What follows belongs to an exercise in optimizing a design on an open flow for small area, a short achievable clock period and few clock cycles per item; a production flow would make more cautious choices. Function was checked by simulation only, so behaviour that the tests miss may differ from the original. The series may have gaps, and a smaller design here may also do less where the tests do not look.

==> run_1/m1.png <==
Scale bar: 200 um. Supply wires on this layer in grey.
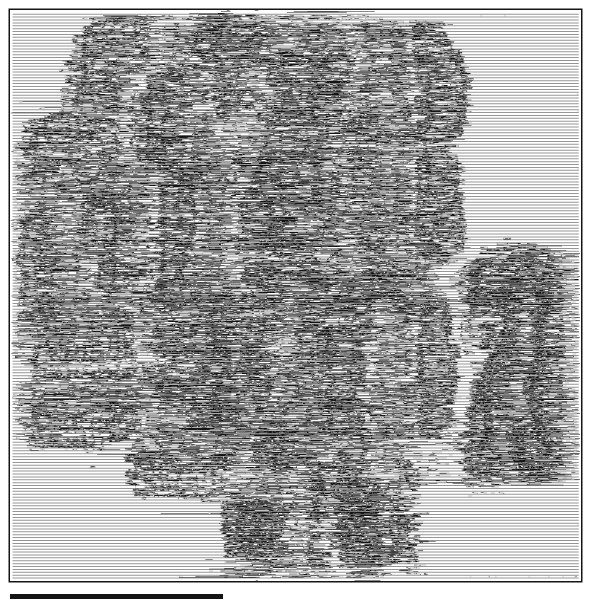
==> run_1/m2.png <==
Scale bar: 200 um.
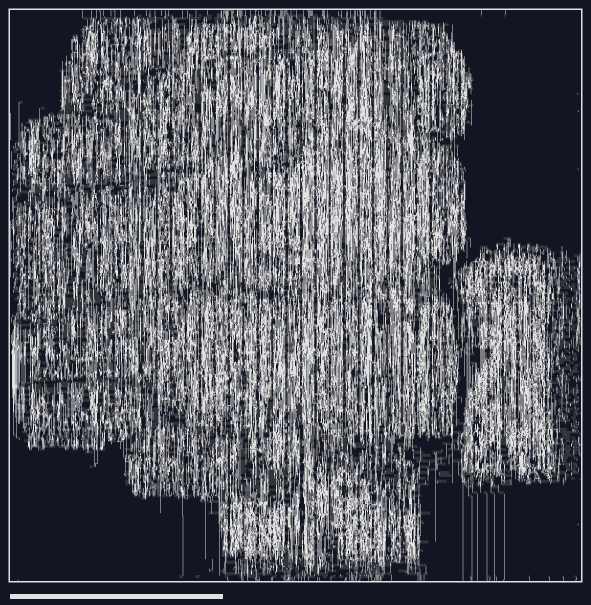
==> run_1/m3.png <==
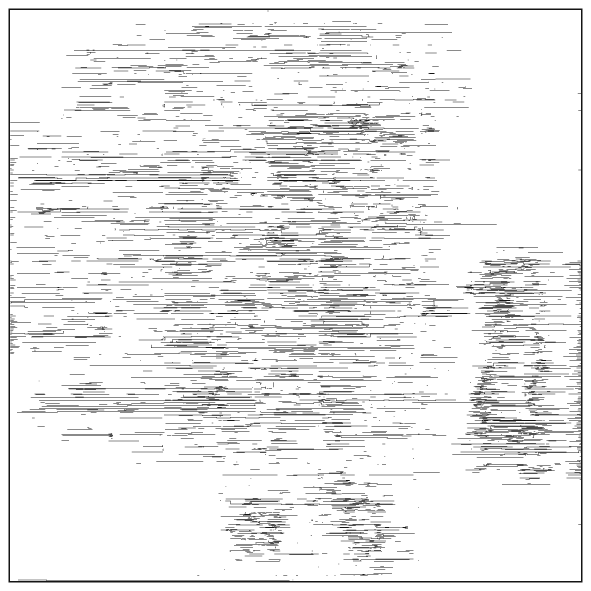
==> run_1/m4.png <==
Scale bar: 200 um. Supply wires on this layer in grey.
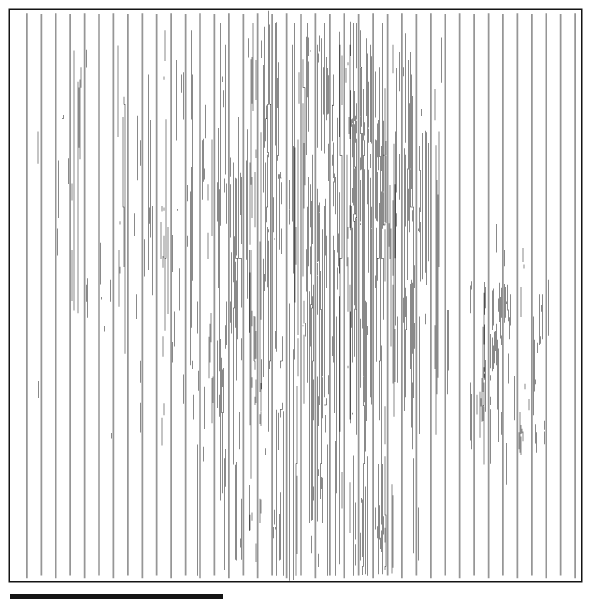
<file path="constraint.sdc">
create_clock -name core_clock -period 12.0 [get_ports {clk}]
set_input_delay 2.4000 -clock core_clock [delete_from_list [all_inputs] [get_ports {clk}]]
set_output_delay 2.4000 -clock core_clock [all_outputs]
set_load 0.01 [all_outputs]
</file>
<file path="run.sh">
#!/bin/bash
# synth_recipe.tcl (not shown) runs the flow's synth.tcl, then flattens the netlist and writes it again
# the make line also repeats each setting of config.mk as NAME=value (left out here)
make -C /OpenROAD-flow-scripts/flow DESIGN_CONFIG=/design/flow/config.mk WORK_HOME=/design/flow/orfs CLKGATE_MAP_FILE= SYNTH_SCRIPT=/design/flow/synth_recipe.tcl finish
</file>
<file path="design.v">
module reliability_LUT(
    input   [6:0]   K,
    output  [127:0] fz,
    output  [31:0]  r0_4,
    output  [15:0]  r0_8,
    output  [7:0]   r0_16,
    output  [3:0]   r0_32,
    output  [1:0]   r0_64,
    output  [15:0]  r1_8,
    output  [7:0]   r1_16,
    output  [3:0]   r1_32
);
    wire [128:1] lt;
    genvar c;
    generate for (c = 1; c <= 128; c = c + 1) begin: g_lt
        assign lt[c] = ({1'b0, K} < c);
    end endgenerate
    assign fz[0] = lt[128];
    assign fz[1] = lt[127];
    assign fz[2] = lt[126];
    assign fz[3] = lt[124];
    assign fz[4] = lt[120];
    assign fz[5] = lt[112];
    assign fz[6] = lt[96];
    assign fz[7] = lt[125];
    assign fz[8] = lt[123];
    assign fz[9] = lt[64];
    assign fz[10] = lt[119];
    assign fz[11] = lt[122];
    assign fz[12] = lt[111];
    assign fz[13] = lt[118];
    assign fz[14] = lt[110];
    assign fz[15] = lt[116];
    assign fz[16] = lt[95];
    assign fz[17] = lt[63];
    assign fz[18] = lt[108];
    assign fz[19] = lt[94];
    assign fz[20] = lt[104];
    assign fz[21] = lt[92];
    assign fz[22] = lt[121];
    assign fz[23] = lt[62];
    assign fz[24] = lt[117];
    assign fz[25] = lt[88];
    assign fz[26] = lt[60];
    assign fz[27] = lt[109];
    assign fz[28] = lt[115];
    assign fz[29] = lt[80];
    assign fz[30] = lt[114];
    assign fz[31] = lt[56];
    assign fz[32] = lt[107];
    assign fz[33] = lt[93];
    assign fz[34] = lt[102];
    assign fz[35] = lt[48];
    assign fz[36] = lt[91];
    assign fz[37] = lt[103];
    assign fz[38] = lt[106];
    assign fz[39] = lt[90];
    assign fz[40] = lt[32];
    assign fz[41] = lt[61];
    assign fz[42] = lt[87];
    assign fz[43] = lt[100];
    assign fz[44] = lt[59];
    assign fz[45] = lt[86];
    assign fz[46] = lt[79];
    assign fz[47] = lt[54];
    assign fz[48] = lt[58];
    assign fz[49] = lt[84];
    assign fz[50] = lt[47];
    assign fz[51] = lt[78];
    assign fz[52] = lt[55];
    assign fz[53] = lt[113];
    assign fz[54] = lt[76];
    assign fz[55] = lt[105];
    assign fz[56] = lt[52];
    assign fz[57] = lt[46];
    assign fz[58] = lt[72];
    assign fz[59] = lt[101];
    assign fz[60] = lt[31];
    assign fz[61] = lt[89];
    assign fz[62] = lt[44];
    assign fz[63] = lt[99];
    assign fz[64] = lt[85];
    assign fz[65] = lt[30];
    assign fz[66] = lt[40];
    assign fz[67] = lt[98];
    assign fz[68] = lt[57];
    assign fz[69] = lt[83];
    assign fz[70] = lt[28];
    assign fz[71] = lt[77];
    assign fz[72] = lt[82];
    assign fz[73] = lt[53];
    assign fz[74] = lt[24];
    assign fz[75] = lt[75];
    assign fz[76] = lt[51];
    assign fz[77] = lt[74];
    assign fz[78] = lt[45];
    assign fz[79] = lt[71];
    assign fz[80] = lt[16];
    assign fz[81] = lt[50];
    assign fz[82] = lt[43];
    assign fz[83] = lt[70];
    assign fz[84] = lt[29];
    assign fz[85] = lt[42];
    assign fz[86] = lt[68];
    assign fz[87] = lt[39];
    assign fz[88] = lt[27];
    assign fz[89] = lt[97];
    assign fz[90] = lt[38];
    assign fz[91] = lt[26];
    assign fz[92] = lt[23];
    assign fz[93] = lt[36];
    assign fz[94] = lt[81];
    assign fz[95] = lt[22];
    assign fz[96] = lt[73];
    assign fz[97] = lt[15];
    assign fz[98] = lt[49];
    assign fz[99] = lt[20];
    assign fz[100] = lt[69];
    assign fz[101] = lt[14];
    assign fz[102] = lt[41];
    assign fz[103] = lt[12];
    assign fz[104] = lt[67];
    assign fz[105] = lt[37];
    assign fz[106] = lt[8];
    assign fz[107] = lt[66];
    assign fz[108] = lt[25];
    assign fz[109] = lt[35];
    assign fz[110] = lt[21];
    assign fz[111] = lt[34];
    assign fz[112] = lt[19];
    assign fz[113] = lt[13];
    assign fz[114] = lt[18];
    assign fz[115] = lt[11];
    assign fz[116] = lt[10];
    assign fz[117] = lt[7];
    assign fz[118] = lt[6];
    assign fz[119] = lt[65];
    assign fz[120] = lt[4];
    assign fz[121] = lt[33];
    assign fz[122] = lt[17];
    assign fz[123] = lt[9];
    assign fz[124] = lt[5];
    assign fz[125] = lt[3];
    assign fz[126] = lt[2];
    assign fz[127] = lt[1];
    assign r0_4[0] = lt[124];
    assign r0_4[1] = lt[96];
    assign r0_4[2] = lt[64];
    assign r0_4[3] = lt[110];
    assign r0_4[4] = lt[63];
    assign r0_4[5] = lt[62];
    assign r0_4[6] = lt[60];
    assign r0_4[7] = lt[56];
    assign r0_4[8] = lt[48];
    assign r0_4[9] = lt[90];
    assign r0_4[10] = lt[32];
    assign r0_4[11] = lt[54];
    assign r0_4[12] = lt[47];
    assign r0_4[13] = lt[55];
    assign r0_4[14] = lt[46];
    assign r0_4[15] = lt[31];
    assign r0_4[16] = lt[30];
    assign r0_4[17] = lt[28];
    assign r0_4[18] = lt[24];
    assign r0_4[19] = lt[45];
    assign r0_4[20] = lt[16];
    assign r0_4[21] = lt[29];
    assign r0_4[22] = lt[26];
    assign r0_4[23] = lt[22];
    assign r0_4[24] = lt[15];
    assign r0_4[25] = lt[12];
    assign r0_4[26] = lt[8];
    assign r0_4[27] = lt[21];
    assign r0_4[28] = lt[11];
    assign r0_4[29] = lt[6];
    assign r0_4[30] = lt[4];
    assign r0_4[31] = lt[1];
    assign r0_8[0] = lt[96];
    assign r0_8[1] = lt[64];
    assign r0_8[2] = lt[62];
    assign r0_8[3] = lt[56];
    assign r0_8[4] = lt[48];
    assign r0_8[5] = lt[32];
    assign r0_8[6] = lt[47];
    assign r0_8[7] = lt[31];
    assign r0_8[8] = lt[28];
    assign r0_8[9] = lt[24];
    assign r0_8[10] = lt[16];
    assign r0_8[11] = lt[22];
    assign r0_8[12] = lt[12];
    assign r0_8[13] = lt[8];
    assign r0_8[14] = lt[6];
    assign r0_8[15] = lt[1];
    assign r0_16[0] = lt[64];
    assign r0_16[1] = lt[56];
    assign r0_16[2] = lt[32];
    assign r0_16[3] = lt[31];
    assign r0_16[4] = lt[24];
    assign r0_16[5] = lt[16];
    assign r0_16[6] = lt[8];
    assign r0_16[7] = lt[1];
    assign r0_32[0] = lt[56];
    assign r0_32[1] = lt[31];
    assign r0_32[2] = lt[16];
    assign r0_32[3] = lt[1];
    assign r0_64[0] = lt[31];
    assign r0_64[1] = lt[1];
    assign r1_8[0] = ~lt[128];
    assign r1_8[1] = ~lt[123];
    assign r1_8[2] = ~lt[121];
    assign r1_8[3] = ~lt[117];
    assign r1_8[4] = ~lt[107];
    assign r1_8[5] = ~lt[100];
    assign r1_8[6] = ~lt[113];
    assign r1_8[7] = ~lt[101];
    assign r1_8[8] = ~lt[98];
    assign r1_8[9] = ~lt[82];
    assign r1_8[10] = ~lt[70];
    assign r1_8[11] = ~lt[97];
    assign r1_8[12] = ~lt[73];
    assign r1_8[13] = ~lt[67];
    assign r1_8[14] = ~lt[65];
    assign r1_8[15] = ~lt[33];
    assign r1_16[0] = ~lt[128];
    assign r1_16[1] = ~lt[121];
    assign r1_16[2] = ~lt[107];
    assign r1_16[3] = ~lt[113];
    assign r1_16[4] = ~lt[98];
    assign r1_16[5] = ~lt[97];
    assign r1_16[6] = ~lt[73];
    assign r1_16[7] = ~lt[65];
    assign r1_32[0] = ~lt[128];
    assign r1_32[1] = ~lt[113];
    assign r1_32[2] = ~lt[98];
    assign r1_32[3] = ~lt[73];
endmodule
module pe #(parameter W = 14) (
    input  signed [W-1:0] a,
    input  signed [W-1:0] b,
    input                 g,       
    input                 u,
    output signed [W:0]   z,
    output                sS,      
    output                sD,      
    output                nzo,     
    output                zS,      
    output                zD       
);
    wire signed [W:0] S = a + b;
    wire signed [W:0] D = b - a;
    wire sa = a[W-1];
    wire sb = b[W-1];
    wire sel = (sa == sb) ? (D[W] ^ ~sa) : (S[W] ^ sa);
    wire signed [W:0] ax = a;
    wire signed [W:0] bx = b;
    wire signed [W:0] na = sb ? -ax : ax;
    wire signed [W:0] nb = sa ? -bx : bx;
    wire signed [W:0] fz = sel ? na : nb;
    assign z  = g ? (u ? D : S) : fz;
    assign sS = S[W];
    assign sD = D[W];
    wire [W:0] ax1 = ax, bx1 = bx;
    wire sz = ((ax1 ^ bx1) == {(ax1[W-1:0] | bx1[W-1:0]), 1'b0});
    wire dz = (a == b);
    assign nzo = g ? ~(u ? dz : sz) : (|a & |b);
    assign zS = sz;
    assign zD = dz;
endmodule
module polar_decoder (
    input           clk,
    input           rst_n,
    input           module_en,
    output          proc_done,
    output  [ 10:0] raddr,
    input   [191:0] rdata,
    output  [  5:0] waddr,
    output  [139:0] wdata
);
    integer i, j;
    genvar gi;
    localparam ST_IDLE = 3'd0, ST_P1 = 3'd1, ST_PZ = 3'd2, ST_TOP = 3'd3,
               ST_TREE = 3'd4, ST_CWZ = 3'd5, ST_KF = 3'd6, ST_DONE = 3'd7;
    reg [2:0]  st;
    reg [6:0]  K, Kn, P;
    reg        knv, kf2, pcap;
    reg [5:0]  p;
    reg [10:0] cwbase;       
    reg [1:0]  q;
    reg [3:0]  ts;
    reg [2:0]  lv;
    reg [2:0]  pos;
    reg        actg;
    reg [1:0]  lstep;
    reg [1:0]  blr, ul;
    reg [10:0] raddr_r;
    reg [5:0]  waddr_r;
    reg        wd_clr, cwd1, dn1;
    reg [5:0]  p_d;
    reg        done;
    reg [126:0] wd;
    reg [6:0]  dec_idx;
    assign raddr = raddr_r;
    assign waddr = waddr_r;
    assign wdata = {13'd0, wd};
    assign proc_done = done;
    reg [191:0] hold;
    reg signed [13:0] B5 [0:31];
    reg signed [14:0] B4 [0:15];
    reg signed [15:0] B3 [0:7];
    reg signed [16:0] B2 [0:3];
    reg [3:0] nz2r;
    reg [3:0]  PS4;
    reg [7:0]  PS8;
    reg [15:0] PS16;
    reg [31:0] PS32;
    reg [63:0] PS64;
    reg        pv, pvo, pr1;
    reg [2:0]  pfs;
    reg [1:0]  pchunk;
    reg [3:0]  praw;
    reg [3:0]  pfz, pcomb, pmask;
    reg [4:0]  pw;
    wire [3:0]  PS4e;
    wire [7:0]  PS8e;
    wire [15:0] PS16e;
    wire [63:0] PS64e;
    wire [127:0] fz;
    wire [31:0]  r0_4;
    wire [15:0]  r0_8, r1_8;
    wire [7:0]   r0_16;
    wire [3:0]   r0_32;
    wire [1:0]   r0_64;
    wire [7:0]   r1_16;
    wire [3:0]   r1_32;
    reliability_LUT lut (.K(K), .fz(fz), .r0_4(r0_4), .r0_8(r0_8), .r0_16(r0_16),
                         .r0_32(r0_32), .r0_64(r0_64), .r1_8(r1_8), .r1_16(r1_16), .r1_32(r1_32));
    wire [6:0] Kx = (st == ST_KF) ? rdata[16:10] : Kn;
    wire [127:0] fzx_unused;
    wire [31:0]  r0x_4;
    wire [15:0]  r0x_8, r1x_8;
    wire [7:0]   r0x_16;
    wire [3:0]   r0x_32;
    wire [1:0]   r0x_64;
    wire [7:0]   r1x_16;
    wire [3:0]   r1x_32;
    reliability_LUT lutx (.K(Kx), .fz(fzx_unused), .r0_4(r0x_4), .r0_8(r0x_8), .r0_16(r0x_16),
                          .r0_32(r0x_32), .r0_64(r0x_64), .r1_8(r1x_8), .r1_16(r1x_16), .r1_32(r1x_32));
    wire [1:0] firstq_x = !r0x_32[0] ? 2'd0 : !r0x_32[1] ? 2'd1 : !r0x_32[2] ? 2'd2 : 2'd3;
    wire       zero_x   = (Kx == 7'd0);
    wire [1:0] firstq   = !r0_32[0] ? 2'd0 : !r0_32[1] ? 2'd1 : !r0_32[2] ? 2'd2 : 2'd3;
    reg [31:0] s_fz;
    reg [7:0]  s_r0_4;
    reg [3:0]  s_r0_8, s_r1_8;
    reg [1:0]  s_r0_16, s_r1_16;
    reg        s_r1_32;
    always @(posedge clk) begin
        if (st == ST_TOP && ts == 4'd2) begin
            s_fz    <= fz[{q, 5'd0} +: 32];
            s_r0_4  <= r0_4[{q, 3'd0} +: 8];
            s_r0_8  <= r0_8[{q, 2'd0} +: 4];
            s_r1_8  <= r1_8[{q, 2'd0} +: 4];
            s_r0_16 <= r0_16[{q, 1'd0} +: 2];
            s_r1_16 <= r1_16[{q, 1'd0} +: 2];
            s_r1_32 <= r1_32[q];
        end
    end
    reg  [3:0] fzq;                     
    wire in_top  = (st == ST_TOP);
    wire in_tree = (st == ST_TREE);
    reg m_topa, m_topb, m_l5, m_l4, m_l3, m_l2;
    reg s_b5lo, s_b4lo;        
    reg we5a, we5b, we4;
    reg r0left;
    always @* begin
        case (lv)
        3'd5: r0left = s_r0_16[0];
        3'd4: r0left = s_r0_8[{pos[2], 1'b0}];
        default: r0left = s_r0_4[{pos[2:1], 1'b0}];
        endcase
    end
    wire tree_g = actg | r0left;              
    wire tree_u_en = actg & ~r0left;
    reg [1:0] topk;
    always @* begin
        case (ts)
        4'd2: topk = 2'd2;
        4'd4: topk = 2'd0;
        4'd6: topk = 2'd3;
        default: topk = 2'd1;
        endcase
    end
    wire signed [18:0] pz [0:15];
    wire ps_S [0:15];
    wire ps_D [0:15];
    wire [15:0] pnz, ps_zS, ps_zD;
    generate for (gi = 0; gi < 16; gi = gi + 1) begin: g_pe
        localparam W = (gi < 6) ? 17 : (gi < 8) ? 15 : 14;
        localparam LX = (gi == 0) ? 0 : (gi == 1) ? 1 : (gi == 2) ? 0 : (gi == 3) ? 0 : 2;
        localparam LY = (gi == 0) ? 2 : (gi == 1) ? 3 : (gi == 2) ? 1 : (gi == 3) ? 3 : (gi == 4) ? 1 : 3;
        localparam [3:0] GI = gi;
        reg signed [W-1:0] a, b;
        reg gg, uu;
        wire signed [W-1:0] h2 = $signed(hold[12*gi +: 12]);
        wire signed [W-1:0] h1 = $signed(rdata[12*gi +: 12]);
        wire [W-1:0] b5hi = B5[16 + gi];
        wire [W-1:0] b5lo = B5[gi];
        wire [W-1:0] b4lo = B4[gi];
        wire tg = m_topa ? q[1] : m_topb ? q[0] : (tree_g & ~m_l2);
        wire tu = (m_topa & q[1] & ~r0_64[0] & PS64e[{topk, GI}]) |
                  (m_topb & q[0] & ~r0_32[{q[1], 1'b0}] & PS32[{ts[3], GI}]) |
                  (tree_u_en & ((m_l5 & PS16e[gi]) | (m_l4 & PS8e[gi & 7]) | (m_l3 & PS4e[gi & 3])));
        if (gi >= 8) begin: c5
            always @* begin
                a = ({W{m_topa}} & h2) | ({W{m_topb}} & b4lo) | ({W{m_l5}} & b5hi);
                b = ({W{m_topa}} & h1) | ({W{s_b5lo}} & b5lo);
            end
        end else if (gi >= 6) begin: c4
            wire [W-1:0] b4hi = B4[8 + gi];
            always @* begin
                a = ({W{m_topa}} & h2) | ({W{s_b4lo}} & b4lo) | ({W{m_l5}} & b5hi);
                b = ({W{m_topa}} & h1) | ({W{s_b5lo}} & b5lo) | ({W{m_l4}} & b4hi);
            end
        end else if (gi >= 4) begin: c4l
            wire [W-1:0] b4hi = B4[8 + gi];
            wire [W-1:0] b2lo = B2[LX];
            wire [W-1:0] b2hi = B2[LY];
            always @* begin
                a = ({W{m_topa}} & h2) | ({W{s_b4lo}} & b4lo) | ({W{m_l5}} & b5hi) | ({W{m_l2}} & b2lo);
                b = ({W{m_topa}} & h1) | ({W{s_b5lo}} & b5lo) | ({W{m_l4}} & b4hi) | ({W{m_l2}} & b2hi);
            end
        end else if (gi >= 2) begin: c3
            wire [W-1:0] b4hi = B4[8 + gi];
            wire [W-1:0] b3lo = B3[gi];
            wire [W-1:0] b3hi = B3[4 + gi];
            wire [W-1:0] b2lo = B2[LX];
            wire [W-1:0] b2hi = B2[LY];
            always @* begin
                a = ({W{m_topa}} & h2) | ({W{s_b4lo}} & b4lo) | ({W{m_l5}} & b5hi) | ({W{m_l3}} & b3lo) | ({W{m_l2}} & b2lo);
                b = ({W{m_topa}} & h1) | ({W{s_b5lo}} & b5lo) | ({W{m_l4}} & b4hi) | ({W{m_l3}} & b3hi) | ({W{m_l2}} & b2hi);
            end
        end else begin: c2
            wire [W-1:0] b4hi = B4[8 + gi];
            wire [W-1:0] b3lo = B3[gi];
            wire [W-1:0] b3hi = B3[4 + gi];
            wire [W-1:0] b2lo = B2[LX];
            wire [W-1:0] b2hi = B2[LY];
            always @* begin
                a = ({W{m_topa}} & h2) | ({W{s_b4lo}} & b4lo) | ({W{m_l5}} & b5hi) | ({W{m_l3}} & b3lo) | ({W{m_l2}} & b2lo);
                b = ({W{m_topa}} & h1) | ({W{s_b5lo}} & b5lo) | ({W{m_l4}} & b4hi) | ({W{m_l3}} & b3hi) | ({W{m_l2}} & b2hi);
            end
        end
        always @* begin
            gg = tg; uu = tu;
        end
        wire signed [W:0] z;
        pe #(.W(W)) u_pe (.a(a), .b(b), .g(gg), .u(uu), .z(z), .sS(ps_S[gi]), .sD(ps_D[gi]), .nzo(pnz[gi]), .zS(ps_zS[gi]), .zD(ps_zD[gi]));
        assign pz[gi] = z;
    end endgenerate
    wire [3:0] sgn2, nz2;
    generate for (gi = 0; gi < 4; gi = gi + 1) begin: g_l2
        assign sgn2[gi] = B2[gi][16];
        assign nz2[gi]  = nz2r[gi];
    end endgenerate
    wire caseL = fzq[0] & ~fzq[1];
    wire caseR = fzq[2] & ~fzq[3];
    function gtf(input sx, input sy, input sS, input sD, input zS, input zD);
        gtf = (!sx && !sy) ? sD : (sx && sy) ? (!sD && !zD) : (!sx && sy) ? (!sS && !zS) : sS;
    endfunction
    function ltf(input sx, input sy, input sS, input sD, input zS, input zD);
        ltf = (!sx && !sy) ? (!sD && !zD) : (sx && sy) ? sD : (!sx && sy) ? sS : (!sS && !zS);
    endfunction
    wire gt01 = gtf(sgn2[0], sgn2[1], ps_S[2], ps_D[2], ps_zS[2], ps_zD[2]);
    wire gt10 = ltf(sgn2[0], sgn2[1], ps_S[2], ps_D[2], ps_zS[2], ps_zD[2]);
    wire gt03 = gtf(sgn2[0], sgn2[3], ps_S[3], ps_D[3], ps_zS[3], ps_zD[3]);
    wire gt30 = ltf(sgn2[0], sgn2[3], ps_S[3], ps_D[3], ps_zS[3], ps_zD[3]);
    wire gt21 = gtf(sgn2[2], sgn2[1], ps_S[4], ps_D[4], ps_zS[4], ps_zD[4]);
    wire gt12 = ltf(sgn2[2], sgn2[1], ps_S[4], ps_D[4], ps_zS[4], ps_zD[4]);
    wire gt23 = gtf(sgn2[2], sgn2[3], ps_S[5], ps_D[5], ps_zS[5], ps_zD[5]);
    wire gt32 = ltf(sgn2[2], sgn2[3], ps_S[5], ps_D[5], ps_zS[5], ps_zD[5]);
    wire G01 = (gt01 | gt03) & (gt21 | gt23);
    wire G10 = (gt10 | gt12) & (gt30 | gt32);
    wire sl0 = (sgn2[0] ^ sgn2[2]) & nz2[0] & nz2[2];
    wire sl1 = (sgn2[1] ^ sgn2[3]) & nz2[1] & nz2[3];
    wire lu0 = ~fzq[0] & (sl0 ^ sl1);
    wire sumL = (sl0 & sl1) | (sl0 & ~sl1 & G01) | (~sl0 & sl1 & G10);
    wire lu1 = ~fzq[1] & (fzq[0] ? sumL : sl1);
    wire lbl0 = lu0 ^ lu1;
    wire lbl1 = lu1;
    wire sr0 = lbl0 ? ps_D[0] : ps_S[0];
    wire sr1 = lbl1 ? ps_D[1] : ps_S[1];
    wire lu2 = ~fzq[2] & (sr0 ^ sr1);
    wire lu1f = ~fzq[0] & ~fzq[1] & sl1;
    wire n0 = (lstep == 2'd2) ? blr[0] : (lu0 ^ lu1f);
    wire n1 = (lstep == 2'd2) ? blr[1] : lu1f;
    wire [18:0] x0 = {{2{B2[0][16]}}, B2[0]} ^ {19{n0}};
    wire [18:0] x1 = {{2{B2[1][16]}}, B2[1]} ^ {19{n1}};
    wire [18:0] x2 = {{2{B2[2][16]}}, B2[2]};
    wire [18:0] x3 = {{2{B2[3][16]}}, B2[3]};
    wire [18:0] cs1s = x0 ^ x2 ^ x3;
    wire [18:0] cs1c = {(x0[17:0] & x2[17:0]) | (x0[17:0] & x3[17:0]) | (x2[17:0] & x3[17:0]), n0};
    wire [18:0] cs2s = cs1s ^ cs1c ^ x1;
    wire [18:0] cs2c = {(cs1s[17:0] & cs1c[17:0]) | (cs1s[17:0] & x1[17:0]) | (cs1c[17:0] & x1[17:0]), n1};
    wire [18:0] sum4 = cs2s + cs2c;
    wire lu3 = ~fzq[3] & (fzq[2] ? sum4[18] : sr1);
    wire [7:0] sgn3;
    wire nozero3;
    reg  [7:0] nz3;
    generate for (gi = 0; gi < 8; gi = gi + 1) begin: g_l3
        assign sgn3[gi] = B3[gi][15];
        always @* nz3[gi] = |B3[gi];
    end endgenerate
    assign nozero3 = &nz3;
    wire [15:0] sgn4;
    wire [31:0] sgn5;
    reg  [15:0] nz4;
    reg  [31:0] nz5;
    generate for (gi = 0; gi < 16; gi = gi + 1) begin: g_l4
        assign sgn4[gi] = B4[gi][14];
        always @* nz4[gi] = |B4[gi];
    end endgenerate
    generate for (gi = 0; gi < 32; gi = gi + 1) begin: g_l5
        assign sgn5[gi] = B5[(gi + 16) % 32][13];
        always @* nz5[gi] = |B5[gi];
    end endgenerate
    wire r1ok3 = m_l3 & ~actg & s_r1_8[pos[2:1]] & nozero3;
    wire r1ok4 = m_l4 & ~actg & s_r1_16[pos[2]] & (&nz4);
    wire r1ok5 = m_l5 & ~actg & s_r1_32 & (&nz5);
    wire r1ok = r1ok3 | r1ok4 | r1ok5;
    wire r1last = (lv == 3'd3) | ((lv == 3'd4) & (lstep == 2'd1)) | ((lv == 3'd5) & (lstep == 2'd3));
    wire [3:0] moreq = {1'b0, ~r0_32[3], ~(r0_32[3] & r0_32[2]), ~(r0_32[3] & r0_32[2] & r0_32[1])};
    wire [10:0] nbase = moreq[q] ? cwbase : cwbase + 11'd33;
    reg [2:0]  st_n;
    reg [6:0]  K_n, Kn_n, P_n;
    reg        knv_n, kf2_n, pcap_n;
    reg [5:0]  p_n;
    reg [10:0] cwbase_n, raddr_n;
    reg [1:0]  q_n;
    reg [3:0]  ts_n;
    reg [2:0]  lv_n, pos_n;
    reg        actg_n;
    reg [1:0]  lstep_n, blr_n, ul_n;
    reg        wd_clr_n, done_n, cwd1_n, dn1_n;
    reg        fin;           
    reg [2:0]  fs;            
    reg [3:0]  leafu;         
    reg        oute;          
    reg        sym;               
    reg        alt, alt_n;        
    reg [3:0]  ccomb, cmask;  
    reg [4:0]  cw;            
    reg        cw_done;
    reg        go;
    reg [2:0]  k;
    always @* begin
        st_n = st; K_n = K; Kn_n = Kn; P_n = P; knv_n = knv; kf2_n = 1'b0; pcap_n = 1'b0;
        p_n = p; cwbase_n = cwbase; raddr_n = raddr_r; q_n = q; ts_n = ts;
        lv_n = lv; pos_n = pos; actg_n = actg; lstep_n = lstep; blr_n = blr; ul_n = ul;
        alt_n = ~alt;
        wd_clr_n = cwd1; cwd1_n = 1'b0; dn1_n = dn1; done_n = 1'b0;
        fin = 1'b0; fs = 3'd2; leafu = 4'd0;
        oute = 1'b0; ccomb = 0; cmask = 0; cw = 0;
        cw_done = 1'b0; go = 1'b0; sym = 1'b0;
        case (st)
        ST_IDLE: begin
            raddr_n = 11'd1;
            if (module_en && !done) begin
                K_n = rdata[16:10];
                p_n = 6'd0;
                cwbase_n = 11'd2;
                knv_n = 1'b0;
                wd_clr_n = 1'b1;
                raddr_n = 11'd0;
                st_n = ST_P1;
            end
        end
        ST_P1: begin
            if (K == 7'd0) begin
                st_n = ST_PZ;
            end else begin
                st_n = ST_TOP; ts_n = 4'd0; q_n = firstq;
                raddr_n = cwbase + 11'd2;
                pcap_n = 1'b1;
            end
        end
        ST_PZ: begin
            P_n = rdata[6:0];
            st_n = ST_CWZ;
        end
        ST_CWZ: begin
            cw_done = 1'b1;
        end
        ST_KF: begin
            if (kf2) begin
                K_n = rdata[16:10];
                if (zero_x) st_n = ST_CWZ;
                else begin
                    st_n = ST_TOP; ts_n = 4'd0; q_n = firstq_x;
                    raddr_n = cwbase + 11'd2;
                end
            end else kf2_n = 1'b1;
        end
        ST_TOP: begin
            if (pcap) P_n = rdata[6:0];
            ts_n = ts + 4'd1;
            case (ts)
            4'd0: raddr_n = cwbase + 11'd6;
            4'd1: raddr_n = cwbase + 11'd0;
            4'd2: raddr_n = cwbase + 11'd4;
            4'd3: raddr_n = cwbase + 11'd3;
            4'd4: raddr_n = cwbase + 11'd7;
            4'd5: raddr_n = cwbase + 11'd1;
            4'd6: raddr_n = cwbase + 11'd5;
            4'd7: raddr_n = cwbase + 11'd32;     
            default: ;
            endcase
            if (ts == 4'd9) begin
                Kn_n = rdata[16:10];
                knv_n = 1'b1;
            end
            if (ts == 4'd9) begin
                raddr_n = nbase + 11'd2; alt_n = 1'b0;
                st_n = ST_TREE; lv_n = 3'd5; pos_n = 3'd0; actg_n = 1'b0; lstep_n = 2'd0;
            end
        end
        ST_TREE: begin
            raddr_n = alt ? nbase + 11'd2 : nbase + 11'd6;
            if (lv == 3'd2) begin
                case (lstep)
                2'd0: begin
                    if (caseL && caseR) begin
                        ul_n = {lu1, lu0};
                        blr_n = {lbl1, lbl0};
                        lstep_n = 2'd2;
                    end else begin
                        fin = 1'b1; fs = 3'd2;
                        leafu = {lu3, lu2, lu1, lu0};
                    end
                end
                default: begin
                    fin = 1'b1; fs = 3'd2;
                    leafu = {lu3, 1'b0, ul[1], ul[0]};
                end
                endcase
            end else if (r1ok) begin
                oute = 1'b1;
                if (r1last) begin
                    fin = 1'b1; fs = lv;
                end else begin
                    lstep_n = lstep + 2'd1;
                end
            end else begin
                lv_n = lv - 3'd1;
                actg_n = 1'b0;
                lstep_n = 2'd0;
                if (tree_g) begin
                    case (lv)
                    3'd5: pos_n = pos + 3'd4;
                    3'd4: pos_n = pos + 3'd2;
                    default: pos_n = pos + 3'd1;
                    endcase
                end
            end
        end
        ST_DONE: begin
            dn1_n = 1'b1;
            if (dn1) begin
                done_n = 1'b1;
                st_n = ST_IDLE;
                dn1_n = 1'b0;
            end
            raddr_n = 11'd1;
        end
        default: st_n = ST_IDLE;
        endcase
        if (fin) begin
            lstep_n = 2'd0;
        end
        if (fin && fs == 3'd2) oute = 1'b1;
        cmask = {~r0_32[{q[1], 1'b0}], ~s_r0_16[0], ~s_r0_8[{pos[2], 1'b0}], ~s_r0_4[{pos[2:1], 1'b0}]};
        go = fin & (fs == 3'd2);
        if (go) begin
            if (pos[0]) begin
                ccomb[0] = 1'b1;
            end else if (!s_r0_4[{pos[2:1], 1'b1}]) begin
                cw[0] = 1'b1; go = 1'b0;
                lv_n = 3'd3; pos_n = {pos[2:1], 1'b0}; actg_n = 1'b1;
            end
        end
        go = go | (fin & (fs == 3'd3));
        if (go) begin
            if (pos[1]) begin
                ccomb[1] = 1'b1;
            end else if (!s_r0_8[{pos[2], 1'b1}]) begin
                cw[1] = 1'b1; go = 1'b0;
                lv_n = 3'd4; pos_n = {pos[2], 2'b00}; actg_n = 1'b1;
            end
        end
        go = go | (fin & (fs == 3'd4));
        if (go) begin
            if (pos[2]) begin
                ccomb[2] = 1'b1;
            end else if (!s_r0_16[1]) begin
                cw[2] = 1'b1; go = 1'b0;
                lv_n = 3'd5; pos_n = 3'd0; actg_n = 1'b1;
            end
        end
        go = go | (fin & (fs == 3'd5));
        if (go) begin
            if (q[0]) begin
                ccomb[3] = 1'b1;
            end else if (!r0_32[{q[1], 1'b1}]) begin
                cw[3] = 1'b1; go = 1'b0;
                sym = ~q[1] | r0_64[0];
                st_n = ST_TOP; ts_n = (alt | sym) ? 4'd2 : 4'd1; q_n = {q[1], 1'b1};
                raddr_n = cwbase + ((alt | sym) ? 11'd0 : 11'd6);
            end
        end
        if (go) begin
            if (!q[1] && !r0_64[1]) begin
                cw[4] = 1'b1; go = 1'b0;
                sym = r0_64[0];
                st_n = ST_TOP; ts_n = (alt | sym) ? 4'd2 : 4'd1; q_n = r0_32[2] ? 2'd3 : 2'd2;
                raddr_n = cwbase + ((alt | sym) ? 11'd0 : 11'd6);
            end else begin
                cw_done = 1'b1;
            end
        end
        if (cw_done) begin
            if (p == P - 7'd1) begin
                st_n = ST_DONE;
            end else begin
                p_n = p + 6'd1;
                cwbase_n = cwbase + 11'd33;
                cwd1_n = 1'b1;
                knv_n = 1'b0;
                if (knv) begin
                    K_n = Kn;
                    if (zero_x) st_n = ST_CWZ;
                    else begin
                        sym = 1'b1;
                        st_n = ST_TOP; ts_n = (st == ST_TREE) ? ((alt | sym) ? 4'd2 : 4'd1) : 4'd0; q_n = firstq_x;
                        raddr_n = cwbase + 11'd33 + ((st == ST_TREE) ? ((alt | sym) ? 11'd0 : 11'd6) : 11'd2);
                    end
                end else begin
                    st_n = ST_KF;
                    raddr_n = cwbase + 11'd32;
                end
            end
        end
    end
    wire [3:0] fzq_n = s_fz[{pos_n, 2'b00} +: 4];
    always @(posedge clk or negedge rst_n) begin
        if (!rst_n) begin
            alt <= 1'b0; fzq <= 4'd0;
            st <= ST_IDLE; K <= 0; Kn <= 0; P <= 0; knv <= 0; kf2 <= 0; pcap <= 0;
            p <= 0; cwbase <= 0; raddr_r <= 11'd1; q <= 0; ts <= 0;
            lv <= 0; pos <= 0; actg <= 0; lstep <= 0; blr <= 0; ul <= 0;
            wd_clr <= 0; done <= 0; waddr_r <= 0; cwd1 <= 0; dn1 <= 0; p_d <= 0;
            pv <= 0; pvo <= 0;
        end else begin
            st <= st_n; K <= K_n; Kn <= Kn_n; P <= P_n; knv <= knv_n; kf2 <= kf2_n; pcap <= pcap_n;
            p <= p_n; cwbase <= cwbase_n; raddr_r <= raddr_n; q <= q_n; ts <= ts_n;
            lv <= lv_n; pos <= pos_n; actg <= actg_n; lstep <= lstep_n; blr <= blr_n; ul <= ul_n;
            wd_clr <= wd_clr_n; done <= done_n; cwd1 <= cwd1_n; dn1 <= dn1_n;
            p_d <= p; waddr_r <= p_d; alt <= alt_n; fzq <= fzq_n;
            pv <= fin; pvo <= oute;
        end
    end
    wire tn = (st_n == ST_TOP);
    wire rn = (st_n == ST_TREE);
    always @(posedge clk or negedge rst_n) begin
        if (!rst_n) begin
            s_b5lo <= 0; s_b4lo <= 0; m_topa <= 0; m_topb <= 0; m_l5 <= 0; m_l4 <= 0; m_l3 <= 0; m_l2 <= 0;
            we5a <= 0; we5b <= 0; we4 <= 0;
        end else begin
            m_topa <= tn & ((ts_n == 4'd2) | (ts_n == 4'd4) | (ts_n == 4'd6) | (ts_n == 4'd8));
            m_topb <= tn & ((ts_n == 4'd5) | (ts_n == 4'd9));
            s_b5lo <= (tn & ((ts_n == 4'd5) | (ts_n == 4'd9))) | (rn & (lv_n == 3'd5));
            s_b4lo <= (tn & ((ts_n == 4'd5) | (ts_n == 4'd9))) | (rn & (lv_n == 3'd4));
            m_l5   <= rn & (lv_n == 3'd5);
            m_l4   <= rn & (lv_n == 3'd4);
            m_l3   <= rn & (lv_n == 3'd3);
            m_l2   <= rn & (lv_n == 3'd2);
            we5a   <= tn & ((ts_n == 4'd2) | (ts_n == 4'd6) | (ts_n == 4'd9));
            we5b   <= tn & (ts_n == 4'd5);
            we4    <= (tn & ((ts_n == 4'd4) | (ts_n == 4'd8))) | (rn & (lv_n == 3'd5));
        end
    end
    always @(posedge clk) begin
        pfs <= lv; pr1 <= (lv != 3'd2); pchunk <= lstep;
        praw <= leafu; pfz <= fzq;
        pcomb <= ccomb; pmask <= cmask; pw <= cw & {5{fin}};
    end
    wire        pwv = pv;
    reg  [7:0] X;
    always @* begin
        case (pfs)
        3'd3: X = sgn3;
        3'd4: X = pchunk[0] ? sgn4[15:8] : (sgn4[7:0] ^ sgn4[15:8]);
        default: begin
            case (pchunk)
            2'd0: X = sgn5[7:0] ^ sgn5[15:8] ^ sgn5[23:16] ^ sgn5[31:24];
            2'd1: X = sgn5[15:8] ^ sgn5[31:24];
            2'd2: X = sgn5[23:16] ^ sgn5[31:24];
            default: X = sgn5[31:24];
            endcase
        end
        endcase
    end
    reg  [7:0] pbt;
    reg  [7:0] poutc;
    reg  [3:0] poutn;
    reg  [2:0] kk;
    always @* begin
        pbt = pr1 ? X : {4'd0, praw};
        for (i = 0; i < 8; i = i + 1) if ((i & 1) == 0) pbt[i] = pbt[i] ^ pbt[i+1];
        for (i = 0; i < 8; i = i + 1) if ((i & 2) == 0) pbt[i] = pbt[i] ^ pbt[i+2];
        for (i = 0; i < 8; i = i + 1) if ((i & 4) == 0) pbt[i] = pbt[i] ^ pbt[i+4];
        poutc = 8'd0;
        if (pr1) begin
            poutc = pbt;
            poutn = 4'd8;
        end else begin
            kk = 3'd0;
            for (i = 0; i < 4; i = i + 1) begin
                if (!pfz[i]) begin
                    poutc[kk] = praw[i];
                    kk = kk + 3'd1;
                end
            end
            poutn = {1'b0, kk};
        end
    end
    wire [3:0]  pb4  = pbt[3:0];
    wire [7:0]  pb8  = (pfs == 3'd3) ? sgn3 : pcomb[0] ? {pb4, (PS4 & {4{pmask[0]}}) ^ pb4} : {4'd0, pb4};
    wire [15:0] pb16 = (pfs == 3'd4) ? sgn4 : pcomb[1] ? {pb8, (PS8 & {8{pmask[1]}}) ^ pb8} : {8'd0, pb8};
    wire [31:0] pb32 = (pfs == 3'd5) ? sgn5 : pcomb[2] ? {pb16, (PS16 & {16{pmask[2]}}) ^ pb16} : {16'd0, pb16};
    wire [63:0] pb64 = pcomb[3] ? {pb32, (PS32 & {32{pmask[3]}}) ^ pb32} : {32'd0, pb32};
    wire w4  = pwv & pw[0];
    wire w8  = pwv & pw[1];
    wire w16 = pwv & pw[2];
    wire w32 = pwv & pw[3];
    wire w64 = pwv & pw[4];
    assign PS4e  = w4  ? pb4  : PS4;
    assign PS8e  = w8  ? pb8  : PS8;
    assign PS16e = w16 ? pb16 : PS16;
    assign PS64e = w64 ? pb64 : PS64;
    wire [127:0] onehot = 128'd1 << dec_idx;
    reg  [126:0] wd_n;
    always @* begin
        for (i = 0; i < 127; i = i + 1) begin
            wd_n[i] = wd[i];
            for (j = 0; j < 8; j = j + 1)
                if (i >= j) wd_n[i] = wd_n[i] | (onehot[i-j] & poutc[j]);
        end
    end
    always @(posedge clk) begin
        if (wd_clr) begin
            wd <= 0;
            dec_idx <= 0;
        end else if (pvo) begin
            wd <= wd_n;
            dec_idx <= dec_idx + poutn;
        end
    end
    always @(posedge clk) begin
        hold  <= rdata;
        if (w4)  PS4  <= pb4;
        if (w8)  PS8  <= pb8;
        if (w16) PS16 <= pb16;
        if (w32) PS32 <= pb32;
        if (w64) PS64 <= pb64;
        for (i = 0; i < 16; i = i + 1) begin
            if (we5a) B5[i] <= pz[i][13:0];
            if (we5b) B5[16+i] <= pz[i][13:0];
            if (we4)  B4[i] <= pz[i][14:0];
        end
        for (i = 0; i < 8; i = i + 1)
            if (m_l4) B3[i] <= pz[i][15:0];
        for (i = 0; i < 4; i = i + 1)
            if (m_l3) begin
                B2[i] <= pz[i][16:0];
                nz2r[i] <= pnz[i];
            end
    end
endmodule
</file>
<file path="config.mk">
export PLATFORM = sky130hd
export DESIGN_NAME = polar_decoder
export DESIGN_NICKNAME = polar_decoder
export VERILOG_FILES = /design/flow/design.v
export SDC_FILE = /design/flow/constraint.sdc
export NUM_CORES = 8
export LEC_CHECK = 0
export CAP_MARGIN = 20
export CORE_MARGIN = 2
export CORE_UTILIZATION = 40
export SETUP_SLACK_MARGIN = 5
export SLEW_MARGIN = 20
</file>
==> run_results.csv, run 1 <==
group,metric,value,unit
worst_setup_path,cp_top_family,"compound AO/OA/AOI/OAI gates",
floorplan,core.rowCount,195,
worst_setup_path,critPathMaxStageDelay,0.74,ns
floorplan,ios,353,
worst_setup_path,crit_chain,"clkdlybuf4s50_1, a22oi_1, nand3_1, ha_1, inv_1, o21bai_1, a21oi_1, o31ai_2, o41ai_4, o21ai_0, a21oi_2, buf_4, nand2_1, o21ai_0, nand2_1, a32o_1, a211oi_1",
yosys,synth_top_area_share,25.6,%
final_layout,fin_nets,13900,
clock_network,path_clk_slew,0.06,ns
placed_design,placed_cell_area,0.120,sq mm
drt,vias,106000,
drt,avgRoutedWirePerCell,27.5,um
drt,ant_nets,0,
final_layout,fillers,27600,
timing,maxSlewHeadroom,16.1,%
clock_network,cts_tree,"built",
drt,dr.pass1.iters,10,
timing,worstMarginPinSlew,1.25,ns
timing,min_period,7.01,ns
drt,wirelength,463,mm
final_layout,register_area,0.0407,sq mm
job,drv_cap,0,
global_route,grt_util_met1,40.5,%
global_route,grt_first_pass_wirelength,668,mm
placed_design,place_congestion,1.04,
final_layout,final_layout_size_suffix_gt1_share,6.69,%
global_route,grt_usage,30.7,%
timing,fmax,0.143,GHz
floorplan,initial_core_util,40.2,%
worst_setup_path,crit_arrival,7.62,ns
worst_hold_path,hp-start,"p_d[3]$_DFF_PN0_",
outcome,status,"no timing/DRC/antenna violations",
placed_design,hpwl,350,mm
timing,fin_skew,0.0740,ns
clock_network,clk_latency,0.90,ns
yosys,avgSynthCellArea,8.77,sq um
yosys,yosysSeqAreaShare,35.8,%
final_layout,postLayoutCellArea,0.128,sq mm
worst_setup_path,r2r_slack,5.00,ns
clock_network,cts_max_level,4,
global_route,grt_max_degree,188,
worst_setup_path,crit_buf_inv,3,
yosys,syn_inst,13000,
Testbench counts for the RTL of run 1, summed over its fixed seeds: cycles 60,770, packets 864.
Back to the opening pictures, m1.png:
longest straight run: 170 um
share of all routed wire: 40%
wire length on this layer: 184 mm
nets with wire on the layer: 12829
main direction: horizontal

Back to the opening pictures, m2.png:
nets with wire on the layer: 11015
wire length on this layer: 197 mm

Back to the opening pictures, m3.png:
wire length on this layer: 48.4 mm
share of all routed wire: 10%
longest straight run: 228 um
main direction: horizontal
nets with wire on the layer: 1897

Back to the opening pictures, m4.png:
share of all routed wire: 7.2%
nets with wire on the layer: 381
wire length on this layer: 33.2 mm

run 1: registers in the layout, summed over array words and instances (netlist names), 64 cells and up:
name	count
B4	240
hold	192
B3	128
B5	448
wd	127
PS64	64
B2	68
run 1: routing by layer:
metal | vias to the layer above | share of wire (%)
met1 | 50600 | 40
li1 | 47900 | -
met3 | 1124 | 10
met2 | 6180 | 43
met4 | 24 | 7.2
met5 | - | 0.036
run 1: cell usage in the layout, fill, tap and decap left out, drive strengths merged, types with 73 or more instances in the layout:
cell,count
clkbuf,222
o211ai,80
mux2i,268
nor4,244
buf,243
o221ai,132
a221o,126
clkdlybuf4s50,333
xnor2,617
inv,840
a21oi,878
o21ai,640
o21bai,230
nand4,160
dfxtp,445
edfxtp,969
and3,73
a22oi,338
dfrtp,106
nand3,324
ha,700
xor2,229
a31oi,104
a21o,128
a222oi,182
nand2,1180
nor3,356
nand2b,186
a211oi,280
a221oi,283
nor2,1191
run 1: cells by family (layout without fill, tap and decap cells):
family,after synthesis,count (layout),synth area share [%]
muxes,333,333,3.08
DFF,1521,1521,35.8
AOI/OAI and AO/OA,3831,3831,23.5
adders and majority gates,776,776,9.01
and+or+nand+nor,3981,3982,16.1
other,1,34,0.00330
buffers and inverters,1661,1749,5.86
xor gates and xnor gates,851,851,6.67
run 1: worst reg2reg max path, stage by stage, from the launching register on:
cell	delay (ns)
edfxtp_1	0.40
nor4_1	0.86
nand4_1	0.58
and3_1	0.45
a21oi_1	0.74
a211oi_2	0.26
nand4b_1	0.24
nand2_1	0.13
a31oi_1	0.32
o32ai_1	0.13
buf_4	0.21
a21oi_1	0.31
a41o_1	0.14
buf_4	0.33
inv_1	0.39
nand3_2	0.43
mux2i_1	0.45
a21boi_0	0.33
nor2_1	0.09
nor2_1	0.12
run 1: worst max path at each step:
stage | endpoint | cells after the start | slack (ns)
2_1_floorplan | B2[1][1]$_DFFE_PP_ | 23 | 5.06
3_3_place_gp | B2[1][12]$_DFFE_PP_ | 24 | 3.15
3_5_place_dp | B5[17][12]$_DFFE_PP_ | 24 | 3.19
4_1_cts | praw[2]$_SDFF_PP0_ | 22 | 5.01
5_1_grt | B3[7][3]$_DFFE_PP_ | 22 | 4.85
6_report | B3[4][14]$_DFFE_PP_ | 17 | 4.99
run 1: layout make-up:
type                            instances  area share [%]
Multi-Input combinational cell       9786            52.8
Clock inverter                        113            1.00
Timing Repair Buffer                  583            4.24
Tap cell                             3743            3.67
Antenna cell                           21          0.0412
Sequential cell                      1521            31.9
Inverter                              833            2.45
Clock buffer                          220            3.82
run 1: stage by stage:
step | cells | hold WS (ns)
global placement | 16400 | 0.338
global route | 16800 | 0.344
detailed placement | 16400 | 0.336
floorplan | 13000 | 0.331
finish | 16800 | 0.346
CTS | 16800 | 0.344
run 1: timing repair:
action                                  4_1_cts  5_1_grt
endpoints found under the setup margin      514      601
resized for setup                            52      140
pin swaps                                     8       16
gates cloned                                  0        2
buffers inserted                             11       25
==> run_1/cts.png <==
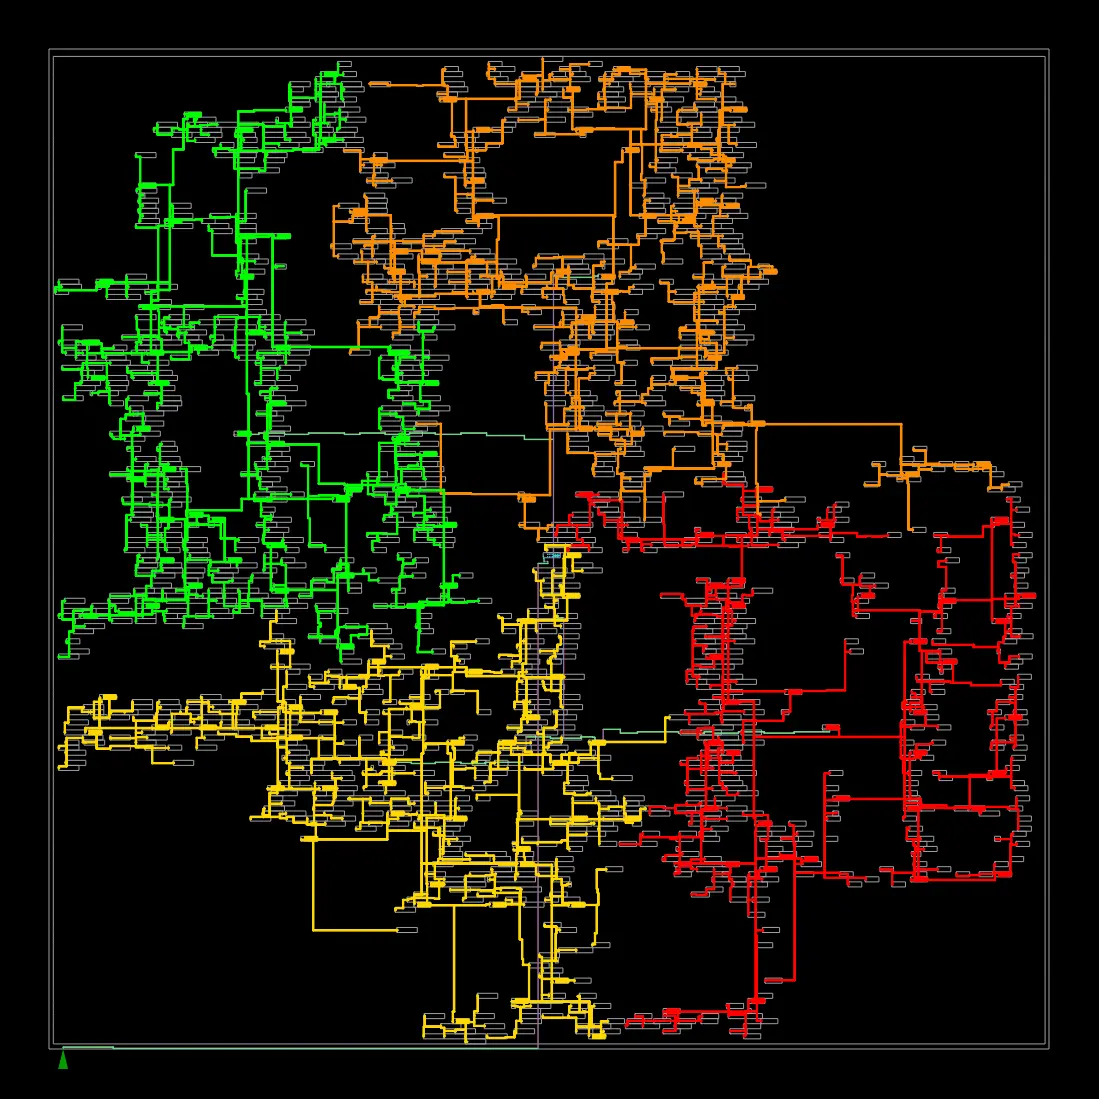

==> inputs of run 2 (changes only) <==
--- a/design.v
+++ b/design.v
@@ -486,12 +486,14 @@
     wire lu1 = ~fzq[1] & (fzq[0] ? sumL : sl1);
     wire lbl0 = lu0 ^ lu1;
     wire lbl1 = lu1;
-    wire sr0 = lbl0 ? ps_D[0] : ps_S[0];
-    wire sr1 = lbl1 ? ps_D[1] : ps_S[1];
-    wire lu2 = ~fzq[2] & (sr0 ^ sr1);
-    wire lu1f = ~fzq[0] & ~fzq[1] & sl1;
-    wire n0 = (lstep == 2'd2) ? blr[0] : (lu0 ^ lu1f);
-    wire n1 = (lstep == 2'd2) ? blr[1] : lu1f;
+    wire lu1x = ~fzq[0] & ~fzq[1] & sl1;
+    wire bl0x = lu0 ^ lu1x;
+    wire sr0 = bl0x ? ps_D[0] : ps_S[0];
+    wire sr1 = lu1x ? ps_D[1] : ps_S[1];
+    wire sr1L = sumL ? ps_D[1] : ps_S[1];
+    wire lu2 = ~fzq[2] & (caseL ? (sumL ? (ps_D[0] ^ ps_D[1]) : (ps_S[0] ^ ps_S[1])) : (sr0 ^ sr1));
+    wire n0 = (lstep == 2'd2) ? blr[0] : bl0x;
+    wire n1 = (lstep == 2'd2) ? blr[1] : lu1x;
     wire [18:0] x0 = {{2{B2[0][16]}}, B2[0]} ^ {19{n0}};
     wire [18:0] x1 = {{2{B2[1][16]}}, B2[1]} ^ {19{n1}};
     wire [18:0] x2 = {{2{B2[2][16]}}, B2[2]};
@@ -501,7 +503,7 @@
     wire [18:0] cs2s = cs1s ^ cs1c ^ x1;
     wire [18:0] cs2c = {(cs1s[17:0] & cs1c[17:0]) | (cs1s[17:0] & x1[17:0]) | (cs1c[17:0] & x1[17:0]), n1};
     wire [18:0] sum4 = cs2s + cs2c;
-    wire lu3 = ~fzq[3] & (fzq[2] ? sum4[18] : sr1);
+    wire lu3 = ~fzq[3] & (fzq[2] ? sum4[18] : (caseL ? sr1L : sr1));
     wire [7:0] sgn3;
     wire nozero3;
     reg  [7:0] nz3;
@@ -831,7 +833,7 @@
             poutn = {1'b0, kk};
         end
     end
-    wire [3:0]  pb4  = pbt[3:0];
+    wire [3:0]  pb4  = {praw[3], praw[2] ^ praw[3], praw[1] ^ praw[3], praw[0] ^ praw[1] ^ praw[2] ^ praw[3]};
     wire [7:0]  pb8  = (pfs == 3'd3) ? sgn3 : pcomb[0] ? {pb4, (PS4 & {4{pmask[0]}}) ^ pb4} : {4'd0, pb4};
     wire [15:0] pb16 = (pfs == 3'd4) ? sgn4 : pcomb[1] ? {pb8, (PS8 & {8{pmask[1]}}) ^ pb8} : {8'd0, pb8};
     wire [31:0] pb32 = (pfs == 3'd5) ? sgn5 : pcomb[2] ? {pb16, (PS16 & {16{pmask[2]}}) ^ pb16} : {16'd0, pb16};
==> run_2/cts.png <==
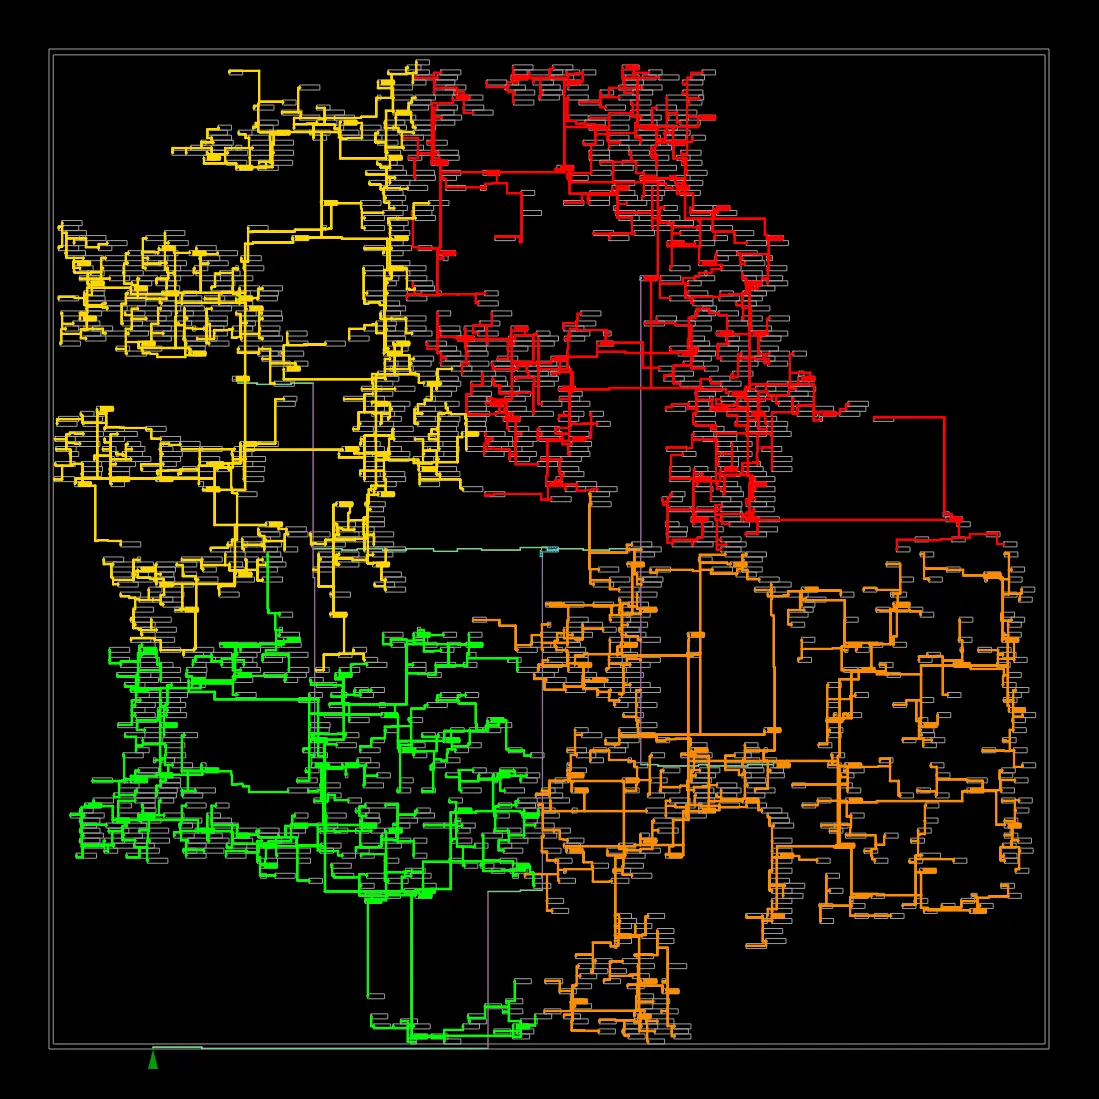
cts bufs inserted: 178
Root Buffer: clkbuf_16
seq_cells: 1521
CTS HTree Levels: 4
Clock Sinks: 1521

==> run_2/m1.png <==
Scale bar: 200 um. Supply wires on this layer in grey.
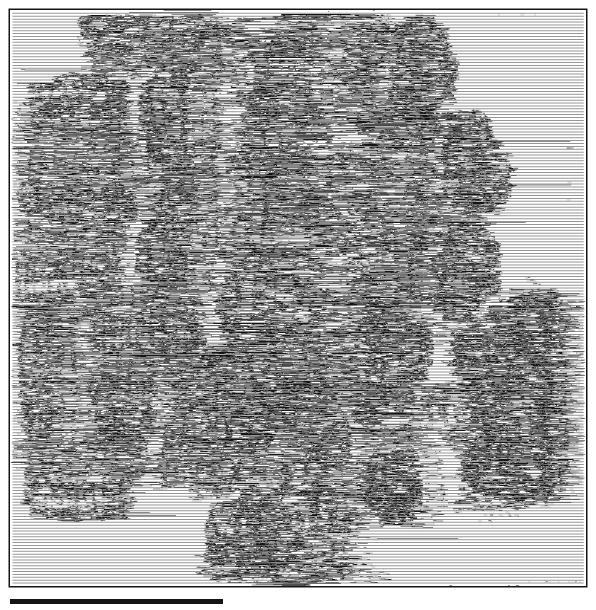
Routed WL: 498 mm
total vias in the final route: 110000
met1 Resource Use GR: 43.5%

==> run_results.csv, run 2 <==
group,metric,value,unit
outcome,status,"no timing/DRC/antenna violations",
final_layout,layout_commonest_cell,"nand2_1",
final_layout,largest_registers,"B5 (448), B4 (240), hold (192)",
drt,wl_met1,200,mm
yosys,synth_compound_area_share,23.1,%
placed_design,hpwl,377,mm
final_layout,layout_common_cells,"nand2_1 (1289), nor2_1 (1117), edfxtp_1 (969)",
yosys,avgSynthCellArea,8.72,sq um
worst_setup_path,cp-endpoint,"praw[2]$_SDFF_PP0_",
timing,fin_skew,0.0860,ns
timing,hold_ws,0.345,ns
yosys,synth-main-ff-cell,"edfxtp_1",
global_route,grt_first_pass_wirelength,711,mm
floorplan,ios,353,
yosys,synth_top_family_by_area,"compound AO/OA/AOI/OAI gates",
clock_network,cts_tree,"built",
yosys,muxShareOfSynthArea,3.51,%
timing,fmax,0.144,GHz
worst_setup_path,cp.depth,16,
final_layout,largest_reg_flops,448,
floorplan,core.rowCount,197,
final_layout,final_layout_size_suffix_gt1_share,5.86,%
placed_design,dp_cells,16700,
timing,worstMarginPinSlew,1.30,ns
clock_network,clk_latency,0.92,ns
drt,wl_met2,210,mm
placed_design,place_congestion,1.05,
drt,top_layer,"met5",
yosys,yosysSeqAreaShare,35.2,%
yosys,synth_xor_area_share,6.53,%
final_layout,fin_nets,14100,
worst_setup_path,cp_top_family,"compound AO/OA/AOI/OAI gates",
placed_design,placed_cell_area,0.122,sq mm
global_route,grt_usage,32.4,%
final_layout,fin_cells,17100,
yosys,synth_top_area_cell,"edfxtp_1",
worst_setup_path,r2r_slack,5.26,ns
floorplan,initial_core_util,40.2,%
worst_setup_path,crit_arrival,7.75,ns
timing,maxSlewHeadroom,12.4,%
global_route,grt_max_degree,192,
yosys,syn_inst,13300,
clock_network,path_clk_slew,0.06,ns
drt,avgRoutedWirePerCell,29.1,um
final_layout,postLayoutCellArea,0.129,sq mm
yosys,synth_top_area_share,25.2,%
worst_setup_path,crit_chain,"clkdlybuf4s50_1, nand2_1, nand4_1, ha_1, nor2_1, o21a_1, a31oi_1, o41a_1, nand3_1, a21oi_1, and2_1, mux2i_1, nor3b_1, o32ai_4, mux2_2, o31ai_1",
drt,route.met3.wl,55.9,mm
yosys,synth-simple-area-share,17.3,%
worst_setup_path,critPathMaxStageDelay,0.75,ns
Testbench counts for the RTL of run 2, summed over its fixed seeds: cycles 60,770, packets 864.
==> run_2/m3.png <==
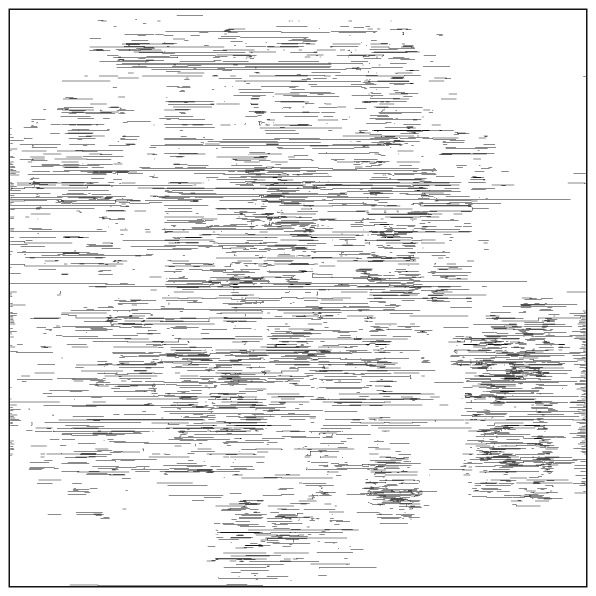
nets with wire on the layer: 2023
share of all routed wire: 11%
main direction: horizontal

==> run_2/m4.png <==
Scale bar: 200 um. Supply wires on this layer in grey.
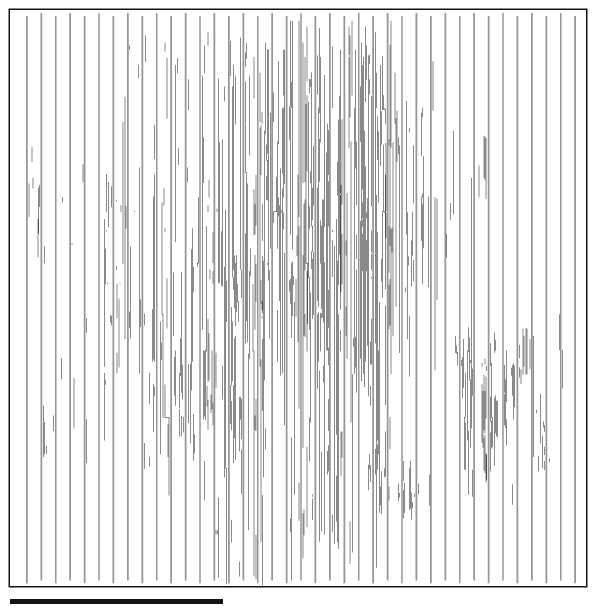
nets with wire on the layer: 360
wire length on this layer: 31.6 mm
share of all routed wire: 6.3%
main direction: vertical
longest straight run: 320 um

[run 2: changes by cell type in the layout (fill, tap and decap cells not counted), moves of 51 or more]
cell,before,now
a21oi_1,841,748
a211oi_1,277,209
nand2_1,1170,1289
or3_1,43,94
a31oi_1,102,167
o21bai_1,229,117
nor2_1,1183,1117
o211ai_1,77,165
[run 2: worst min-delay path by stage]
stage / from / to / slack [ns] / cells after the start
finish: p_d[2]$_DFF_PN0_ / waddr_r[2]$_DFF_PN0_ / 0.35 / 0
global placement: p_d[1]$_DFF_PN0_ / waddr_r[1]$_DFF_PN0_ / 0.33 / 0
detailed placement: p_d[1]$_DFF_PN0_ / waddr_r[1]$_DFF_PN0_ / 0.33 / 0
global route: p_d[4]$_DFF_PN0_ / waddr_r[4]$_DFF_PN0_ / 0.36 / 0
CTS: p_d[2]$_DFF_PN0_ / waddr_r[2]$_DFF_PN0_ / 0.35 / 0
floorplan: p_d[0]$_DFF_PN0_ / waddr_r[0]$_DFF_PN0_ / 0.33 / 0
[run 2: cells by family (layout without fill, tap and decap cells)]
family	Yosys count	after routing
buf+inv	1683	1709
fa+ha+maj	773	773
xor+xnor	847	847
simple gates	4273	4273
other cells	1	47
mux	388	389
flops	1521	1521
compound gates	3785	3787
[run 2: cell type report]
cell class / count / area, sq um / area share, %
repair buffers: 555 / 5180 / 4.01
inverters: 829 / 3110 / 2.41
flip-flops and latches: 1521 / 40700 / 31.6
clock inverters: 94 / 1170 / 0.905
diodes: 34 / 85.1 / 0.0660
multi-input cells: 10100 / 69100 / 53.6
well taps: 3781 / 4730 / 3.67
clock buffers: 231 / 4860 / 3.76
[run 2: worst reg2reg max path: stages, from the launching register on]
cell and delay (ns):
dfrtp_4 0.74, buf_6 0.56, buf_4 0.69, a22oi_1 0.29, nand3_1 0.45, inv_1 0.17, ha_1 0.39, a21o_1 0.13
a21oi_1 0.09, o21ai_0 0.31, nand3_1 0.16, a31o_2 0.25, o21ba_2 0.22, o21ai_1 0.40, a21boi_4 0.52, a211oi_1 0.15
o41ai_1 0.88
[run 2: stage by stage]
stage | utilization (%)
floorplan | -
global placement | 42.5
detailed placement | 42.5
CTS | 44.6
global route | 44.8
finish | 44.8
[run 2: per-layer routing]
layer | global-route usage, % | vias to the layer above
met5 | 0 | -
met4 | 18.1 | 20
met3 | 7.64 | 1116
met2 | 47.6 | 6623
met1 | 43.5 | 53200
li1 | - | 49100
[run 2: what timing repair did]
action                     4_1_cts  5_1_grt
resized for setup               13       41
pin swaps                        1       10
buffers inserted                 0       23
gates cloned                     2        1
setup endpoints to repair      182      404
==> run_2/congestion_map.png <==
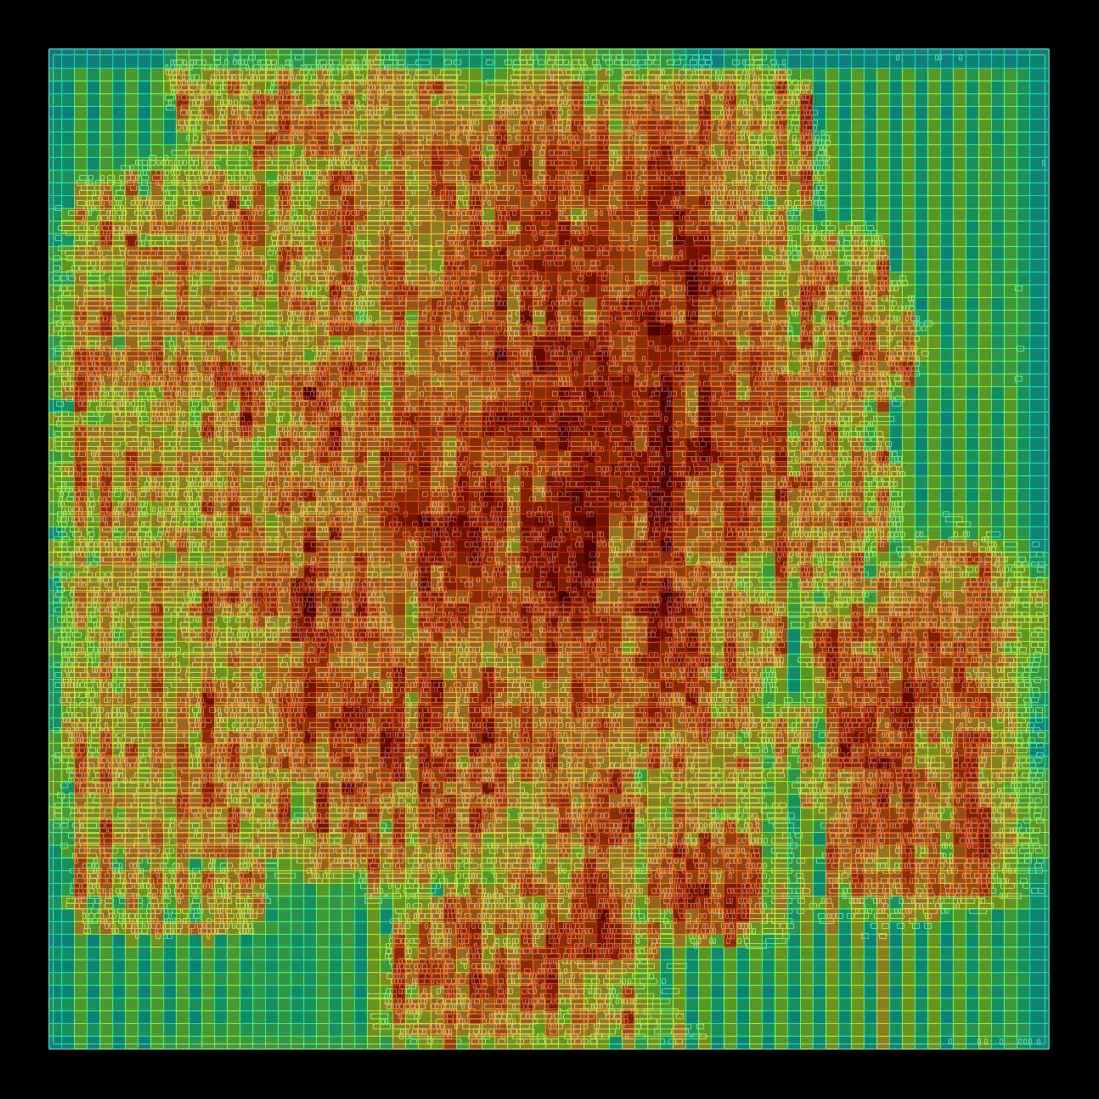

==> inputs of run 3 (changes only) <==
--- a/design.v
+++ b/design.v
@@ -239,7 +239,10 @@
     input  signed [W-1:0] b,
     input                 g,       
     input                 u,
+    input                 na,      
+    input                 nb,      
     output signed [W:0]   z,
+    output                nz,      
     output                sS,      
     output                sD,      
     output                nzo,     
@@ -253,16 +256,15 @@
     wire sel = (sa == sb) ? (D[W] ^ ~sa) : (S[W] ^ sa);
     wire signed [W:0] ax = a;
     wire signed [W:0] bx = b;
-    wire signed [W:0] na = sb ? -ax : ax;
-    wire signed [W:0] nb = sa ? -bx : bx;
-    wire signed [W:0] fz = sel ? na : nb;
-    assign z  = g ? (u ? D : S) : fz;
+    wire sp = u ^ na ^ nb;
+    assign z  = g ? (sp ? D : S) : (sel ? ax : bx);
+    assign nz = g ? nb : ((sel ? sb : sa) ^ na ^ nb);
     assign sS = S[W];
     assign sD = D[W];
     wire [W:0] ax1 = ax, bx1 = bx;
     wire sz = ((ax1 ^ bx1) == {(ax1[W-1:0] | bx1[W-1:0]), 1'b0});
     wire dz = (a == b);
-    assign nzo = g ? ~(u ? dz : sz) : (|a & |b);
+    assign nzo = g ? ~(sp ? dz : sz) : (|a & |b);
     assign zS = sz;
     assign zD = dz;
 endmodule
@@ -309,6 +311,10 @@
     reg signed [15:0] B3 [0:7];
     reg signed [16:0] B2 [0:3];
     reg [3:0] nz2r;
+    reg [31:0] F5;
+    reg [15:0] F4;
+    reg [7:0]  F3;
+    reg [3:0]  F2;
     reg [3:0]  PS4;
     reg [7:0]  PS8;
     reg [15:0] PS16;
@@ -392,7 +398,7 @@
     wire signed [18:0] pz [0:15];
     wire ps_S [0:15];
     wire ps_D [0:15];
-    wire [15:0] pnz, ps_zS, ps_zD;
+    wire [15:0] pnz, ps_zS, ps_zD, pzf;
     generate for (gi = 0; gi < 16; gi = gi + 1) begin: g_pe
         localparam W = (gi < 6) ? 17 : (gi < 8) ? 15 : 14;
         localparam LX = (gi == 0) ? 0 : (gi == 1) ? 1 : (gi == 2) ? 0 : (gi == 3) ? 0 : 2;
@@ -405,18 +411,23 @@
         wire [W-1:0] b5hi = B5[16 + gi];
         wire [W-1:0] b5lo = B5[gi];
         wire [W-1:0] b4lo = B4[gi];
+        reg af, bf;
         wire tg = m_topa ? q[1] : m_topb ? q[0] : (tree_g & ~m_l2);
         wire tu = (m_topa & q[1] & ~r0_64[0] & PS64e[{topk, GI}]) |
                   (m_topb & q[0] & ~r0_32[{q[1], 1'b0}] & PS32[{ts[3], GI}]) |
                   (tree_u_en & ((m_l5 & PS16e[gi]) | (m_l4 & PS8e[gi & 7]) | (m_l3 & PS4e[gi & 3])));
         if (gi >= 8) begin: c5
             always @* begin
+                af = (s_b4lo & F4[gi]) | (m_l5 & F5[16 + gi]);
+                bf = s_b5lo & F5[gi];
                 a = ({W{m_topa}} & h2) | ({W{m_topb}} & b4lo) | ({W{m_l5}} & b5hi);
                 b = ({W{m_topa}} & h1) | ({W{s_b5lo}} & b5lo);
             end
         end else if (gi >= 6) begin: c4
             wire [W-1:0] b4hi = B4[8 + gi];
             always @* begin
+                af = (s_b4lo & F4[gi]) | (m_l5 & F5[16 + gi]);
+                bf = (s_b5lo & F5[gi]) | (m_l4 & F4[8 + gi]);
                 a = ({W{m_topa}} & h2) | ({W{s_b4lo}} & b4lo) | ({W{m_l5}} & b5hi);
                 b = ({W{m_topa}} & h1) | ({W{s_b5lo}} & b5lo) | ({W{m_l4}} & b4hi);
             end
@@ -425,6 +436,8 @@
             wire [W-1:0] b2lo = B2[LX];
             wire [W-1:0] b2hi = B2[LY];
             always @* begin
+                af = (s_b4lo & F4[gi]) | (m_l5 & F5[16 + gi]) | (m_l2 & F2[LX]);
+                bf = (s_b5lo & F5[gi]) | (m_l4 & F4[8 + gi]) | (m_l2 & F2[LY]);
                 a = ({W{m_topa}} & h2) | ({W{s_b4lo}} & b4lo) | ({W{m_l5}} & b5hi) | ({W{m_l2}} & b2lo);
                 b = ({W{m_topa}} & h1) | ({W{s_b5lo}} & b5lo) | ({W{m_l4}} & b4hi) | ({W{m_l2}} & b2hi);
             end
@@ -435,6 +448,8 @@
             wire [W-1:0] b2lo = B2[LX];
             wire [W-1:0] b2hi = B2[LY];
             always @* begin
+                af = (s_b4lo & F4[gi]) | (m_l5 & F5[16 + gi]) | (m_l3 & F3[gi]) | (m_l2 & F2[LX]);
+                bf = (s_b5lo & F5[gi]) | (m_l4 & F4[8 + gi]) | (m_l3 & F3[4 + gi]) | (m_l2 & F2[LY]);
                 a = ({W{m_topa}} & h2) | ({W{s_b4lo}} & b4lo) | ({W{m_l5}} & b5hi) | ({W{m_l3}} & b3lo) | ({W{m_l2}} & b2lo);
                 b = ({W{m_topa}} & h1) | ({W{s_b5lo}} & b5lo) | ({W{m_l4}} & b4hi) | ({W{m_l3}} & b3hi) | ({W{m_l2}} & b2hi);
             end
@@ -445,6 +460,8 @@
             wire [W-1:0] b2lo = B2[LX];
             wire [W-1:0] b2hi = B2[LY];
             always @* begin
+                af = (s_b4lo & F4[gi]) | (m_l5 & F5[16 + gi]) | (m_l3 & F3[gi]) | (m_l2 & F2[LX]);
+                bf = (s_b5lo & F5[gi]) | (m_l4 & F4[8 + gi]) | (m_l3 & F3[4 + gi]) | (m_l2 & F2[LY]);
                 a = ({W{m_topa}} & h2) | ({W{s_b4lo}} & b4lo) | ({W{m_l5}} & b5hi) | ({W{m_l3}} & b3lo) | ({W{m_l2}} & b2lo);
                 b = ({W{m_topa}} & h1) | ({W{s_b5lo}} & b5lo) | ({W{m_l4}} & b4hi) | ({W{m_l3}} & b3hi) | ({W{m_l2}} & b2hi);
             end
@@ -453,12 +470,13 @@
             gg = tg; uu = tu;
         end
         wire signed [W:0] z;
-        pe #(.W(W)) u_pe (.a(a), .b(b), .g(gg), .u(uu), .z(z), .sS(ps_S[gi]), .sD(ps_D[gi]), .nzo(pnz[gi]), .zS(ps_zS[gi]), .zD(ps_zD[gi]));
+        pe #(.W(W)) u_pe (.a(a), .b(b), .g(gg), .u(uu), .na(af), .nb(bf), .z(z), .nz(pzf[gi]), .sS(ps_S[gi]), .sD(ps_D[gi]), .nzo(pnz[gi]), .zS(ps_zS[gi]), .zD(ps_zD[gi]));
         assign pz[gi] = z;
     end endgenerate
-    wire [3:0] sgn2, nz2;
+    wire [3:0] sgn2, es2, nz2;
     generate for (gi = 0; gi < 4; gi = gi + 1) begin: g_l2
         assign sgn2[gi] = B2[gi][16];
+        assign es2[gi]  = B2[gi][16] ^ F2[gi];
         assign nz2[gi]  = nz2r[gi];
     end endgenerate
     wire caseL = fzq[0] & ~fzq[1];
@@ -469,6 +487,9 @@
     function ltf(input sx, input sy, input sS, input sD, input zS, input zD);
         ltf = (!sx && !sy) ? (!sD && !zD) : (sx && sy) ? sD : (!sx && sy) ? sS : (!sS && !zS);
     endfunction
+    function srf(input bl, input fx, input fy, input sS, input sD, input zS, input zD);
+        srf = ((bl ^ fx ^ fy) ? (sD & ~zD) : (sS & ~zS)) ^ (fy & ~((bl ^ fx ^ fy) ? zD : zS));
+    endfunction
     wire gt01 = gtf(sgn2[0], sgn2[1], ps_S[2], ps_D[2], ps_zS[2], ps_zD[2]);
     wire gt10 = ltf(sgn2[0], sgn2[1], ps_S[2], ps_D[2], ps_zS[2], ps_zD[2]);
     wire gt03 = gtf(sgn2[0], sgn2[3], ps_S[3], ps_D[3], ps_zS[3], ps_zD[3]);
@@ -479,8 +500,8 @@
     wire gt32 = ltf(sgn2[2], sgn2[3], ps_S[5], ps_D[5], ps_zS[5], ps_zD[5]);
     wire G01 = (gt01 | gt03) & (gt21 | gt23);
     wire G10 = (gt10 | gt12) & (gt30 | gt32);
-    wire sl0 = (sgn2[0] ^ sgn2[2]) & nz2[0] & nz2[2];
-    wire sl1 = (sgn2[1] ^ sgn2[3]) & nz2[1] & nz2[3];
+    wire sl0 = (es2[0] ^ es2[2]) & nz2[0] & nz2[2];
+    wire sl1 = (es2[1] ^ es2[3]) & nz2[1] & nz2[3];
     wire lu0 = ~fzq[0] & (sl0 ^ sl1);
     wire sumL = (sl0 & sl1) | (sl0 & ~sl1 & G01) | (~sl0 & sl1 & G10);
     wire lu1 = ~fzq[1] & (fzq[0] ? sumL : sl1);
@@ -488,27 +509,36 @@
     wire lbl1 = lu1;
     wire lu1x = ~fzq[0] & ~fzq[1] & sl1;
     wire bl0x = lu0 ^ lu1x;
-    wire sr0 = bl0x ? ps_D[0] : ps_S[0];
-    wire sr1 = lu1x ? ps_D[1] : ps_S[1];
-    wire sr1L = sumL ? ps_D[1] : ps_S[1];
-    wire lu2 = ~fzq[2] & (caseL ? (sumL ? (ps_D[0] ^ ps_D[1]) : (ps_S[0] ^ ps_S[1])) : (sr0 ^ sr1));
-    wire n0 = (lstep == 2'd2) ? blr[0] : bl0x;
-    wire n1 = (lstep == 2'd2) ? blr[1] : lu1x;
+    wire sr0_0 = srf(1'b0, F2[0], F2[2], ps_S[0], ps_D[0], ps_zS[0], ps_zD[0]);
+    wire sr0_1 = srf(1'b1, F2[0], F2[2], ps_S[0], ps_D[0], ps_zS[0], ps_zD[0]);
+    wire sr1_0 = srf(1'b0, F2[1], F2[3], ps_S[1], ps_D[1], ps_zS[1], ps_zD[1]);
+    wire sr1_1 = srf(1'b1, F2[1], F2[3], ps_S[1], ps_D[1], ps_zS[1], ps_zD[1]);
+    wire sr0 = bl0x ? sr0_1 : sr0_0;
+    wire sr1 = lu1x ? sr1_1 : sr1_0;
+    wire sr1L = sumL ? sr1_1 : sr1_0;
+    wire lu2 = ~fzq[2] & (caseL ? (sumL ? (sr0_1 ^ sr1_1) : (sr0_0 ^ sr1_0)) : (sr0 ^ sr1));
+    wire n0 = ((lstep == 2'd2) ? blr[0] : bl0x) ^ F2[0];
+    wire n1 = ((lstep == 2'd2) ? blr[1] : lu1x) ^ F2[1];
+    wire n2 = F2[2];
+    wire n3 = F2[3];
     wire [18:0] x0 = {{2{B2[0][16]}}, B2[0]} ^ {19{n0}};
     wire [18:0] x1 = {{2{B2[1][16]}}, B2[1]} ^ {19{n1}};
-    wire [18:0] x2 = {{2{B2[2][16]}}, B2[2]};
-    wire [18:0] x3 = {{2{B2[3][16]}}, B2[3]};
+    wire [18:0] x2 = {{2{B2[2][16]}}, B2[2]} ^ {19{n2}};
+    wire [18:0] x3 = {{2{B2[3][16]}}, B2[3]} ^ {19{n3}};
     wire [18:0] cs1s = x0 ^ x2 ^ x3;
     wire [18:0] cs1c = {(x0[17:0] & x2[17:0]) | (x0[17:0] & x3[17:0]) | (x2[17:0] & x3[17:0]), n0};
     wire [18:0] cs2s = cs1s ^ cs1c ^ x1;
     wire [18:0] cs2c = {(cs1s[17:0] & cs1c[17:0]) | (cs1s[17:0] & x1[17:0]) | (cs1c[17:0] & x1[17:0]), n1};
-    wire [18:0] sum4 = cs2s + cs2c;
+    wire [18:0] k23  = {17'd0, n2 & n3, n2 ^ n3};
+    wire [18:0] cs3s = cs2s ^ cs2c ^ k23;
+    wire [18:0] cs3c = {(cs2s[17:0] & cs2c[17:0]) | (cs2s[17:0] & k23[17:0]) | (cs2c[17:0] & k23[17:0]), 1'b0};
+    wire [18:0] sum4 = cs3s + cs3c;
     wire lu3 = ~fzq[3] & (fzq[2] ? sum4[18] : (caseL ? sr1L : sr1));
     wire [7:0] sgn3;
     wire nozero3;
     reg  [7:0] nz3;
     generate for (gi = 0; gi < 8; gi = gi + 1) begin: g_l3
-        assign sgn3[gi] = B3[gi][15];
+        assign sgn3[gi] = B3[gi][15] ^ F3[gi];
         always @* nz3[gi] = |B3[gi];
     end endgenerate
     assign nozero3 = &nz3;
@@ -517,11 +547,11 @@
     reg  [15:0] nz4;
     reg  [31:0] nz5;
     generate for (gi = 0; gi < 16; gi = gi + 1) begin: g_l4
-        assign sgn4[gi] = B4[gi][14];
+        assign sgn4[gi] = B4[gi][14] ^ F4[gi];
         always @* nz4[gi] = |B4[gi];
     end endgenerate
     generate for (gi = 0; gi < 32; gi = gi + 1) begin: g_l5
-        assign sgn5[gi] = B5[(gi + 16) % 32][13];
+        assign sgn5[gi] = B5[(gi + 16) % 32][13] ^ F5[(gi + 16) % 32];
         always @* nz5[gi] = |B5[gi];
     end endgenerate
     wire r1ok3 = m_l3 & ~actg & s_r1_8[pos[2:1]] & nozero3;
@@ -873,15 +903,16 @@
         if (w32) PS32 <= pb32;
         if (w64) PS64 <= pb64;
         for (i = 0; i < 16; i = i + 1) begin
-            if (we5a) B5[i] <= pz[i][13:0];
-            if (we5b) B5[16+i] <= pz[i][13:0];
-            if (we4)  B4[i] <= pz[i][14:0];
+            if (we5a) begin B5[i] <= pz[i][13:0]; F5[i] <= pzf[i]; end
+            if (we5b) begin B5[16+i] <= pz[i][13:0]; F5[16+i] <= pzf[i]; end
+            if (we4)  begin B4[i] <= pz[i][14:0]; F4[i] <= pzf[i]; end
         end
         for (i = 0; i < 8; i = i + 1)
-            if (m_l4) B3[i] <= pz[i][15:0];
+            if (m_l4) begin B3[i] <= pz[i][15:0]; F3[i] <= pzf[i]; end
         for (i = 0; i < 4; i = i + 1)
             if (m_l3) begin
                 B2[i] <= pz[i][16:0];
+                F2[i] <= pzf[i];
                 nz2r[i] <= pnz[i];
             end
     end
==> run_3/congestion_map.png <==
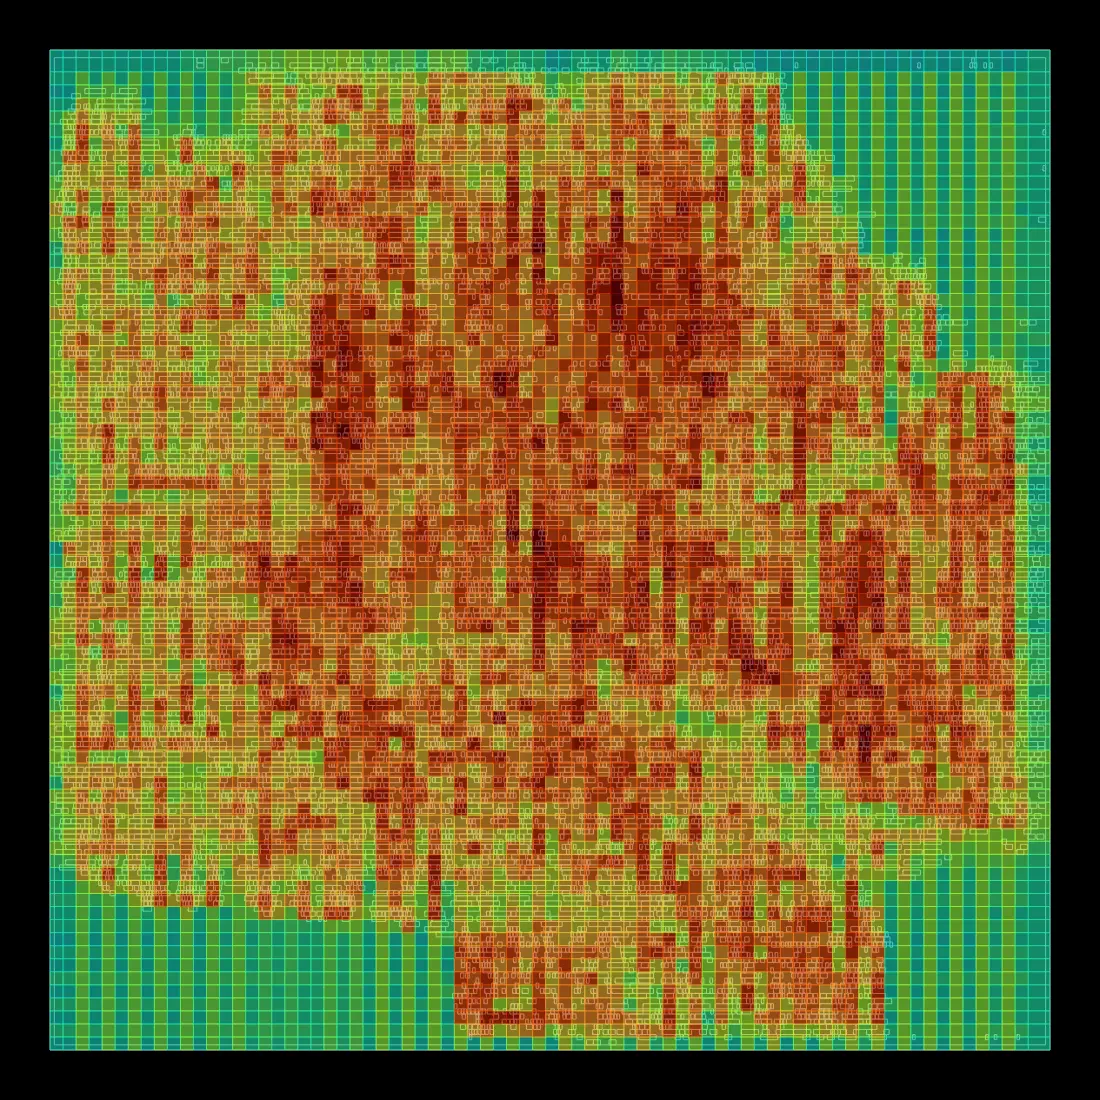
met3 Track Usage GR: 7.94%
WL/cell: 31.3 um
fin util: 45.1%
met1 Resource Use GR: 44.8%
global-route total usage across every layer: 33.8%

==> run_3/cts.png <==
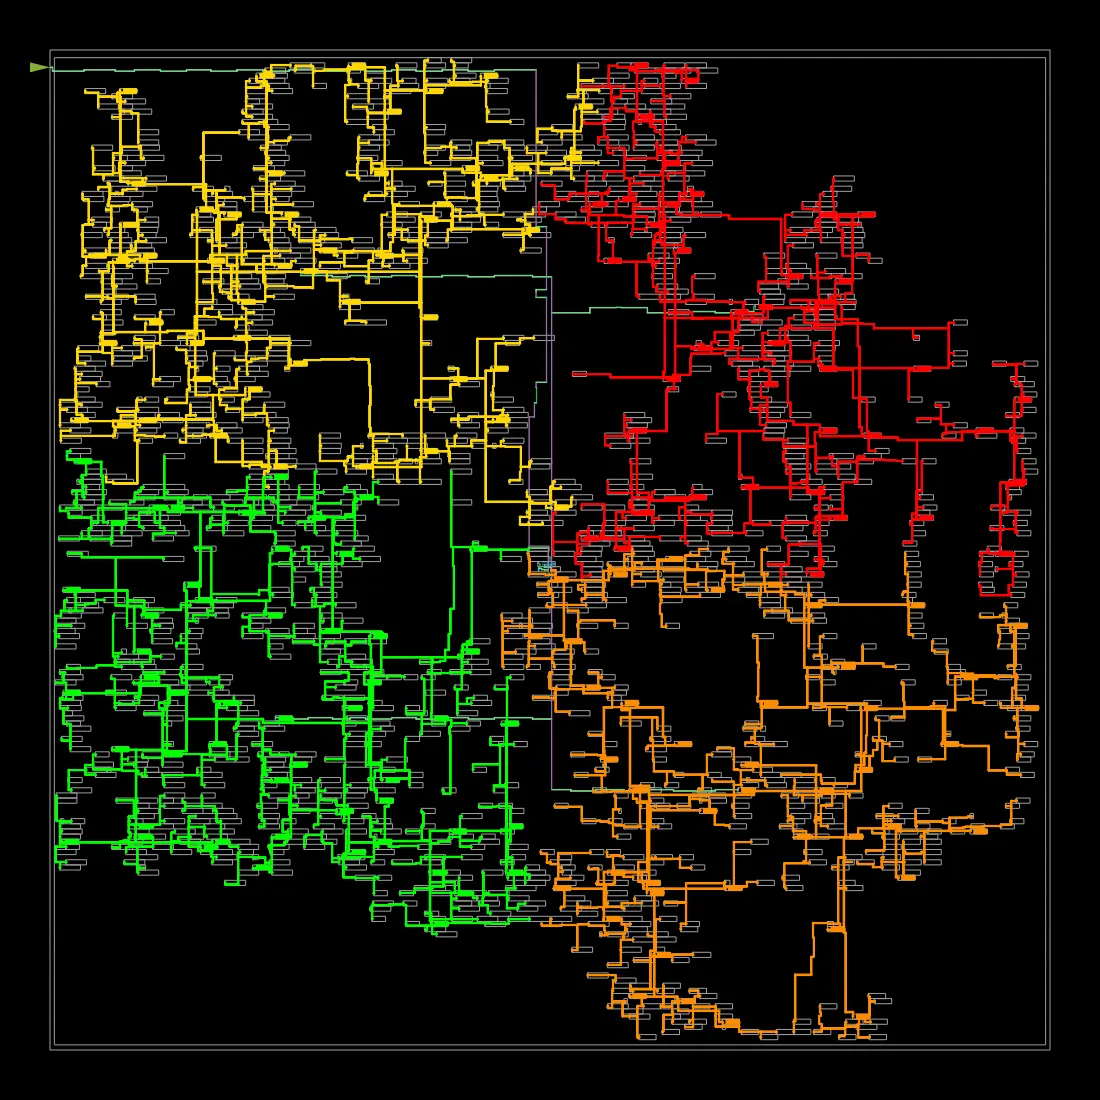
seq_cells: 1581
Clock Sinks: 1581

==> run_3/m1.png <==
Scale bar: 200 um. Supply wires on this layer in grey.
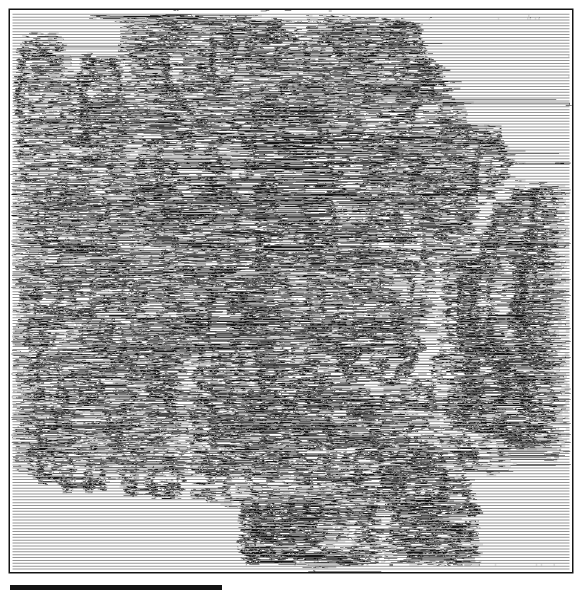
main direction: horizontal
wire length on this layer: 196 mm

==> run_3/m2.png <==
Scale bar: 200 um.
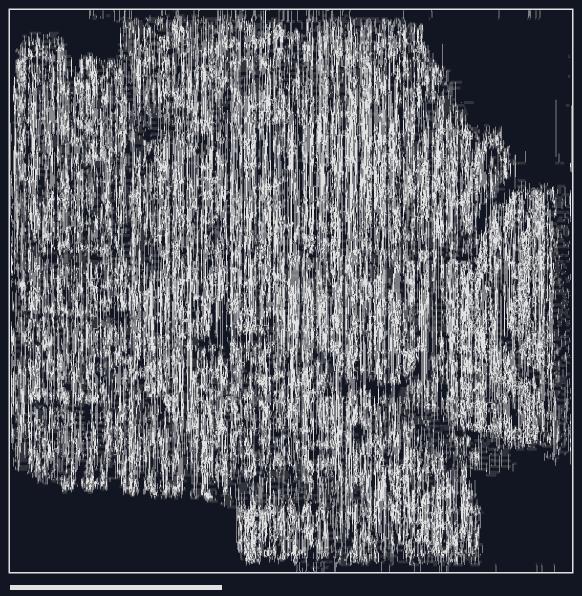
share of all routed wire: 43%
main direction: vertical
wire length on this layer: 212 mm

==> run_results.csv, run 3 <==
group,metric,value,unit
timing,hold_ws,0.347,ns
drt,ant_nets,0,
clock_network,clk_latency,0.93,ns
final_layout,layout_commonest_cell,"nand2_1",
clock_network,cts_root_buffer,"clkbuf_16",
worst_setup_path,crit_chain,"buf_4, buf_16, a22oi_1, nand3_1, inv_1, ha_1, a211oi_1, o21ai_0, a41o_1, o21ai_0, a21oi_1, o2111a_1, a31oi_1, or4b_2, o22ai_2, a311o_1, mux2i_1, o21a_1",
outcome,status,"no timing/DRC/antenna violations",
worst_setup_path,crit_arrival,7.70,ns
drt,wirelength,495,mm
worst_setup_path,critPathMaxStageDelay,0.74,ns
yosys,avgSynthCellArea,9.11,sq um
clock_network,path_clk_slew,0.07,ns
placed_design,hpwl,368,mm
final_layout,layout_common_cells,"nand2_1 (1141), nor2_1 (1074), edfxtp_1 (1029)",
timing,maxSlewHeadroom,16.3,%
job,drv_cap,0,
worst_hold_path,hp-start,"p_d[0]$_DFF_PN0_",
clock_network,cts_tree,"built",
global_route,grt_first_pass_wirelength,700,mm
worst_setup_path,crit_buf_inv,3,
timing,min_period,6.90,ns
timing,fin_skew,0.0684,ns
final_layout,largest_registers,"B5 (448), B4 (240), hold (192)",
final_layout,largest_register,"B5",
drt,vias,104000,
timing,fmax,0.145,GHz
yosys,syn_inst,12100,
clock_network,cts_max_level,4,
floorplan,ios,353,
worst_setup_path,cp_top_family,"compound AO/OA/AOI/OAI gates",
yosys,synth_top_area_share,28.0,%
floorplan,core.rowCount,192,
final_layout,largest_reg_flops,448,
Testbench counts for the RTL of run 3, summed over its fixed seeds: cycles 60,770, packets 864.
-- run 3: worst max-delay path by stage --
stage	start	to	slack, ns	cells past startpoint
3_5_place_dp	rdata[33]	praw[3]$_SDFF_PP0_	3.81	16
3_3_place_gp	rdata[33]	praw[3]$_SDFF_PP0_	3.87	15
2_1_floorplan	m_l3$_DFF_PN0_	B2[2][10]$_DFFE_PP_	5.11	21
6_report	m_l4$_DFF_PN0_	praw[3]$_SDFF_PP0_	5.10	18
4_1_cts	rdata[1]	B2[0][7]$_DFFE_PP_	5.00	18
5_1_grt	rdata[49]	praw[3]$_SDFF_PP0_	5.02	17
-- run 3: layout make-up --
cell class              count  area (sq um)
inverters                 714          2680
diodes                     19          47.5
multi-input cells        9068         62600
clock inverters           112          1130
flip-flops and latches   1581         42500
clock buffers             233          5060
repair buffers            536          5080
fillers                 26100        150000
well taps                3589          4490
-- run 3: metal layers --
| layer | wire, um | vias to the layer above | part of all wire [%] | GRT usage [%] |
|---|---|---|---|---|
| met5 | 485 | - | 0.098 | 0 |
| met4 | 31700 | 68 | 6.4 | 18.2 |
| met3 | 55900 | 1221 | 11 | 7.94 |
| met2 | 212000 | 6850 | 43 | 50.8 |
| met1 | 196000 | 50700 | 39 | 44.8 |
| li1 | - | 45000 | - | - |
-- run 3: kinds of logic (layout without fill, tap and decap cells) --
family	after synthesis	count (layout)	share of synthesized area, %
AOI/OAI and AO/OA	3228	3228	20.6
xor gates and xnor gates	612	614	5.03
adders and majority gates	764	764	9.13
buffers and inverters	1464	1595	5.21
DFF	1581	1581	38.5
muxes	483	483	4.62
other	1	32	0.00340
and+or+nand+nor	3966	3966	16.8
-- run 3: metrics by stage --
stage | instances | utilization (%) | setup WS, ns | instance area (sq um)
after floorplan | 12100 | - | 5.11 | 110000
after global placement | 15500 | 42.7 | 3.87 | 117000
after detailed placement | 15500 | 42.8 | 3.81 | 117000
after CTS | 15800 | 45.0 | 5.00 | 123000
after global routing | 15800 | 45.1 | 5.02 | 124000
final | 15900 | 45.1 | 5.10 | 124000
-- run 3: what timing repair did --
item | 4_1_cts | 5_1_grt
setup endpoints to repair | 4 | 281
pin swaps | 0 | 3
setup buffers | 0 | 9
gates resized for setup | 1 | 20
gates cloned | 0 | 3
endpoints found under the hold margin | 0 | 0
-- run 3: worst register-to-register path, stage by stage, from the launching register on --
cell,delay [ns]
dfrtp_4,0.74
buf_4,0.52
buf_16,0.43
a22oi_1,0.56
nand3_1,0.34
inv_1,0.12
ha_1,0.42
a211oi_1,0.33
o21ai_0,0.22
a41o_1,0.31
o21ai_0,0.37
a21oi_1,0.31
o2111a_1,0.40
a31oi_1,0.15
or4b_2,0.61
o22ai_2,0.33
a311o_1,0.32
mux2i_1,0.09
o21a_1,0.20
==> run_3/m4.png <==
Scale bar: 200 um. Supply wires on this layer in grey.
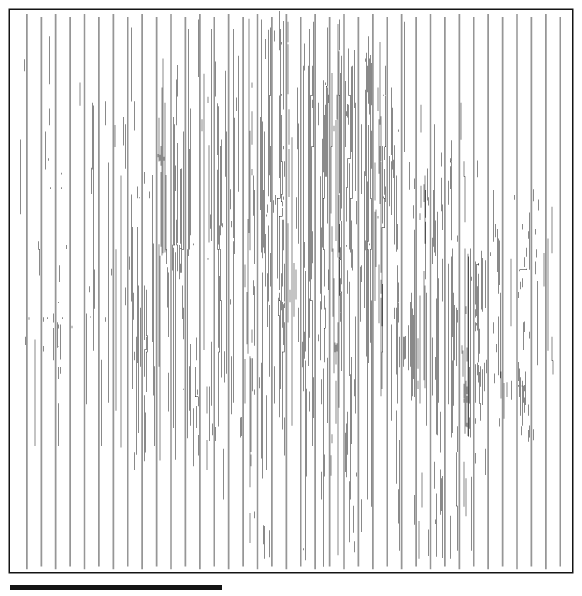

==> inputs of run 4 (changes only) <==
--- a/design.v
+++ b/design.v
@@ -877,13 +877,13 @@
     assign PS8e  = w8  ? pb8  : PS8;
     assign PS16e = w16 ? pb16 : PS16;
     assign PS64e = w64 ? pb64 : PS64;
-    wire [127:0] onehot = 128'd1 << dec_idx;
+    wire [15:0] win = {8'd0, poutc} << dec_idx[2:0];
+    wire [15:0] blk = 16'd1 << dec_idx[6:3];
     reg  [126:0] wd_n;
     always @* begin
         for (i = 0; i < 127; i = i + 1) begin
-            wd_n[i] = wd[i];
-            for (j = 0; j < 8; j = j + 1)
-                if (i >= j) wd_n[i] = wd_n[i] | (onehot[i-j] & poutc[j]);
+            wd_n[i] = wd[i] | (blk[i / 8] & win[i % 8]);
+            if (i >= 8) wd_n[i] = wd_n[i] | (blk[i / 8 - 1] & win[8 + i % 8]);
         end
     end
     always @(posedge clk) begin
==> run_4/m4.png <==
Scale bar: 200 um. Supply wires on this layer in grey.
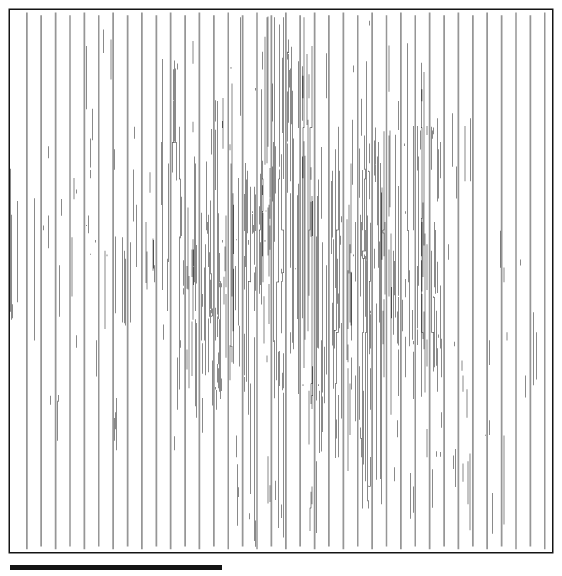
main direction: vertical
nets with wire on the layer: 286
longest straight run: 298 um

==> run_4/m2.png <==
Scale bar: 200 um.
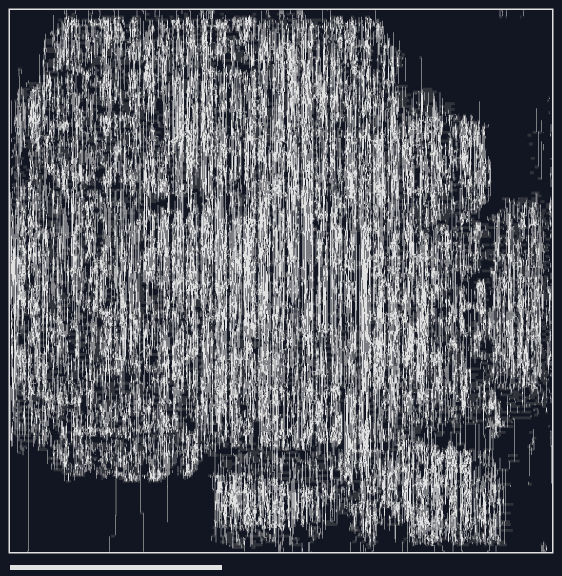
total vias in the final route: 92100
met2 usage: 48.4%
Routed WL: 439 mm

==> run_results.csv, run 4 <==
group,metric,value,unit
final_layout,final_layout_size_suffix_gt1_share,6.86,%
timing,maxSlewHeadroom,17.5,%
final_layout,postLayoutCellArea,0.117,sq mm
yosys,yosysSeqAreaShare,41.3,%
floorplan,ios,353,
placed_design,placed_cell_area,0.110,sq mm
placed_design,hpwl,335,mm
clock_network,cts_sinks,1581,
worst_setup_path,crit_arrival,7.49,ns
clock_network,path_clk_slew,0.06,ns
final_layout,largest_registers,"B5 (448), B4 (240), hold (192)",
clock_network,cts_tree,"built",
final_layout,layout_common_cells,"nand2_1 (1039), edfxtp_1 (1029), nor2_1 (801)",
job,drv_cap,0,
clock_network,clockBufferDepth,3,
outcome,status,"no timing/DRC/antenna violations",
drt,avgRoutedWirePerCell,30.1,um
global_route,grt_first_pass_wirelength,623,mm
final_layout,fillers,24300,
yosys,synth-main-ff-cell,"edfxtp_1",
drt,ant_nets,0,
yosys,syn_inst,10900,
placed_design,place_congestion,1.04,
clock_network,clk_latency,0.89,ns
global_route,overflow,0,
clock_network,cts_max_level,4,
yosys,synth_top_area_share,30.0,%
yosys,avgSynthCellArea,9.44,sq um
timing,fin_skew,0.0779,ns
clock_network,cts_root_buffer,"clkbuf_16",
timing,fmax,0.145,GHz
worst_setup_path,critical_path_class,"in -> reg",
placed_design,dpl_worst_slack,4.01,ns
final_layout,layout_commonest_cell,"nand2_1",
floorplan,core.rowCount,186,
timing,hold_ws,0.329,ns
timing,fin_ws,5.09,ns
floorplan,initial_core_util,40.1,%
final_layout,largest_reg_flops,448,
timing,finalSetupViolations,0,
final_layout,fin_nets,12000,
yosys,synth_top_area_cell,"edfxtp_1",
global_route,grt_usage,32.2,%
final_layout,largest_register,"B5",
Testbench counts for the RTL of run 4, summed over its fixed seeds: cycles 60,770, packets 864.
==> run_4/cts.png <==
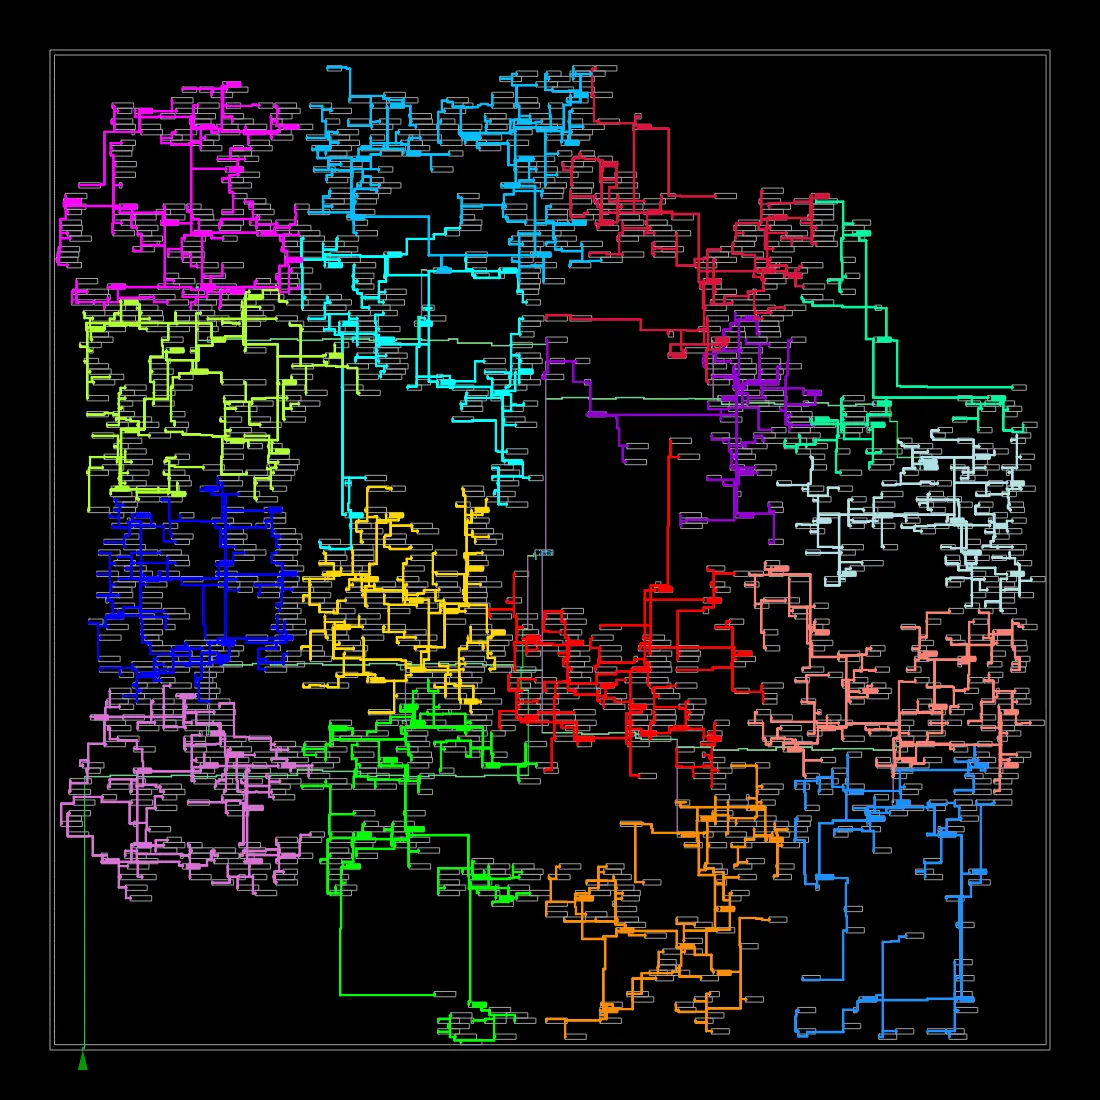
cts bufs inserted: 183

==> run_4/congestion_map.png <==
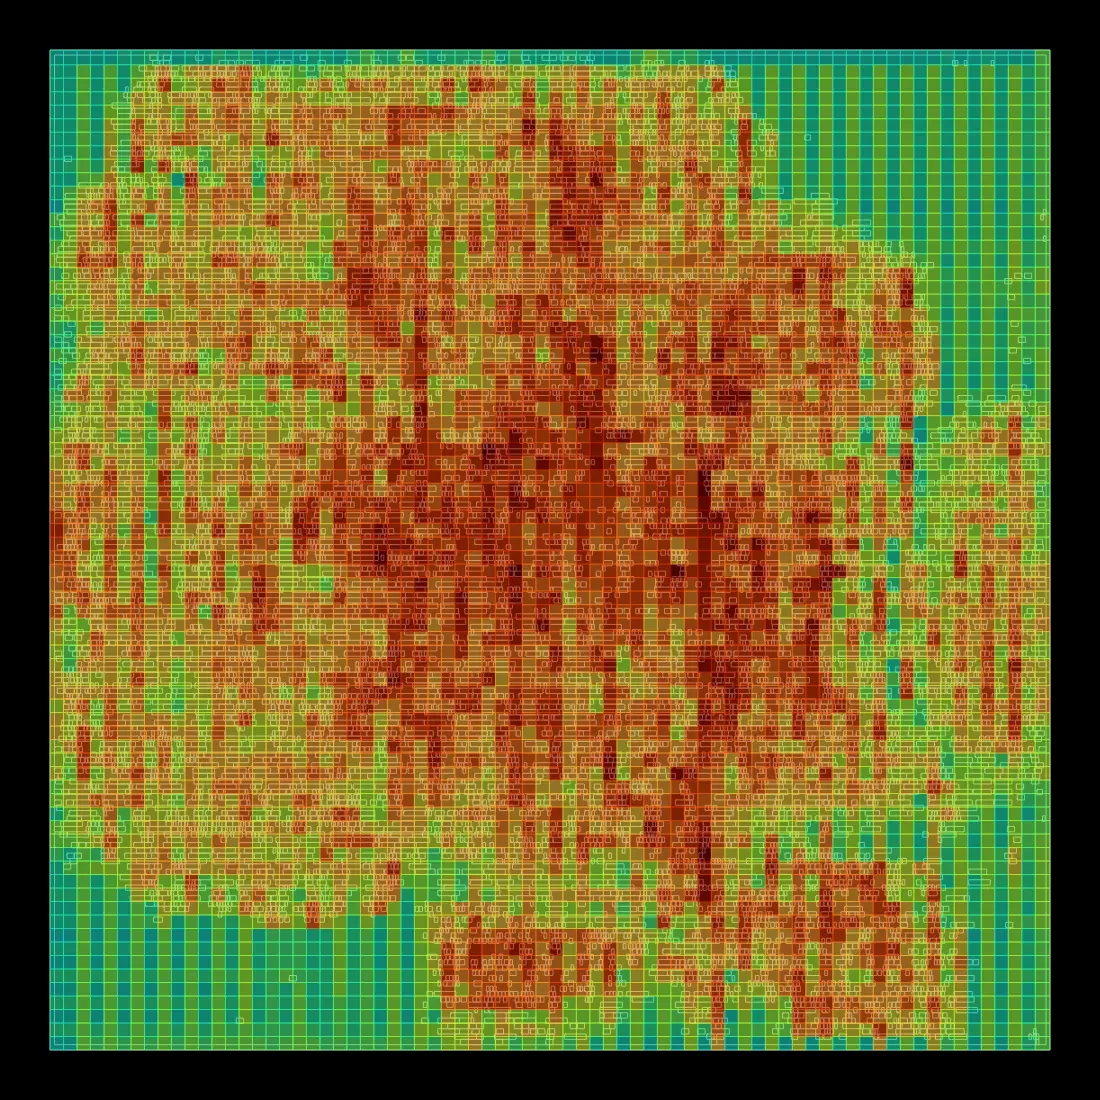
met1 Resource Use GR: 43.4%
fin util: 45.5%

==> run 4: final timing paths <==
| check | from | end | slack (ns) | cells after the start |
|---|---|---|---|---|
| worst min-delay path | p_d[3]$_DFF_PN0_ | waddr_r[3]$_DFF_PN0_ | 0.33 | 0 |
| min in group asynchronous | rst_n | q[0]$_DFF_PN0_ | 1.66 | 1 |
| max in group asynchronous | rst_n | we4$_DFF_PN0_ | 8.92 | 2 |
| worst max register to register | m_l3$_DFF_PN0_ | B5[19][3]$_DFFE_PP_ | 5.15 | 18 |
| worst max-delay path | rdata[57] | F4[4]$_DFFE_PP_ | 5.09 | 18 |
| worst min register to register | p_d[3]$_DFF_PN0_ | waddr_r[3]$_DFF_PN0_ | 0.33 | 0 |
==> run 4: area by class of cell <==
cell class,count,area (sq um),area share (%)
inverter,726,2730,2.33
tap,3384,4230,3.63
timing repair buffer,533,4940,4.23
antenna,19,47.5,0.0407
multi-input combinational,7995,55900,47.9
clock buffer,254,5260,4.50
clock inverter,91,1110,0.955
sequential,1581,42500,36.4
==> run 4: routing by layer <==
layer  share of wire [%]  up-vias  GRT usage [%]
li1                    -    40400              -
met1                  41    45300           43.4
met2                  43     5476           48.4
met3                  11      903           7.61
met4                 5.6       34           15.7
met5               0.051        -              0
==> run 4: kinds of logic after synthesis <==
logic type,share of synthesized area (%)
AO/OA/AOI/OAI,20.1
multiplexers,4.02
XOR/XNOR,5.80
adder cells (fa/ha/maj),9.79
flip-flops,41.3
other,0.00364
buffers and inverters,4.98
AND/OR/NAND/NOR,14.1
==> run 4: repair_timing <==
action,CTS,global route
gates resized for setup,1,19
endpoints found under the setup margin,1,231
buffers inserted,0,9
pin swaps,0,2
cloned,0,1
==> run 4: worst max-delay path, stage by stage <==
cell and delay [ns]:
clkdlybuf4s50_1 0.49, a22oi_1 0.31, nand3_1 0.30, ha_1 0.56, or3_1 0.24, nor3_1 0.09, o21a_1 0.14, nor4_1 0.57
a21oi_1 0.14, buf_4 0.21, nand2b_1 0.11, nand2_1 0.07, a21oi_1 0.83, a21boi_0 0.25, o21bai_1 0.33, xnor2_1 0.19
nor2_1 0.07, xnor2_1 0.19
==> run 4: through the flow <==
stage / util [%] / cells
detailed placement: 42.9 / 14200
finish: 45.5 / 14600
CTS: 45.4 / 14500
global placement: 42.9 / 14200
floorplan: - / 10900
global route: 45.5 / 14600
==> run_4/m1.png <==
Scale bar: 200 um. Supply wires on this layer in grey.
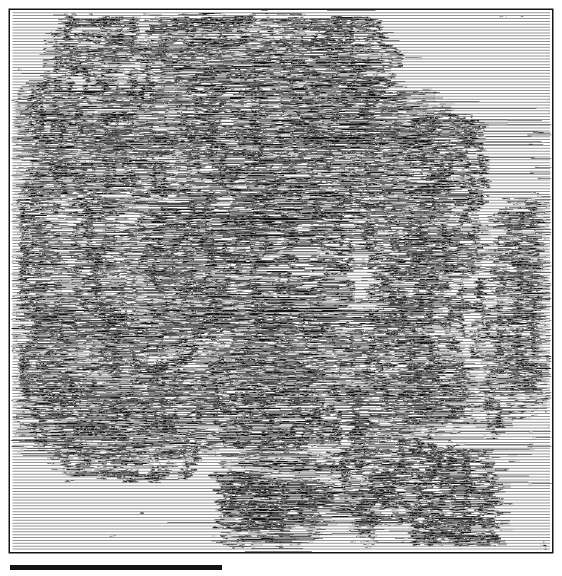

==> inputs of run 5 (changes only) <==
--- a/design.v
+++ b/design.v
@@ -560,12 +560,16 @@
     wire r1ok = r1ok3 | r1ok4 | r1ok5;
     wire r1last = (lv == 3'd3) | ((lv == 3'd4) & (lstep == 2'd1)) | ((lv == 3'd5) & (lstep == 2'd3));
     wire [3:0] moreq = {1'b0, ~r0_32[3], ~(r0_32[3] & r0_32[2]), ~(r0_32[3] & r0_32[2] & r0_32[1])};
-    wire [10:0] nbase = moreq[q] ? cwbase : cwbase + 11'd33;
+    wire [10:0] nxb = cwbase + 11'd33;      
+    wire        nbn = ~moreq[q];              
     reg [2:0]  st_n;
     reg [6:0]  K_n, Kn_n, P_n;
     reg        knv_n, kf2_n, pcap_n;
     reg [5:0]  p_n;
-    reg [10:0] cwbase_n, raddr_n;
+    reg [10:0] cwbase_n;
+    reg [1:0]  rsel;          
+    reg        rabs;
+    reg [5:0]  roff;
     reg [1:0]  q_n;
     reg [3:0]  ts_n;
     reg [2:0]  lv_n, pos_n;
@@ -585,7 +589,7 @@
     reg [2:0]  k;
     always @* begin
         st_n = st; K_n = K; Kn_n = Kn; P_n = P; knv_n = knv; kf2_n = 1'b0; pcap_n = 1'b0;
-        p_n = p; cwbase_n = cwbase; raddr_n = raddr_r; q_n = q; ts_n = ts;
+        p_n = p; cwbase_n = cwbase; rsel = 2'd0; rabs = 1'b0; roff = 6'd0; q_n = q; ts_n = ts;
         lv_n = lv; pos_n = pos; actg_n = actg; lstep_n = lstep; blr_n = blr; ul_n = ul;
         alt_n = ~alt;
         wd_clr_n = cwd1; cwd1_n = 1'b0; dn1_n = dn1; done_n = 1'b0;
@@ -594,14 +598,14 @@
         cw_done = 1'b0; go = 1'b0; sym = 1'b0;
         case (st)
         ST_IDLE: begin
-            raddr_n = 11'd1;
+            rsel = 2'd1; rabs = 1'b1;
             if (module_en && !done) begin
                 K_n = rdata[16:10];
                 p_n = 6'd0;
                 cwbase_n = 11'd2;
                 knv_n = 1'b0;
                 wd_clr_n = 1'b1;
-                raddr_n = 11'd0;
+                rsel = 2'd1; rabs = 1'b0;
                 st_n = ST_P1;
             end
         end
@@ -610,7 +614,7 @@
                 st_n = ST_PZ;
             end else begin
                 st_n = ST_TOP; ts_n = 4'd0; q_n = firstq;
-                raddr_n = cwbase + 11'd2;
+                begin rsel = 2'd2; roff = 6'd2; end
                 pcap_n = 1'b1;
             end
         end
@@ -627,7 +631,7 @@
                 if (zero_x) st_n = ST_CWZ;
                 else begin
                     st_n = ST_TOP; ts_n = 4'd0; q_n = firstq_x;
-                    raddr_n = cwbase + 11'd2;
+                    begin rsel = 2'd2; roff = 6'd2; end
                 end
             end else kf2_n = 1'b1;
         end
@@ -635,14 +639,14 @@
             if (pcap) P_n = rdata[6:0];
             ts_n = ts + 4'd1;
             case (ts)
-            4'd0: raddr_n = cwbase + 11'd6;
-            4'd1: raddr_n = cwbase + 11'd0;
-            4'd2: raddr_n = cwbase + 11'd4;
-            4'd3: raddr_n = cwbase + 11'd3;
-            4'd4: raddr_n = cwbase + 11'd7;
-            4'd5: raddr_n = cwbase + 11'd1;
-            4'd6: raddr_n = cwbase + 11'd5;
-            4'd7: raddr_n = cwbase + 11'd32;     
+            4'd0: begin rsel = 2'd2; roff = 6'd6; end
+            4'd1: begin rsel = 2'd2; roff = 6'd0; end
+            4'd2: begin rsel = 2'd2; roff = 6'd4; end
+            4'd3: begin rsel = 2'd2; roff = 6'd3; end
+            4'd4: begin rsel = 2'd2; roff = 6'd7; end
+            4'd5: begin rsel = 2'd2; roff = 6'd1; end
+            4'd6: begin rsel = 2'd2; roff = 6'd5; end
+            4'd7: begin rsel = 2'd2; roff = 6'd32; end     
             default: ;
             endcase
             if (ts == 4'd9) begin
@@ -650,12 +654,12 @@
                 knv_n = 1'b1;
             end
             if (ts == 4'd9) begin
-                raddr_n = nbase + 11'd2; alt_n = 1'b0;
+                rsel = {1'b1, nbn}; roff = 6'd2; alt_n = 1'b0;
                 st_n = ST_TREE; lv_n = 3'd5; pos_n = 3'd0; actg_n = 1'b0; lstep_n = 2'd0;
             end
         end
         ST_TREE: begin
-            raddr_n = alt ? nbase + 11'd2 : nbase + 11'd6;
+            rsel = {1'b1, nbn}; roff = alt ? 6'd2 : 6'd6;
             if (lv == 3'd2) begin
                 case (lstep)
                 2'd0: begin
@@ -700,7 +704,7 @@
                 st_n = ST_IDLE;
                 dn1_n = 1'b0;
             end
-            raddr_n = 11'd1;
+            rsel = 2'd1; rabs = 1'b1;
         end
         default: st_n = ST_IDLE;
         endcase
@@ -744,7 +748,7 @@
                 cw[3] = 1'b1; go = 1'b0;
                 sym = ~q[1] | r0_64[0];
                 st_n = ST_TOP; ts_n = (alt | sym) ? 4'd2 : 4'd1; q_n = {q[1], 1'b1};
-                raddr_n = cwbase + ((alt | sym) ? 11'd0 : 11'd6);
+                begin rsel = 2'd2; roff = (alt | sym) ? 6'd0 : 6'd6; end
             end
         end
         if (go) begin
@@ -752,7 +756,7 @@
                 cw[4] = 1'b1; go = 1'b0;
                 sym = r0_64[0];
                 st_n = ST_TOP; ts_n = (alt | sym) ? 4'd2 : 4'd1; q_n = r0_32[2] ? 2'd3 : 2'd2;
-                raddr_n = cwbase + ((alt | sym) ? 11'd0 : 11'd6);
+                begin rsel = 2'd2; roff = (alt | sym) ? 6'd0 : 6'd6; end
             end else begin
                 cw_done = 1'b1;
             end
@@ -762,7 +766,7 @@
                 st_n = ST_DONE;
             end else begin
                 p_n = p + 6'd1;
-                cwbase_n = cwbase + 11'd33;
+                cwbase_n = nxb;
                 cwd1_n = 1'b1;
                 knv_n = 1'b0;
                 if (knv) begin
@@ -771,15 +775,17 @@
                     else begin
                         sym = 1'b1;
                         st_n = ST_TOP; ts_n = (st == ST_TREE) ? ((alt | sym) ? 4'd2 : 4'd1) : 4'd0; q_n = firstq_x;
-                        raddr_n = cwbase + 11'd33 + ((st == ST_TREE) ? ((alt | sym) ? 11'd0 : 11'd6) : 11'd2);
+                        begin rsel = 2'd3; roff = (st == ST_TREE) ? ((alt | sym) ? 6'd0 : 6'd6) : 6'd2; end
                     end
                 end else begin
                     st_n = ST_KF;
-                    raddr_n = cwbase + 11'd32;
+                    begin rsel = 2'd2; roff = 6'd32; end
                 end
             end
         end
     end
+    wire [10:0] raddr_n = (rsel == 2'd0) ? raddr_r : (rsel == 2'd1) ? {10'd0, rabs} :
+                          ((rsel[0] ? nxb : cwbase) + {5'd0, roff});
     wire [3:0] fzq_n = s_fz[{pos_n, 2'b00} +: 4];
     always @(posedge clk or negedge rst_n) begin
         if (!rst_n) begin
@@ -800,11 +806,8 @@
     end
     wire tn = (st_n == ST_TOP);
     wire rn = (st_n == ST_TREE);
-    always @(posedge clk or negedge rst_n) begin
-        if (!rst_n) begin
-            s_b5lo <= 0; s_b4lo <= 0; m_topa <= 0; m_topb <= 0; m_l5 <= 0; m_l4 <= 0; m_l3 <= 0; m_l2 <= 0;
-            we5a <= 0; we5b <= 0; we4 <= 0;
-        end else begin
+    always @(posedge clk) begin
+        begin
             m_topa <= tn & ((ts_n == 4'd2) | (ts_n == 4'd4) | (ts_n == 4'd6) | (ts_n == 4'd8));
             m_topb <= tn & ((ts_n == 4'd5) | (ts_n == 4'd9));
             s_b5lo <= (tn & ((ts_n == 4'd5) | (ts_n == 4'd9))) | (rn & (lv_n == 3'd5));
--- a/config.mk
+++ b/config.mk
@@ -8,5 +8,7 @@
 export CAP_MARGIN = 20
 export CORE_MARGIN = 2
 export CORE_UTILIZATION = 40
+export CTS_CLUSTER_DIAMETER = 100
+export CTS_CLUSTER_SIZE = 20
 export SETUP_SLACK_MARGIN = 5
 export SLEW_MARGIN = 20
==> run_5/m1.png <==
Scale bar: 200 um. Supply wires on this layer in grey.
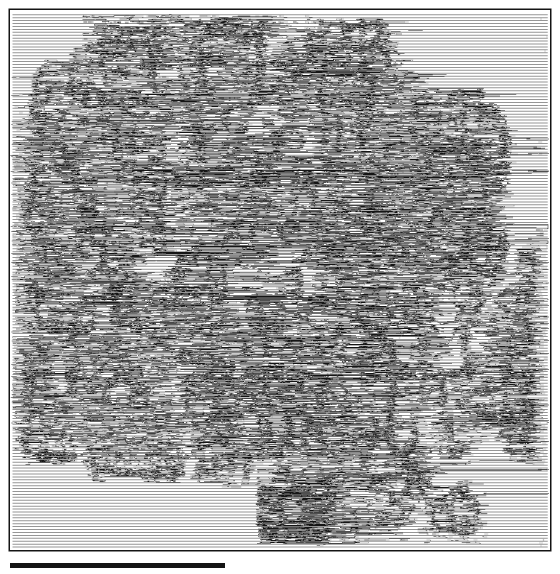
wire length on this layer: 167 mm
share of all routed wire: 41%
nets with wire on the layer: 10456
longest straight run: 203 um
main direction: horizontal

==> run_5/m3.png <==
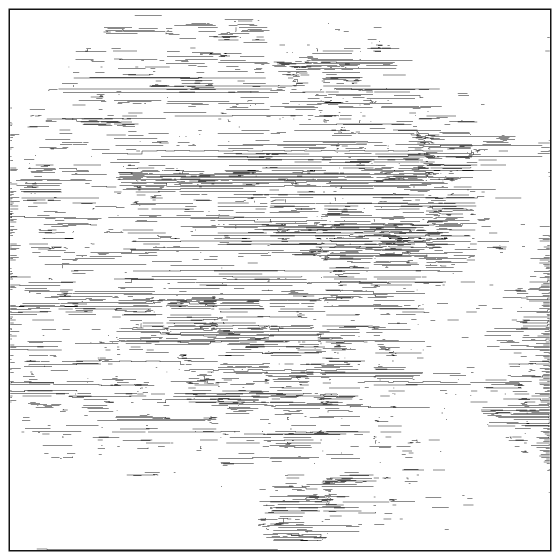
main direction: horizontal
share of all routed wire: 11%
nets with wire on the layer: 1641
wire length on this layer: 45.0 mm

==> run_results.csv, run 5 <==
group,metric,value,unit
yosys,syn_inst,10300,
worst_setup_path,crit_slowest_cell,"xnor2_1",
global_route,grt_usage,31.5,%
yosys,yosysSeqAreaShare,42.7,%
timing,finalSetupViolations,0,
worst_setup_path,r2r_end,"F4[2]$_DFFE_PP_",
worst_setup_path,cp-endpoint,"F4[2]$_DFFE_PP_",
clock_network,clockBufferDepth,3,
clock_network,clk_latency,0.81,ns
placed_design,place_congestion,1.01,
yosys,synthesis.area,0.0993,sq mm
drt,ant_nets,0,
timing,fmax,0.143,GHz
final_layout,final_layout_size_suffix_gt1_share,5.68,%
worst_setup_path,cp.depth,18,
drt,avgRoutedWirePerCell,29.9,um
placed_design,io_buffers,339,
global_route,grt_max_degree,142,
final_layout,largest_registers,"B5 (448), B4 (240), hold (192)",
worst_setup_path,crit_chain,"clkdlybuf4s50_1, nand2_1, and4_1, ha_1, a21o_1, a21oi_1, o21a_1, o21ba_2, o21ai_0, a31oi_1, o21ai_0, a211oi_1, o211ai_1, buf_4, a21oi_2, xor2_1, nand2_1, xnor2_1",
worst_setup_path,critPathMaxStageDelay,0.67,ns
worst_setup_path,cp_top_family,"compound AO/OA/AOI/OAI gates",
yosys,synth-simple-area-share,13.2,%
floorplan,ios,353,
drt,wirelength,412,mm
global_route,overflow,0,
final_layout,layout_common_cells,"edfxtp_1 (1029), nand2_1 (996), a21oi_1 (743)",
yosys,synth_top_family_by_area,"compound AO/OA/AOI/OAI gates",
outcome,status,"no timing/DRC/antenna violations",
worst_setup_path,critical_path_class,"in -> reg",
placed_design,hpwl,313,mm
yosys,synth_xor_area_share,5.84,%
worst_setup_path,crit_arrival,7.49,ns
yosys,synth_top_area_share,31.1,%
clock_network,cts_root_buffer,"clkbuf_16",
floorplan,initial_core_util,40.3,%
timing,fin_skew,0.0498,ns
worst_setup_path,critPathLaunch,"rdata[25]",
worst_hold_path,hp-class,"reg -> reg",
worst_setup_path,r2r_slack,5.07,ns
worst_setup_path,reg2reg_depth,19,
drt,vias,85900,
yosys,muxShareOfSynthArea,4.08,%
clock_network,path_clk_slew,0.09,ns
final_layout,layout_commonest_cell,"edfxtp_1",
timing,min_period,6.99,ns
job,drv_cap,0,
timing,hold_ws,0.345,ns
drt,dr.pass1.iters,9,
floorplan,core.rowCount,182,
yosys,synth-main-ff-cell,"edfxtp_1",
clock_network,cts_sinks,1581,
yosys,synth_compound_area_share,19.1,%
timing,worstMarginPinSlew,1.27,ns
final_layout,largest_register,"B5",
final_layout,fin_nets,11300,
Testbench counts for the RTL of run 5, summed over its fixed seeds: cycles 60,770, packets 864.
==> run_5/cts.png <==
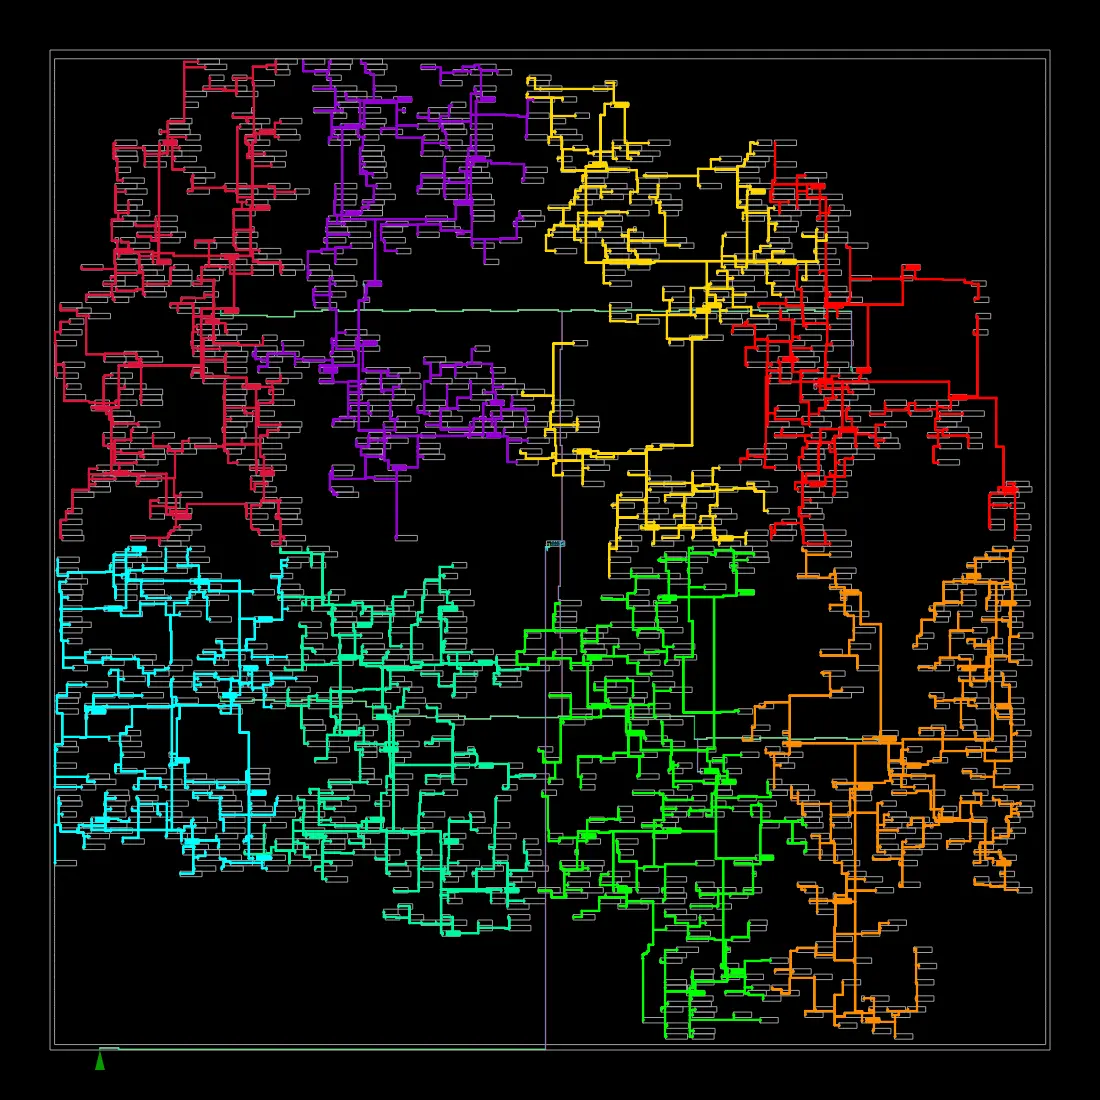
cts bufs inserted: 99
CTS HTree Levels: 3

==> run_5/m2.png <==
Scale bar: 200 um.
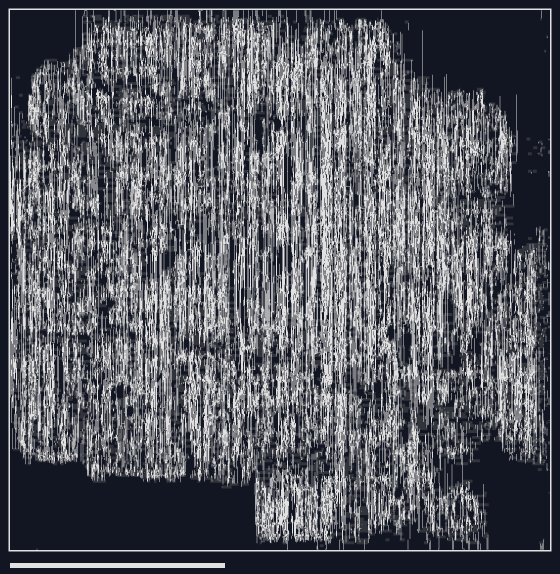
longest straight run: 175 um
wire length on this layer: 177 mm
nets with wire on the layer: 9426
main direction: vertical

==> run 5: worst min path at each step <==
stage,from,to,cells past startpoint
floorplan,p_d[0]$_DFF_PN0_,waddr_r[0]$_DFF_PN0_,0
global placement,p_d[5]$_DFF_PN0_,waddr_r[5]$_DFF_PN0_,0
detailed placement,p_d[4]$_DFF_PN0_,waddr_r[4]$_DFF_PN0_,0
CTS,p_d[4]$_DFF_PN0_,waddr_r[4]$_DFF_PN0_,0
global route,p_d[4]$_DFF_PN0_,waddr_r[4]$_DFF_PN0_,0
finish,p_d[4]$_DFF_PN0_,waddr_r[4]$_DFF_PN0_,0
==> run 5: per-layer routing <==
| metal | up-vias | track usage [%] | wire length (um) |
|---|---|---|---|
| li1 | 37900 | - | - |
| met1 | 42300 | 42.3 | 167000 |
| met2 | 4880 | 47.4 | 177000 |
| met3 | 776 | 7.83 | 45000 |
| met4 | 36 | 14.6 | 22400 |
| met5 | - | 0.579 | 450 |
==> run 5: cell type report <==
cell class              instances  area (sq um)
clock buffers                 146          2730
repair buffers                521          4950
clock inverters                38           437
fillers                     23600        136000
well taps                    3312          4140
flip-flops and latches       1581         42500
multi-input cells            7433         52500
diodes                         24          60.1
inverters                     735          2760
==> run 5: what timing repair did <==
action                                 in CTS  in global routing
gates cloned                                2                  0
pin swaps                                   4                  7
hold buffers                                0                  0
buffers inserted                           11                  7
setup endpoints to repair                 142                399
endpoints found under the hold margin       0                  0
resized for setup                          22                 62
==> run 5: per-stage QoR <==
stage	instance area (sq um)	instances	util (%)	setup WS [ns]
6_report	110000	13800	44.7	5.01
3_5_place_dp	106000	13600	43.1	3.65
4_1_cts	110000	13800	44.5	4.77
5_1_grt	110000	13800	44.7	4.90
2_1_floorplan	99300	10300	-	5.35
3_3_place_gp	106000	13600	43.1	3.40
==> run 5: logic make-up after synthesis <==
family,after synthesis
buffers and inverters,1317
AND/OR/NAND/NOR,2827
multiplexers,382
AO/OA/AOI/OAI,2829
flip-flops,1581
XOR/XNOR,632
other,1
adder cells (fa/ha/maj),748
==> run 5: worst register-to-register path, cell delays in order, from the launching register on <==
cell      delay (ns)
dfxtp_4         0.89
buf_4           0.64
buf_4           0.60
a22oi_1         0.17
and4_1          0.31
ha_1            0.39
a21o_1          0.19
a21oi_1         0.21
o21a_1          0.18
o21ba_2         0.18
o21ai_0         0.20
a31oi_1         0.44
o21ai_0         0.22
a211oi_1        0.29
o211ai_1        0.16
buf_4           0.20
a21oi_2         0.41
xor2_1          0.22
nand2_1         0.09
xnor2_1         0.67
==> run_5/congestion_map.png <==
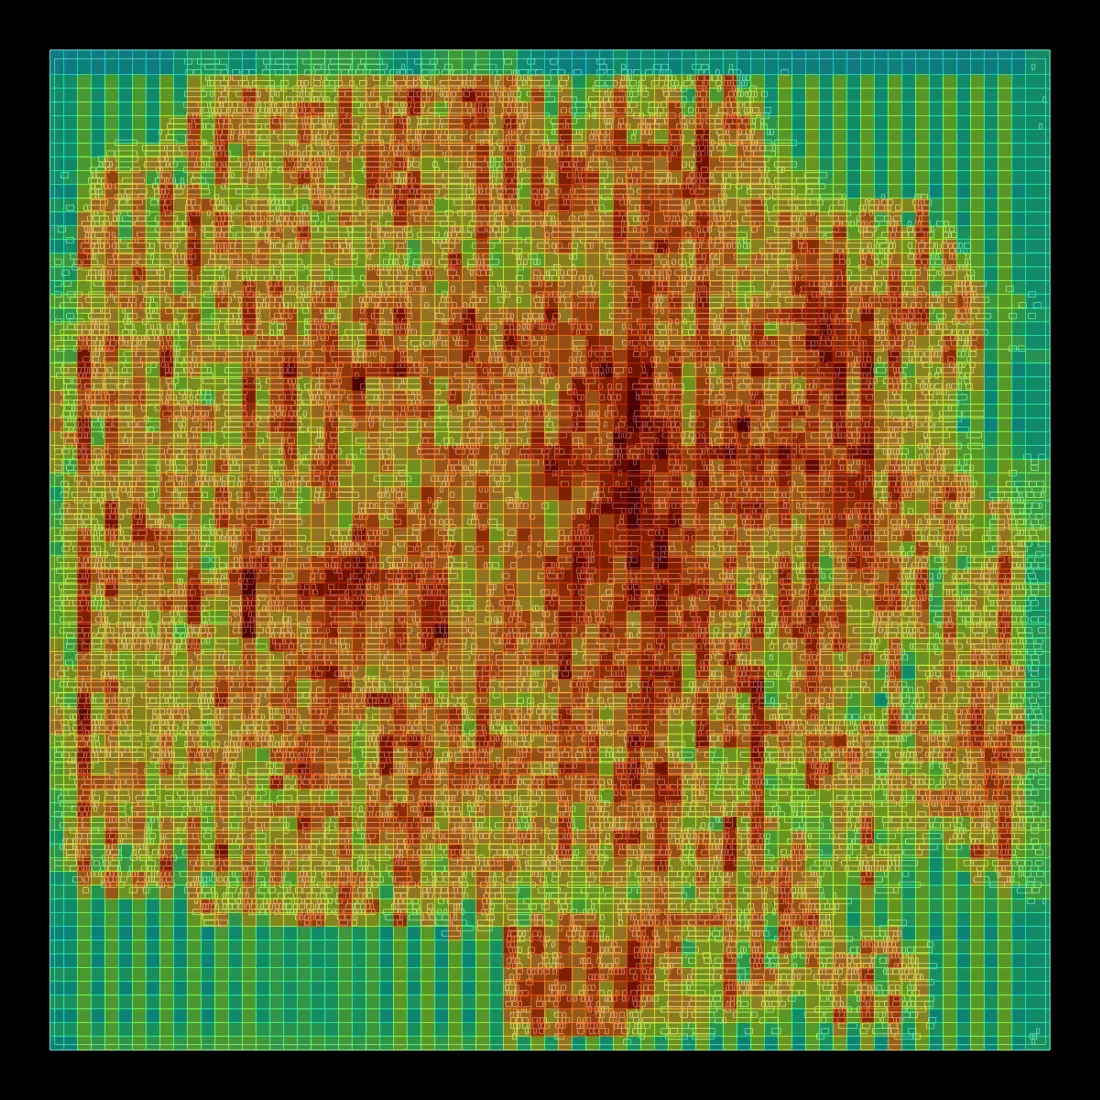

==> inputs of run 6 (changes only) <==
==> flow/run.sh (new file) <==
#!/bin/bash
set -euo pipefail
export SETUP_SLACK_MARGIN=6
bash standard.sh > standard.log 2>&1
==> standard.sh (new file) <==
#!/bin/bash
# synth_recipe.tcl (not shown) runs the flow's synth.tcl, then flattens the netlist and writes it again
# the make line also repeats each setting of config.mk as NAME=value (left out here)
make -C /OpenROAD-flow-scripts/flow DESIGN_CONFIG=/design/flow/config.mk WORK_HOME=/design/flow/orfs CLKGATE_MAP_FILE= SYNTH_SCRIPT=/design/flow/synth_recipe.tcl "${@:-finish}"
--- a/config.mk
+++ b/config.mk
@@ -10,5 +10,4 @@
 export CORE_UTILIZATION = 40
 export CTS_CLUSTER_DIAMETER = 100
 export CTS_CLUSTER_SIZE = 20
-export SETUP_SLACK_MARGIN = 5
 export SLEW_MARGIN = 20
removed: run.sh
==> run_6/congestion_map.png <==
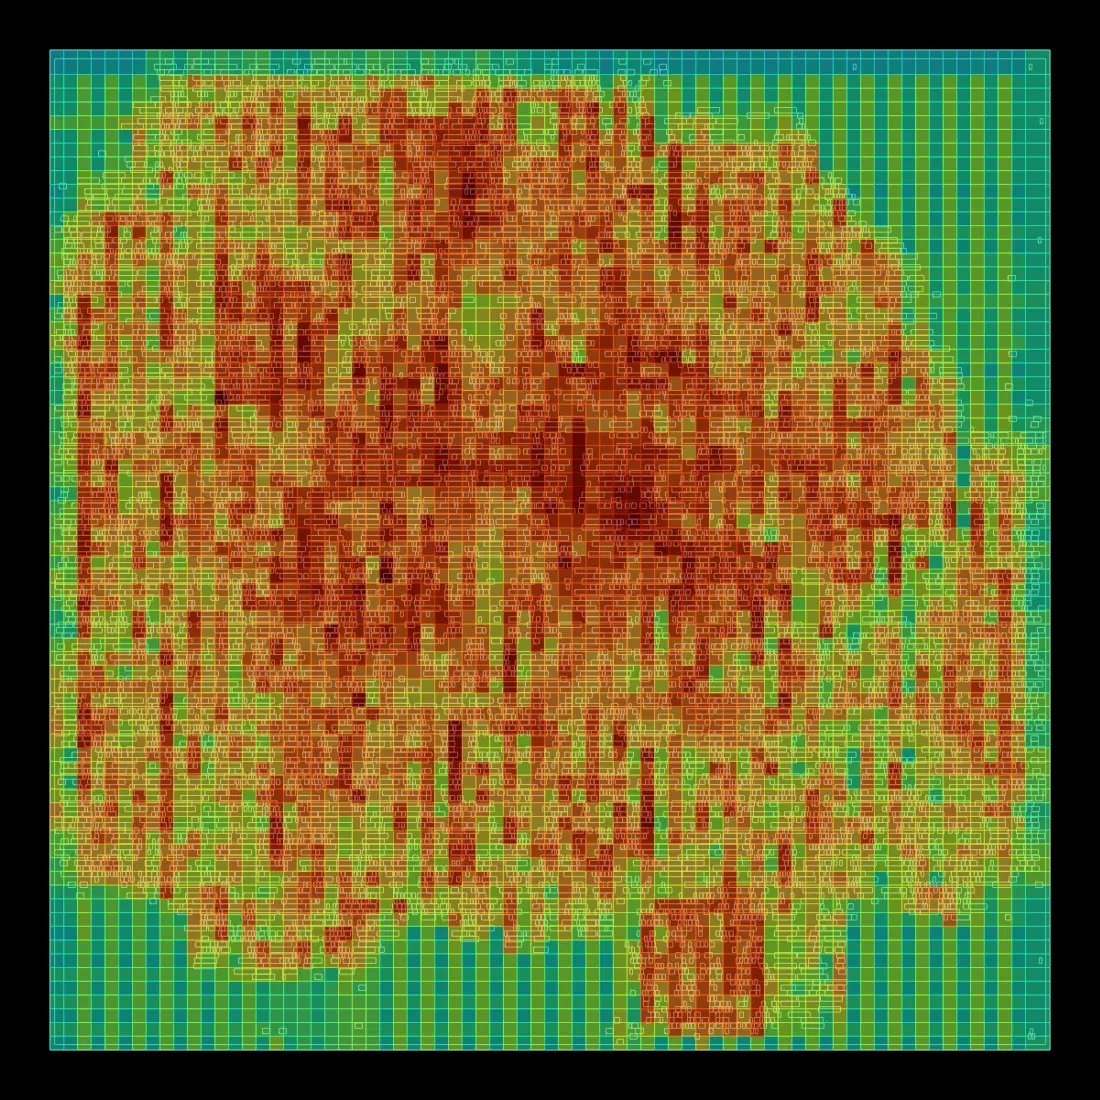
global-route total usage across every layer: 31.8%
met3 Track Usage GR: 8.32%
met2 usage: 48.8%
met1 Resource Use GR: 41.1%
WL/cell: 30.0 um

==> run_6/cts.png <==
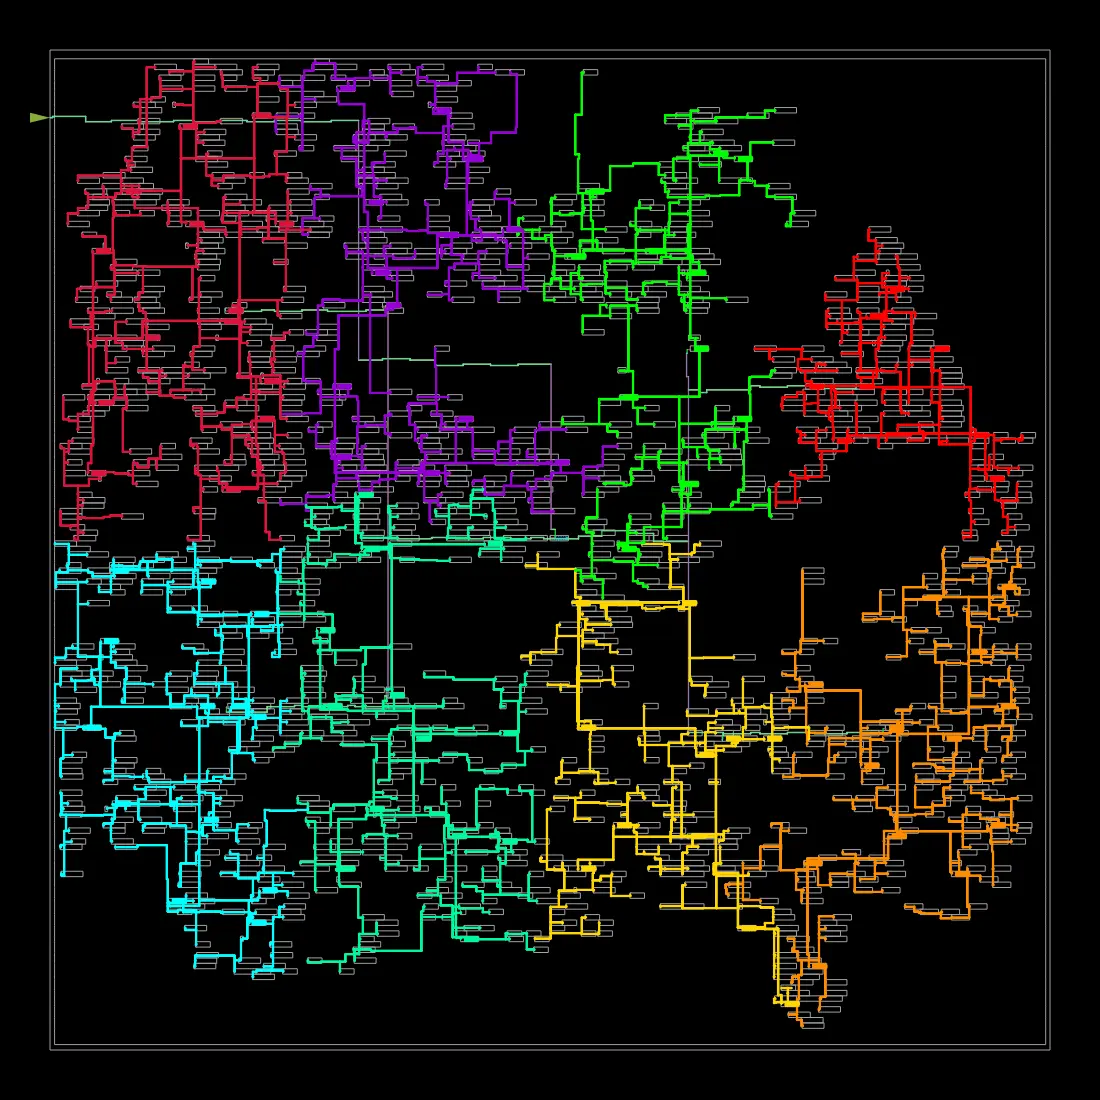
cts bufs inserted: 97

==> run_results.csv, run 6 <==
group,metric,value,unit
clock_network,cts_tree,"built",
timing,final-max-slew-violation-count,5,
timing,fin_skew,0.0868,ns
final_layout,largest_register,"B5",
clock_network,clockBufferDepth,3,
placed_design,hpwl,313,mm
yosys,avgSynthCellArea,9.62,sq um
outcome,status,"failed layout checks",
clock_network,cts_root_buffer,"clkbuf_16",
outcome,violations,"max-slew violations",
worst_hold_path,hold-path-cell-count,0,
yosys,synth-main-ff-cell,"edfxtp_1",
yosys,synth-simple-area-share,13.2,%
timing,maxSlewHeadroom,-10.4,%
drt,ant_nets,0,
yosys,synth_top_area_share,31.1,%
timing,fmax,0.156,GHz
floorplan,initial_core_util,40.3,%
clock_network,path_clk_slew,0.09,ns
timing,min_period,6.43,ns
yosys,yosysSeqAreaShare,42.7,%
yosys,synth_top_area_cell,"edfxtp_1",
worst_hold_path,hp-start,"p_d[4]$_DFF_PN0_",
clock_network,cts_max_level,3,
global_route,grt_max_degree,112,
clock_network,cts_hold_repair.buffers,0,
global_route,grt_first_pass_wirelength,587,mm
job,drv_cap,0,
timing,worstMarginPinSlew,1.66,ns
yosys,synth_compound_area_share,19.1,%
final_layout,layout_commonest_cell,"edfxtp_1",
final_layout,largest_reg_flops,448,
worst_hold_path,worstHoldEndpoint,"waddr_r[4]$_DFF_PN0_",
worst_setup_path,crit_arrival,7.12,ns
placed_design,io_buffers,339,
final_layout,fin_nets,11400,
worst_setup_path,r2r_slack,5.74,ns
yosys,synth_xor_area_share,5.84,%
final_layout,largest_registers,"B5 (448), B4 (240), hold (192)",
==> run_6/m3.png <==
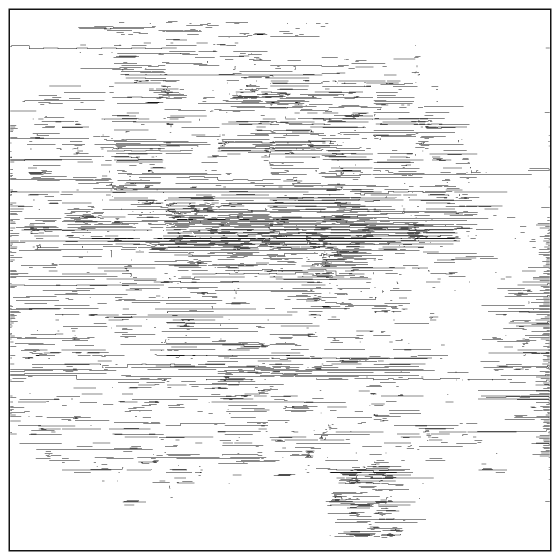
Routed WL: 419 mm
total vias in the final route: 87100

==> run_6/m2.png <==
Scale bar: 200 um.
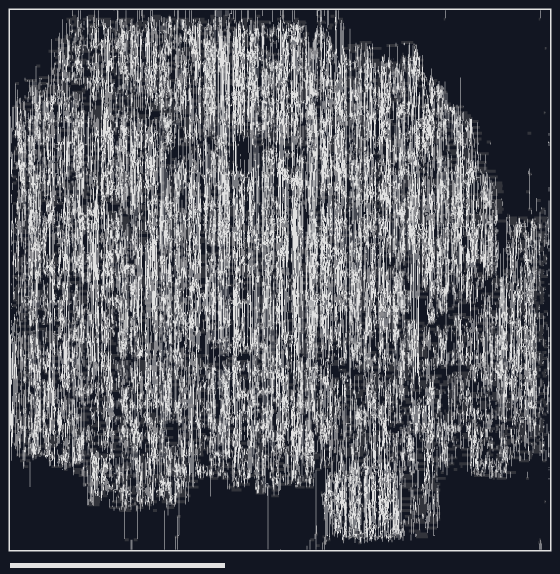

==> run 6: cell counts after synthesis <==
No cell type changed its count.
==> run 6: metal layers <==
metal | vias up | global-route usage (%) | routed length, um
li1 | 38200 | - | -
met1 | 43000 | 41.1 | 164000
met2 | 5045 | 48.8 | 182000
met3 | 881 | 8.32 | 45300
met4 | 58 | 16.4 | 26600
met5 | - | 0 | 722
==> run 6: critical path: stages <==
cell,delay (ns)
clkdlybuf4s50_1,0.56
a22oi_2,0.31
nand3_2,0.23
ha_4,0.41
a21oi_1,0.11
o31a_1,0.37
a211oi_2,0.30
nor3_1,0.14
a21oi_2,0.20
a21oi_1,0.11
o221a_2,0.33
a2111oi_4,0.55
a211oi_2,0.13
a31oi_4,0.32
mux2_4,0.35
a2111oi_4,0.27
==> run 6: worst max path at each step <==
stage / slack, ns / startpoint / cells after the start / to
3_5_place_dp: 3.96 / rdata[61] / 18 / praw[2]$_SDFF_PP0_
6_report: 5.57 / rdata[50] / 16 / praw[2]$_SDFF_PP0_
3_3_place_gp: 3.96 / rdata[61] / 18 / praw[2]$_SDFF_PP0_
2_1_floorplan: 5.98 / rdata[37] / 17 / praw[2]$_SDFF_PP0_
4_1_cts: 5.82 / F2[3]$_DFFE_PP_ / 29 / praw[3]$_SDFF_PP0_
5_1_grt: 5.63 / rdata[40] / 16 / praw[2]$_SDFF_PP0_
==> run 6: what timing repair did <==
item                                    CTS  global route
gates cloned                             10             6
gates resized for setup                 294           297
endpoints found under the setup margin  928           929
pin swaps                                69           138
setup buffers                            90            64
endpoints found under the hold margin     0             0
==> run 6: cell families (layout without fill, tap and decap cells) <==
logic type,after synthesis,count (layout)
AO/OA/AOI/OAI,2829,2830
AND/OR/NAND/NOR,2827,2827
flip-flops,1581,1581
buffers and inverters,1317,1579
adder cells (fa/ha/maj),748,748
XOR/XNOR,632,641
multiplexers,382,382
other,1,42
==> run 6: area by class of cell <==
class                      instances  area, sq um
clock inverter                    23          287
fill                           23300       133000
tap                             3312         4140
timing repair buffer             664         6320
antenna                           29         72.6
multi-input combinational       7441        54900
sequential                      1581        42500
clock buffer                     157         2820
inverter                         735         2770
==> run 6: metrics by stage <==
stage | cell area [sq um] | setup WS [ns] | utilization [%] | std cells | hold WS, ns
2_1_floorplan | 99600 | 5.98 | - | 10300 | 0.331
4_1_cts | 112000 | 5.82 | 45.3 | 13800 | 0.355
3_3_place_gp | 106000 | 3.96 | 43.1 | 13600 | 0.340
3_5_place_dp | 106000 | 3.96 | 43.2 | 13600 | 0.335
5_1_grt | 114000 | 5.63 | 46.2 | 13900 | 0.364
6_report | 114000 | 5.57 | 46.2 | 13900 | 0.354
==> run_6/m4.png <==
Scale bar: 200 um. Supply wires on this layer in grey.
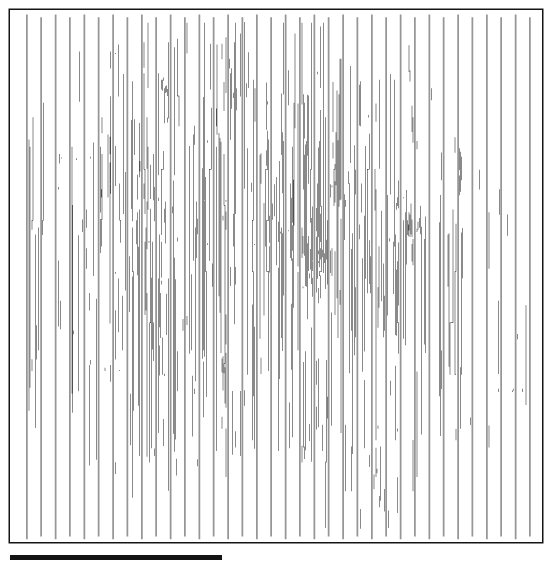

==> inputs of run 7 (changes only) <==
==> flow/run.sh (replaced) <==
#!/bin/bash
set -euo pipefail
export SETUP_SLACK_MARGIN=6.5
bash standard.sh > standard.log 2>&1
==> run_7/m4.png <==
Scale bar: 200 um. Supply wires on this layer in grey.
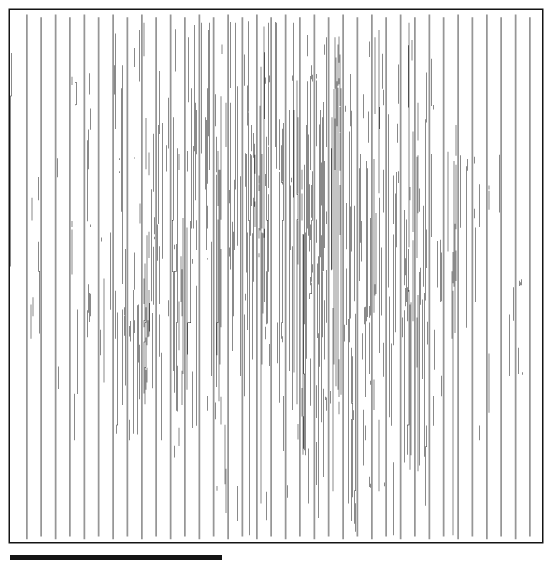
wire length on this layer: 28.4 mm
nets with wire on the layer: 297
main direction: vertical

==> run_7/m1.png <==
Scale bar: 200 um. Supply wires on this layer in grey.
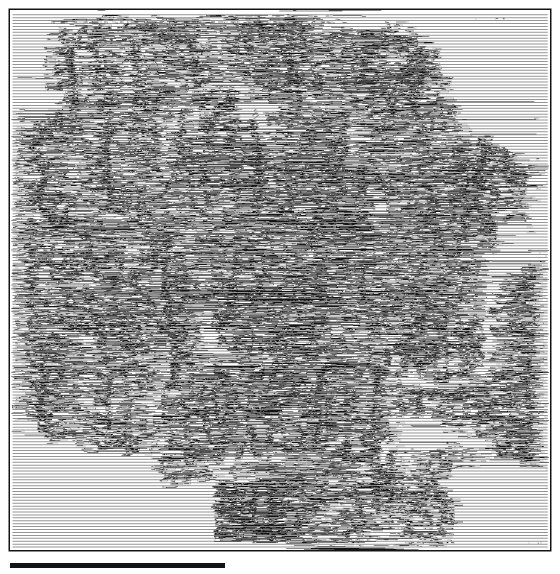
main direction: horizontal
nets with wire on the layer: 10872
wire length on this layer: 169 mm
share of all routed wire: 40%

==> run_7/cts.png <==
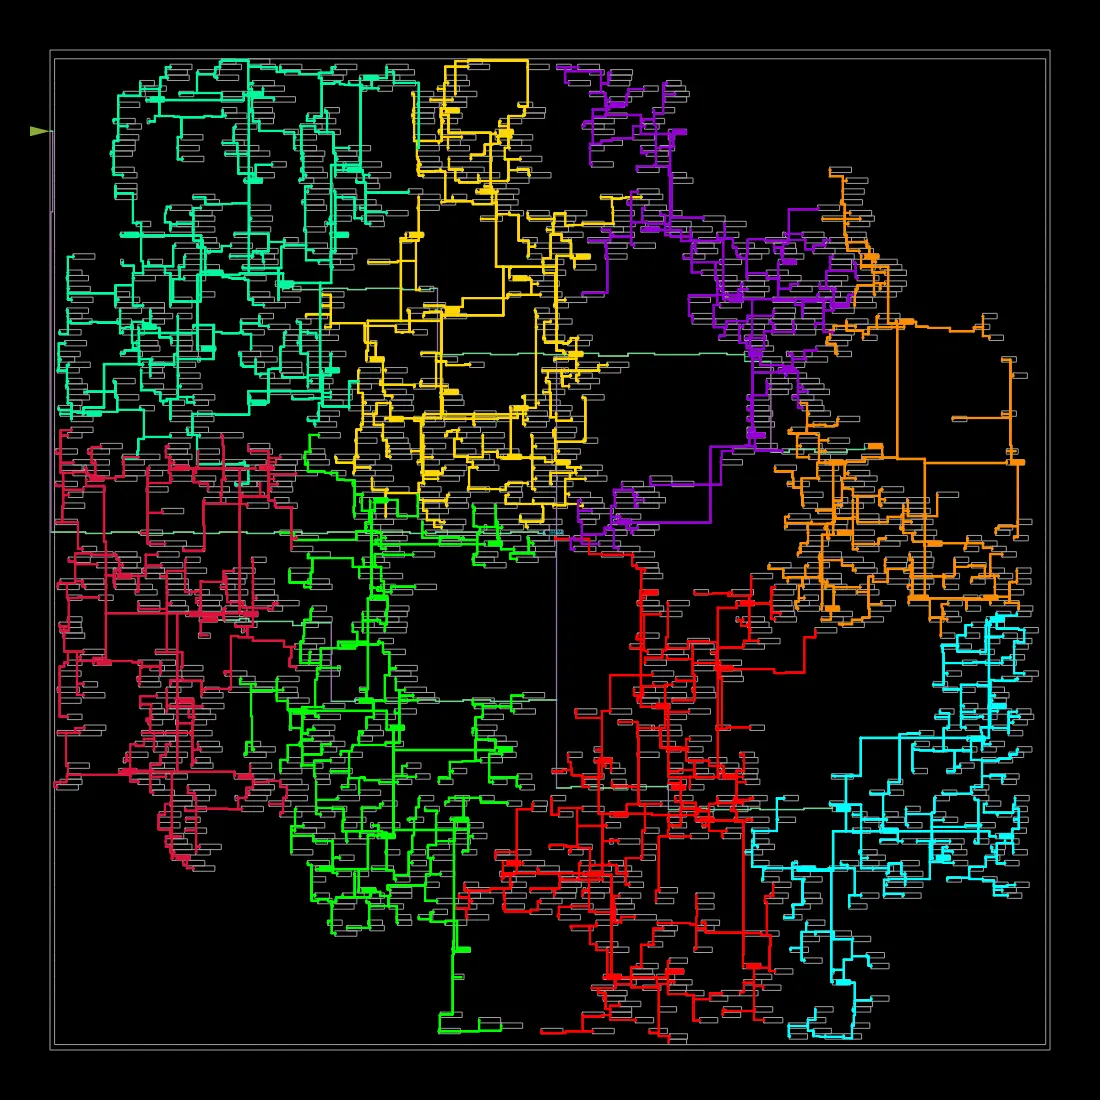
cts bufs inserted: 98

==> run_7/congestion_map.png <==
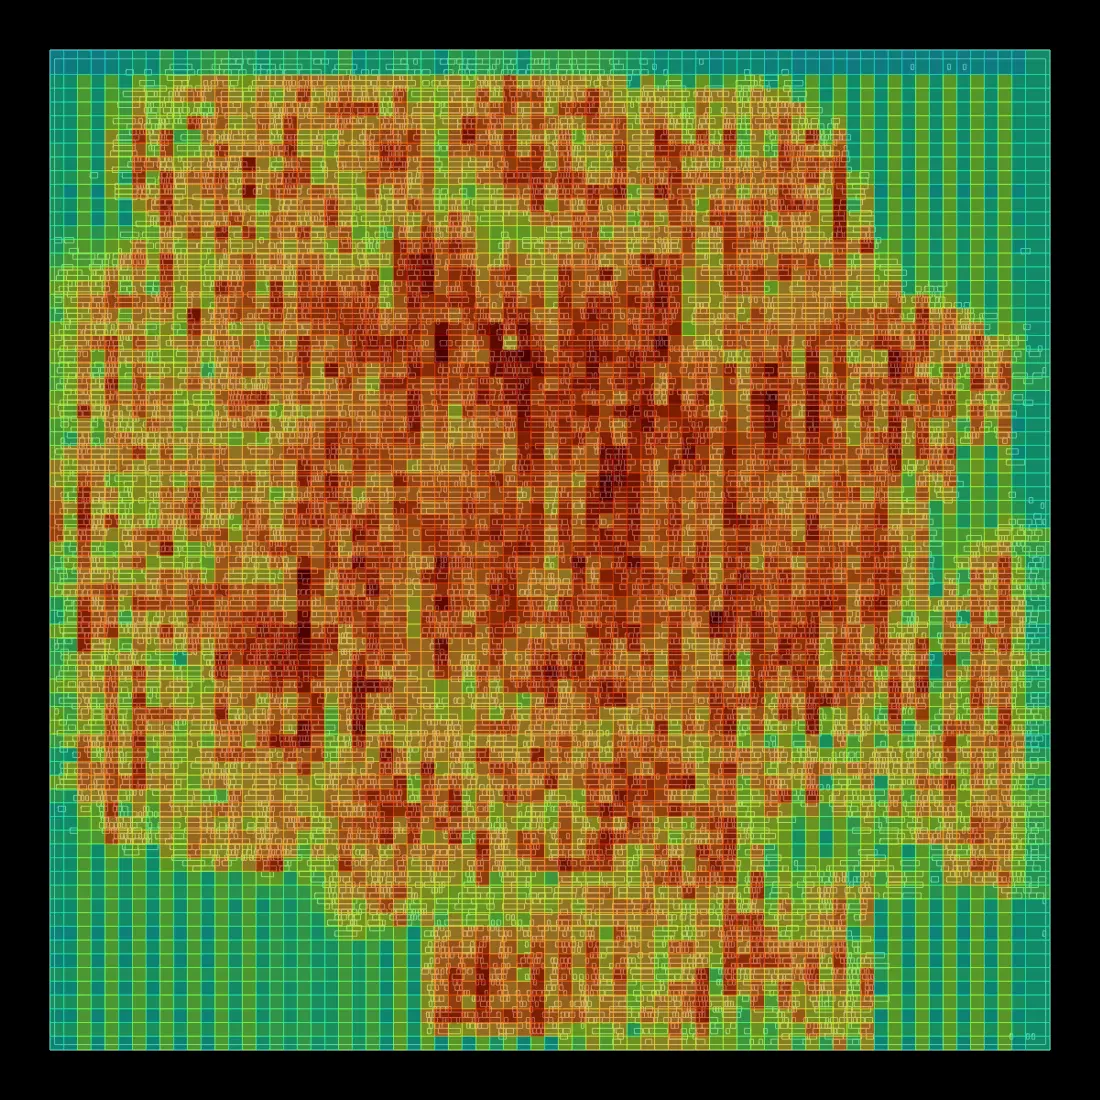
Most Crowded Layer GR: met2
met3 Track Usage GR: 6.76%

==> run_results.csv, run 7 <==
group,metric,value,unit
timing,fmax,0.169,GHz
placed_design,io_buffers,339,
timing,fin_ws,6.08,ns
clock_network,cts_sinks,1581,
worst_setup_path,crit_buf_inv,3,
clock_network,path_clk_slew,0.09,ns
outcome,status,"no timing/DRC/antenna violations",
placed_design,hpwl,306,mm
placed_design,dpl_worst_slack,4.05,ns
final_layout,largest_reg_flops,448,
yosys,synthesis.area,0.0993,sq mm
placed_design,placed_cell_area,0.107,sq mm
worst_hold_path,hp-start,"p_d[0]$_DFF_PN0_",
final_layout,final_layout_size_suffix_gt1_share,16.9,%
final_layout,layout_common_cells,"edfxtp_1 (1029), nand2_1 (965), inv_1 (706)",
timing,fin_skew,0.0698,ns
drt,avgRoutedWirePerCell,29.8,um
worst_hold_path,hp-class,"reg -> reg",
yosys,synth_top_area_cell,"edfxtp_1",
global_route,overflow,0,
global_route,grt_first_pass_wirelength,591,mm
worst_setup_path,crit_arrival,6.72,ns
clock_network,clk_latency,0.85,ns
final_layout,largest_register,"B5",
worst_setup_path,critPathMaxStageDelay,0.54,ns
final_layout,postLayoutCellArea,0.120,sq mm
worst_setup_path,r2r_start,"m_l3$_DFF_P_",
drt,vias,88700,
yosys,syn_inst,10300,
yosys,avgSynthCellArea,9.62,sq um
floorplan,ios,353,
job,drv_cap,0,
placed_design,dp_cells,13600,
timing,maxSlewHeadroom,18.0,%
timing,min_period,5.92,ns
timing,worstMarginPinSlew,1.23,ns
worst_setup_path,critPathLaunch,"rdata[47]",
clock_network,cts_hold_repair.buffers,0,
worst_setup_path,cp_common_cell,"nand2_1",
global_route,grt_usage,31.8,%
timing,finalSetupViolations,0,
worst_setup_path,cp_top_family,"compound AO/OA/AOI/OAI gates",
final_layout,largest_registers,"B5 (448), B4 (240), hold (192)",
clock_network,cts_max_level,3,
drt,ant_nets,0,
yosys,synth_top_area_share,31.1,%
floorplan,core.rowCount,182,
global_route,grt_max_degree,148,
run 7: logic make-up (layout without fill, tap and decap cells):
logic type | count (synthesis) | after routing | synth area share (%)
AND/OR/NAND/NOR | 2827 | 2827 | 13.2
AO/OA/AOI/OAI | 2829 | 2830 | 19.1
other | 1 | 22 | 0.00378
XOR/XNOR | 632 | 641 | 5.84
flip-flops | 1581 | 1581 | 42.7
buffers and inverters | 1317 | 1867 | 5.12
adder cells (fa/ha/maj) | 748 | 748 | 9.93
multiplexers | 382 | 382 | 4.08
run 7: repair_timing:
| action | CTS | global route |
|---|---|---|
| setup buffers | 227 | 198 |
| setup endpoints to repair | 1043 | 1010 |
| cloned | 22 | 10 |
| gates resized for setup | 682 | 707 |
| pin swaps | 268 | 410 |
run 7: per-layer routing:
metal	GRT usage, %	part of all wire (%)	vias to the layer above
met1	43.1	40	43900
met5	0	0.023	-
met4	17.2	6.7	14
li1	-	-	38700
met3	6.76	11	888
met2	47.3	43	5153
run 7: final timing paths:
check	to	slack, ns	depth (start not counted)
min	waddr_r[0]$_DFF_PN0_	0.35	0
max reg2reg	praw[3]$_SDFF_PP0_	6.09	22
max	praw[3]$_SDFF_PP0_	6.08	18
max in group asynchronous	wd_clr$_DFF_PN0_	9.14	2
min in group asynchronous	K[3]$_DFF_PN0_	1.50	1
min reg2reg	waddr_r[0]$_DFF_PN0_	0.35	0
run 7: cell type report:
cell class,count,area [sq um]
inverter,735,2780
multi-input combinational,7441,58100
clock buffer,155,2760
timing repair buffer,948,9220
fill,22600,127000
antenna,9,22.5
sequential,1581,42500
clock inverter,29,425
tap,3312,4140
==> run_7/m2.png <==
Scale bar: 200 um.
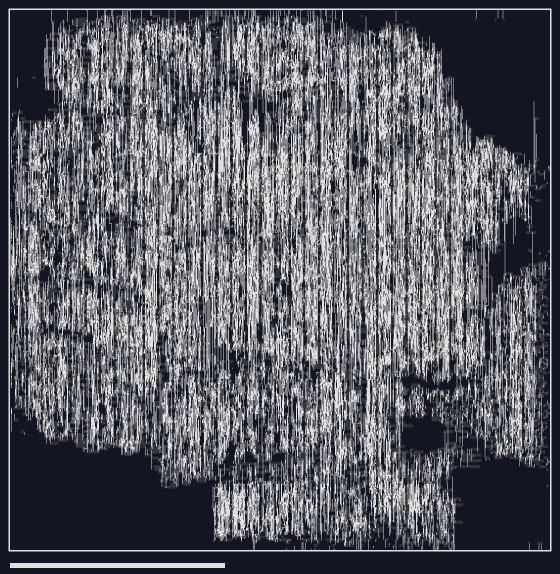

==> inputs of run 8 (changes only) <==
--- a/config.mk
+++ b/config.mk
@@ -7,7 +7,7 @@
 export LEC_CHECK = 0
 export CAP_MARGIN = 20
 export CORE_MARGIN = 2
-export CORE_UTILIZATION = 40
+export CORE_UTILIZATION = 50
 export CTS_CLUSTER_DIAMETER = 100
 export CTS_CLUSTER_SIZE = 20
 export SLEW_MARGIN = 20
==> run_8/m2.png <==
Scale bar: 100 um.
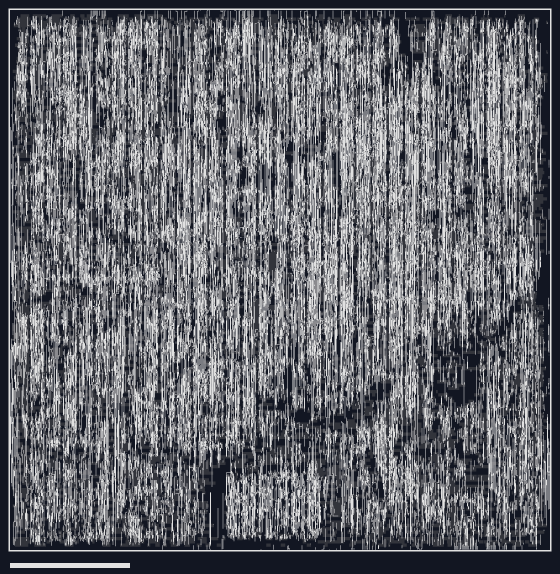
nets with wire on the layer: 10072
main direction: vertical
share of all routed wire: 43%
wire length on this layer: 186 mm

==> run_8/m4.png <==
Scale bar: 100 um. Supply wires on this layer in grey.
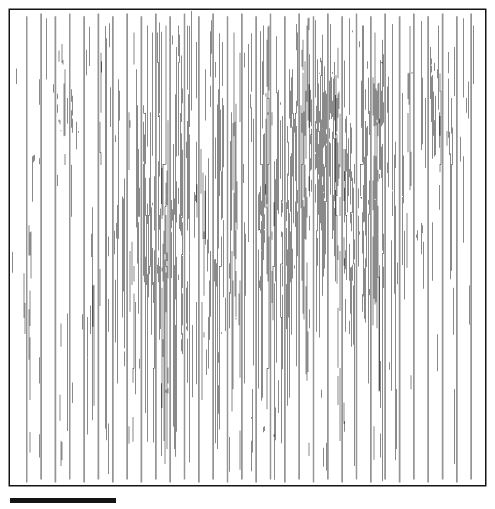
Routed WL: 438 mm
total vias in the final route: 90500

==> run_8/m1.png <==
Scale bar: 100 um. Supply wires on this layer in grey.
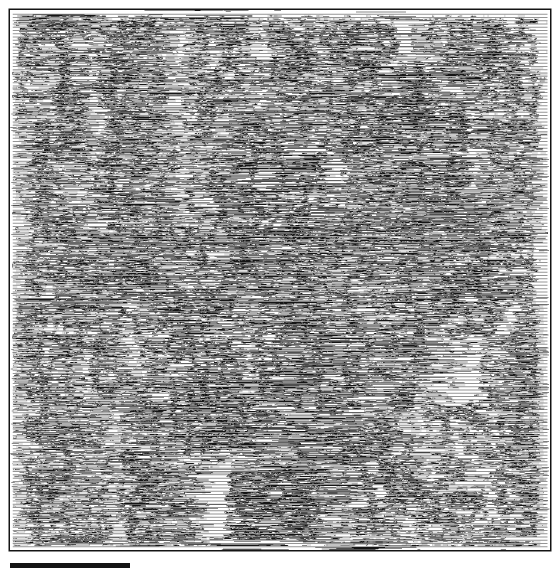
met1 Resource Use GR: 51.8%

==> run_8/m3.png <==
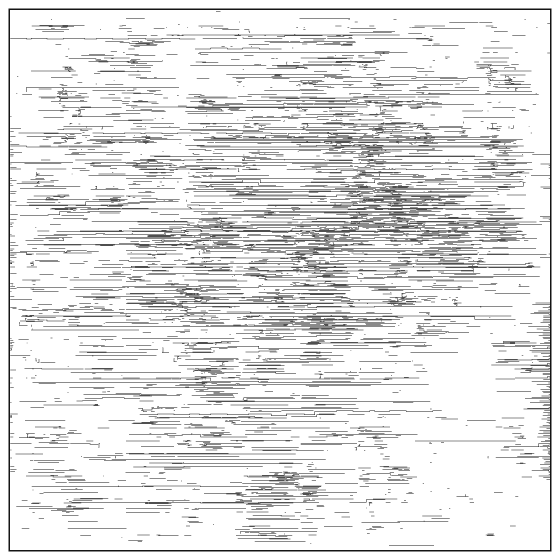
nets with wire on the layer: 1762
wire length on this layer: 53.5 mm

==> run_results.csv, run 8 <==
group,metric,value,unit
worst_setup_path,crit_arrival,6.74,ns
final_layout,multiInputGateArea,0.0585,sq mm
drt,ant_nets,0,
yosys,synth_top_area_share,31.1,%
yosys,avgSynthCellArea,9.62,sq um
clock_network,clk_latency,0.81,ns
final_layout,layout_commonest_cell,"edfxtp_1",
yosys,synth-main-ff-cell,"edfxtp_1",
placed_design,io_buffers,339,
timing,finalSetupViolations,0,
timing,final-max-slew-violation-count,64,
final_layout,register_area,0.0425,sq mm
clock_network,cts_tree,"built",
floorplan,core.rowCount,163,
timing,worstMarginPinSlew,1.58,ns
job,drv_cap,0,
global_route,overflow,0,
outcome,violations,"max-slew violations",
timing,hold_ws,0.352,ns
timing,maxSlewHeadroom,-5.39,%
final_layout,final_layout_size_suffix_gt1_share,18.0,%
drt,dr.pass1.iters,8,
outcome,status,"failed layout checks",
floorplan,initial_core_util,50.3,%
==> run 8: cell counts after synthesis <==
Identical to the previous run, type by type.
==> run 8: cell families after synthesis <==
family                   Yosys count  synth area share [%]
other                              1               0.00378
flip-flops                      1581                  42.7
AO/OA/AOI/OAI                   2829                  19.1
multiplexers                     382                  4.08
AND/OR/NAND/NOR                 2827                  13.2
buffers and inverters           1317                  5.12
adder cells (fa/ha/maj)          748                  9.93
XOR/XNOR                         632                  5.84
==> run 8: stage by stage <==
stage / utilization (%) / setup WS (ns) / instance area, sq um / instances
after global routing: 60.8 / 5.89 / 120000 / 13600
after CTS: 58.2 / 5.95 / 115000 / 13400
after global placement: 53.7 / 3.92 / 106000 / 12900
after floorplan: - / 5.95 / 101000 / 10300
final: 60.8 / 5.95 / 120000 / 13600
after detailed placement: 53.7 / 3.96 / 106000 / 12900
==> run 8: final cells by class <==
cell class / instances / area share, %
diodes: 22 / 0.0459
flip-flops and latches: 1581 / 35.4
inverters: 735 / 2.31
repair buffers: 1020 / 8.40
well taps: 2640 / 2.75
clock buffers: 153 / 2.15
clock inverters: 19 / 0.210
multi-input cells: 7448 / 48.7
==> run 8: timing repair <==
action,in CTS,in global routing
cloned,23,17
endpoints found under the hold margin,0,0
pin swaps,294,449
resized for setup,716,740
setup buffers,305,203
setup endpoints to repair,1057,1005
==> run 8: final timing paths <==
kind	to	slack [ns]	cells past startpoint	from
max	praw[3]$_SDFF_PP0_	5.95	18	rdata[45]
min	waddr_r[2]$_DFF_PN0_	0.35	0	p_d[2]$_DFF_PN0_
max reg2reg	praw[3]$_SDFF_PP0_	6.01	23	F2[1]$_DFFE_PP_
min reg2reg	waddr_r[2]$_DFF_PN0_	0.35	0	p_d[2]$_DFF_PN0_
max in group asynchronous	wd_clr$_DFF_PN0_	9.44	2	rst_n
min in group asynchronous	K[5]$_DFF_PN0_	1.49	1	rst_n
==> run 8: per-layer routing <==
layer	part of all wire [%]	wire length (um)	track usage, %	vias to the layer above
met5	0.036	158	0	-
met2	43	186000	60.4	5907
met4	7.9	34500	25.2	22
met3	12	53500	11.6	1260
met1	37	163000	51.8	44400
li1	-	-	-	38900
==> run 8: critical path: stages <==
cell	delay (ns)
clkdlybuf4s50_1	0.52
a22oi_1	0.23
nand3_2	0.20
ha_4	0.31
nor4_2	0.29
o211ai_1	0.21
a221oi_2	0.38
o21ai_2	0.13
a211o_1	0.31
o21a_1	0.21
mux4_2	0.49
a211oi_4	0.25
a31oi_4	0.06
buf_12	0.17
buf_6	0.11
o21ai_4	0.17
mux2i_1	0.10
o21a_1	0.18
==> run_8/cts.png <==
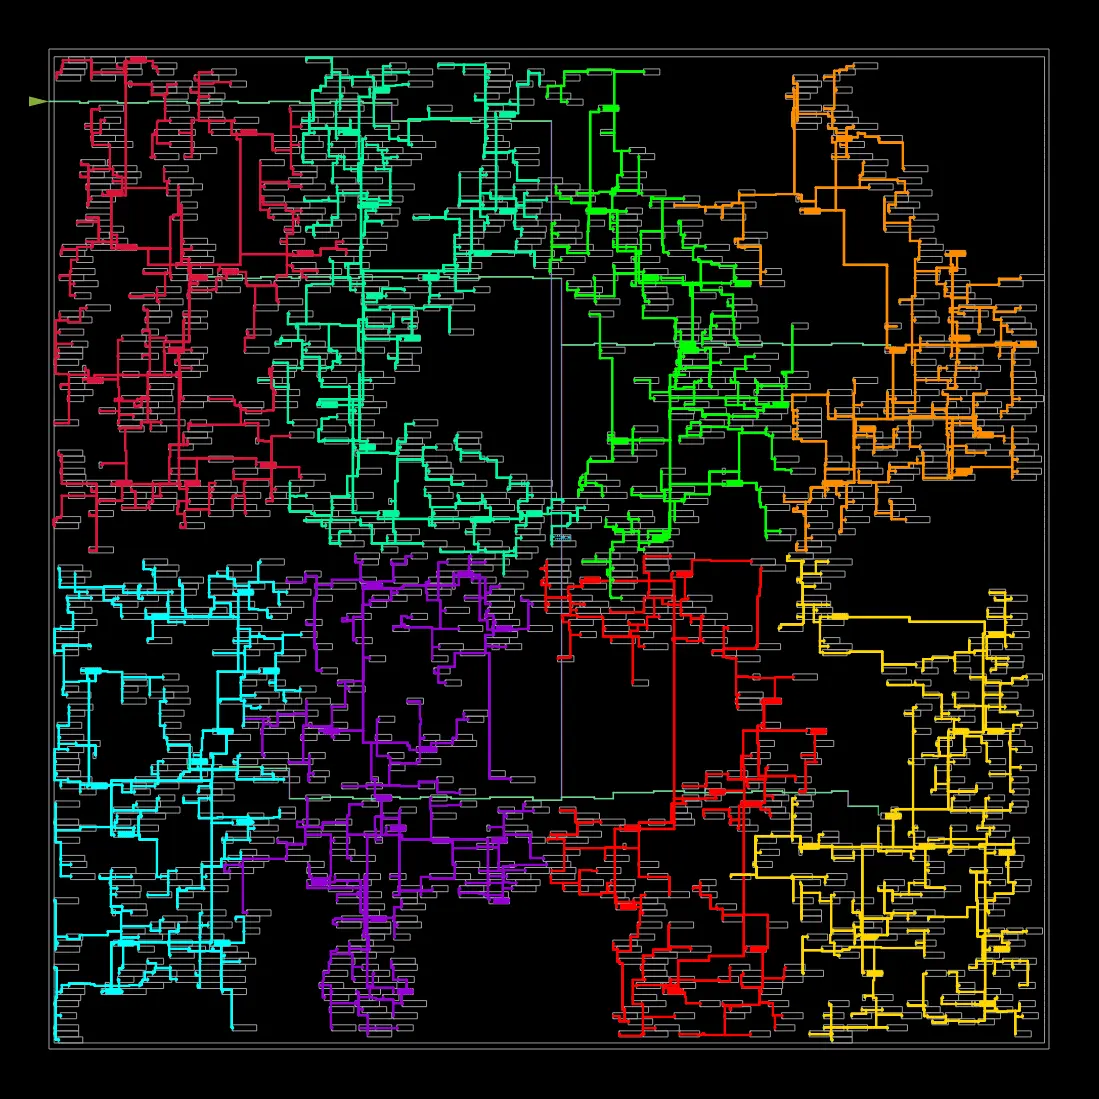

==> inputs of run 9 (changes only) <==
==> flow/run.sh (replaced) <==
#!/bin/bash
set -euo pipefail
export SETUP_SLACK_MARGIN=6
export POST_GLOBAL_ROUTE_TCL="$(pwd)/flow/post_grt.tcl"
bash standard.sh > standard.log 2>&1
==> flow/post_grt.tcl (new file) <==
# Hook run by ORFS at the end of global routing (POST_GLOBAL_ROUTE_TCL): the timing repair
# just before can leave a few max-slew/max-capacitance violations, so repair the design
# once more with global-route parasitics and re-route the changed nets incrementally,
# the same sequence global_route.tcl uses after its own repairs.
estimate_parasitics -global_routing
puts "post-grt slew violations before: [sta::max_slew_violation_count]"
repair_design -slew_margin 20 -cap_margin 20 -verbose
global_route -start_incremental
detailed_placement
global_route -end_incremental
estimate_parasitics -global_routing
puts "post-grt slew violations after: [sta::max_slew_violation_count]"
write_guides $::env(RESULTS_DIR)/route.guide
--- a/config.mk
+++ b/config.mk
@@ -7,7 +7,7 @@
 export LEC_CHECK = 0
 export CAP_MARGIN = 20
 export CORE_MARGIN = 2
-export CORE_UTILIZATION = 50
+export CORE_UTILIZATION = 40
 export CTS_CLUSTER_DIAMETER = 100
 export CTS_CLUSTER_SIZE = 20
 export SLEW_MARGIN = 20
==> run_9/cts.png <==
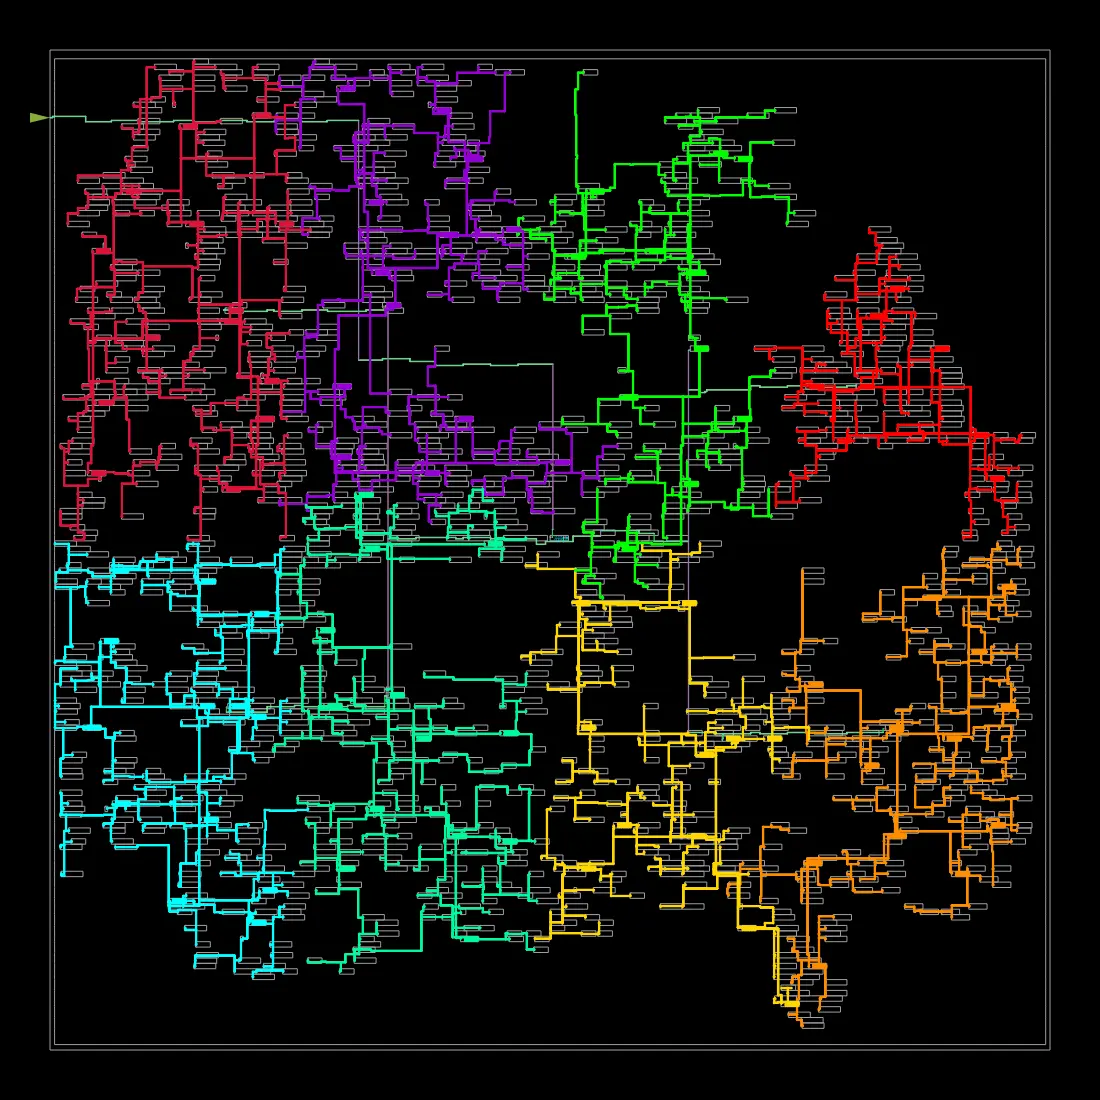
cts bufs inserted: 97

==> run_9/m1.png <==
Scale bar: 200 um. Supply wires on this layer in grey.
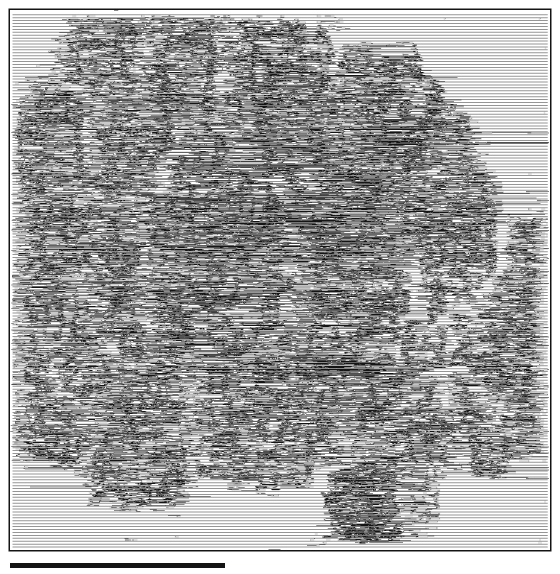
met1 Resource Use GR: 41.1%
Routed WL: 419 mm
total vias in the final route: 87200

==> run_9/m4.png <==
Scale bar: 200 um. Supply wires on this layer in grey.
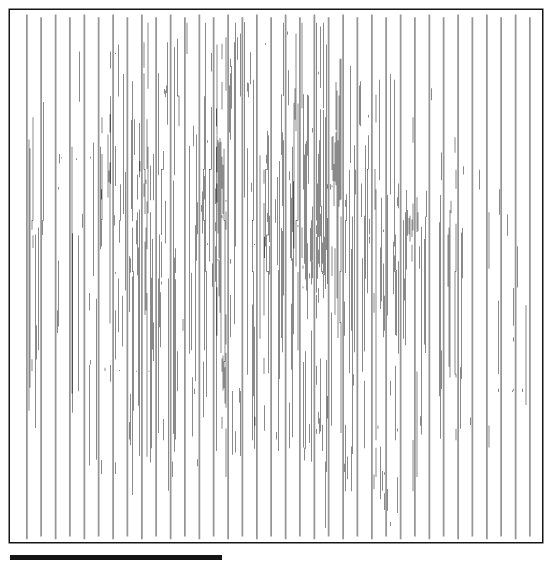
share of all routed wire: 6.4%
main direction: vertical
nets with wire on the layer: 294

==> run_9/m2.png <==
Scale bar: 200 um.
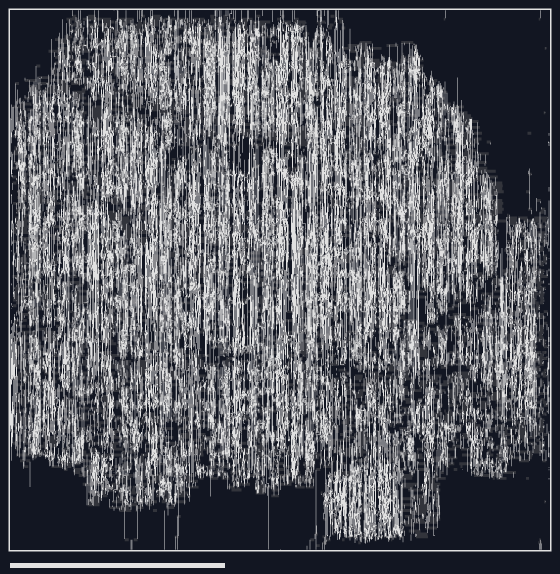

==> run_results.csv, run 9 <==
group,metric,value,unit
drt,dr.pass1.iters,9,
outcome,status,"no timing/DRC/antenna violations",
clock_network,clk_latency,0.82,ns
timing,fin_ws,5.62,ns
yosys,synth_top_area_share,31.1,%
clock_network,cts_resized,294,
final_layout,final_layout_size_suffix_gt1_share,9.97,%
clock_network,postCtsSetupBuffers,90,
yosys,avgSynthCellArea,9.62,sq um
worst_hold_path,hold-path-cell-count,0,
clock_network,cts_tree,"built",
clock_network,cts_sinks,1581,
yosys,synth-main-ff-cell,"edfxtp_1",
worst_setup_path,r2r_start,"B2[3][16]$_DFFE_PP_",
floorplan,core.rowCount,182,
drt,ant_nets,0,
worst_setup_path,critical_path_class,"in -> reg",
yosys,synth_top_area_cell,"edfxtp_1",
job,drv_cap,0,
final_layout,largest_register,"B5",
worst_setup_path,critPathLaunch,"rdata[50]",
final_layout,multiInputGateArea,0.0549,sq mm
clock_network,cts_root_buffer,"clkbuf_16",
floorplan,initial_core_util,40.3,%
final_layout,largest_reg_flops,448,
timing,final-max-slew-violation-count,0,
clock_network,cts_max_level,3,
worst_hold_path,hp-class,"reg -> reg",
worst_setup_path,r2r_end,"praw[3]$_SDFF_PP0_",
final_layout,register_area,0.0425,sq mm
placed_design,io_buffers,339,
clock_network,path_clk_slew,0.09,ns
worst_hold_path,hp-start,"p_d[3]$_DFF_PN0_",
timing,maxSlewHeadroom,12.7,%
timing,finalSetupViolations,0,
placed_design,hpwl,313,mm
timing,fmax,0.157,GHz
worst_setup_path,crit_arrival,7.07,ns
timing,worstMarginPinSlew,1.30,ns
global_route,grt_usage,31.8,%
yosys,synthesis.area,0.0993,sq mm
final_layout,layout_common_cells,"edfxtp_1 (1029), nand2_1 (986), nor2_1 (731)",
floorplan,ios,353,
clock_network,clockBufferDepth,3,
final_layout,fillers,23300,
global_route,grt_max_degree,112,
-- run 9: cell types whose count changed in the layout (fill, tap and decap cells not counted), sizes merged, moves of 5 or more --
| cell | before | now |
|---|---|---|
| buf | 682 | 322 |
| clkbuf | 184 | 168 |
| clkdlybuf4s15 | 10 | 2 |
| clkdlybuf4s50 | 245 | 300 |
| clkinv | 7 | 12 |
| dlymetal6s2s | 36 | 17 |
| xnor2 | 437 | 430 |
-- run 9: kinds of logic (layout without fill, tap and decap cells) --
logic type	after synthesis	after routing	share of synthesized area (%)
buffers and inverters	1317	1582	5.12
XOR/XNOR	632	641	5.84
multiplexers	382	382	4.08
adder cells (fa/ha/maj)	748	748	9.93
other	1	34	0.00378
AND/OR/NAND/NOR	2827	2827	13.2
AO/OA/AOI/OAI	2829	2830	19.1
flip-flops	1581	1581	42.7
-- run 9: worst max path at each step --
stage	endpoint	cells after the start
after detailed placement	praw[2]$_SDFF_PP0_	18
after CTS	praw[3]$_SDFF_PP0_	29
after floorplan	praw[2]$_SDFF_PP0_	17
final	praw[2]$_SDFF_PP0_	16
after global placement	praw[2]$_SDFF_PP0_	18
-- run 9: worst max-delay path, cell delays in order --
cell,delay (ns)
clkdlybuf4s50_1,0.55
a22oi_2,0.29
nand3_2,0.22
ha_4,0.41
a21oi_1,0.11
o31a_1,0.37
a211oi_2,0.31
nor3_1,0.14
a21oi_2,0.20
a21oi_1,0.11
o221a_2,0.33
a2111oi_4,0.54
a211oi_2,0.13
a31oi_4,0.32
mux2_4,0.35
a2111oi_4,0.27
-- run 9: cell type report --
cell class	instances	share of cell area, %
inverters	735	2.43
clock inverters	23	0.252
well taps	3312	3.64
clock buffers	157	2.48
flip-flops and latches	1581	37.3
repair buffers	667	5.57
diodes	21	0.0462
multi-input cells	7441	48.2
-- run 9: through the flow --
step	area (sq um)	utilization, %	cells
final	114000	46.2	13900
after CTS	112000	45.3	13800
after floorplan	99600	-	10300
after detailed placement	106000	43.2	13600
after global placement	106000	43.1	13600
-- run 9: layer usage --
layer | wire, um | vias up | global-route usage [%]
met5 | 383 | - | 0
met4 | 26600 | 54 | 16.4
met3 | 45200 | 874 | 8.32
met2 | 182000 | 5001 | 48.8
met1 | 164000 | 43100 | 41.1
li1 | - | 38200 | -
==> run_9/m3.png <==
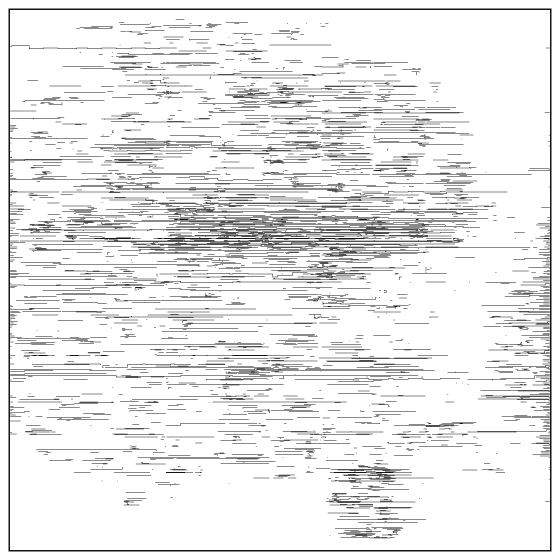

==> inputs of run 10 (changes only) <==
--- a/design.v
+++ b/design.v
@@ -525,13 +525,13 @@
     wire [18:0] x1 = {{2{B2[1][16]}}, B2[1]} ^ {19{n1}};
     wire [18:0] x2 = {{2{B2[2][16]}}, B2[2]} ^ {19{n2}};
     wire [18:0] x3 = {{2{B2[3][16]}}, B2[3]} ^ {19{n3}};
-    wire [18:0] cs1s = x0 ^ x2 ^ x3;
-    wire [18:0] cs1c = {(x0[17:0] & x2[17:0]) | (x0[17:0] & x3[17:0]) | (x2[17:0] & x3[17:0]), n0};
-    wire [18:0] cs2s = cs1s ^ cs1c ^ x1;
-    wire [18:0] cs2c = {(cs1s[17:0] & cs1c[17:0]) | (cs1s[17:0] & x1[17:0]) | (cs1c[17:0] & x1[17:0]), n1};
     wire [18:0] k23  = {17'd0, n2 & n3, n2 ^ n3};
-    wire [18:0] cs3s = cs2s ^ cs2c ^ k23;
-    wire [18:0] cs3c = {(cs2s[17:0] & cs2c[17:0]) | (cs2s[17:0] & k23[17:0]) | (cs2c[17:0] & k23[17:0]), 1'b0};
+    wire [18:0] cs1s = x2 ^ x3 ^ k23;
+    wire [18:0] cs1c = {(x2[17:0] & x3[17:0]) | (x2[17:0] & k23[17:0]) | (x3[17:0] & k23[17:0]), n0};
+    wire [18:0] cs2s = cs1s ^ cs1c ^ x0;
+    wire [18:0] cs2c = {(cs1s[17:0] & cs1c[17:0]) | (cs1s[17:0] & x0[17:0]) | (cs1c[17:0] & x0[17:0]), n1};
+    wire [18:0] cs3s = cs2s ^ cs2c ^ x1;
+    wire [18:0] cs3c = {(cs2s[17:0] & cs2c[17:0]) | (cs2s[17:0] & x1[17:0]) | (cs2c[17:0] & x1[17:0]), 1'b0};
     wire [18:0] sum4 = cs3s + cs3c;
     wire lu3 = ~fzq[3] & (fzq[2] ? sum4[18] : (caseL ? sr1L : sr1));
     wire [7:0] sgn3;
==> flow/run.sh (replaced) <==
#!/bin/bash
set -euo pipefail
export SETUP_SLACK_MARGIN=6.5
export POST_GLOBAL_ROUTE_TCL="$(pwd)/flow/post_grt.tcl"
bash standard.sh > standard.log 2>&1
==> run_10/m3.png <==
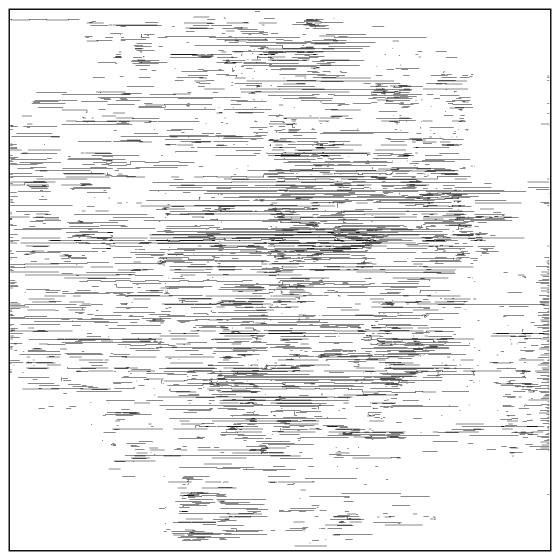
main direction: horizontal
longest straight run: 289 um

==> run_10/cts.png <==
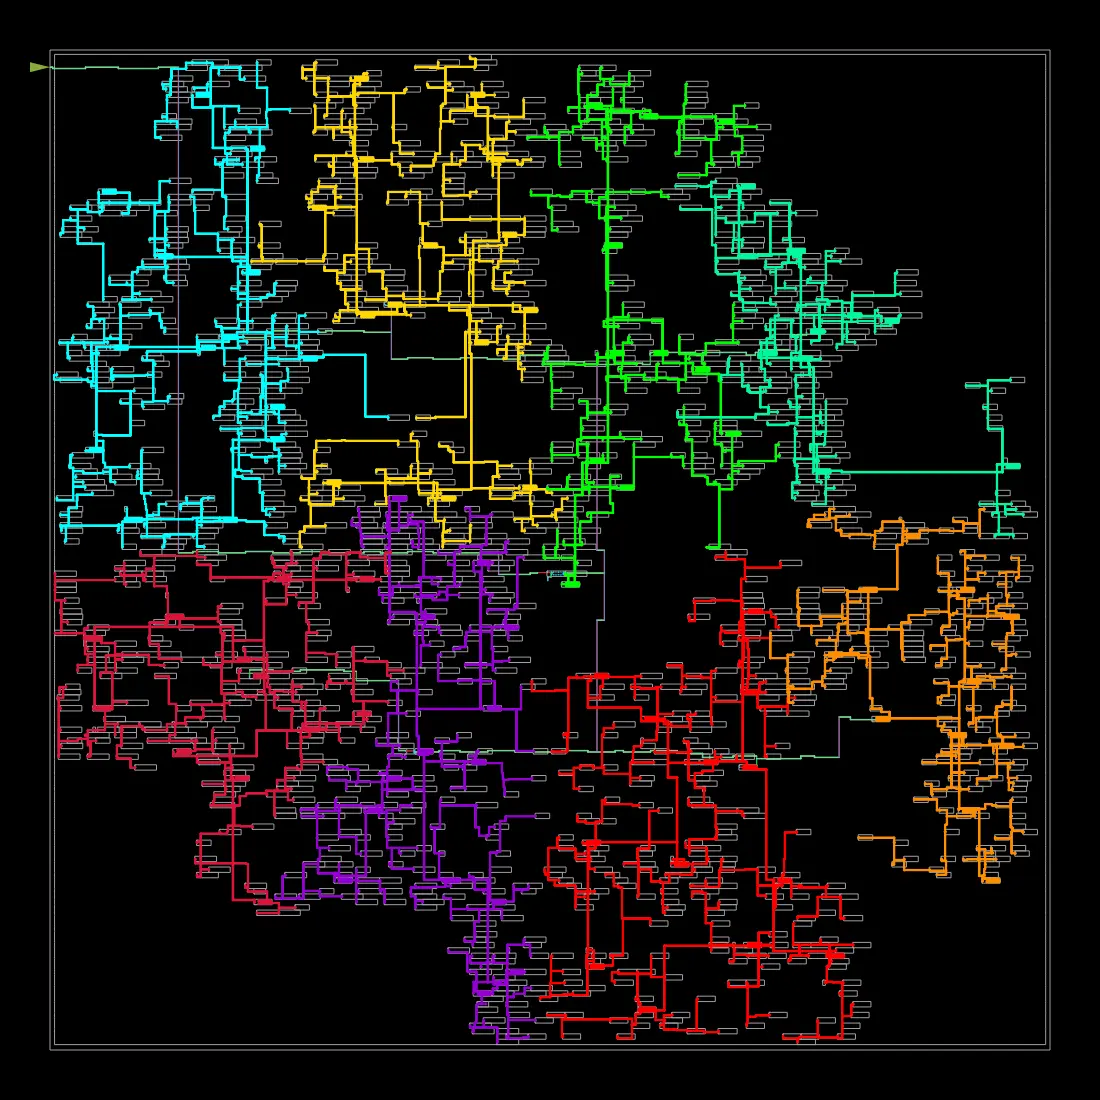
cts bufs inserted: 100

==> run_results.csv, run 10 <==
group,metric,value,unit
worst_setup_path,crit_arrival,6.70,ns
yosys,synth-main-ff-cell,"edfxtp_1",
worst_setup_path,crit_slowest_cell,"edfxtp_1",
final_layout,final_layout_size_suffix_gt1_share,17.1,%
worst_setup_path,crit_buf_inv,5,
yosys,yosysSeqAreaShare,42.2,%
placed_design,dp_cells,13700,
yosys,synth_top_area_cell,"edfxtp_1",
worst_setup_path,critical_path_class,"reg -> reg",
final_layout,layout_commonest_cell,"edfxtp_1",
floorplan,ios,353,
final_layout,layout_common_cells,"edfxtp_1 (1029), nand2_1 (932), inv_1 (721)",
timing,fin_ws,6.04,ns
timing,finalSetupViolations,0,
global_route,grt_first_pass_wirelength,613,mm
clock_network,cts_resized,656,
placed_design,place_congestion,1.06,
final_layout,fin_cells,14400,
global_route,overflow,0,
final_layout,largest_reg_flops,448,
yosys,synth_top_area_share,30.7,%
clock_network,clk_latency,0.84,ns
floorplan,initial_core_util,40.1,%
outcome,status,"no timing/DRC/antenna violations",
clock_network,cts_max_level,3,
clock_network,postCtsSetupBuffers,206,
timing,final-max-slew-violation-count,0,
clock_network,path_clk_slew,0.10,ns
drt,dr.pass1.iters,11,
placed_design,io_buffers,339,
global_route,grt_max_degree,138,
worst_setup_path,cp_top_family,"XOR/XNOR gates",
clock_network,cts_root_buffer,"clkbuf_16",
timing,worstMarginPinSlew,1.37,ns
worst_hold_path,hp-class,"reg -> reg",
Testbench counts for the RTL of run 10, summed over its fixed seeds: cycles 60,770, packets 864.
==> run_10/m1.png <==
Scale bar: 200 um. Supply wires on this layer in grey.
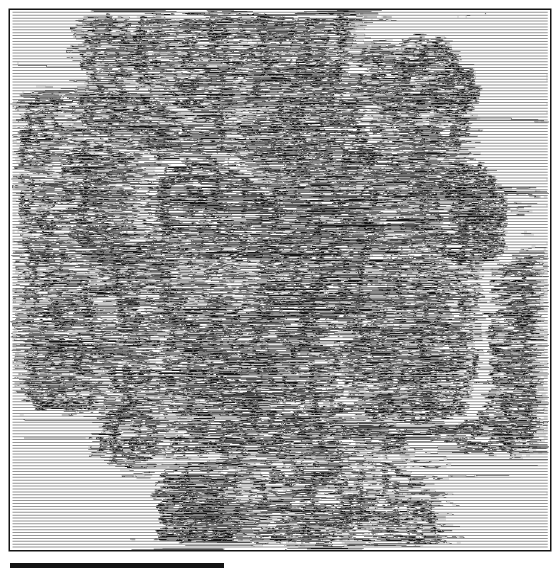
main direction: horizontal
wire length on this layer: 176 mm
longest straight run: 280 um
share of all routed wire: 40%

==> run_10/m2.png <==
Scale bar: 200 um.
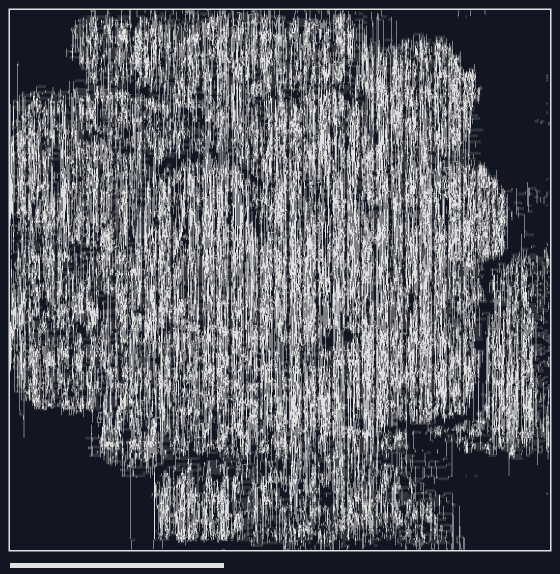
share of all routed wire: 42%
longest straight run: 165 um

run 10: cell types whose count changed after synthesis, moves of 26 or more:
cell and change:
a21oi_1 -35, mux2_2 +40, xor2_1 +33, o21ai_0 -76
o221ai_1 +27, a221oi_1 -35, o2bb2ai_1 +26, o211ai_1 +28
xnor2_1 -50, buf_1 +38, nand3_1 +41
run 10: worst paths after layout:
path	start	to	slack, ns	depth (start not counted)
worst max-delay path	F2[1]$_DFFE_PP_	praw[3]$_SDFF_PP0_	6.04	24
worst min-delay path	p_d[2]$_DFF_PN0_	waddr_r[2]$_DFF_PN0_	0.35	0
worst max register to register	F2[1]$_DFFE_PP_	praw[3]$_SDFF_PP0_	6.04	24
worst min register to register	p_d[2]$_DFF_PN0_	waddr_r[2]$_DFF_PN0_	0.35	0
max in group asynchronous	rst_n	wd_clr$_DFF_PN0_	9.53	3
min in group asynchronous	rst_n	Kn[2]$_DFFE_PN0P_	1.47	1
run 10: cell families after synthesis:
logic type | count (synthesis) | synth area share, %
simple gates | 2915 | 13.5
compound gates | 2847 | 19.4
flops | 1581 | 42.2
buf+inv | 1346 | 5.12
fa+ha+maj | 751 | 9.81
xor+xnor | 605 | 5.42
mux | 426 | 4.51
other cells | 1 | 0.00373
run 10: final cells by class:
| class | instances | area, sq um | area share [%] |
|---|---|---|---|
| multi-input cells | 7560 | 59400 | 49.1 |
| flip-flops and latches | 1581 | 42500 | 35.1 |
| repair buffers | 921 | 8940 | 7.39 |
| well taps | 3348 | 4190 | 3.46 |
| inverters | 756 | 2840 | 2.35 |
| clock buffers | 152 | 2750 | 2.27 |
| clock inverters | 31 | 379 | 0.313 |
| diodes | 29 | 72.6 | 0.0599 |
run 10: stage by stage:
stage	cell area (sq um)
final	121000
after CTS	116000
after floorplan	102000
after global placement	108000
after detailed placement	108000
run 10: routing by layer:
metal  part of all wire, %  GRT usage, %  wire (um)
met1                    40          44.0     176000
met2                    42          48.0     188000
met3                    11          8.18      50800
met4                   6.6          16.6      29100
met5                 0.072             0        320
==> run_10/m4.png <==
Scale bar: 200 um. Supply wires on this layer in grey.
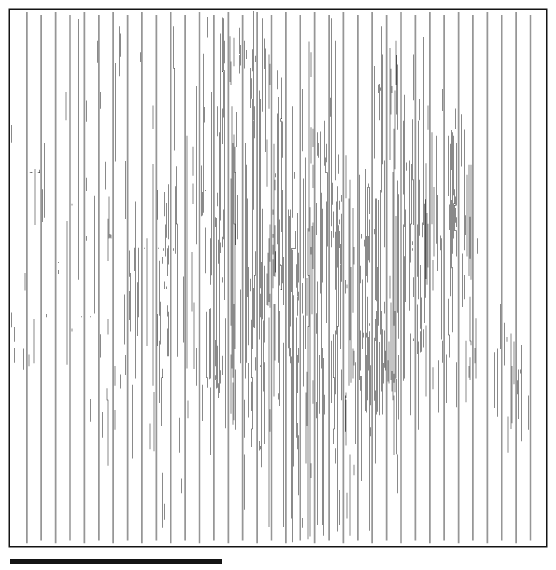

==> inputs of run 11 (changes only) <==
--- a/config.mk
+++ b/config.mk
@@ -7,7 +7,7 @@
 export LEC_CHECK = 0
 export CAP_MARGIN = 20
 export CORE_MARGIN = 2
-export CORE_UTILIZATION = 40
+export CORE_UTILIZATION = 50
 export CTS_CLUSTER_DIAMETER = 100
 export CTS_CLUSTER_SIZE = 20
 export SLEW_MARGIN = 20
==> run_11/m4.png <==
Scale bar: 100 um. Supply wires on this layer in grey.
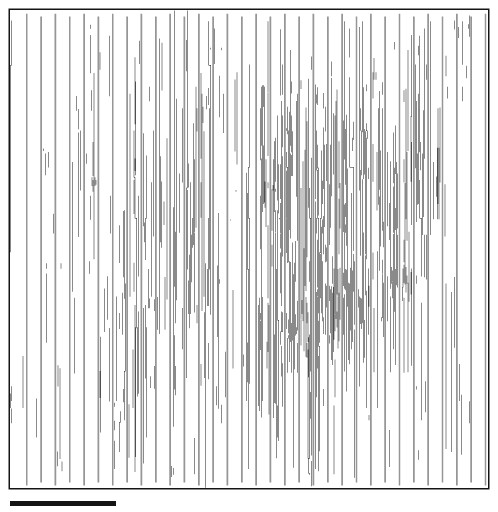
Routed WL: 432 mm
total vias in the final route: 90800

==> run_11/m2.png <==
Scale bar: 100 um.
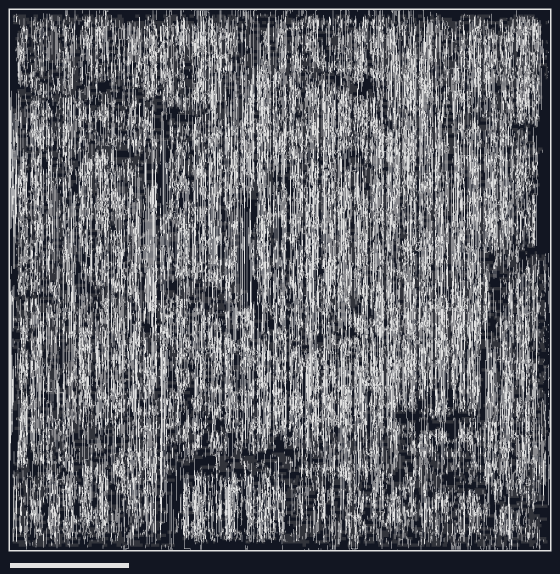
main direction: vertical
wire length on this layer: 183 mm
nets with wire on the layer: 10115
share of all routed wire: 42%

==> run_results.csv, run 11 <==
group,metric,value,unit
job,drv_cap,0,
clock_network,cts_max_level,3,
final_layout,final_layout_size_suffix_gt1_share,16.8,%
floorplan,core.rowCount,164,
clock_network,cts_resized,781,
worst_setup_path,cp_top_family,"adder cells",
worst_hold_path,hp-class,"reg -> reg",
placed_design,placed_cell_area,0.107,sq mm
worst_setup_path,crit_slowest_cell,"edfxtp_1",
timing,maxSlewHeadroom,12.6,%
drt,avgRoutedWirePerCell,31.6,um
yosys,synthesis.area,0.101,sq mm
placed_design,io_buffers,339,
timing,fmax,0.156,GHz
final_layout,postLayoutCellArea,0.120,sq mm
global_route,grt_use_met3,9.87,%
yosys,syn_inst,10500,
yosys,synth_compound_area_share,19.4,%
worst_setup_path,r2r_end,"praw[3]$_SDFF_PP0_",
clock_network,clockBufferDepth,3,
timing,fin_skew,0.0459,ns
yosys,avgSynthCellArea,9.60,sq um
worst_setup_path,crit_arrival,7.12,ns
yosys,synth_xor_area_share,5.42,%
worst_setup_path,critPathLaunch,"B2[3][16]$_DFFE_PP_",
timing,finalSetupViolations,0,
placed_design,hpwl,313,mm
worst_setup_path,crit_buf_inv,3,
final_layout,largest_reg_flops,448,
clock_network,cts_root_buffer,"clkbuf_16",
outcome,status,"no timing/DRC/antenna violations",
worst_setup_path,r2r_start,"B2[3][16]$_DFFE_PP_",
clock_network,cts_tree,"built",
global_route,gr-usage-met2,58.8,%
floorplan,initial_core_util,50.3,%
timing,worstMarginPinSlew,1.30,ns
yosys,synth-simple-area-share,13.5,%
global_route,overflow,0,
final_layout,largest_register,"B5",
global_route,grt_first_pass_wirelength,602,mm
==> run_11/cts.png <==
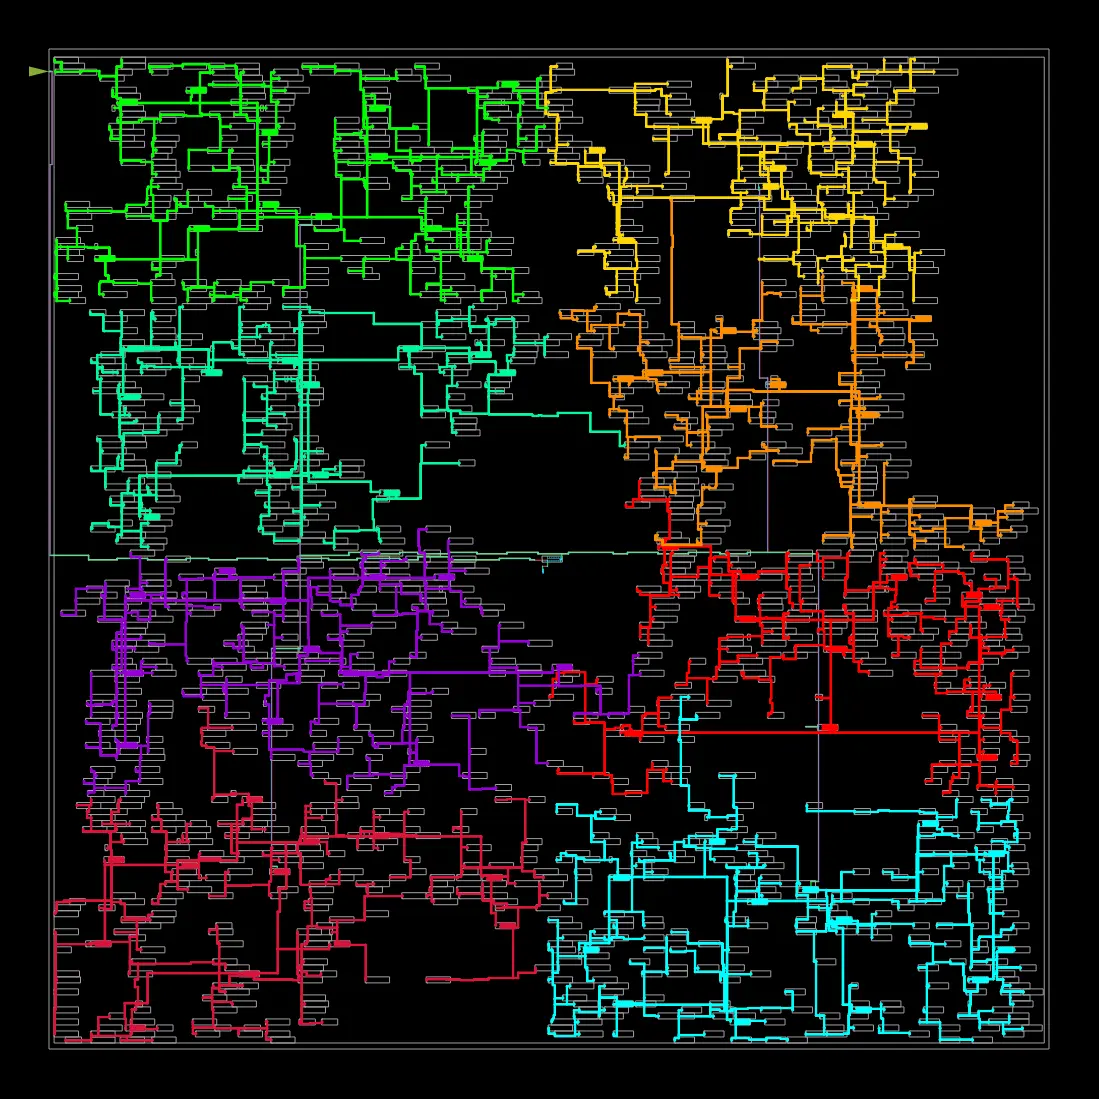
cts bufs inserted: 95

==> run_11/m1.png <==
Scale bar: 100 um. Supply wires on this layer in grey.
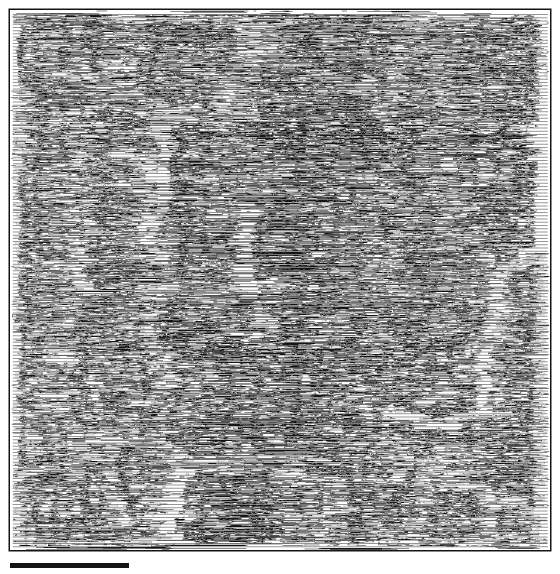
share of all routed wire: 39%
longest straight run: 140 um

## run 11: cell types whose count changed in the layout (fill, tap and decap cells not counted), moves of 9 or more
| cell | delta |
|---|---|
| dlygate4sd2_1 | +21 |
| ha_4 | +14 |
| dlymetal6s2s_1 | -22 |
| nand2_2 | -11 |
| inv_1 | -16 |
| a21oi_2 | -9 |
| a21oi_1 | +17 |
| inv_2 | +12 |
| buf_4 | +26 |
## run 11: routing by layer
metal  vias up  routed length, um  share of wire (%)
li1      39500                  -                  -
met5         -                 80              0.018
met3       998              50500                 12
met2      5443             183000                 42
met4        12              29600                6.8
met1     44900             169000                 39
## run 11: worst register-to-register path, stage by stage, from the launching register on
cell and delay, ns:
edfxtp_1 0.56, xor2_4 0.34, xnor2_1 0.12, and3_4 0.21, ha_1 0.54, nor2_1 0.14, mux2_4 0.29, mux2_4 0.34
xnor2_4 0.17, buf_8 0.16, buf_6 0.13, xor2_4 0.16, fa_1 0.56, inv_2 0.04, fa_2 0.56, ha_4 0.21
nor2b_4 0.12, o21ai_1 0.12, nand2b_1 0.07, a21oi_1 0.12, nor2b_1 0.06, o21ai_1 0.13, nand2b_1 0.10, a211oi_2 0.33
o31ai_2 0.12, xnor2_2 0.38, nand4b_1 0.17, o41ai_2 0.08
## run 11: worst min path at each step
stage | cells past startpoint | slack, ns | start | to
finish | 0 | 0.35 | p_d[5]$_DFF_PN0_ | waddr_r[5]$_DFF_PN0_
global placement | 0 | 0.33 | p_d[2]$_DFF_PN0_ | waddr_r[2]$_DFF_PN0_
CTS | 0 | 0.36 | p_d[5]$_DFF_PN0_ | waddr_r[5]$_DFF_PN0_
floorplan | 0 | 0.33 | p_d[0]$_DFF_PN0_ | waddr_r[0]$_DFF_PN0_
detailed placement | 0 | 0.34 | p_d[3]$_DFF_PN0_ | waddr_r[3]$_DFF_PN0_
## run 11: metrics by stage
stage	setup WS (ns)	instances	util, %	hold slack, ns
final	5.59	13700	60.0	0.355
after CTS	5.92	13500	58.1	0.358
after detailed placement	4.27	13000	53.7	0.339
after global placement	4.37	13000	53.7	0.333
after floorplan	6.00	10500	-	0.331
## run 11: cell families (layout without fill, tap and decap cells)
kind of cell,Yosys count,count (layout)
mux,426,427
flops,1581,1581
simple gates,2915,2915
xor+xnor,605,609
compound gates,2847,2847
other cells,1,34
buf+inv,1346,1866
fa+ha+maj,751,751
## run 11: area by class of cell
cell class / count / area, sq um / area share, %
flip-flops and latches: 1581 / 42500 / 35.4
repair buffers: 932 / 8860 / 7.39
clock inverters: 20 / 194 / 0.162
well taps: 2656 / 3320 / 2.77
multi-input cells: 7562 / 59400 / 49.6
inverters: 756 / 2850 / 2.38
diodes: 21 / 52.6 / 0.0438
clock buffers: 158 / 2730 / 2.28
==> run_11/m3.png <==
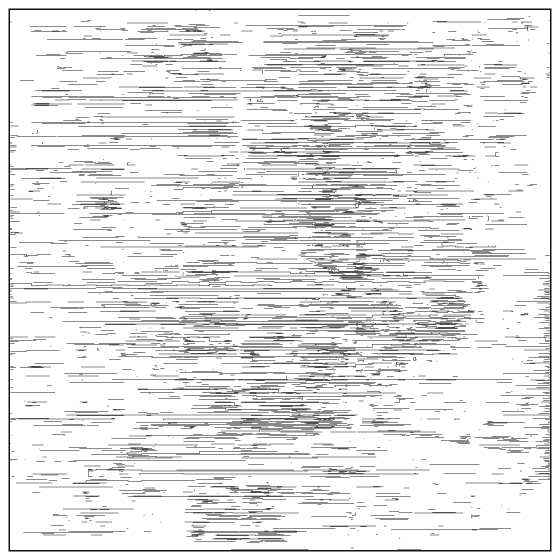

==> inputs of run 12 (changes only) <==
--- a/design.v
+++ b/design.v
@@ -558,7 +558,7 @@
     wire r1ok4 = m_l4 & ~actg & s_r1_16[pos[2]] & (&nz4);
     wire r1ok5 = m_l5 & ~actg & s_r1_32 & (&nz5);
     wire r1ok = r1ok3 | r1ok4 | r1ok5;
-    wire r1last = (lv == 3'd3) | ((lv == 3'd4) & (lstep == 2'd1)) | ((lv == 3'd5) & (lstep == 2'd3));
+    wire r1last = (lv != 3'd5) | (lstep == 2'd1);
     wire [3:0] moreq = {1'b0, ~r0_32[3], ~(r0_32[3] & r0_32[2]), ~(r0_32[3] & r0_32[2] & r0_32[1])};
     wire [10:0] nxb = cwbase + 11'd33;      
     wire        nbn = ~moreq[q];              
@@ -827,34 +827,28 @@
         pcomb <= ccomb; pmask <= cmask; pw <= cw & {5{fin}};
     end
     wire        pwv = pv;
-    reg  [7:0] X;
+    reg  [15:0] X;
     always @* begin
         case (pfs)
-        3'd3: X = sgn3;
-        3'd4: X = pchunk[0] ? sgn4[15:8] : (sgn4[7:0] ^ sgn4[15:8]);
-        default: begin
-            case (pchunk)
-            2'd0: X = sgn5[7:0] ^ sgn5[15:8] ^ sgn5[23:16] ^ sgn5[31:24];
-            2'd1: X = sgn5[15:8] ^ sgn5[31:24];
-            2'd2: X = sgn5[23:16] ^ sgn5[31:24];
-            default: X = sgn5[31:24];
-            endcase
-        end
+        3'd3: X = {8'd0, sgn3};
+        3'd4: X = {sgn4[15:8], sgn4[7:0] ^ sgn4[15:8]};
+        default: X = pchunk[0] ? {sgn5[31:24], sgn5[23:16] ^ sgn5[31:24]} :
+                                 {sgn5[15:8] ^ sgn5[31:24], sgn5[7:0] ^ sgn5[15:8] ^ sgn5[23:16] ^ sgn5[31:24]};
         endcase
     end
-    reg  [7:0] pbt;
-    reg  [7:0] poutc;
-    reg  [3:0] poutn;
-    reg  [2:0] kk;
+    reg  [15:0] pbt;
+    reg  [15:0] poutc;
+    reg  [4:0]  poutn;
+    reg  [2:0]  kk;
     always @* begin
-        pbt = pr1 ? X : {4'd0, praw};
-        for (i = 0; i < 8; i = i + 1) if ((i & 1) == 0) pbt[i] = pbt[i] ^ pbt[i+1];
-        for (i = 0; i < 8; i = i + 1) if ((i & 2) == 0) pbt[i] = pbt[i] ^ pbt[i+2];
-        for (i = 0; i < 8; i = i + 1) if ((i & 4) == 0) pbt[i] = pbt[i] ^ pbt[i+4];
-        poutc = 8'd0;
+        pbt = X;
+        for (i = 0; i < 16; i = i + 1) if ((i & 1) == 0) pbt[i] = pbt[i] ^ pbt[i+1];
+        for (i = 0; i < 16; i = i + 1) if ((i & 2) == 0) pbt[i] = pbt[i] ^ pbt[i+2];
+        for (i = 0; i < 16; i = i + 1) if ((i & 4) == 0) pbt[i] = pbt[i] ^ pbt[i+4];
+        poutc = 16'd0;
         if (pr1) begin
             poutc = pbt;
-            poutn = 4'd8;
+            poutn = (pfs == 3'd3) ? 5'd8 : 5'd16;
         end else begin
             kk = 3'd0;
             for (i = 0; i < 4; i = i + 1) begin
@@ -863,7 +857,7 @@
                     kk = kk + 3'd1;
                 end
             end
-            poutn = {1'b0, kk};
+            poutn = {2'd0, kk};
         end
     end
     wire [3:0]  pb4  = {praw[3], praw[2] ^ praw[3], praw[1] ^ praw[3], praw[0] ^ praw[1] ^ praw[2] ^ praw[3]};
@@ -880,13 +874,14 @@
     assign PS8e  = w8  ? pb8  : PS8;
     assign PS16e = w16 ? pb16 : PS16;
     assign PS64e = w64 ? pb64 : PS64;
-    wire [15:0] win = {8'd0, poutc} << dec_idx[2:0];
+    wire [23:0] win = {8'd0, poutc} << dec_idx[2:0];
     wire [15:0] blk = 16'd1 << dec_idx[6:3];
     reg  [126:0] wd_n;
     always @* begin
         for (i = 0; i < 127; i = i + 1) begin
             wd_n[i] = wd[i] | (blk[i / 8] & win[i % 8]);
-            if (i >= 8) wd_n[i] = wd_n[i] | (blk[i / 8 - 1] & win[8 + i % 8]);
+            if (i >= 8)  wd_n[i] = wd_n[i] | (blk[i / 8 - 1] & win[8 + i % 8]);
+            if (i >= 16) wd_n[i] = wd_n[i] | (blk[i / 8 - 2] & win[16 + i % 8]);
         end
     end
     always @(posedge clk) begin
--- a/config.mk
+++ b/config.mk
@@ -7,7 +7,7 @@
 export LEC_CHECK = 0
 export CAP_MARGIN = 20
 export CORE_MARGIN = 2
-export CORE_UTILIZATION = 50
+export CORE_UTILIZATION = 40
 export CTS_CLUSTER_DIAMETER = 100
 export CTS_CLUSTER_SIZE = 20
 export SLEW_MARGIN = 20
==> run_12/m3.png <==
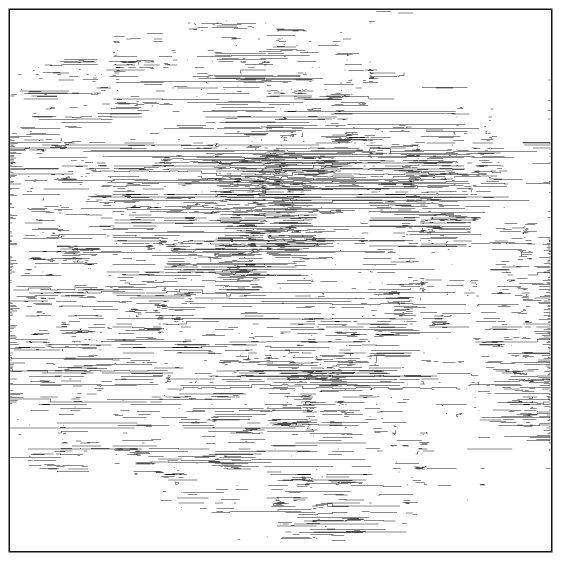
Routed WL: 459 mm
met3 Track Usage GR: 8.13%
total vias in the final route: 93600

==> run_12/m4.png <==
Scale bar: 200 um. Supply wires on this layer in grey.
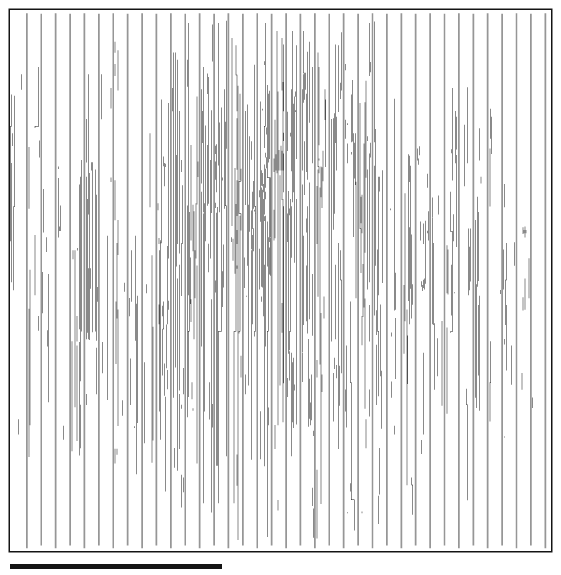
share of all routed wire: 6.7%
wire length on this layer: 30.9 mm
longest straight run: 428 um

==> run_results.csv, run 12 <==
group,metric,value,unit
outcome,status,"no timing/DRC/antenna violations",
yosys,avgSynthCellArea,9.46,sq um
placed_design,place_congestion,1.05,
placed_design,dp_cells,14100,
clock_network,cts_hold_repair.buffers,0,
yosys,syn_inst,10800,
final_layout,largest_reg_flops,448,
placed_design,io_buffers,339,
placed_design,dpl_worst_slack,4.35,ns
yosys,synth_top_area_share,30.2,%
floorplan,initial_core_util,40.3,%
floorplan,ios,353,
drt,dr.pass1.iters,11,
timing,fin_ws,6.04,ns
yosys,synth-main-ff-cell,"edfxtp_1",
worst_setup_path,crit_slowest_cell,"dfxtp_1",
yosys,yosysSeqAreaShare,41.4,%
worst_setup_path,critPathMaxStageDelay,0.92,ns
clock_network,cts_inserted_buffers,100,
worst_setup_path,crit_arrival,6.46,ns
worst_setup_path,critical_path_class,"reg -> reg",
clock_network,cts_resized,629,
floorplan,core.rowCount,185,
clock_network,path_clk_slew,0.09,ns
placed_design,placed_cell_area,0.110,sq mm
global_route,grt_first_pass_wirelength,638,mm
final_layout,fillers,23600,
timing,fin_skew,0.0530,ns
yosys,synth_top_area_cell,"edfxtp_1",
final_layout,fin_cells,14700,
final_layout,largest_registers,"B5 (448), B4 (240), hold (192)",
worst_setup_path,cp_common_cell,"mux2i_1",
final_layout,largest_register,"B5",
worst_hold_path,hp-class,"reg -> reg",
clock_network,cts_max_level,3,
worst_setup_path,crit_chain,"xnor2_2, xnor3_2, a21oi_4, a211oi_1, o21ai_0, o311ai_0, mux2i_1, a41oi_1, o41a_1, nand2_1, mux2i_1, xnor2_1, o21ai_1",
yosys,synthesis.area,0.102,sq mm
final_layout,postLayoutCellArea,0.122,sq mm
drt,ant_nets,0,
final_layout,layout_commonest_cell,"edfxtp_1",
Testbench counts for the RTL of run 12, summed over its fixed seeds: cycles 59,397, packets 864.
==> run_12/congestion_map.png <==
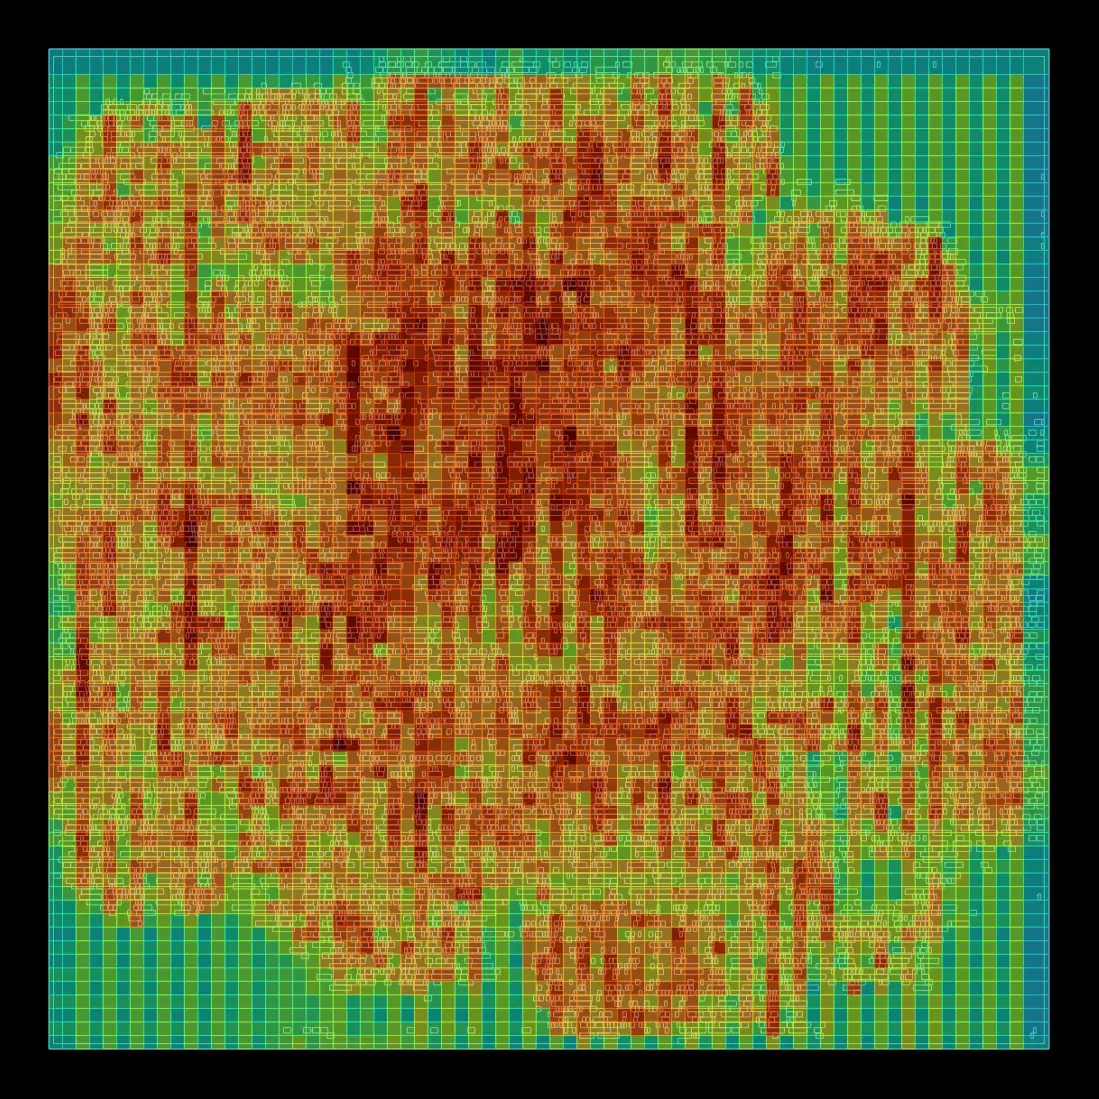
fin util: 48.0%
met1 Resource Use GR: 44.5%
global-route total usage across every layer: 33.7%
WL/cell: 31.2 um
met2 usage: 50.4%

==> run_12/m2.png <==
Scale bar: 200 um.
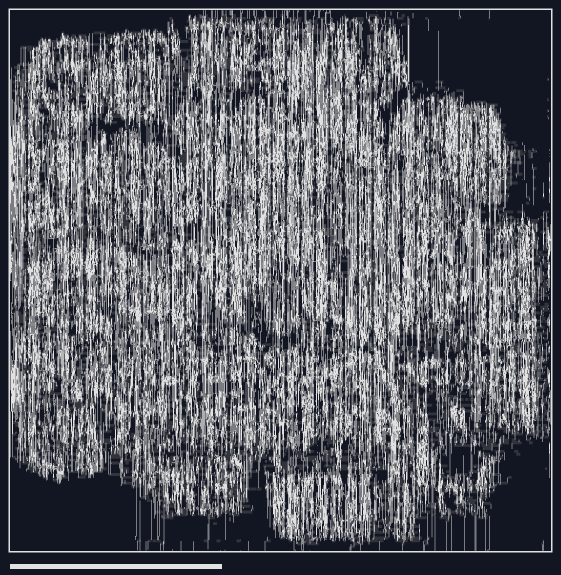
share of all routed wire: 43%
longest straight run: 155 um

## run 12: kinds of logic after synthesis
family                   share of synthesized area (%)
other                                          0.00366
buffers and inverters                             5.12
adder cells (fa/ha/maj)                           9.56
flip-flops                                        41.4
AO/OA/AOI/OAI                                     19.3
AND/OR/NAND/NOR                                   14.4
multiplexers                                      4.69
XOR/XNOR                                          5.51
## run 12: final timing paths
check / cells after the start / to / start / slack (ns)
setup / recovery: 13 / B5[16][13]$_DFFE_PP_ / praw[3]$_SDFF_PP0_ / 6.04
hold / removal: 0 / waddr_r[1]$_DFF_PN0_ / p_d[1]$_DFF_PN0_ / 0.35
setup reg to reg: 13 / B5[16][13]$_DFFE_PP_ / praw[3]$_SDFF_PP0_ / 6.04
hold reg to reg: 0 / waddr_r[1]$_DFF_PN0_ / p_d[1]$_DFF_PN0_ / 0.35
max in group asynchronous: 2 / pvo$_DFF_PN0_ / rst_n / 9.12
min in group asynchronous: 1 / K[0]$_DFF_PN0_ / rst_n / 1.52
## run 12: cell type report
class	instances	area, sq um	share of cell area (%)
Timing Repair Buffer	940	8920	7.31
Clock buffer	154	2780	2.28
Clock inverter	30	410	0.336
Tap cell	3366	4210	3.45
Sequential cell	1580	42500	34.8
Multi-Input combinational cell	7884	60400	49.5
Antenna cell	22	55.1	0.0451
Inverter	737	2770	2.27
## run 12: critical path, delay by kind of cell, from the launching register on
family / cells / cell delay, ns
AO/OA/AOI/OAI: 7 / 2.64
AND/OR/NAND/NOR: 1 / 0.58
XOR/XNOR: 3 / 1.00
multiplexers: 2 / 0.49
flip-flops: 1 / 0.92
## run 12: per-layer routing
| layer | routed length (um) | GRT usage (%) | up-vias |
|---|---|---|---|
| li1 | - | - | 40600 |
| met1 | 182000 | 44.5 | 46300 |
| met2 | 197000 | 50.4 | 5653 |
| met3 | 50000 | 8.13 | 985 |
| met4 | 30900 | 19.0 | 26 |
| met5 | 152 | 0 | - |
==> run_12/m1.png <==
Scale bar: 200 um. Supply wires on this layer in grey.
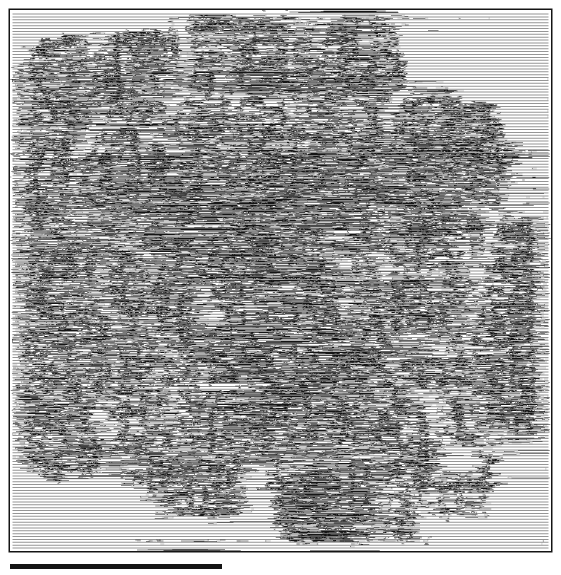

==> inputs of run 13 (changes only) <==
==> flow/run.sh (replaced) <==
#!/bin/bash
set -euo pipefail
export SETUP_SLACK_MARGIN=6.5
bash standard.sh > standard.log 2>&1
removed: flow/post_grt.tcl
==> run_13/m1.png <==
Scale bar: 200 um. Supply wires on this layer in grey.
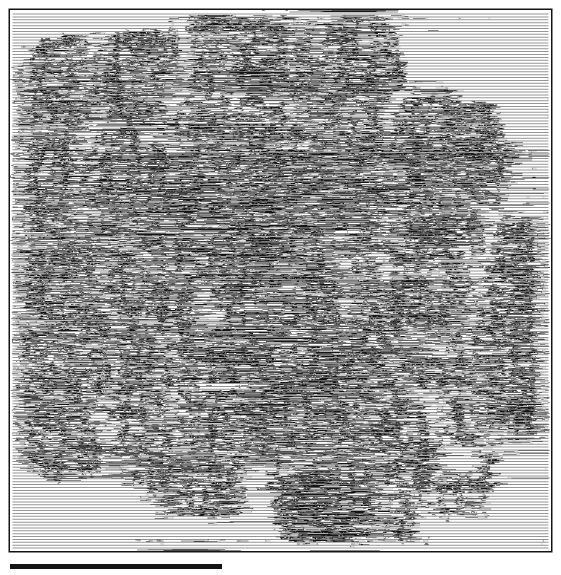
wire length on this layer: 181 mm
main direction: horizontal
share of all routed wire: 39%

==> run_13/congestion_map.png <==
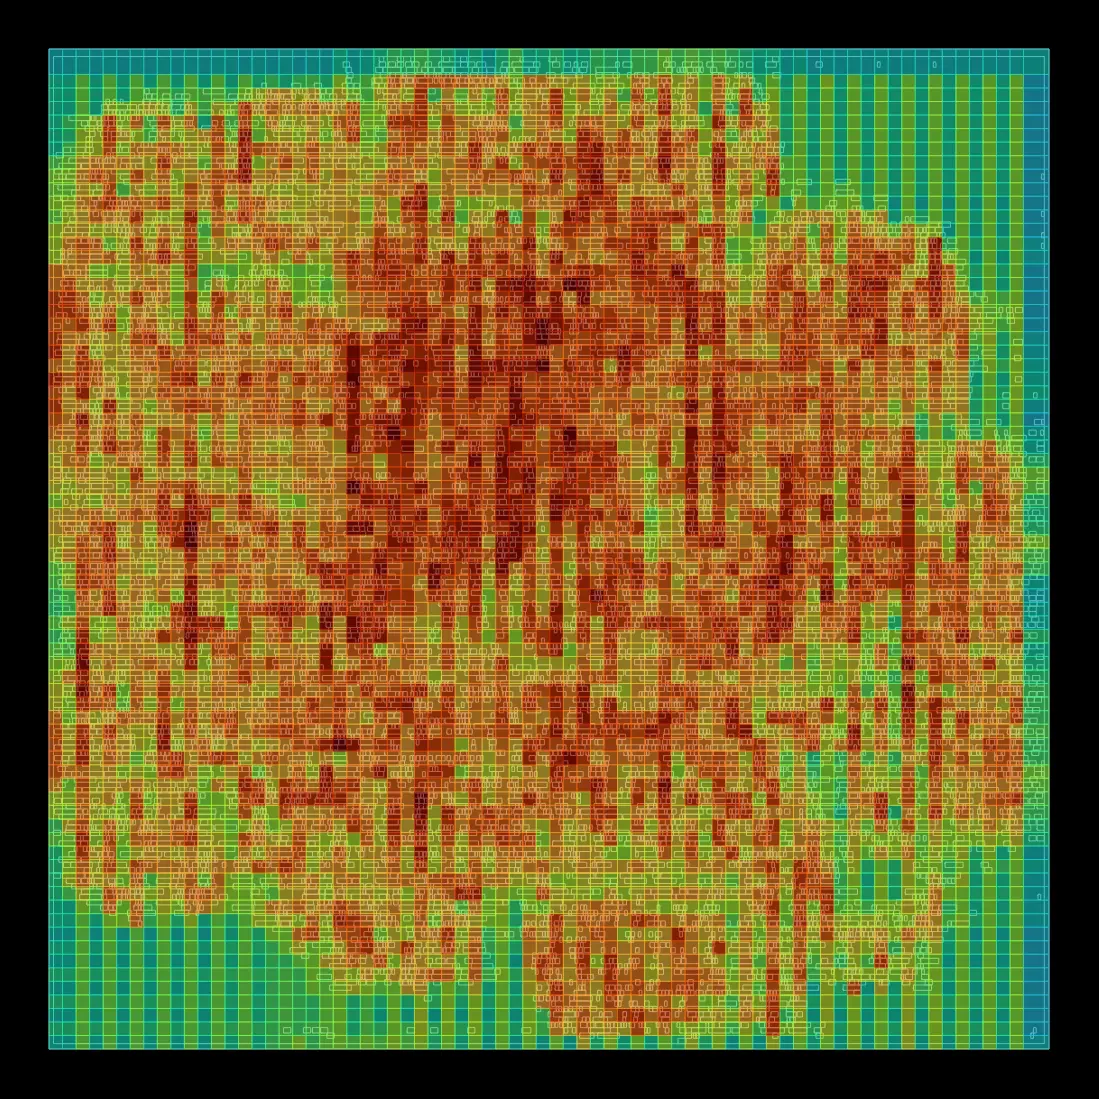
fin util: 48.0%
WL/cell: 31.2 um

==> run_13/m4.png <==
Scale bar: 200 um. Supply wires on this layer in grey.
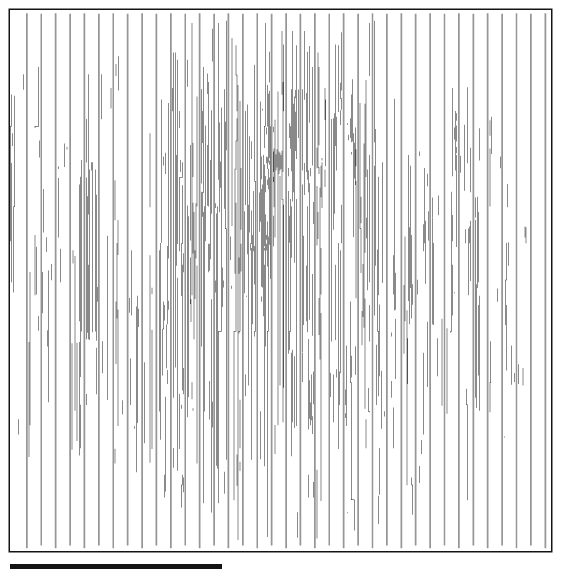
main direction: vertical
share of all routed wire: 6.7%

==> run_13/m2.png <==
Scale bar: 200 um.
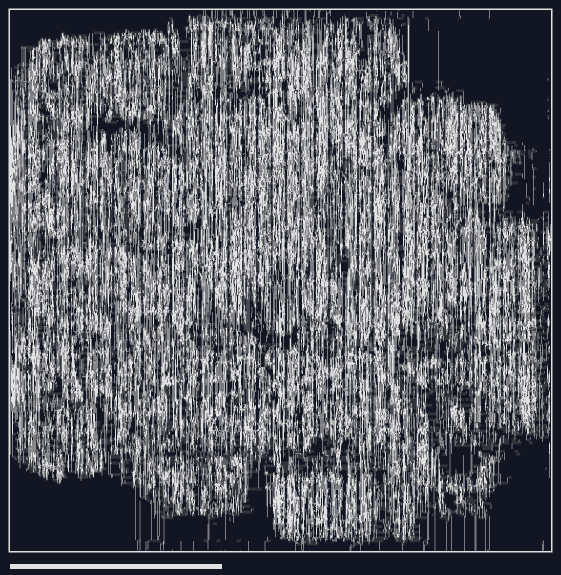
main direction: vertical
wire length on this layer: 197 mm
nets with wire on the layer: 10306

==> run_results.csv, run 13 <==
group,metric,value,unit
worst_setup_path,critical_path_class,"reg -> reg",
worst_setup_path,r2r_start,"praw[3]$_SDFF_PP0_",
final_layout,layout_common_cells,"edfxtp_1 (1029), nand2_1 (982), nor2_1 (813)",
final_layout,largest_registers,"B5 (448), B4 (240), hold (192)",
outcome,status,"no timing/DRC/antenna violations",
floorplan,ios,353,
worst_setup_path,r2r_end,"B5[16][13]$_DFFE_PP_",
timing,worstMarginPinSlew,1.41,ns
clock_network,cts_hold_repair.buffers,0,
yosys,yosysSeqAreaShare,41.4,%
clock_network,cts_inserted_buffers,100,
global_route,grt_max_degree,130,
clock_network,path_clk_slew,0.09,ns
drt,wirelength,459,mm
final_layout,layout_commonest_cell,"edfxtp_1",
yosys,synth_top_area_cell,"edfxtp_1",
drt,dr.pass1.iters,9,
clock_network,clk_latency,0.84,ns
worst_setup_path,critPathLaunch,"praw[3]$_SDFF_PP0_",
yosys,synthesis.area,0.102,sq mm
timing,maxSlewHeadroom,6.11,%
job,drv_cap,0,
drt,ant_nets,0,
timing,fin_skew,0.0517,ns
worst_setup_path,crit_chain,"xnor2_2, xnor3_2, a21oi_4, a211oi_1, o21ai_0, o311ai_0, mux2i_1, a41oi_1, o41a_1, nand2_1, mux2i_1, xnor2_1, o21ai_1",
drt,wl_met2,197,mm
run 13: changes by cell type in the layout (fill, tap and decap cells not counted):
cell / change
clkbuf_2: -1
diode_2: +3
run 13: stage by stage:
step           instances  worst slack, ns  hold slack (ns)  area (sq um)
6_report           14700             6.03            0.355        122000
5_1_grt            14700             5.94            0.376        122000
4_1_cts            14500             6.08            0.356        119000
3_5_place_dp       14100             4.35            0.336        110000
3_3_place_gp       14100             4.45            0.336        110000
2_1_floorplan      10800             6.14            0.331        104000
run 13: cell type report:
| type | count | area (sq um) |
|---|---|---|
| fill | 23600 | 132000 |
| multi-input combinational | 7884 | 60400 |
| sequential | 1580 | 42500 |
| timing repair buffer | 939 | 8920 |
| tap | 3366 | 4210 |
| clock buffer | 154 | 2780 |
| inverter | 737 | 2770 |
| clock inverter | 30 | 410 |
| antenna | 25 | 62.6 |
run 13: repair_timing:
item,CTS,global route
hold endpoints to repair,0,0
resized for setup,629,544
setup buffers,269,140
cloned,18,6
pin swaps,222,288
endpoints found under the setup margin,976,980
run 13: critical path: cells and delay by family (launching register included):
family           cells  cell delay (ns)
XOR/XNOR             3             0.99
AND/OR/NAND/NOR      1             0.60
AO/OA/AOI/OAI        7             2.64
multiplexers         2             0.48
flip-flops           1             0.92
run 13: cells by family after synthesis:
family	share of synthesized area (%)
and+or+nand+nor	14.4
AOI/OAI and AO/OA	19.3
DFF	41.4
buffers and inverters	5.12
adders and majority gates	9.56
xor gates and xnor gates	5.51
muxes	4.69
other	0.00366
run 13: worst min path at each step:
stage	start	slack, ns	cells after the start	to
3_3_place_gp	p_d[4]$_DFF_PN0_	0.34	0	waddr_r[4]$_DFF_PN0_
6_report	p_d[1]$_DFF_PN0_	0.35	0	waddr_r[1]$_DFF_PN0_
3_5_place_dp	p_d[5]$_DFF_PN0_	0.34	0	waddr_r[5]$_DFF_PN0_
5_1_grt	p_d[1]$_DFF_PN0_	0.38	0	waddr_r[1]$_DFF_PN0_
2_1_floorplan	p_d[0]$_DFF_PN0_	0.33	0	waddr_r[0]$_DFF_PN0_
4_1_cts	p_d[1]$_DFF_PN0_	0.36	0	waddr_r[1]$_DFF_PN0_
run 13: per-layer routing:
layer	GRT usage (%)	vias up
met5	0	-
met4	19.0	22
met3	8.13	943
met2	50.4	5646
met1	44.5	46200
li1	-	40600

==> screenshots <==
Metal 3.
shot_01.png
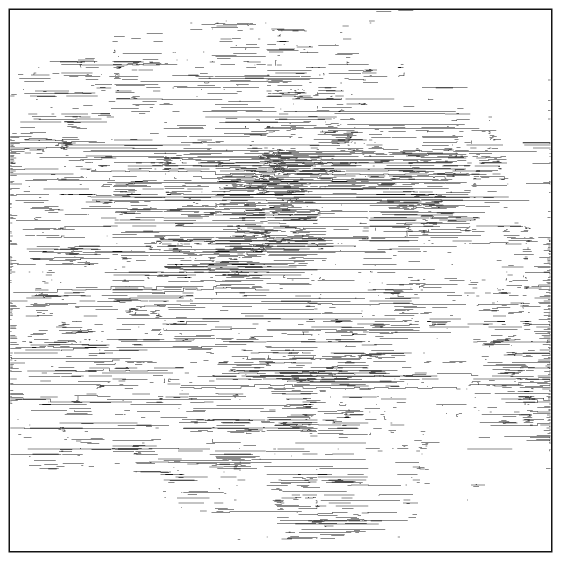
shot_02.png
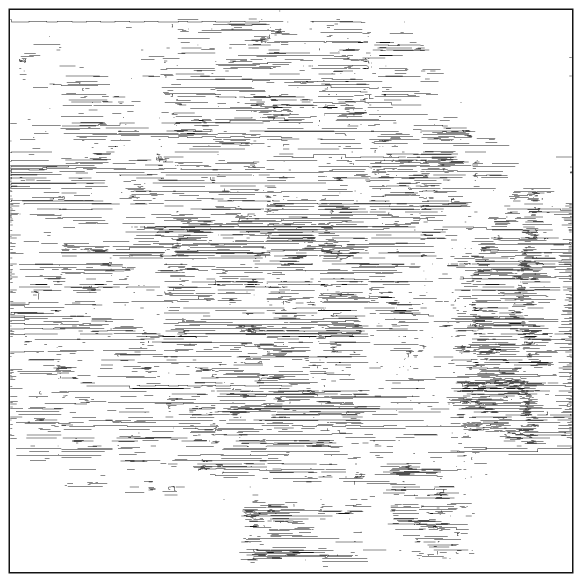
Run 13 is shot_01.png.
Run 3 is shot_02.png.


==> gallery <==
Track usage over the die.
image #1
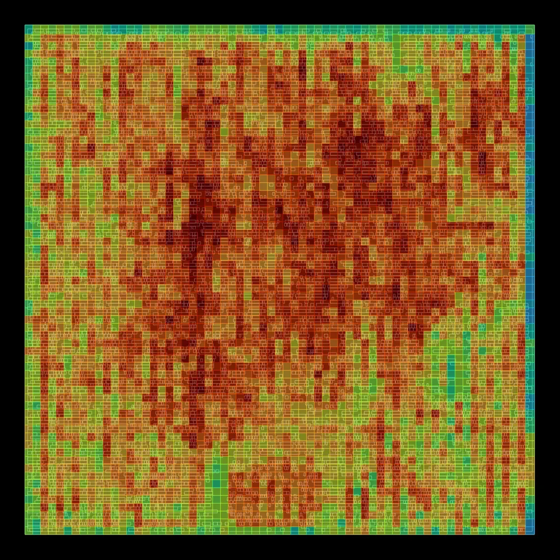
image #2
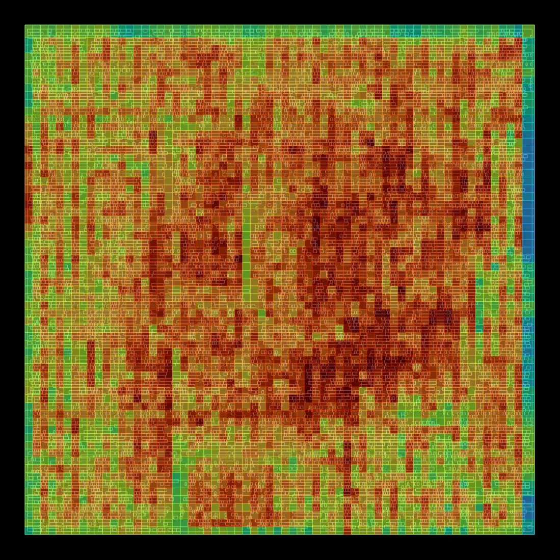
image #3
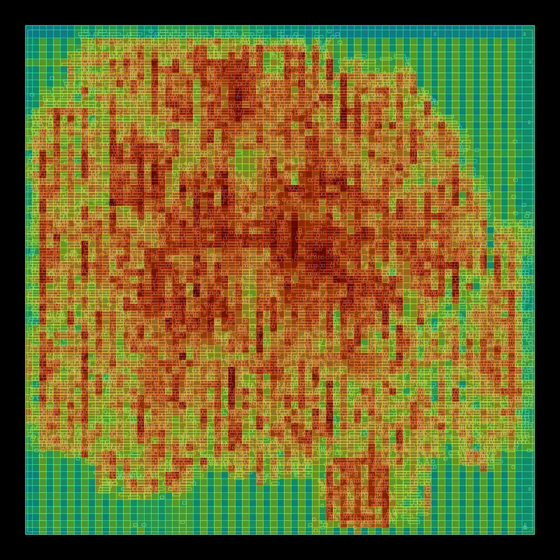
image #4
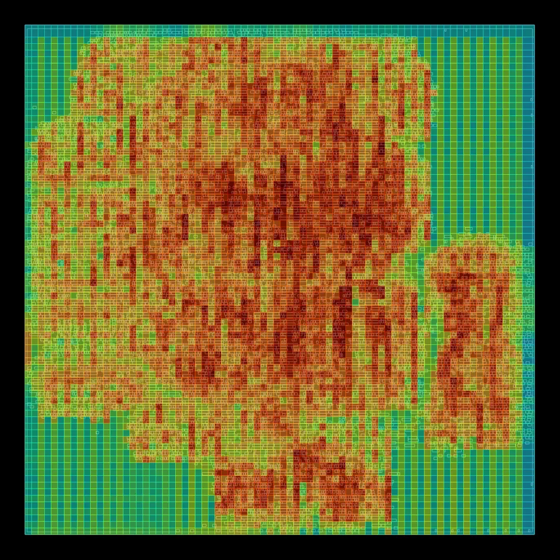
image #5
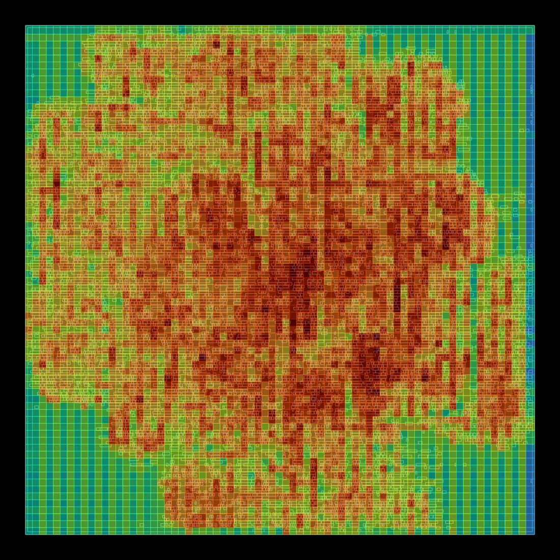
For run 1, see image #4.
For run 10, see image #5.
For run 11, see image #2.
For run 8, see image #1.
For run 9, see image #3.

port drivers added, routing unchanged:
No port has a modelled driver above. Below, the same layouts with a new extraction and two added sets of constraints.
Step 1 assumes that a clkbuf_16 drives the clock port and a buf_2 every other input.
Step 2 moves the port delays by t, midway between the first and last clock arrival at a register: inputs arrive t later, outputs are due t later. That takes back most of the time a late clock gives input paths.
Slacks: no drivers / after step 1 / after step 2; pairs: no drivers / after step 1.
run | t, ns | setup slack, ns | clock arrival spread, ns | slew at the worst register clock pin (ns) | cell pins on the clock port's net
run 1 | 0.965 | 4.987 / 5.001 / 4.094 | 0.075 / 0.075 | 0.08 / 0.08 | 1
run 2 | 0.970 | 5.075 / 5.148 / 4.178 | 0.086 / 0.086 | 0.07 / 0.07 | 1
run 3 | 1.011 | 5.104 / 5.104 / 4.176 | 0.070 / 0.070 | 0.08 / 0.08 | 1
run 4 | 0.948 | 5.088 / 5.103 / 4.155 | 0.078 / 0.078 | 0.07 / 0.07 | 1
run 5 | 0.881 | 5.011 / 5.072 / 4.198 | 0.050 / 0.051 | 0.10 / 0.10 | 1
run 6 | 0.889 | 5.570 / 5.652 / 4.763 | 0.087 / 0.087 | 0.10 / 0.10 | 1
run 7 | 0.908 | 6.077 / 6.089 / 5.204 | 0.071 / 0.071 | 0.10 / 0.10 | 1
run 8 | 0.891 | 5.954 / 6.014 / 5.146 | 0.038 / 0.038 | 0.11 / 0.11 | 1
run 9 | 0.889 | 5.620 / 5.703 / 4.814 | 0.082 / 0.081 | 0.10 / 0.10 | 1
run 10 | 0.913 | 6.038 / 6.038 / 5.433 | 0.074 / 0.074 | 0.10 / 0.10 | 1
run 11 | 0.873 | 5.585 / 5.585 / 5.495 | 0.046 / 0.046 | 0.11 / 0.11 | 1
run 12 | 0.923 | 6.039 / 6.039 / 5.365 | 0.060 / 0.061 | 0.10 / 0.10 | 1
run 13 | 0.926 | 6.032 / 6.032 / 5.393 | 0.057 / 0.057 | 0.10 / 0.10 | 1
The setup slack of run 4, which loses most, moves by +0.015 ns with the drivers and by -0.933 ns with both steps.
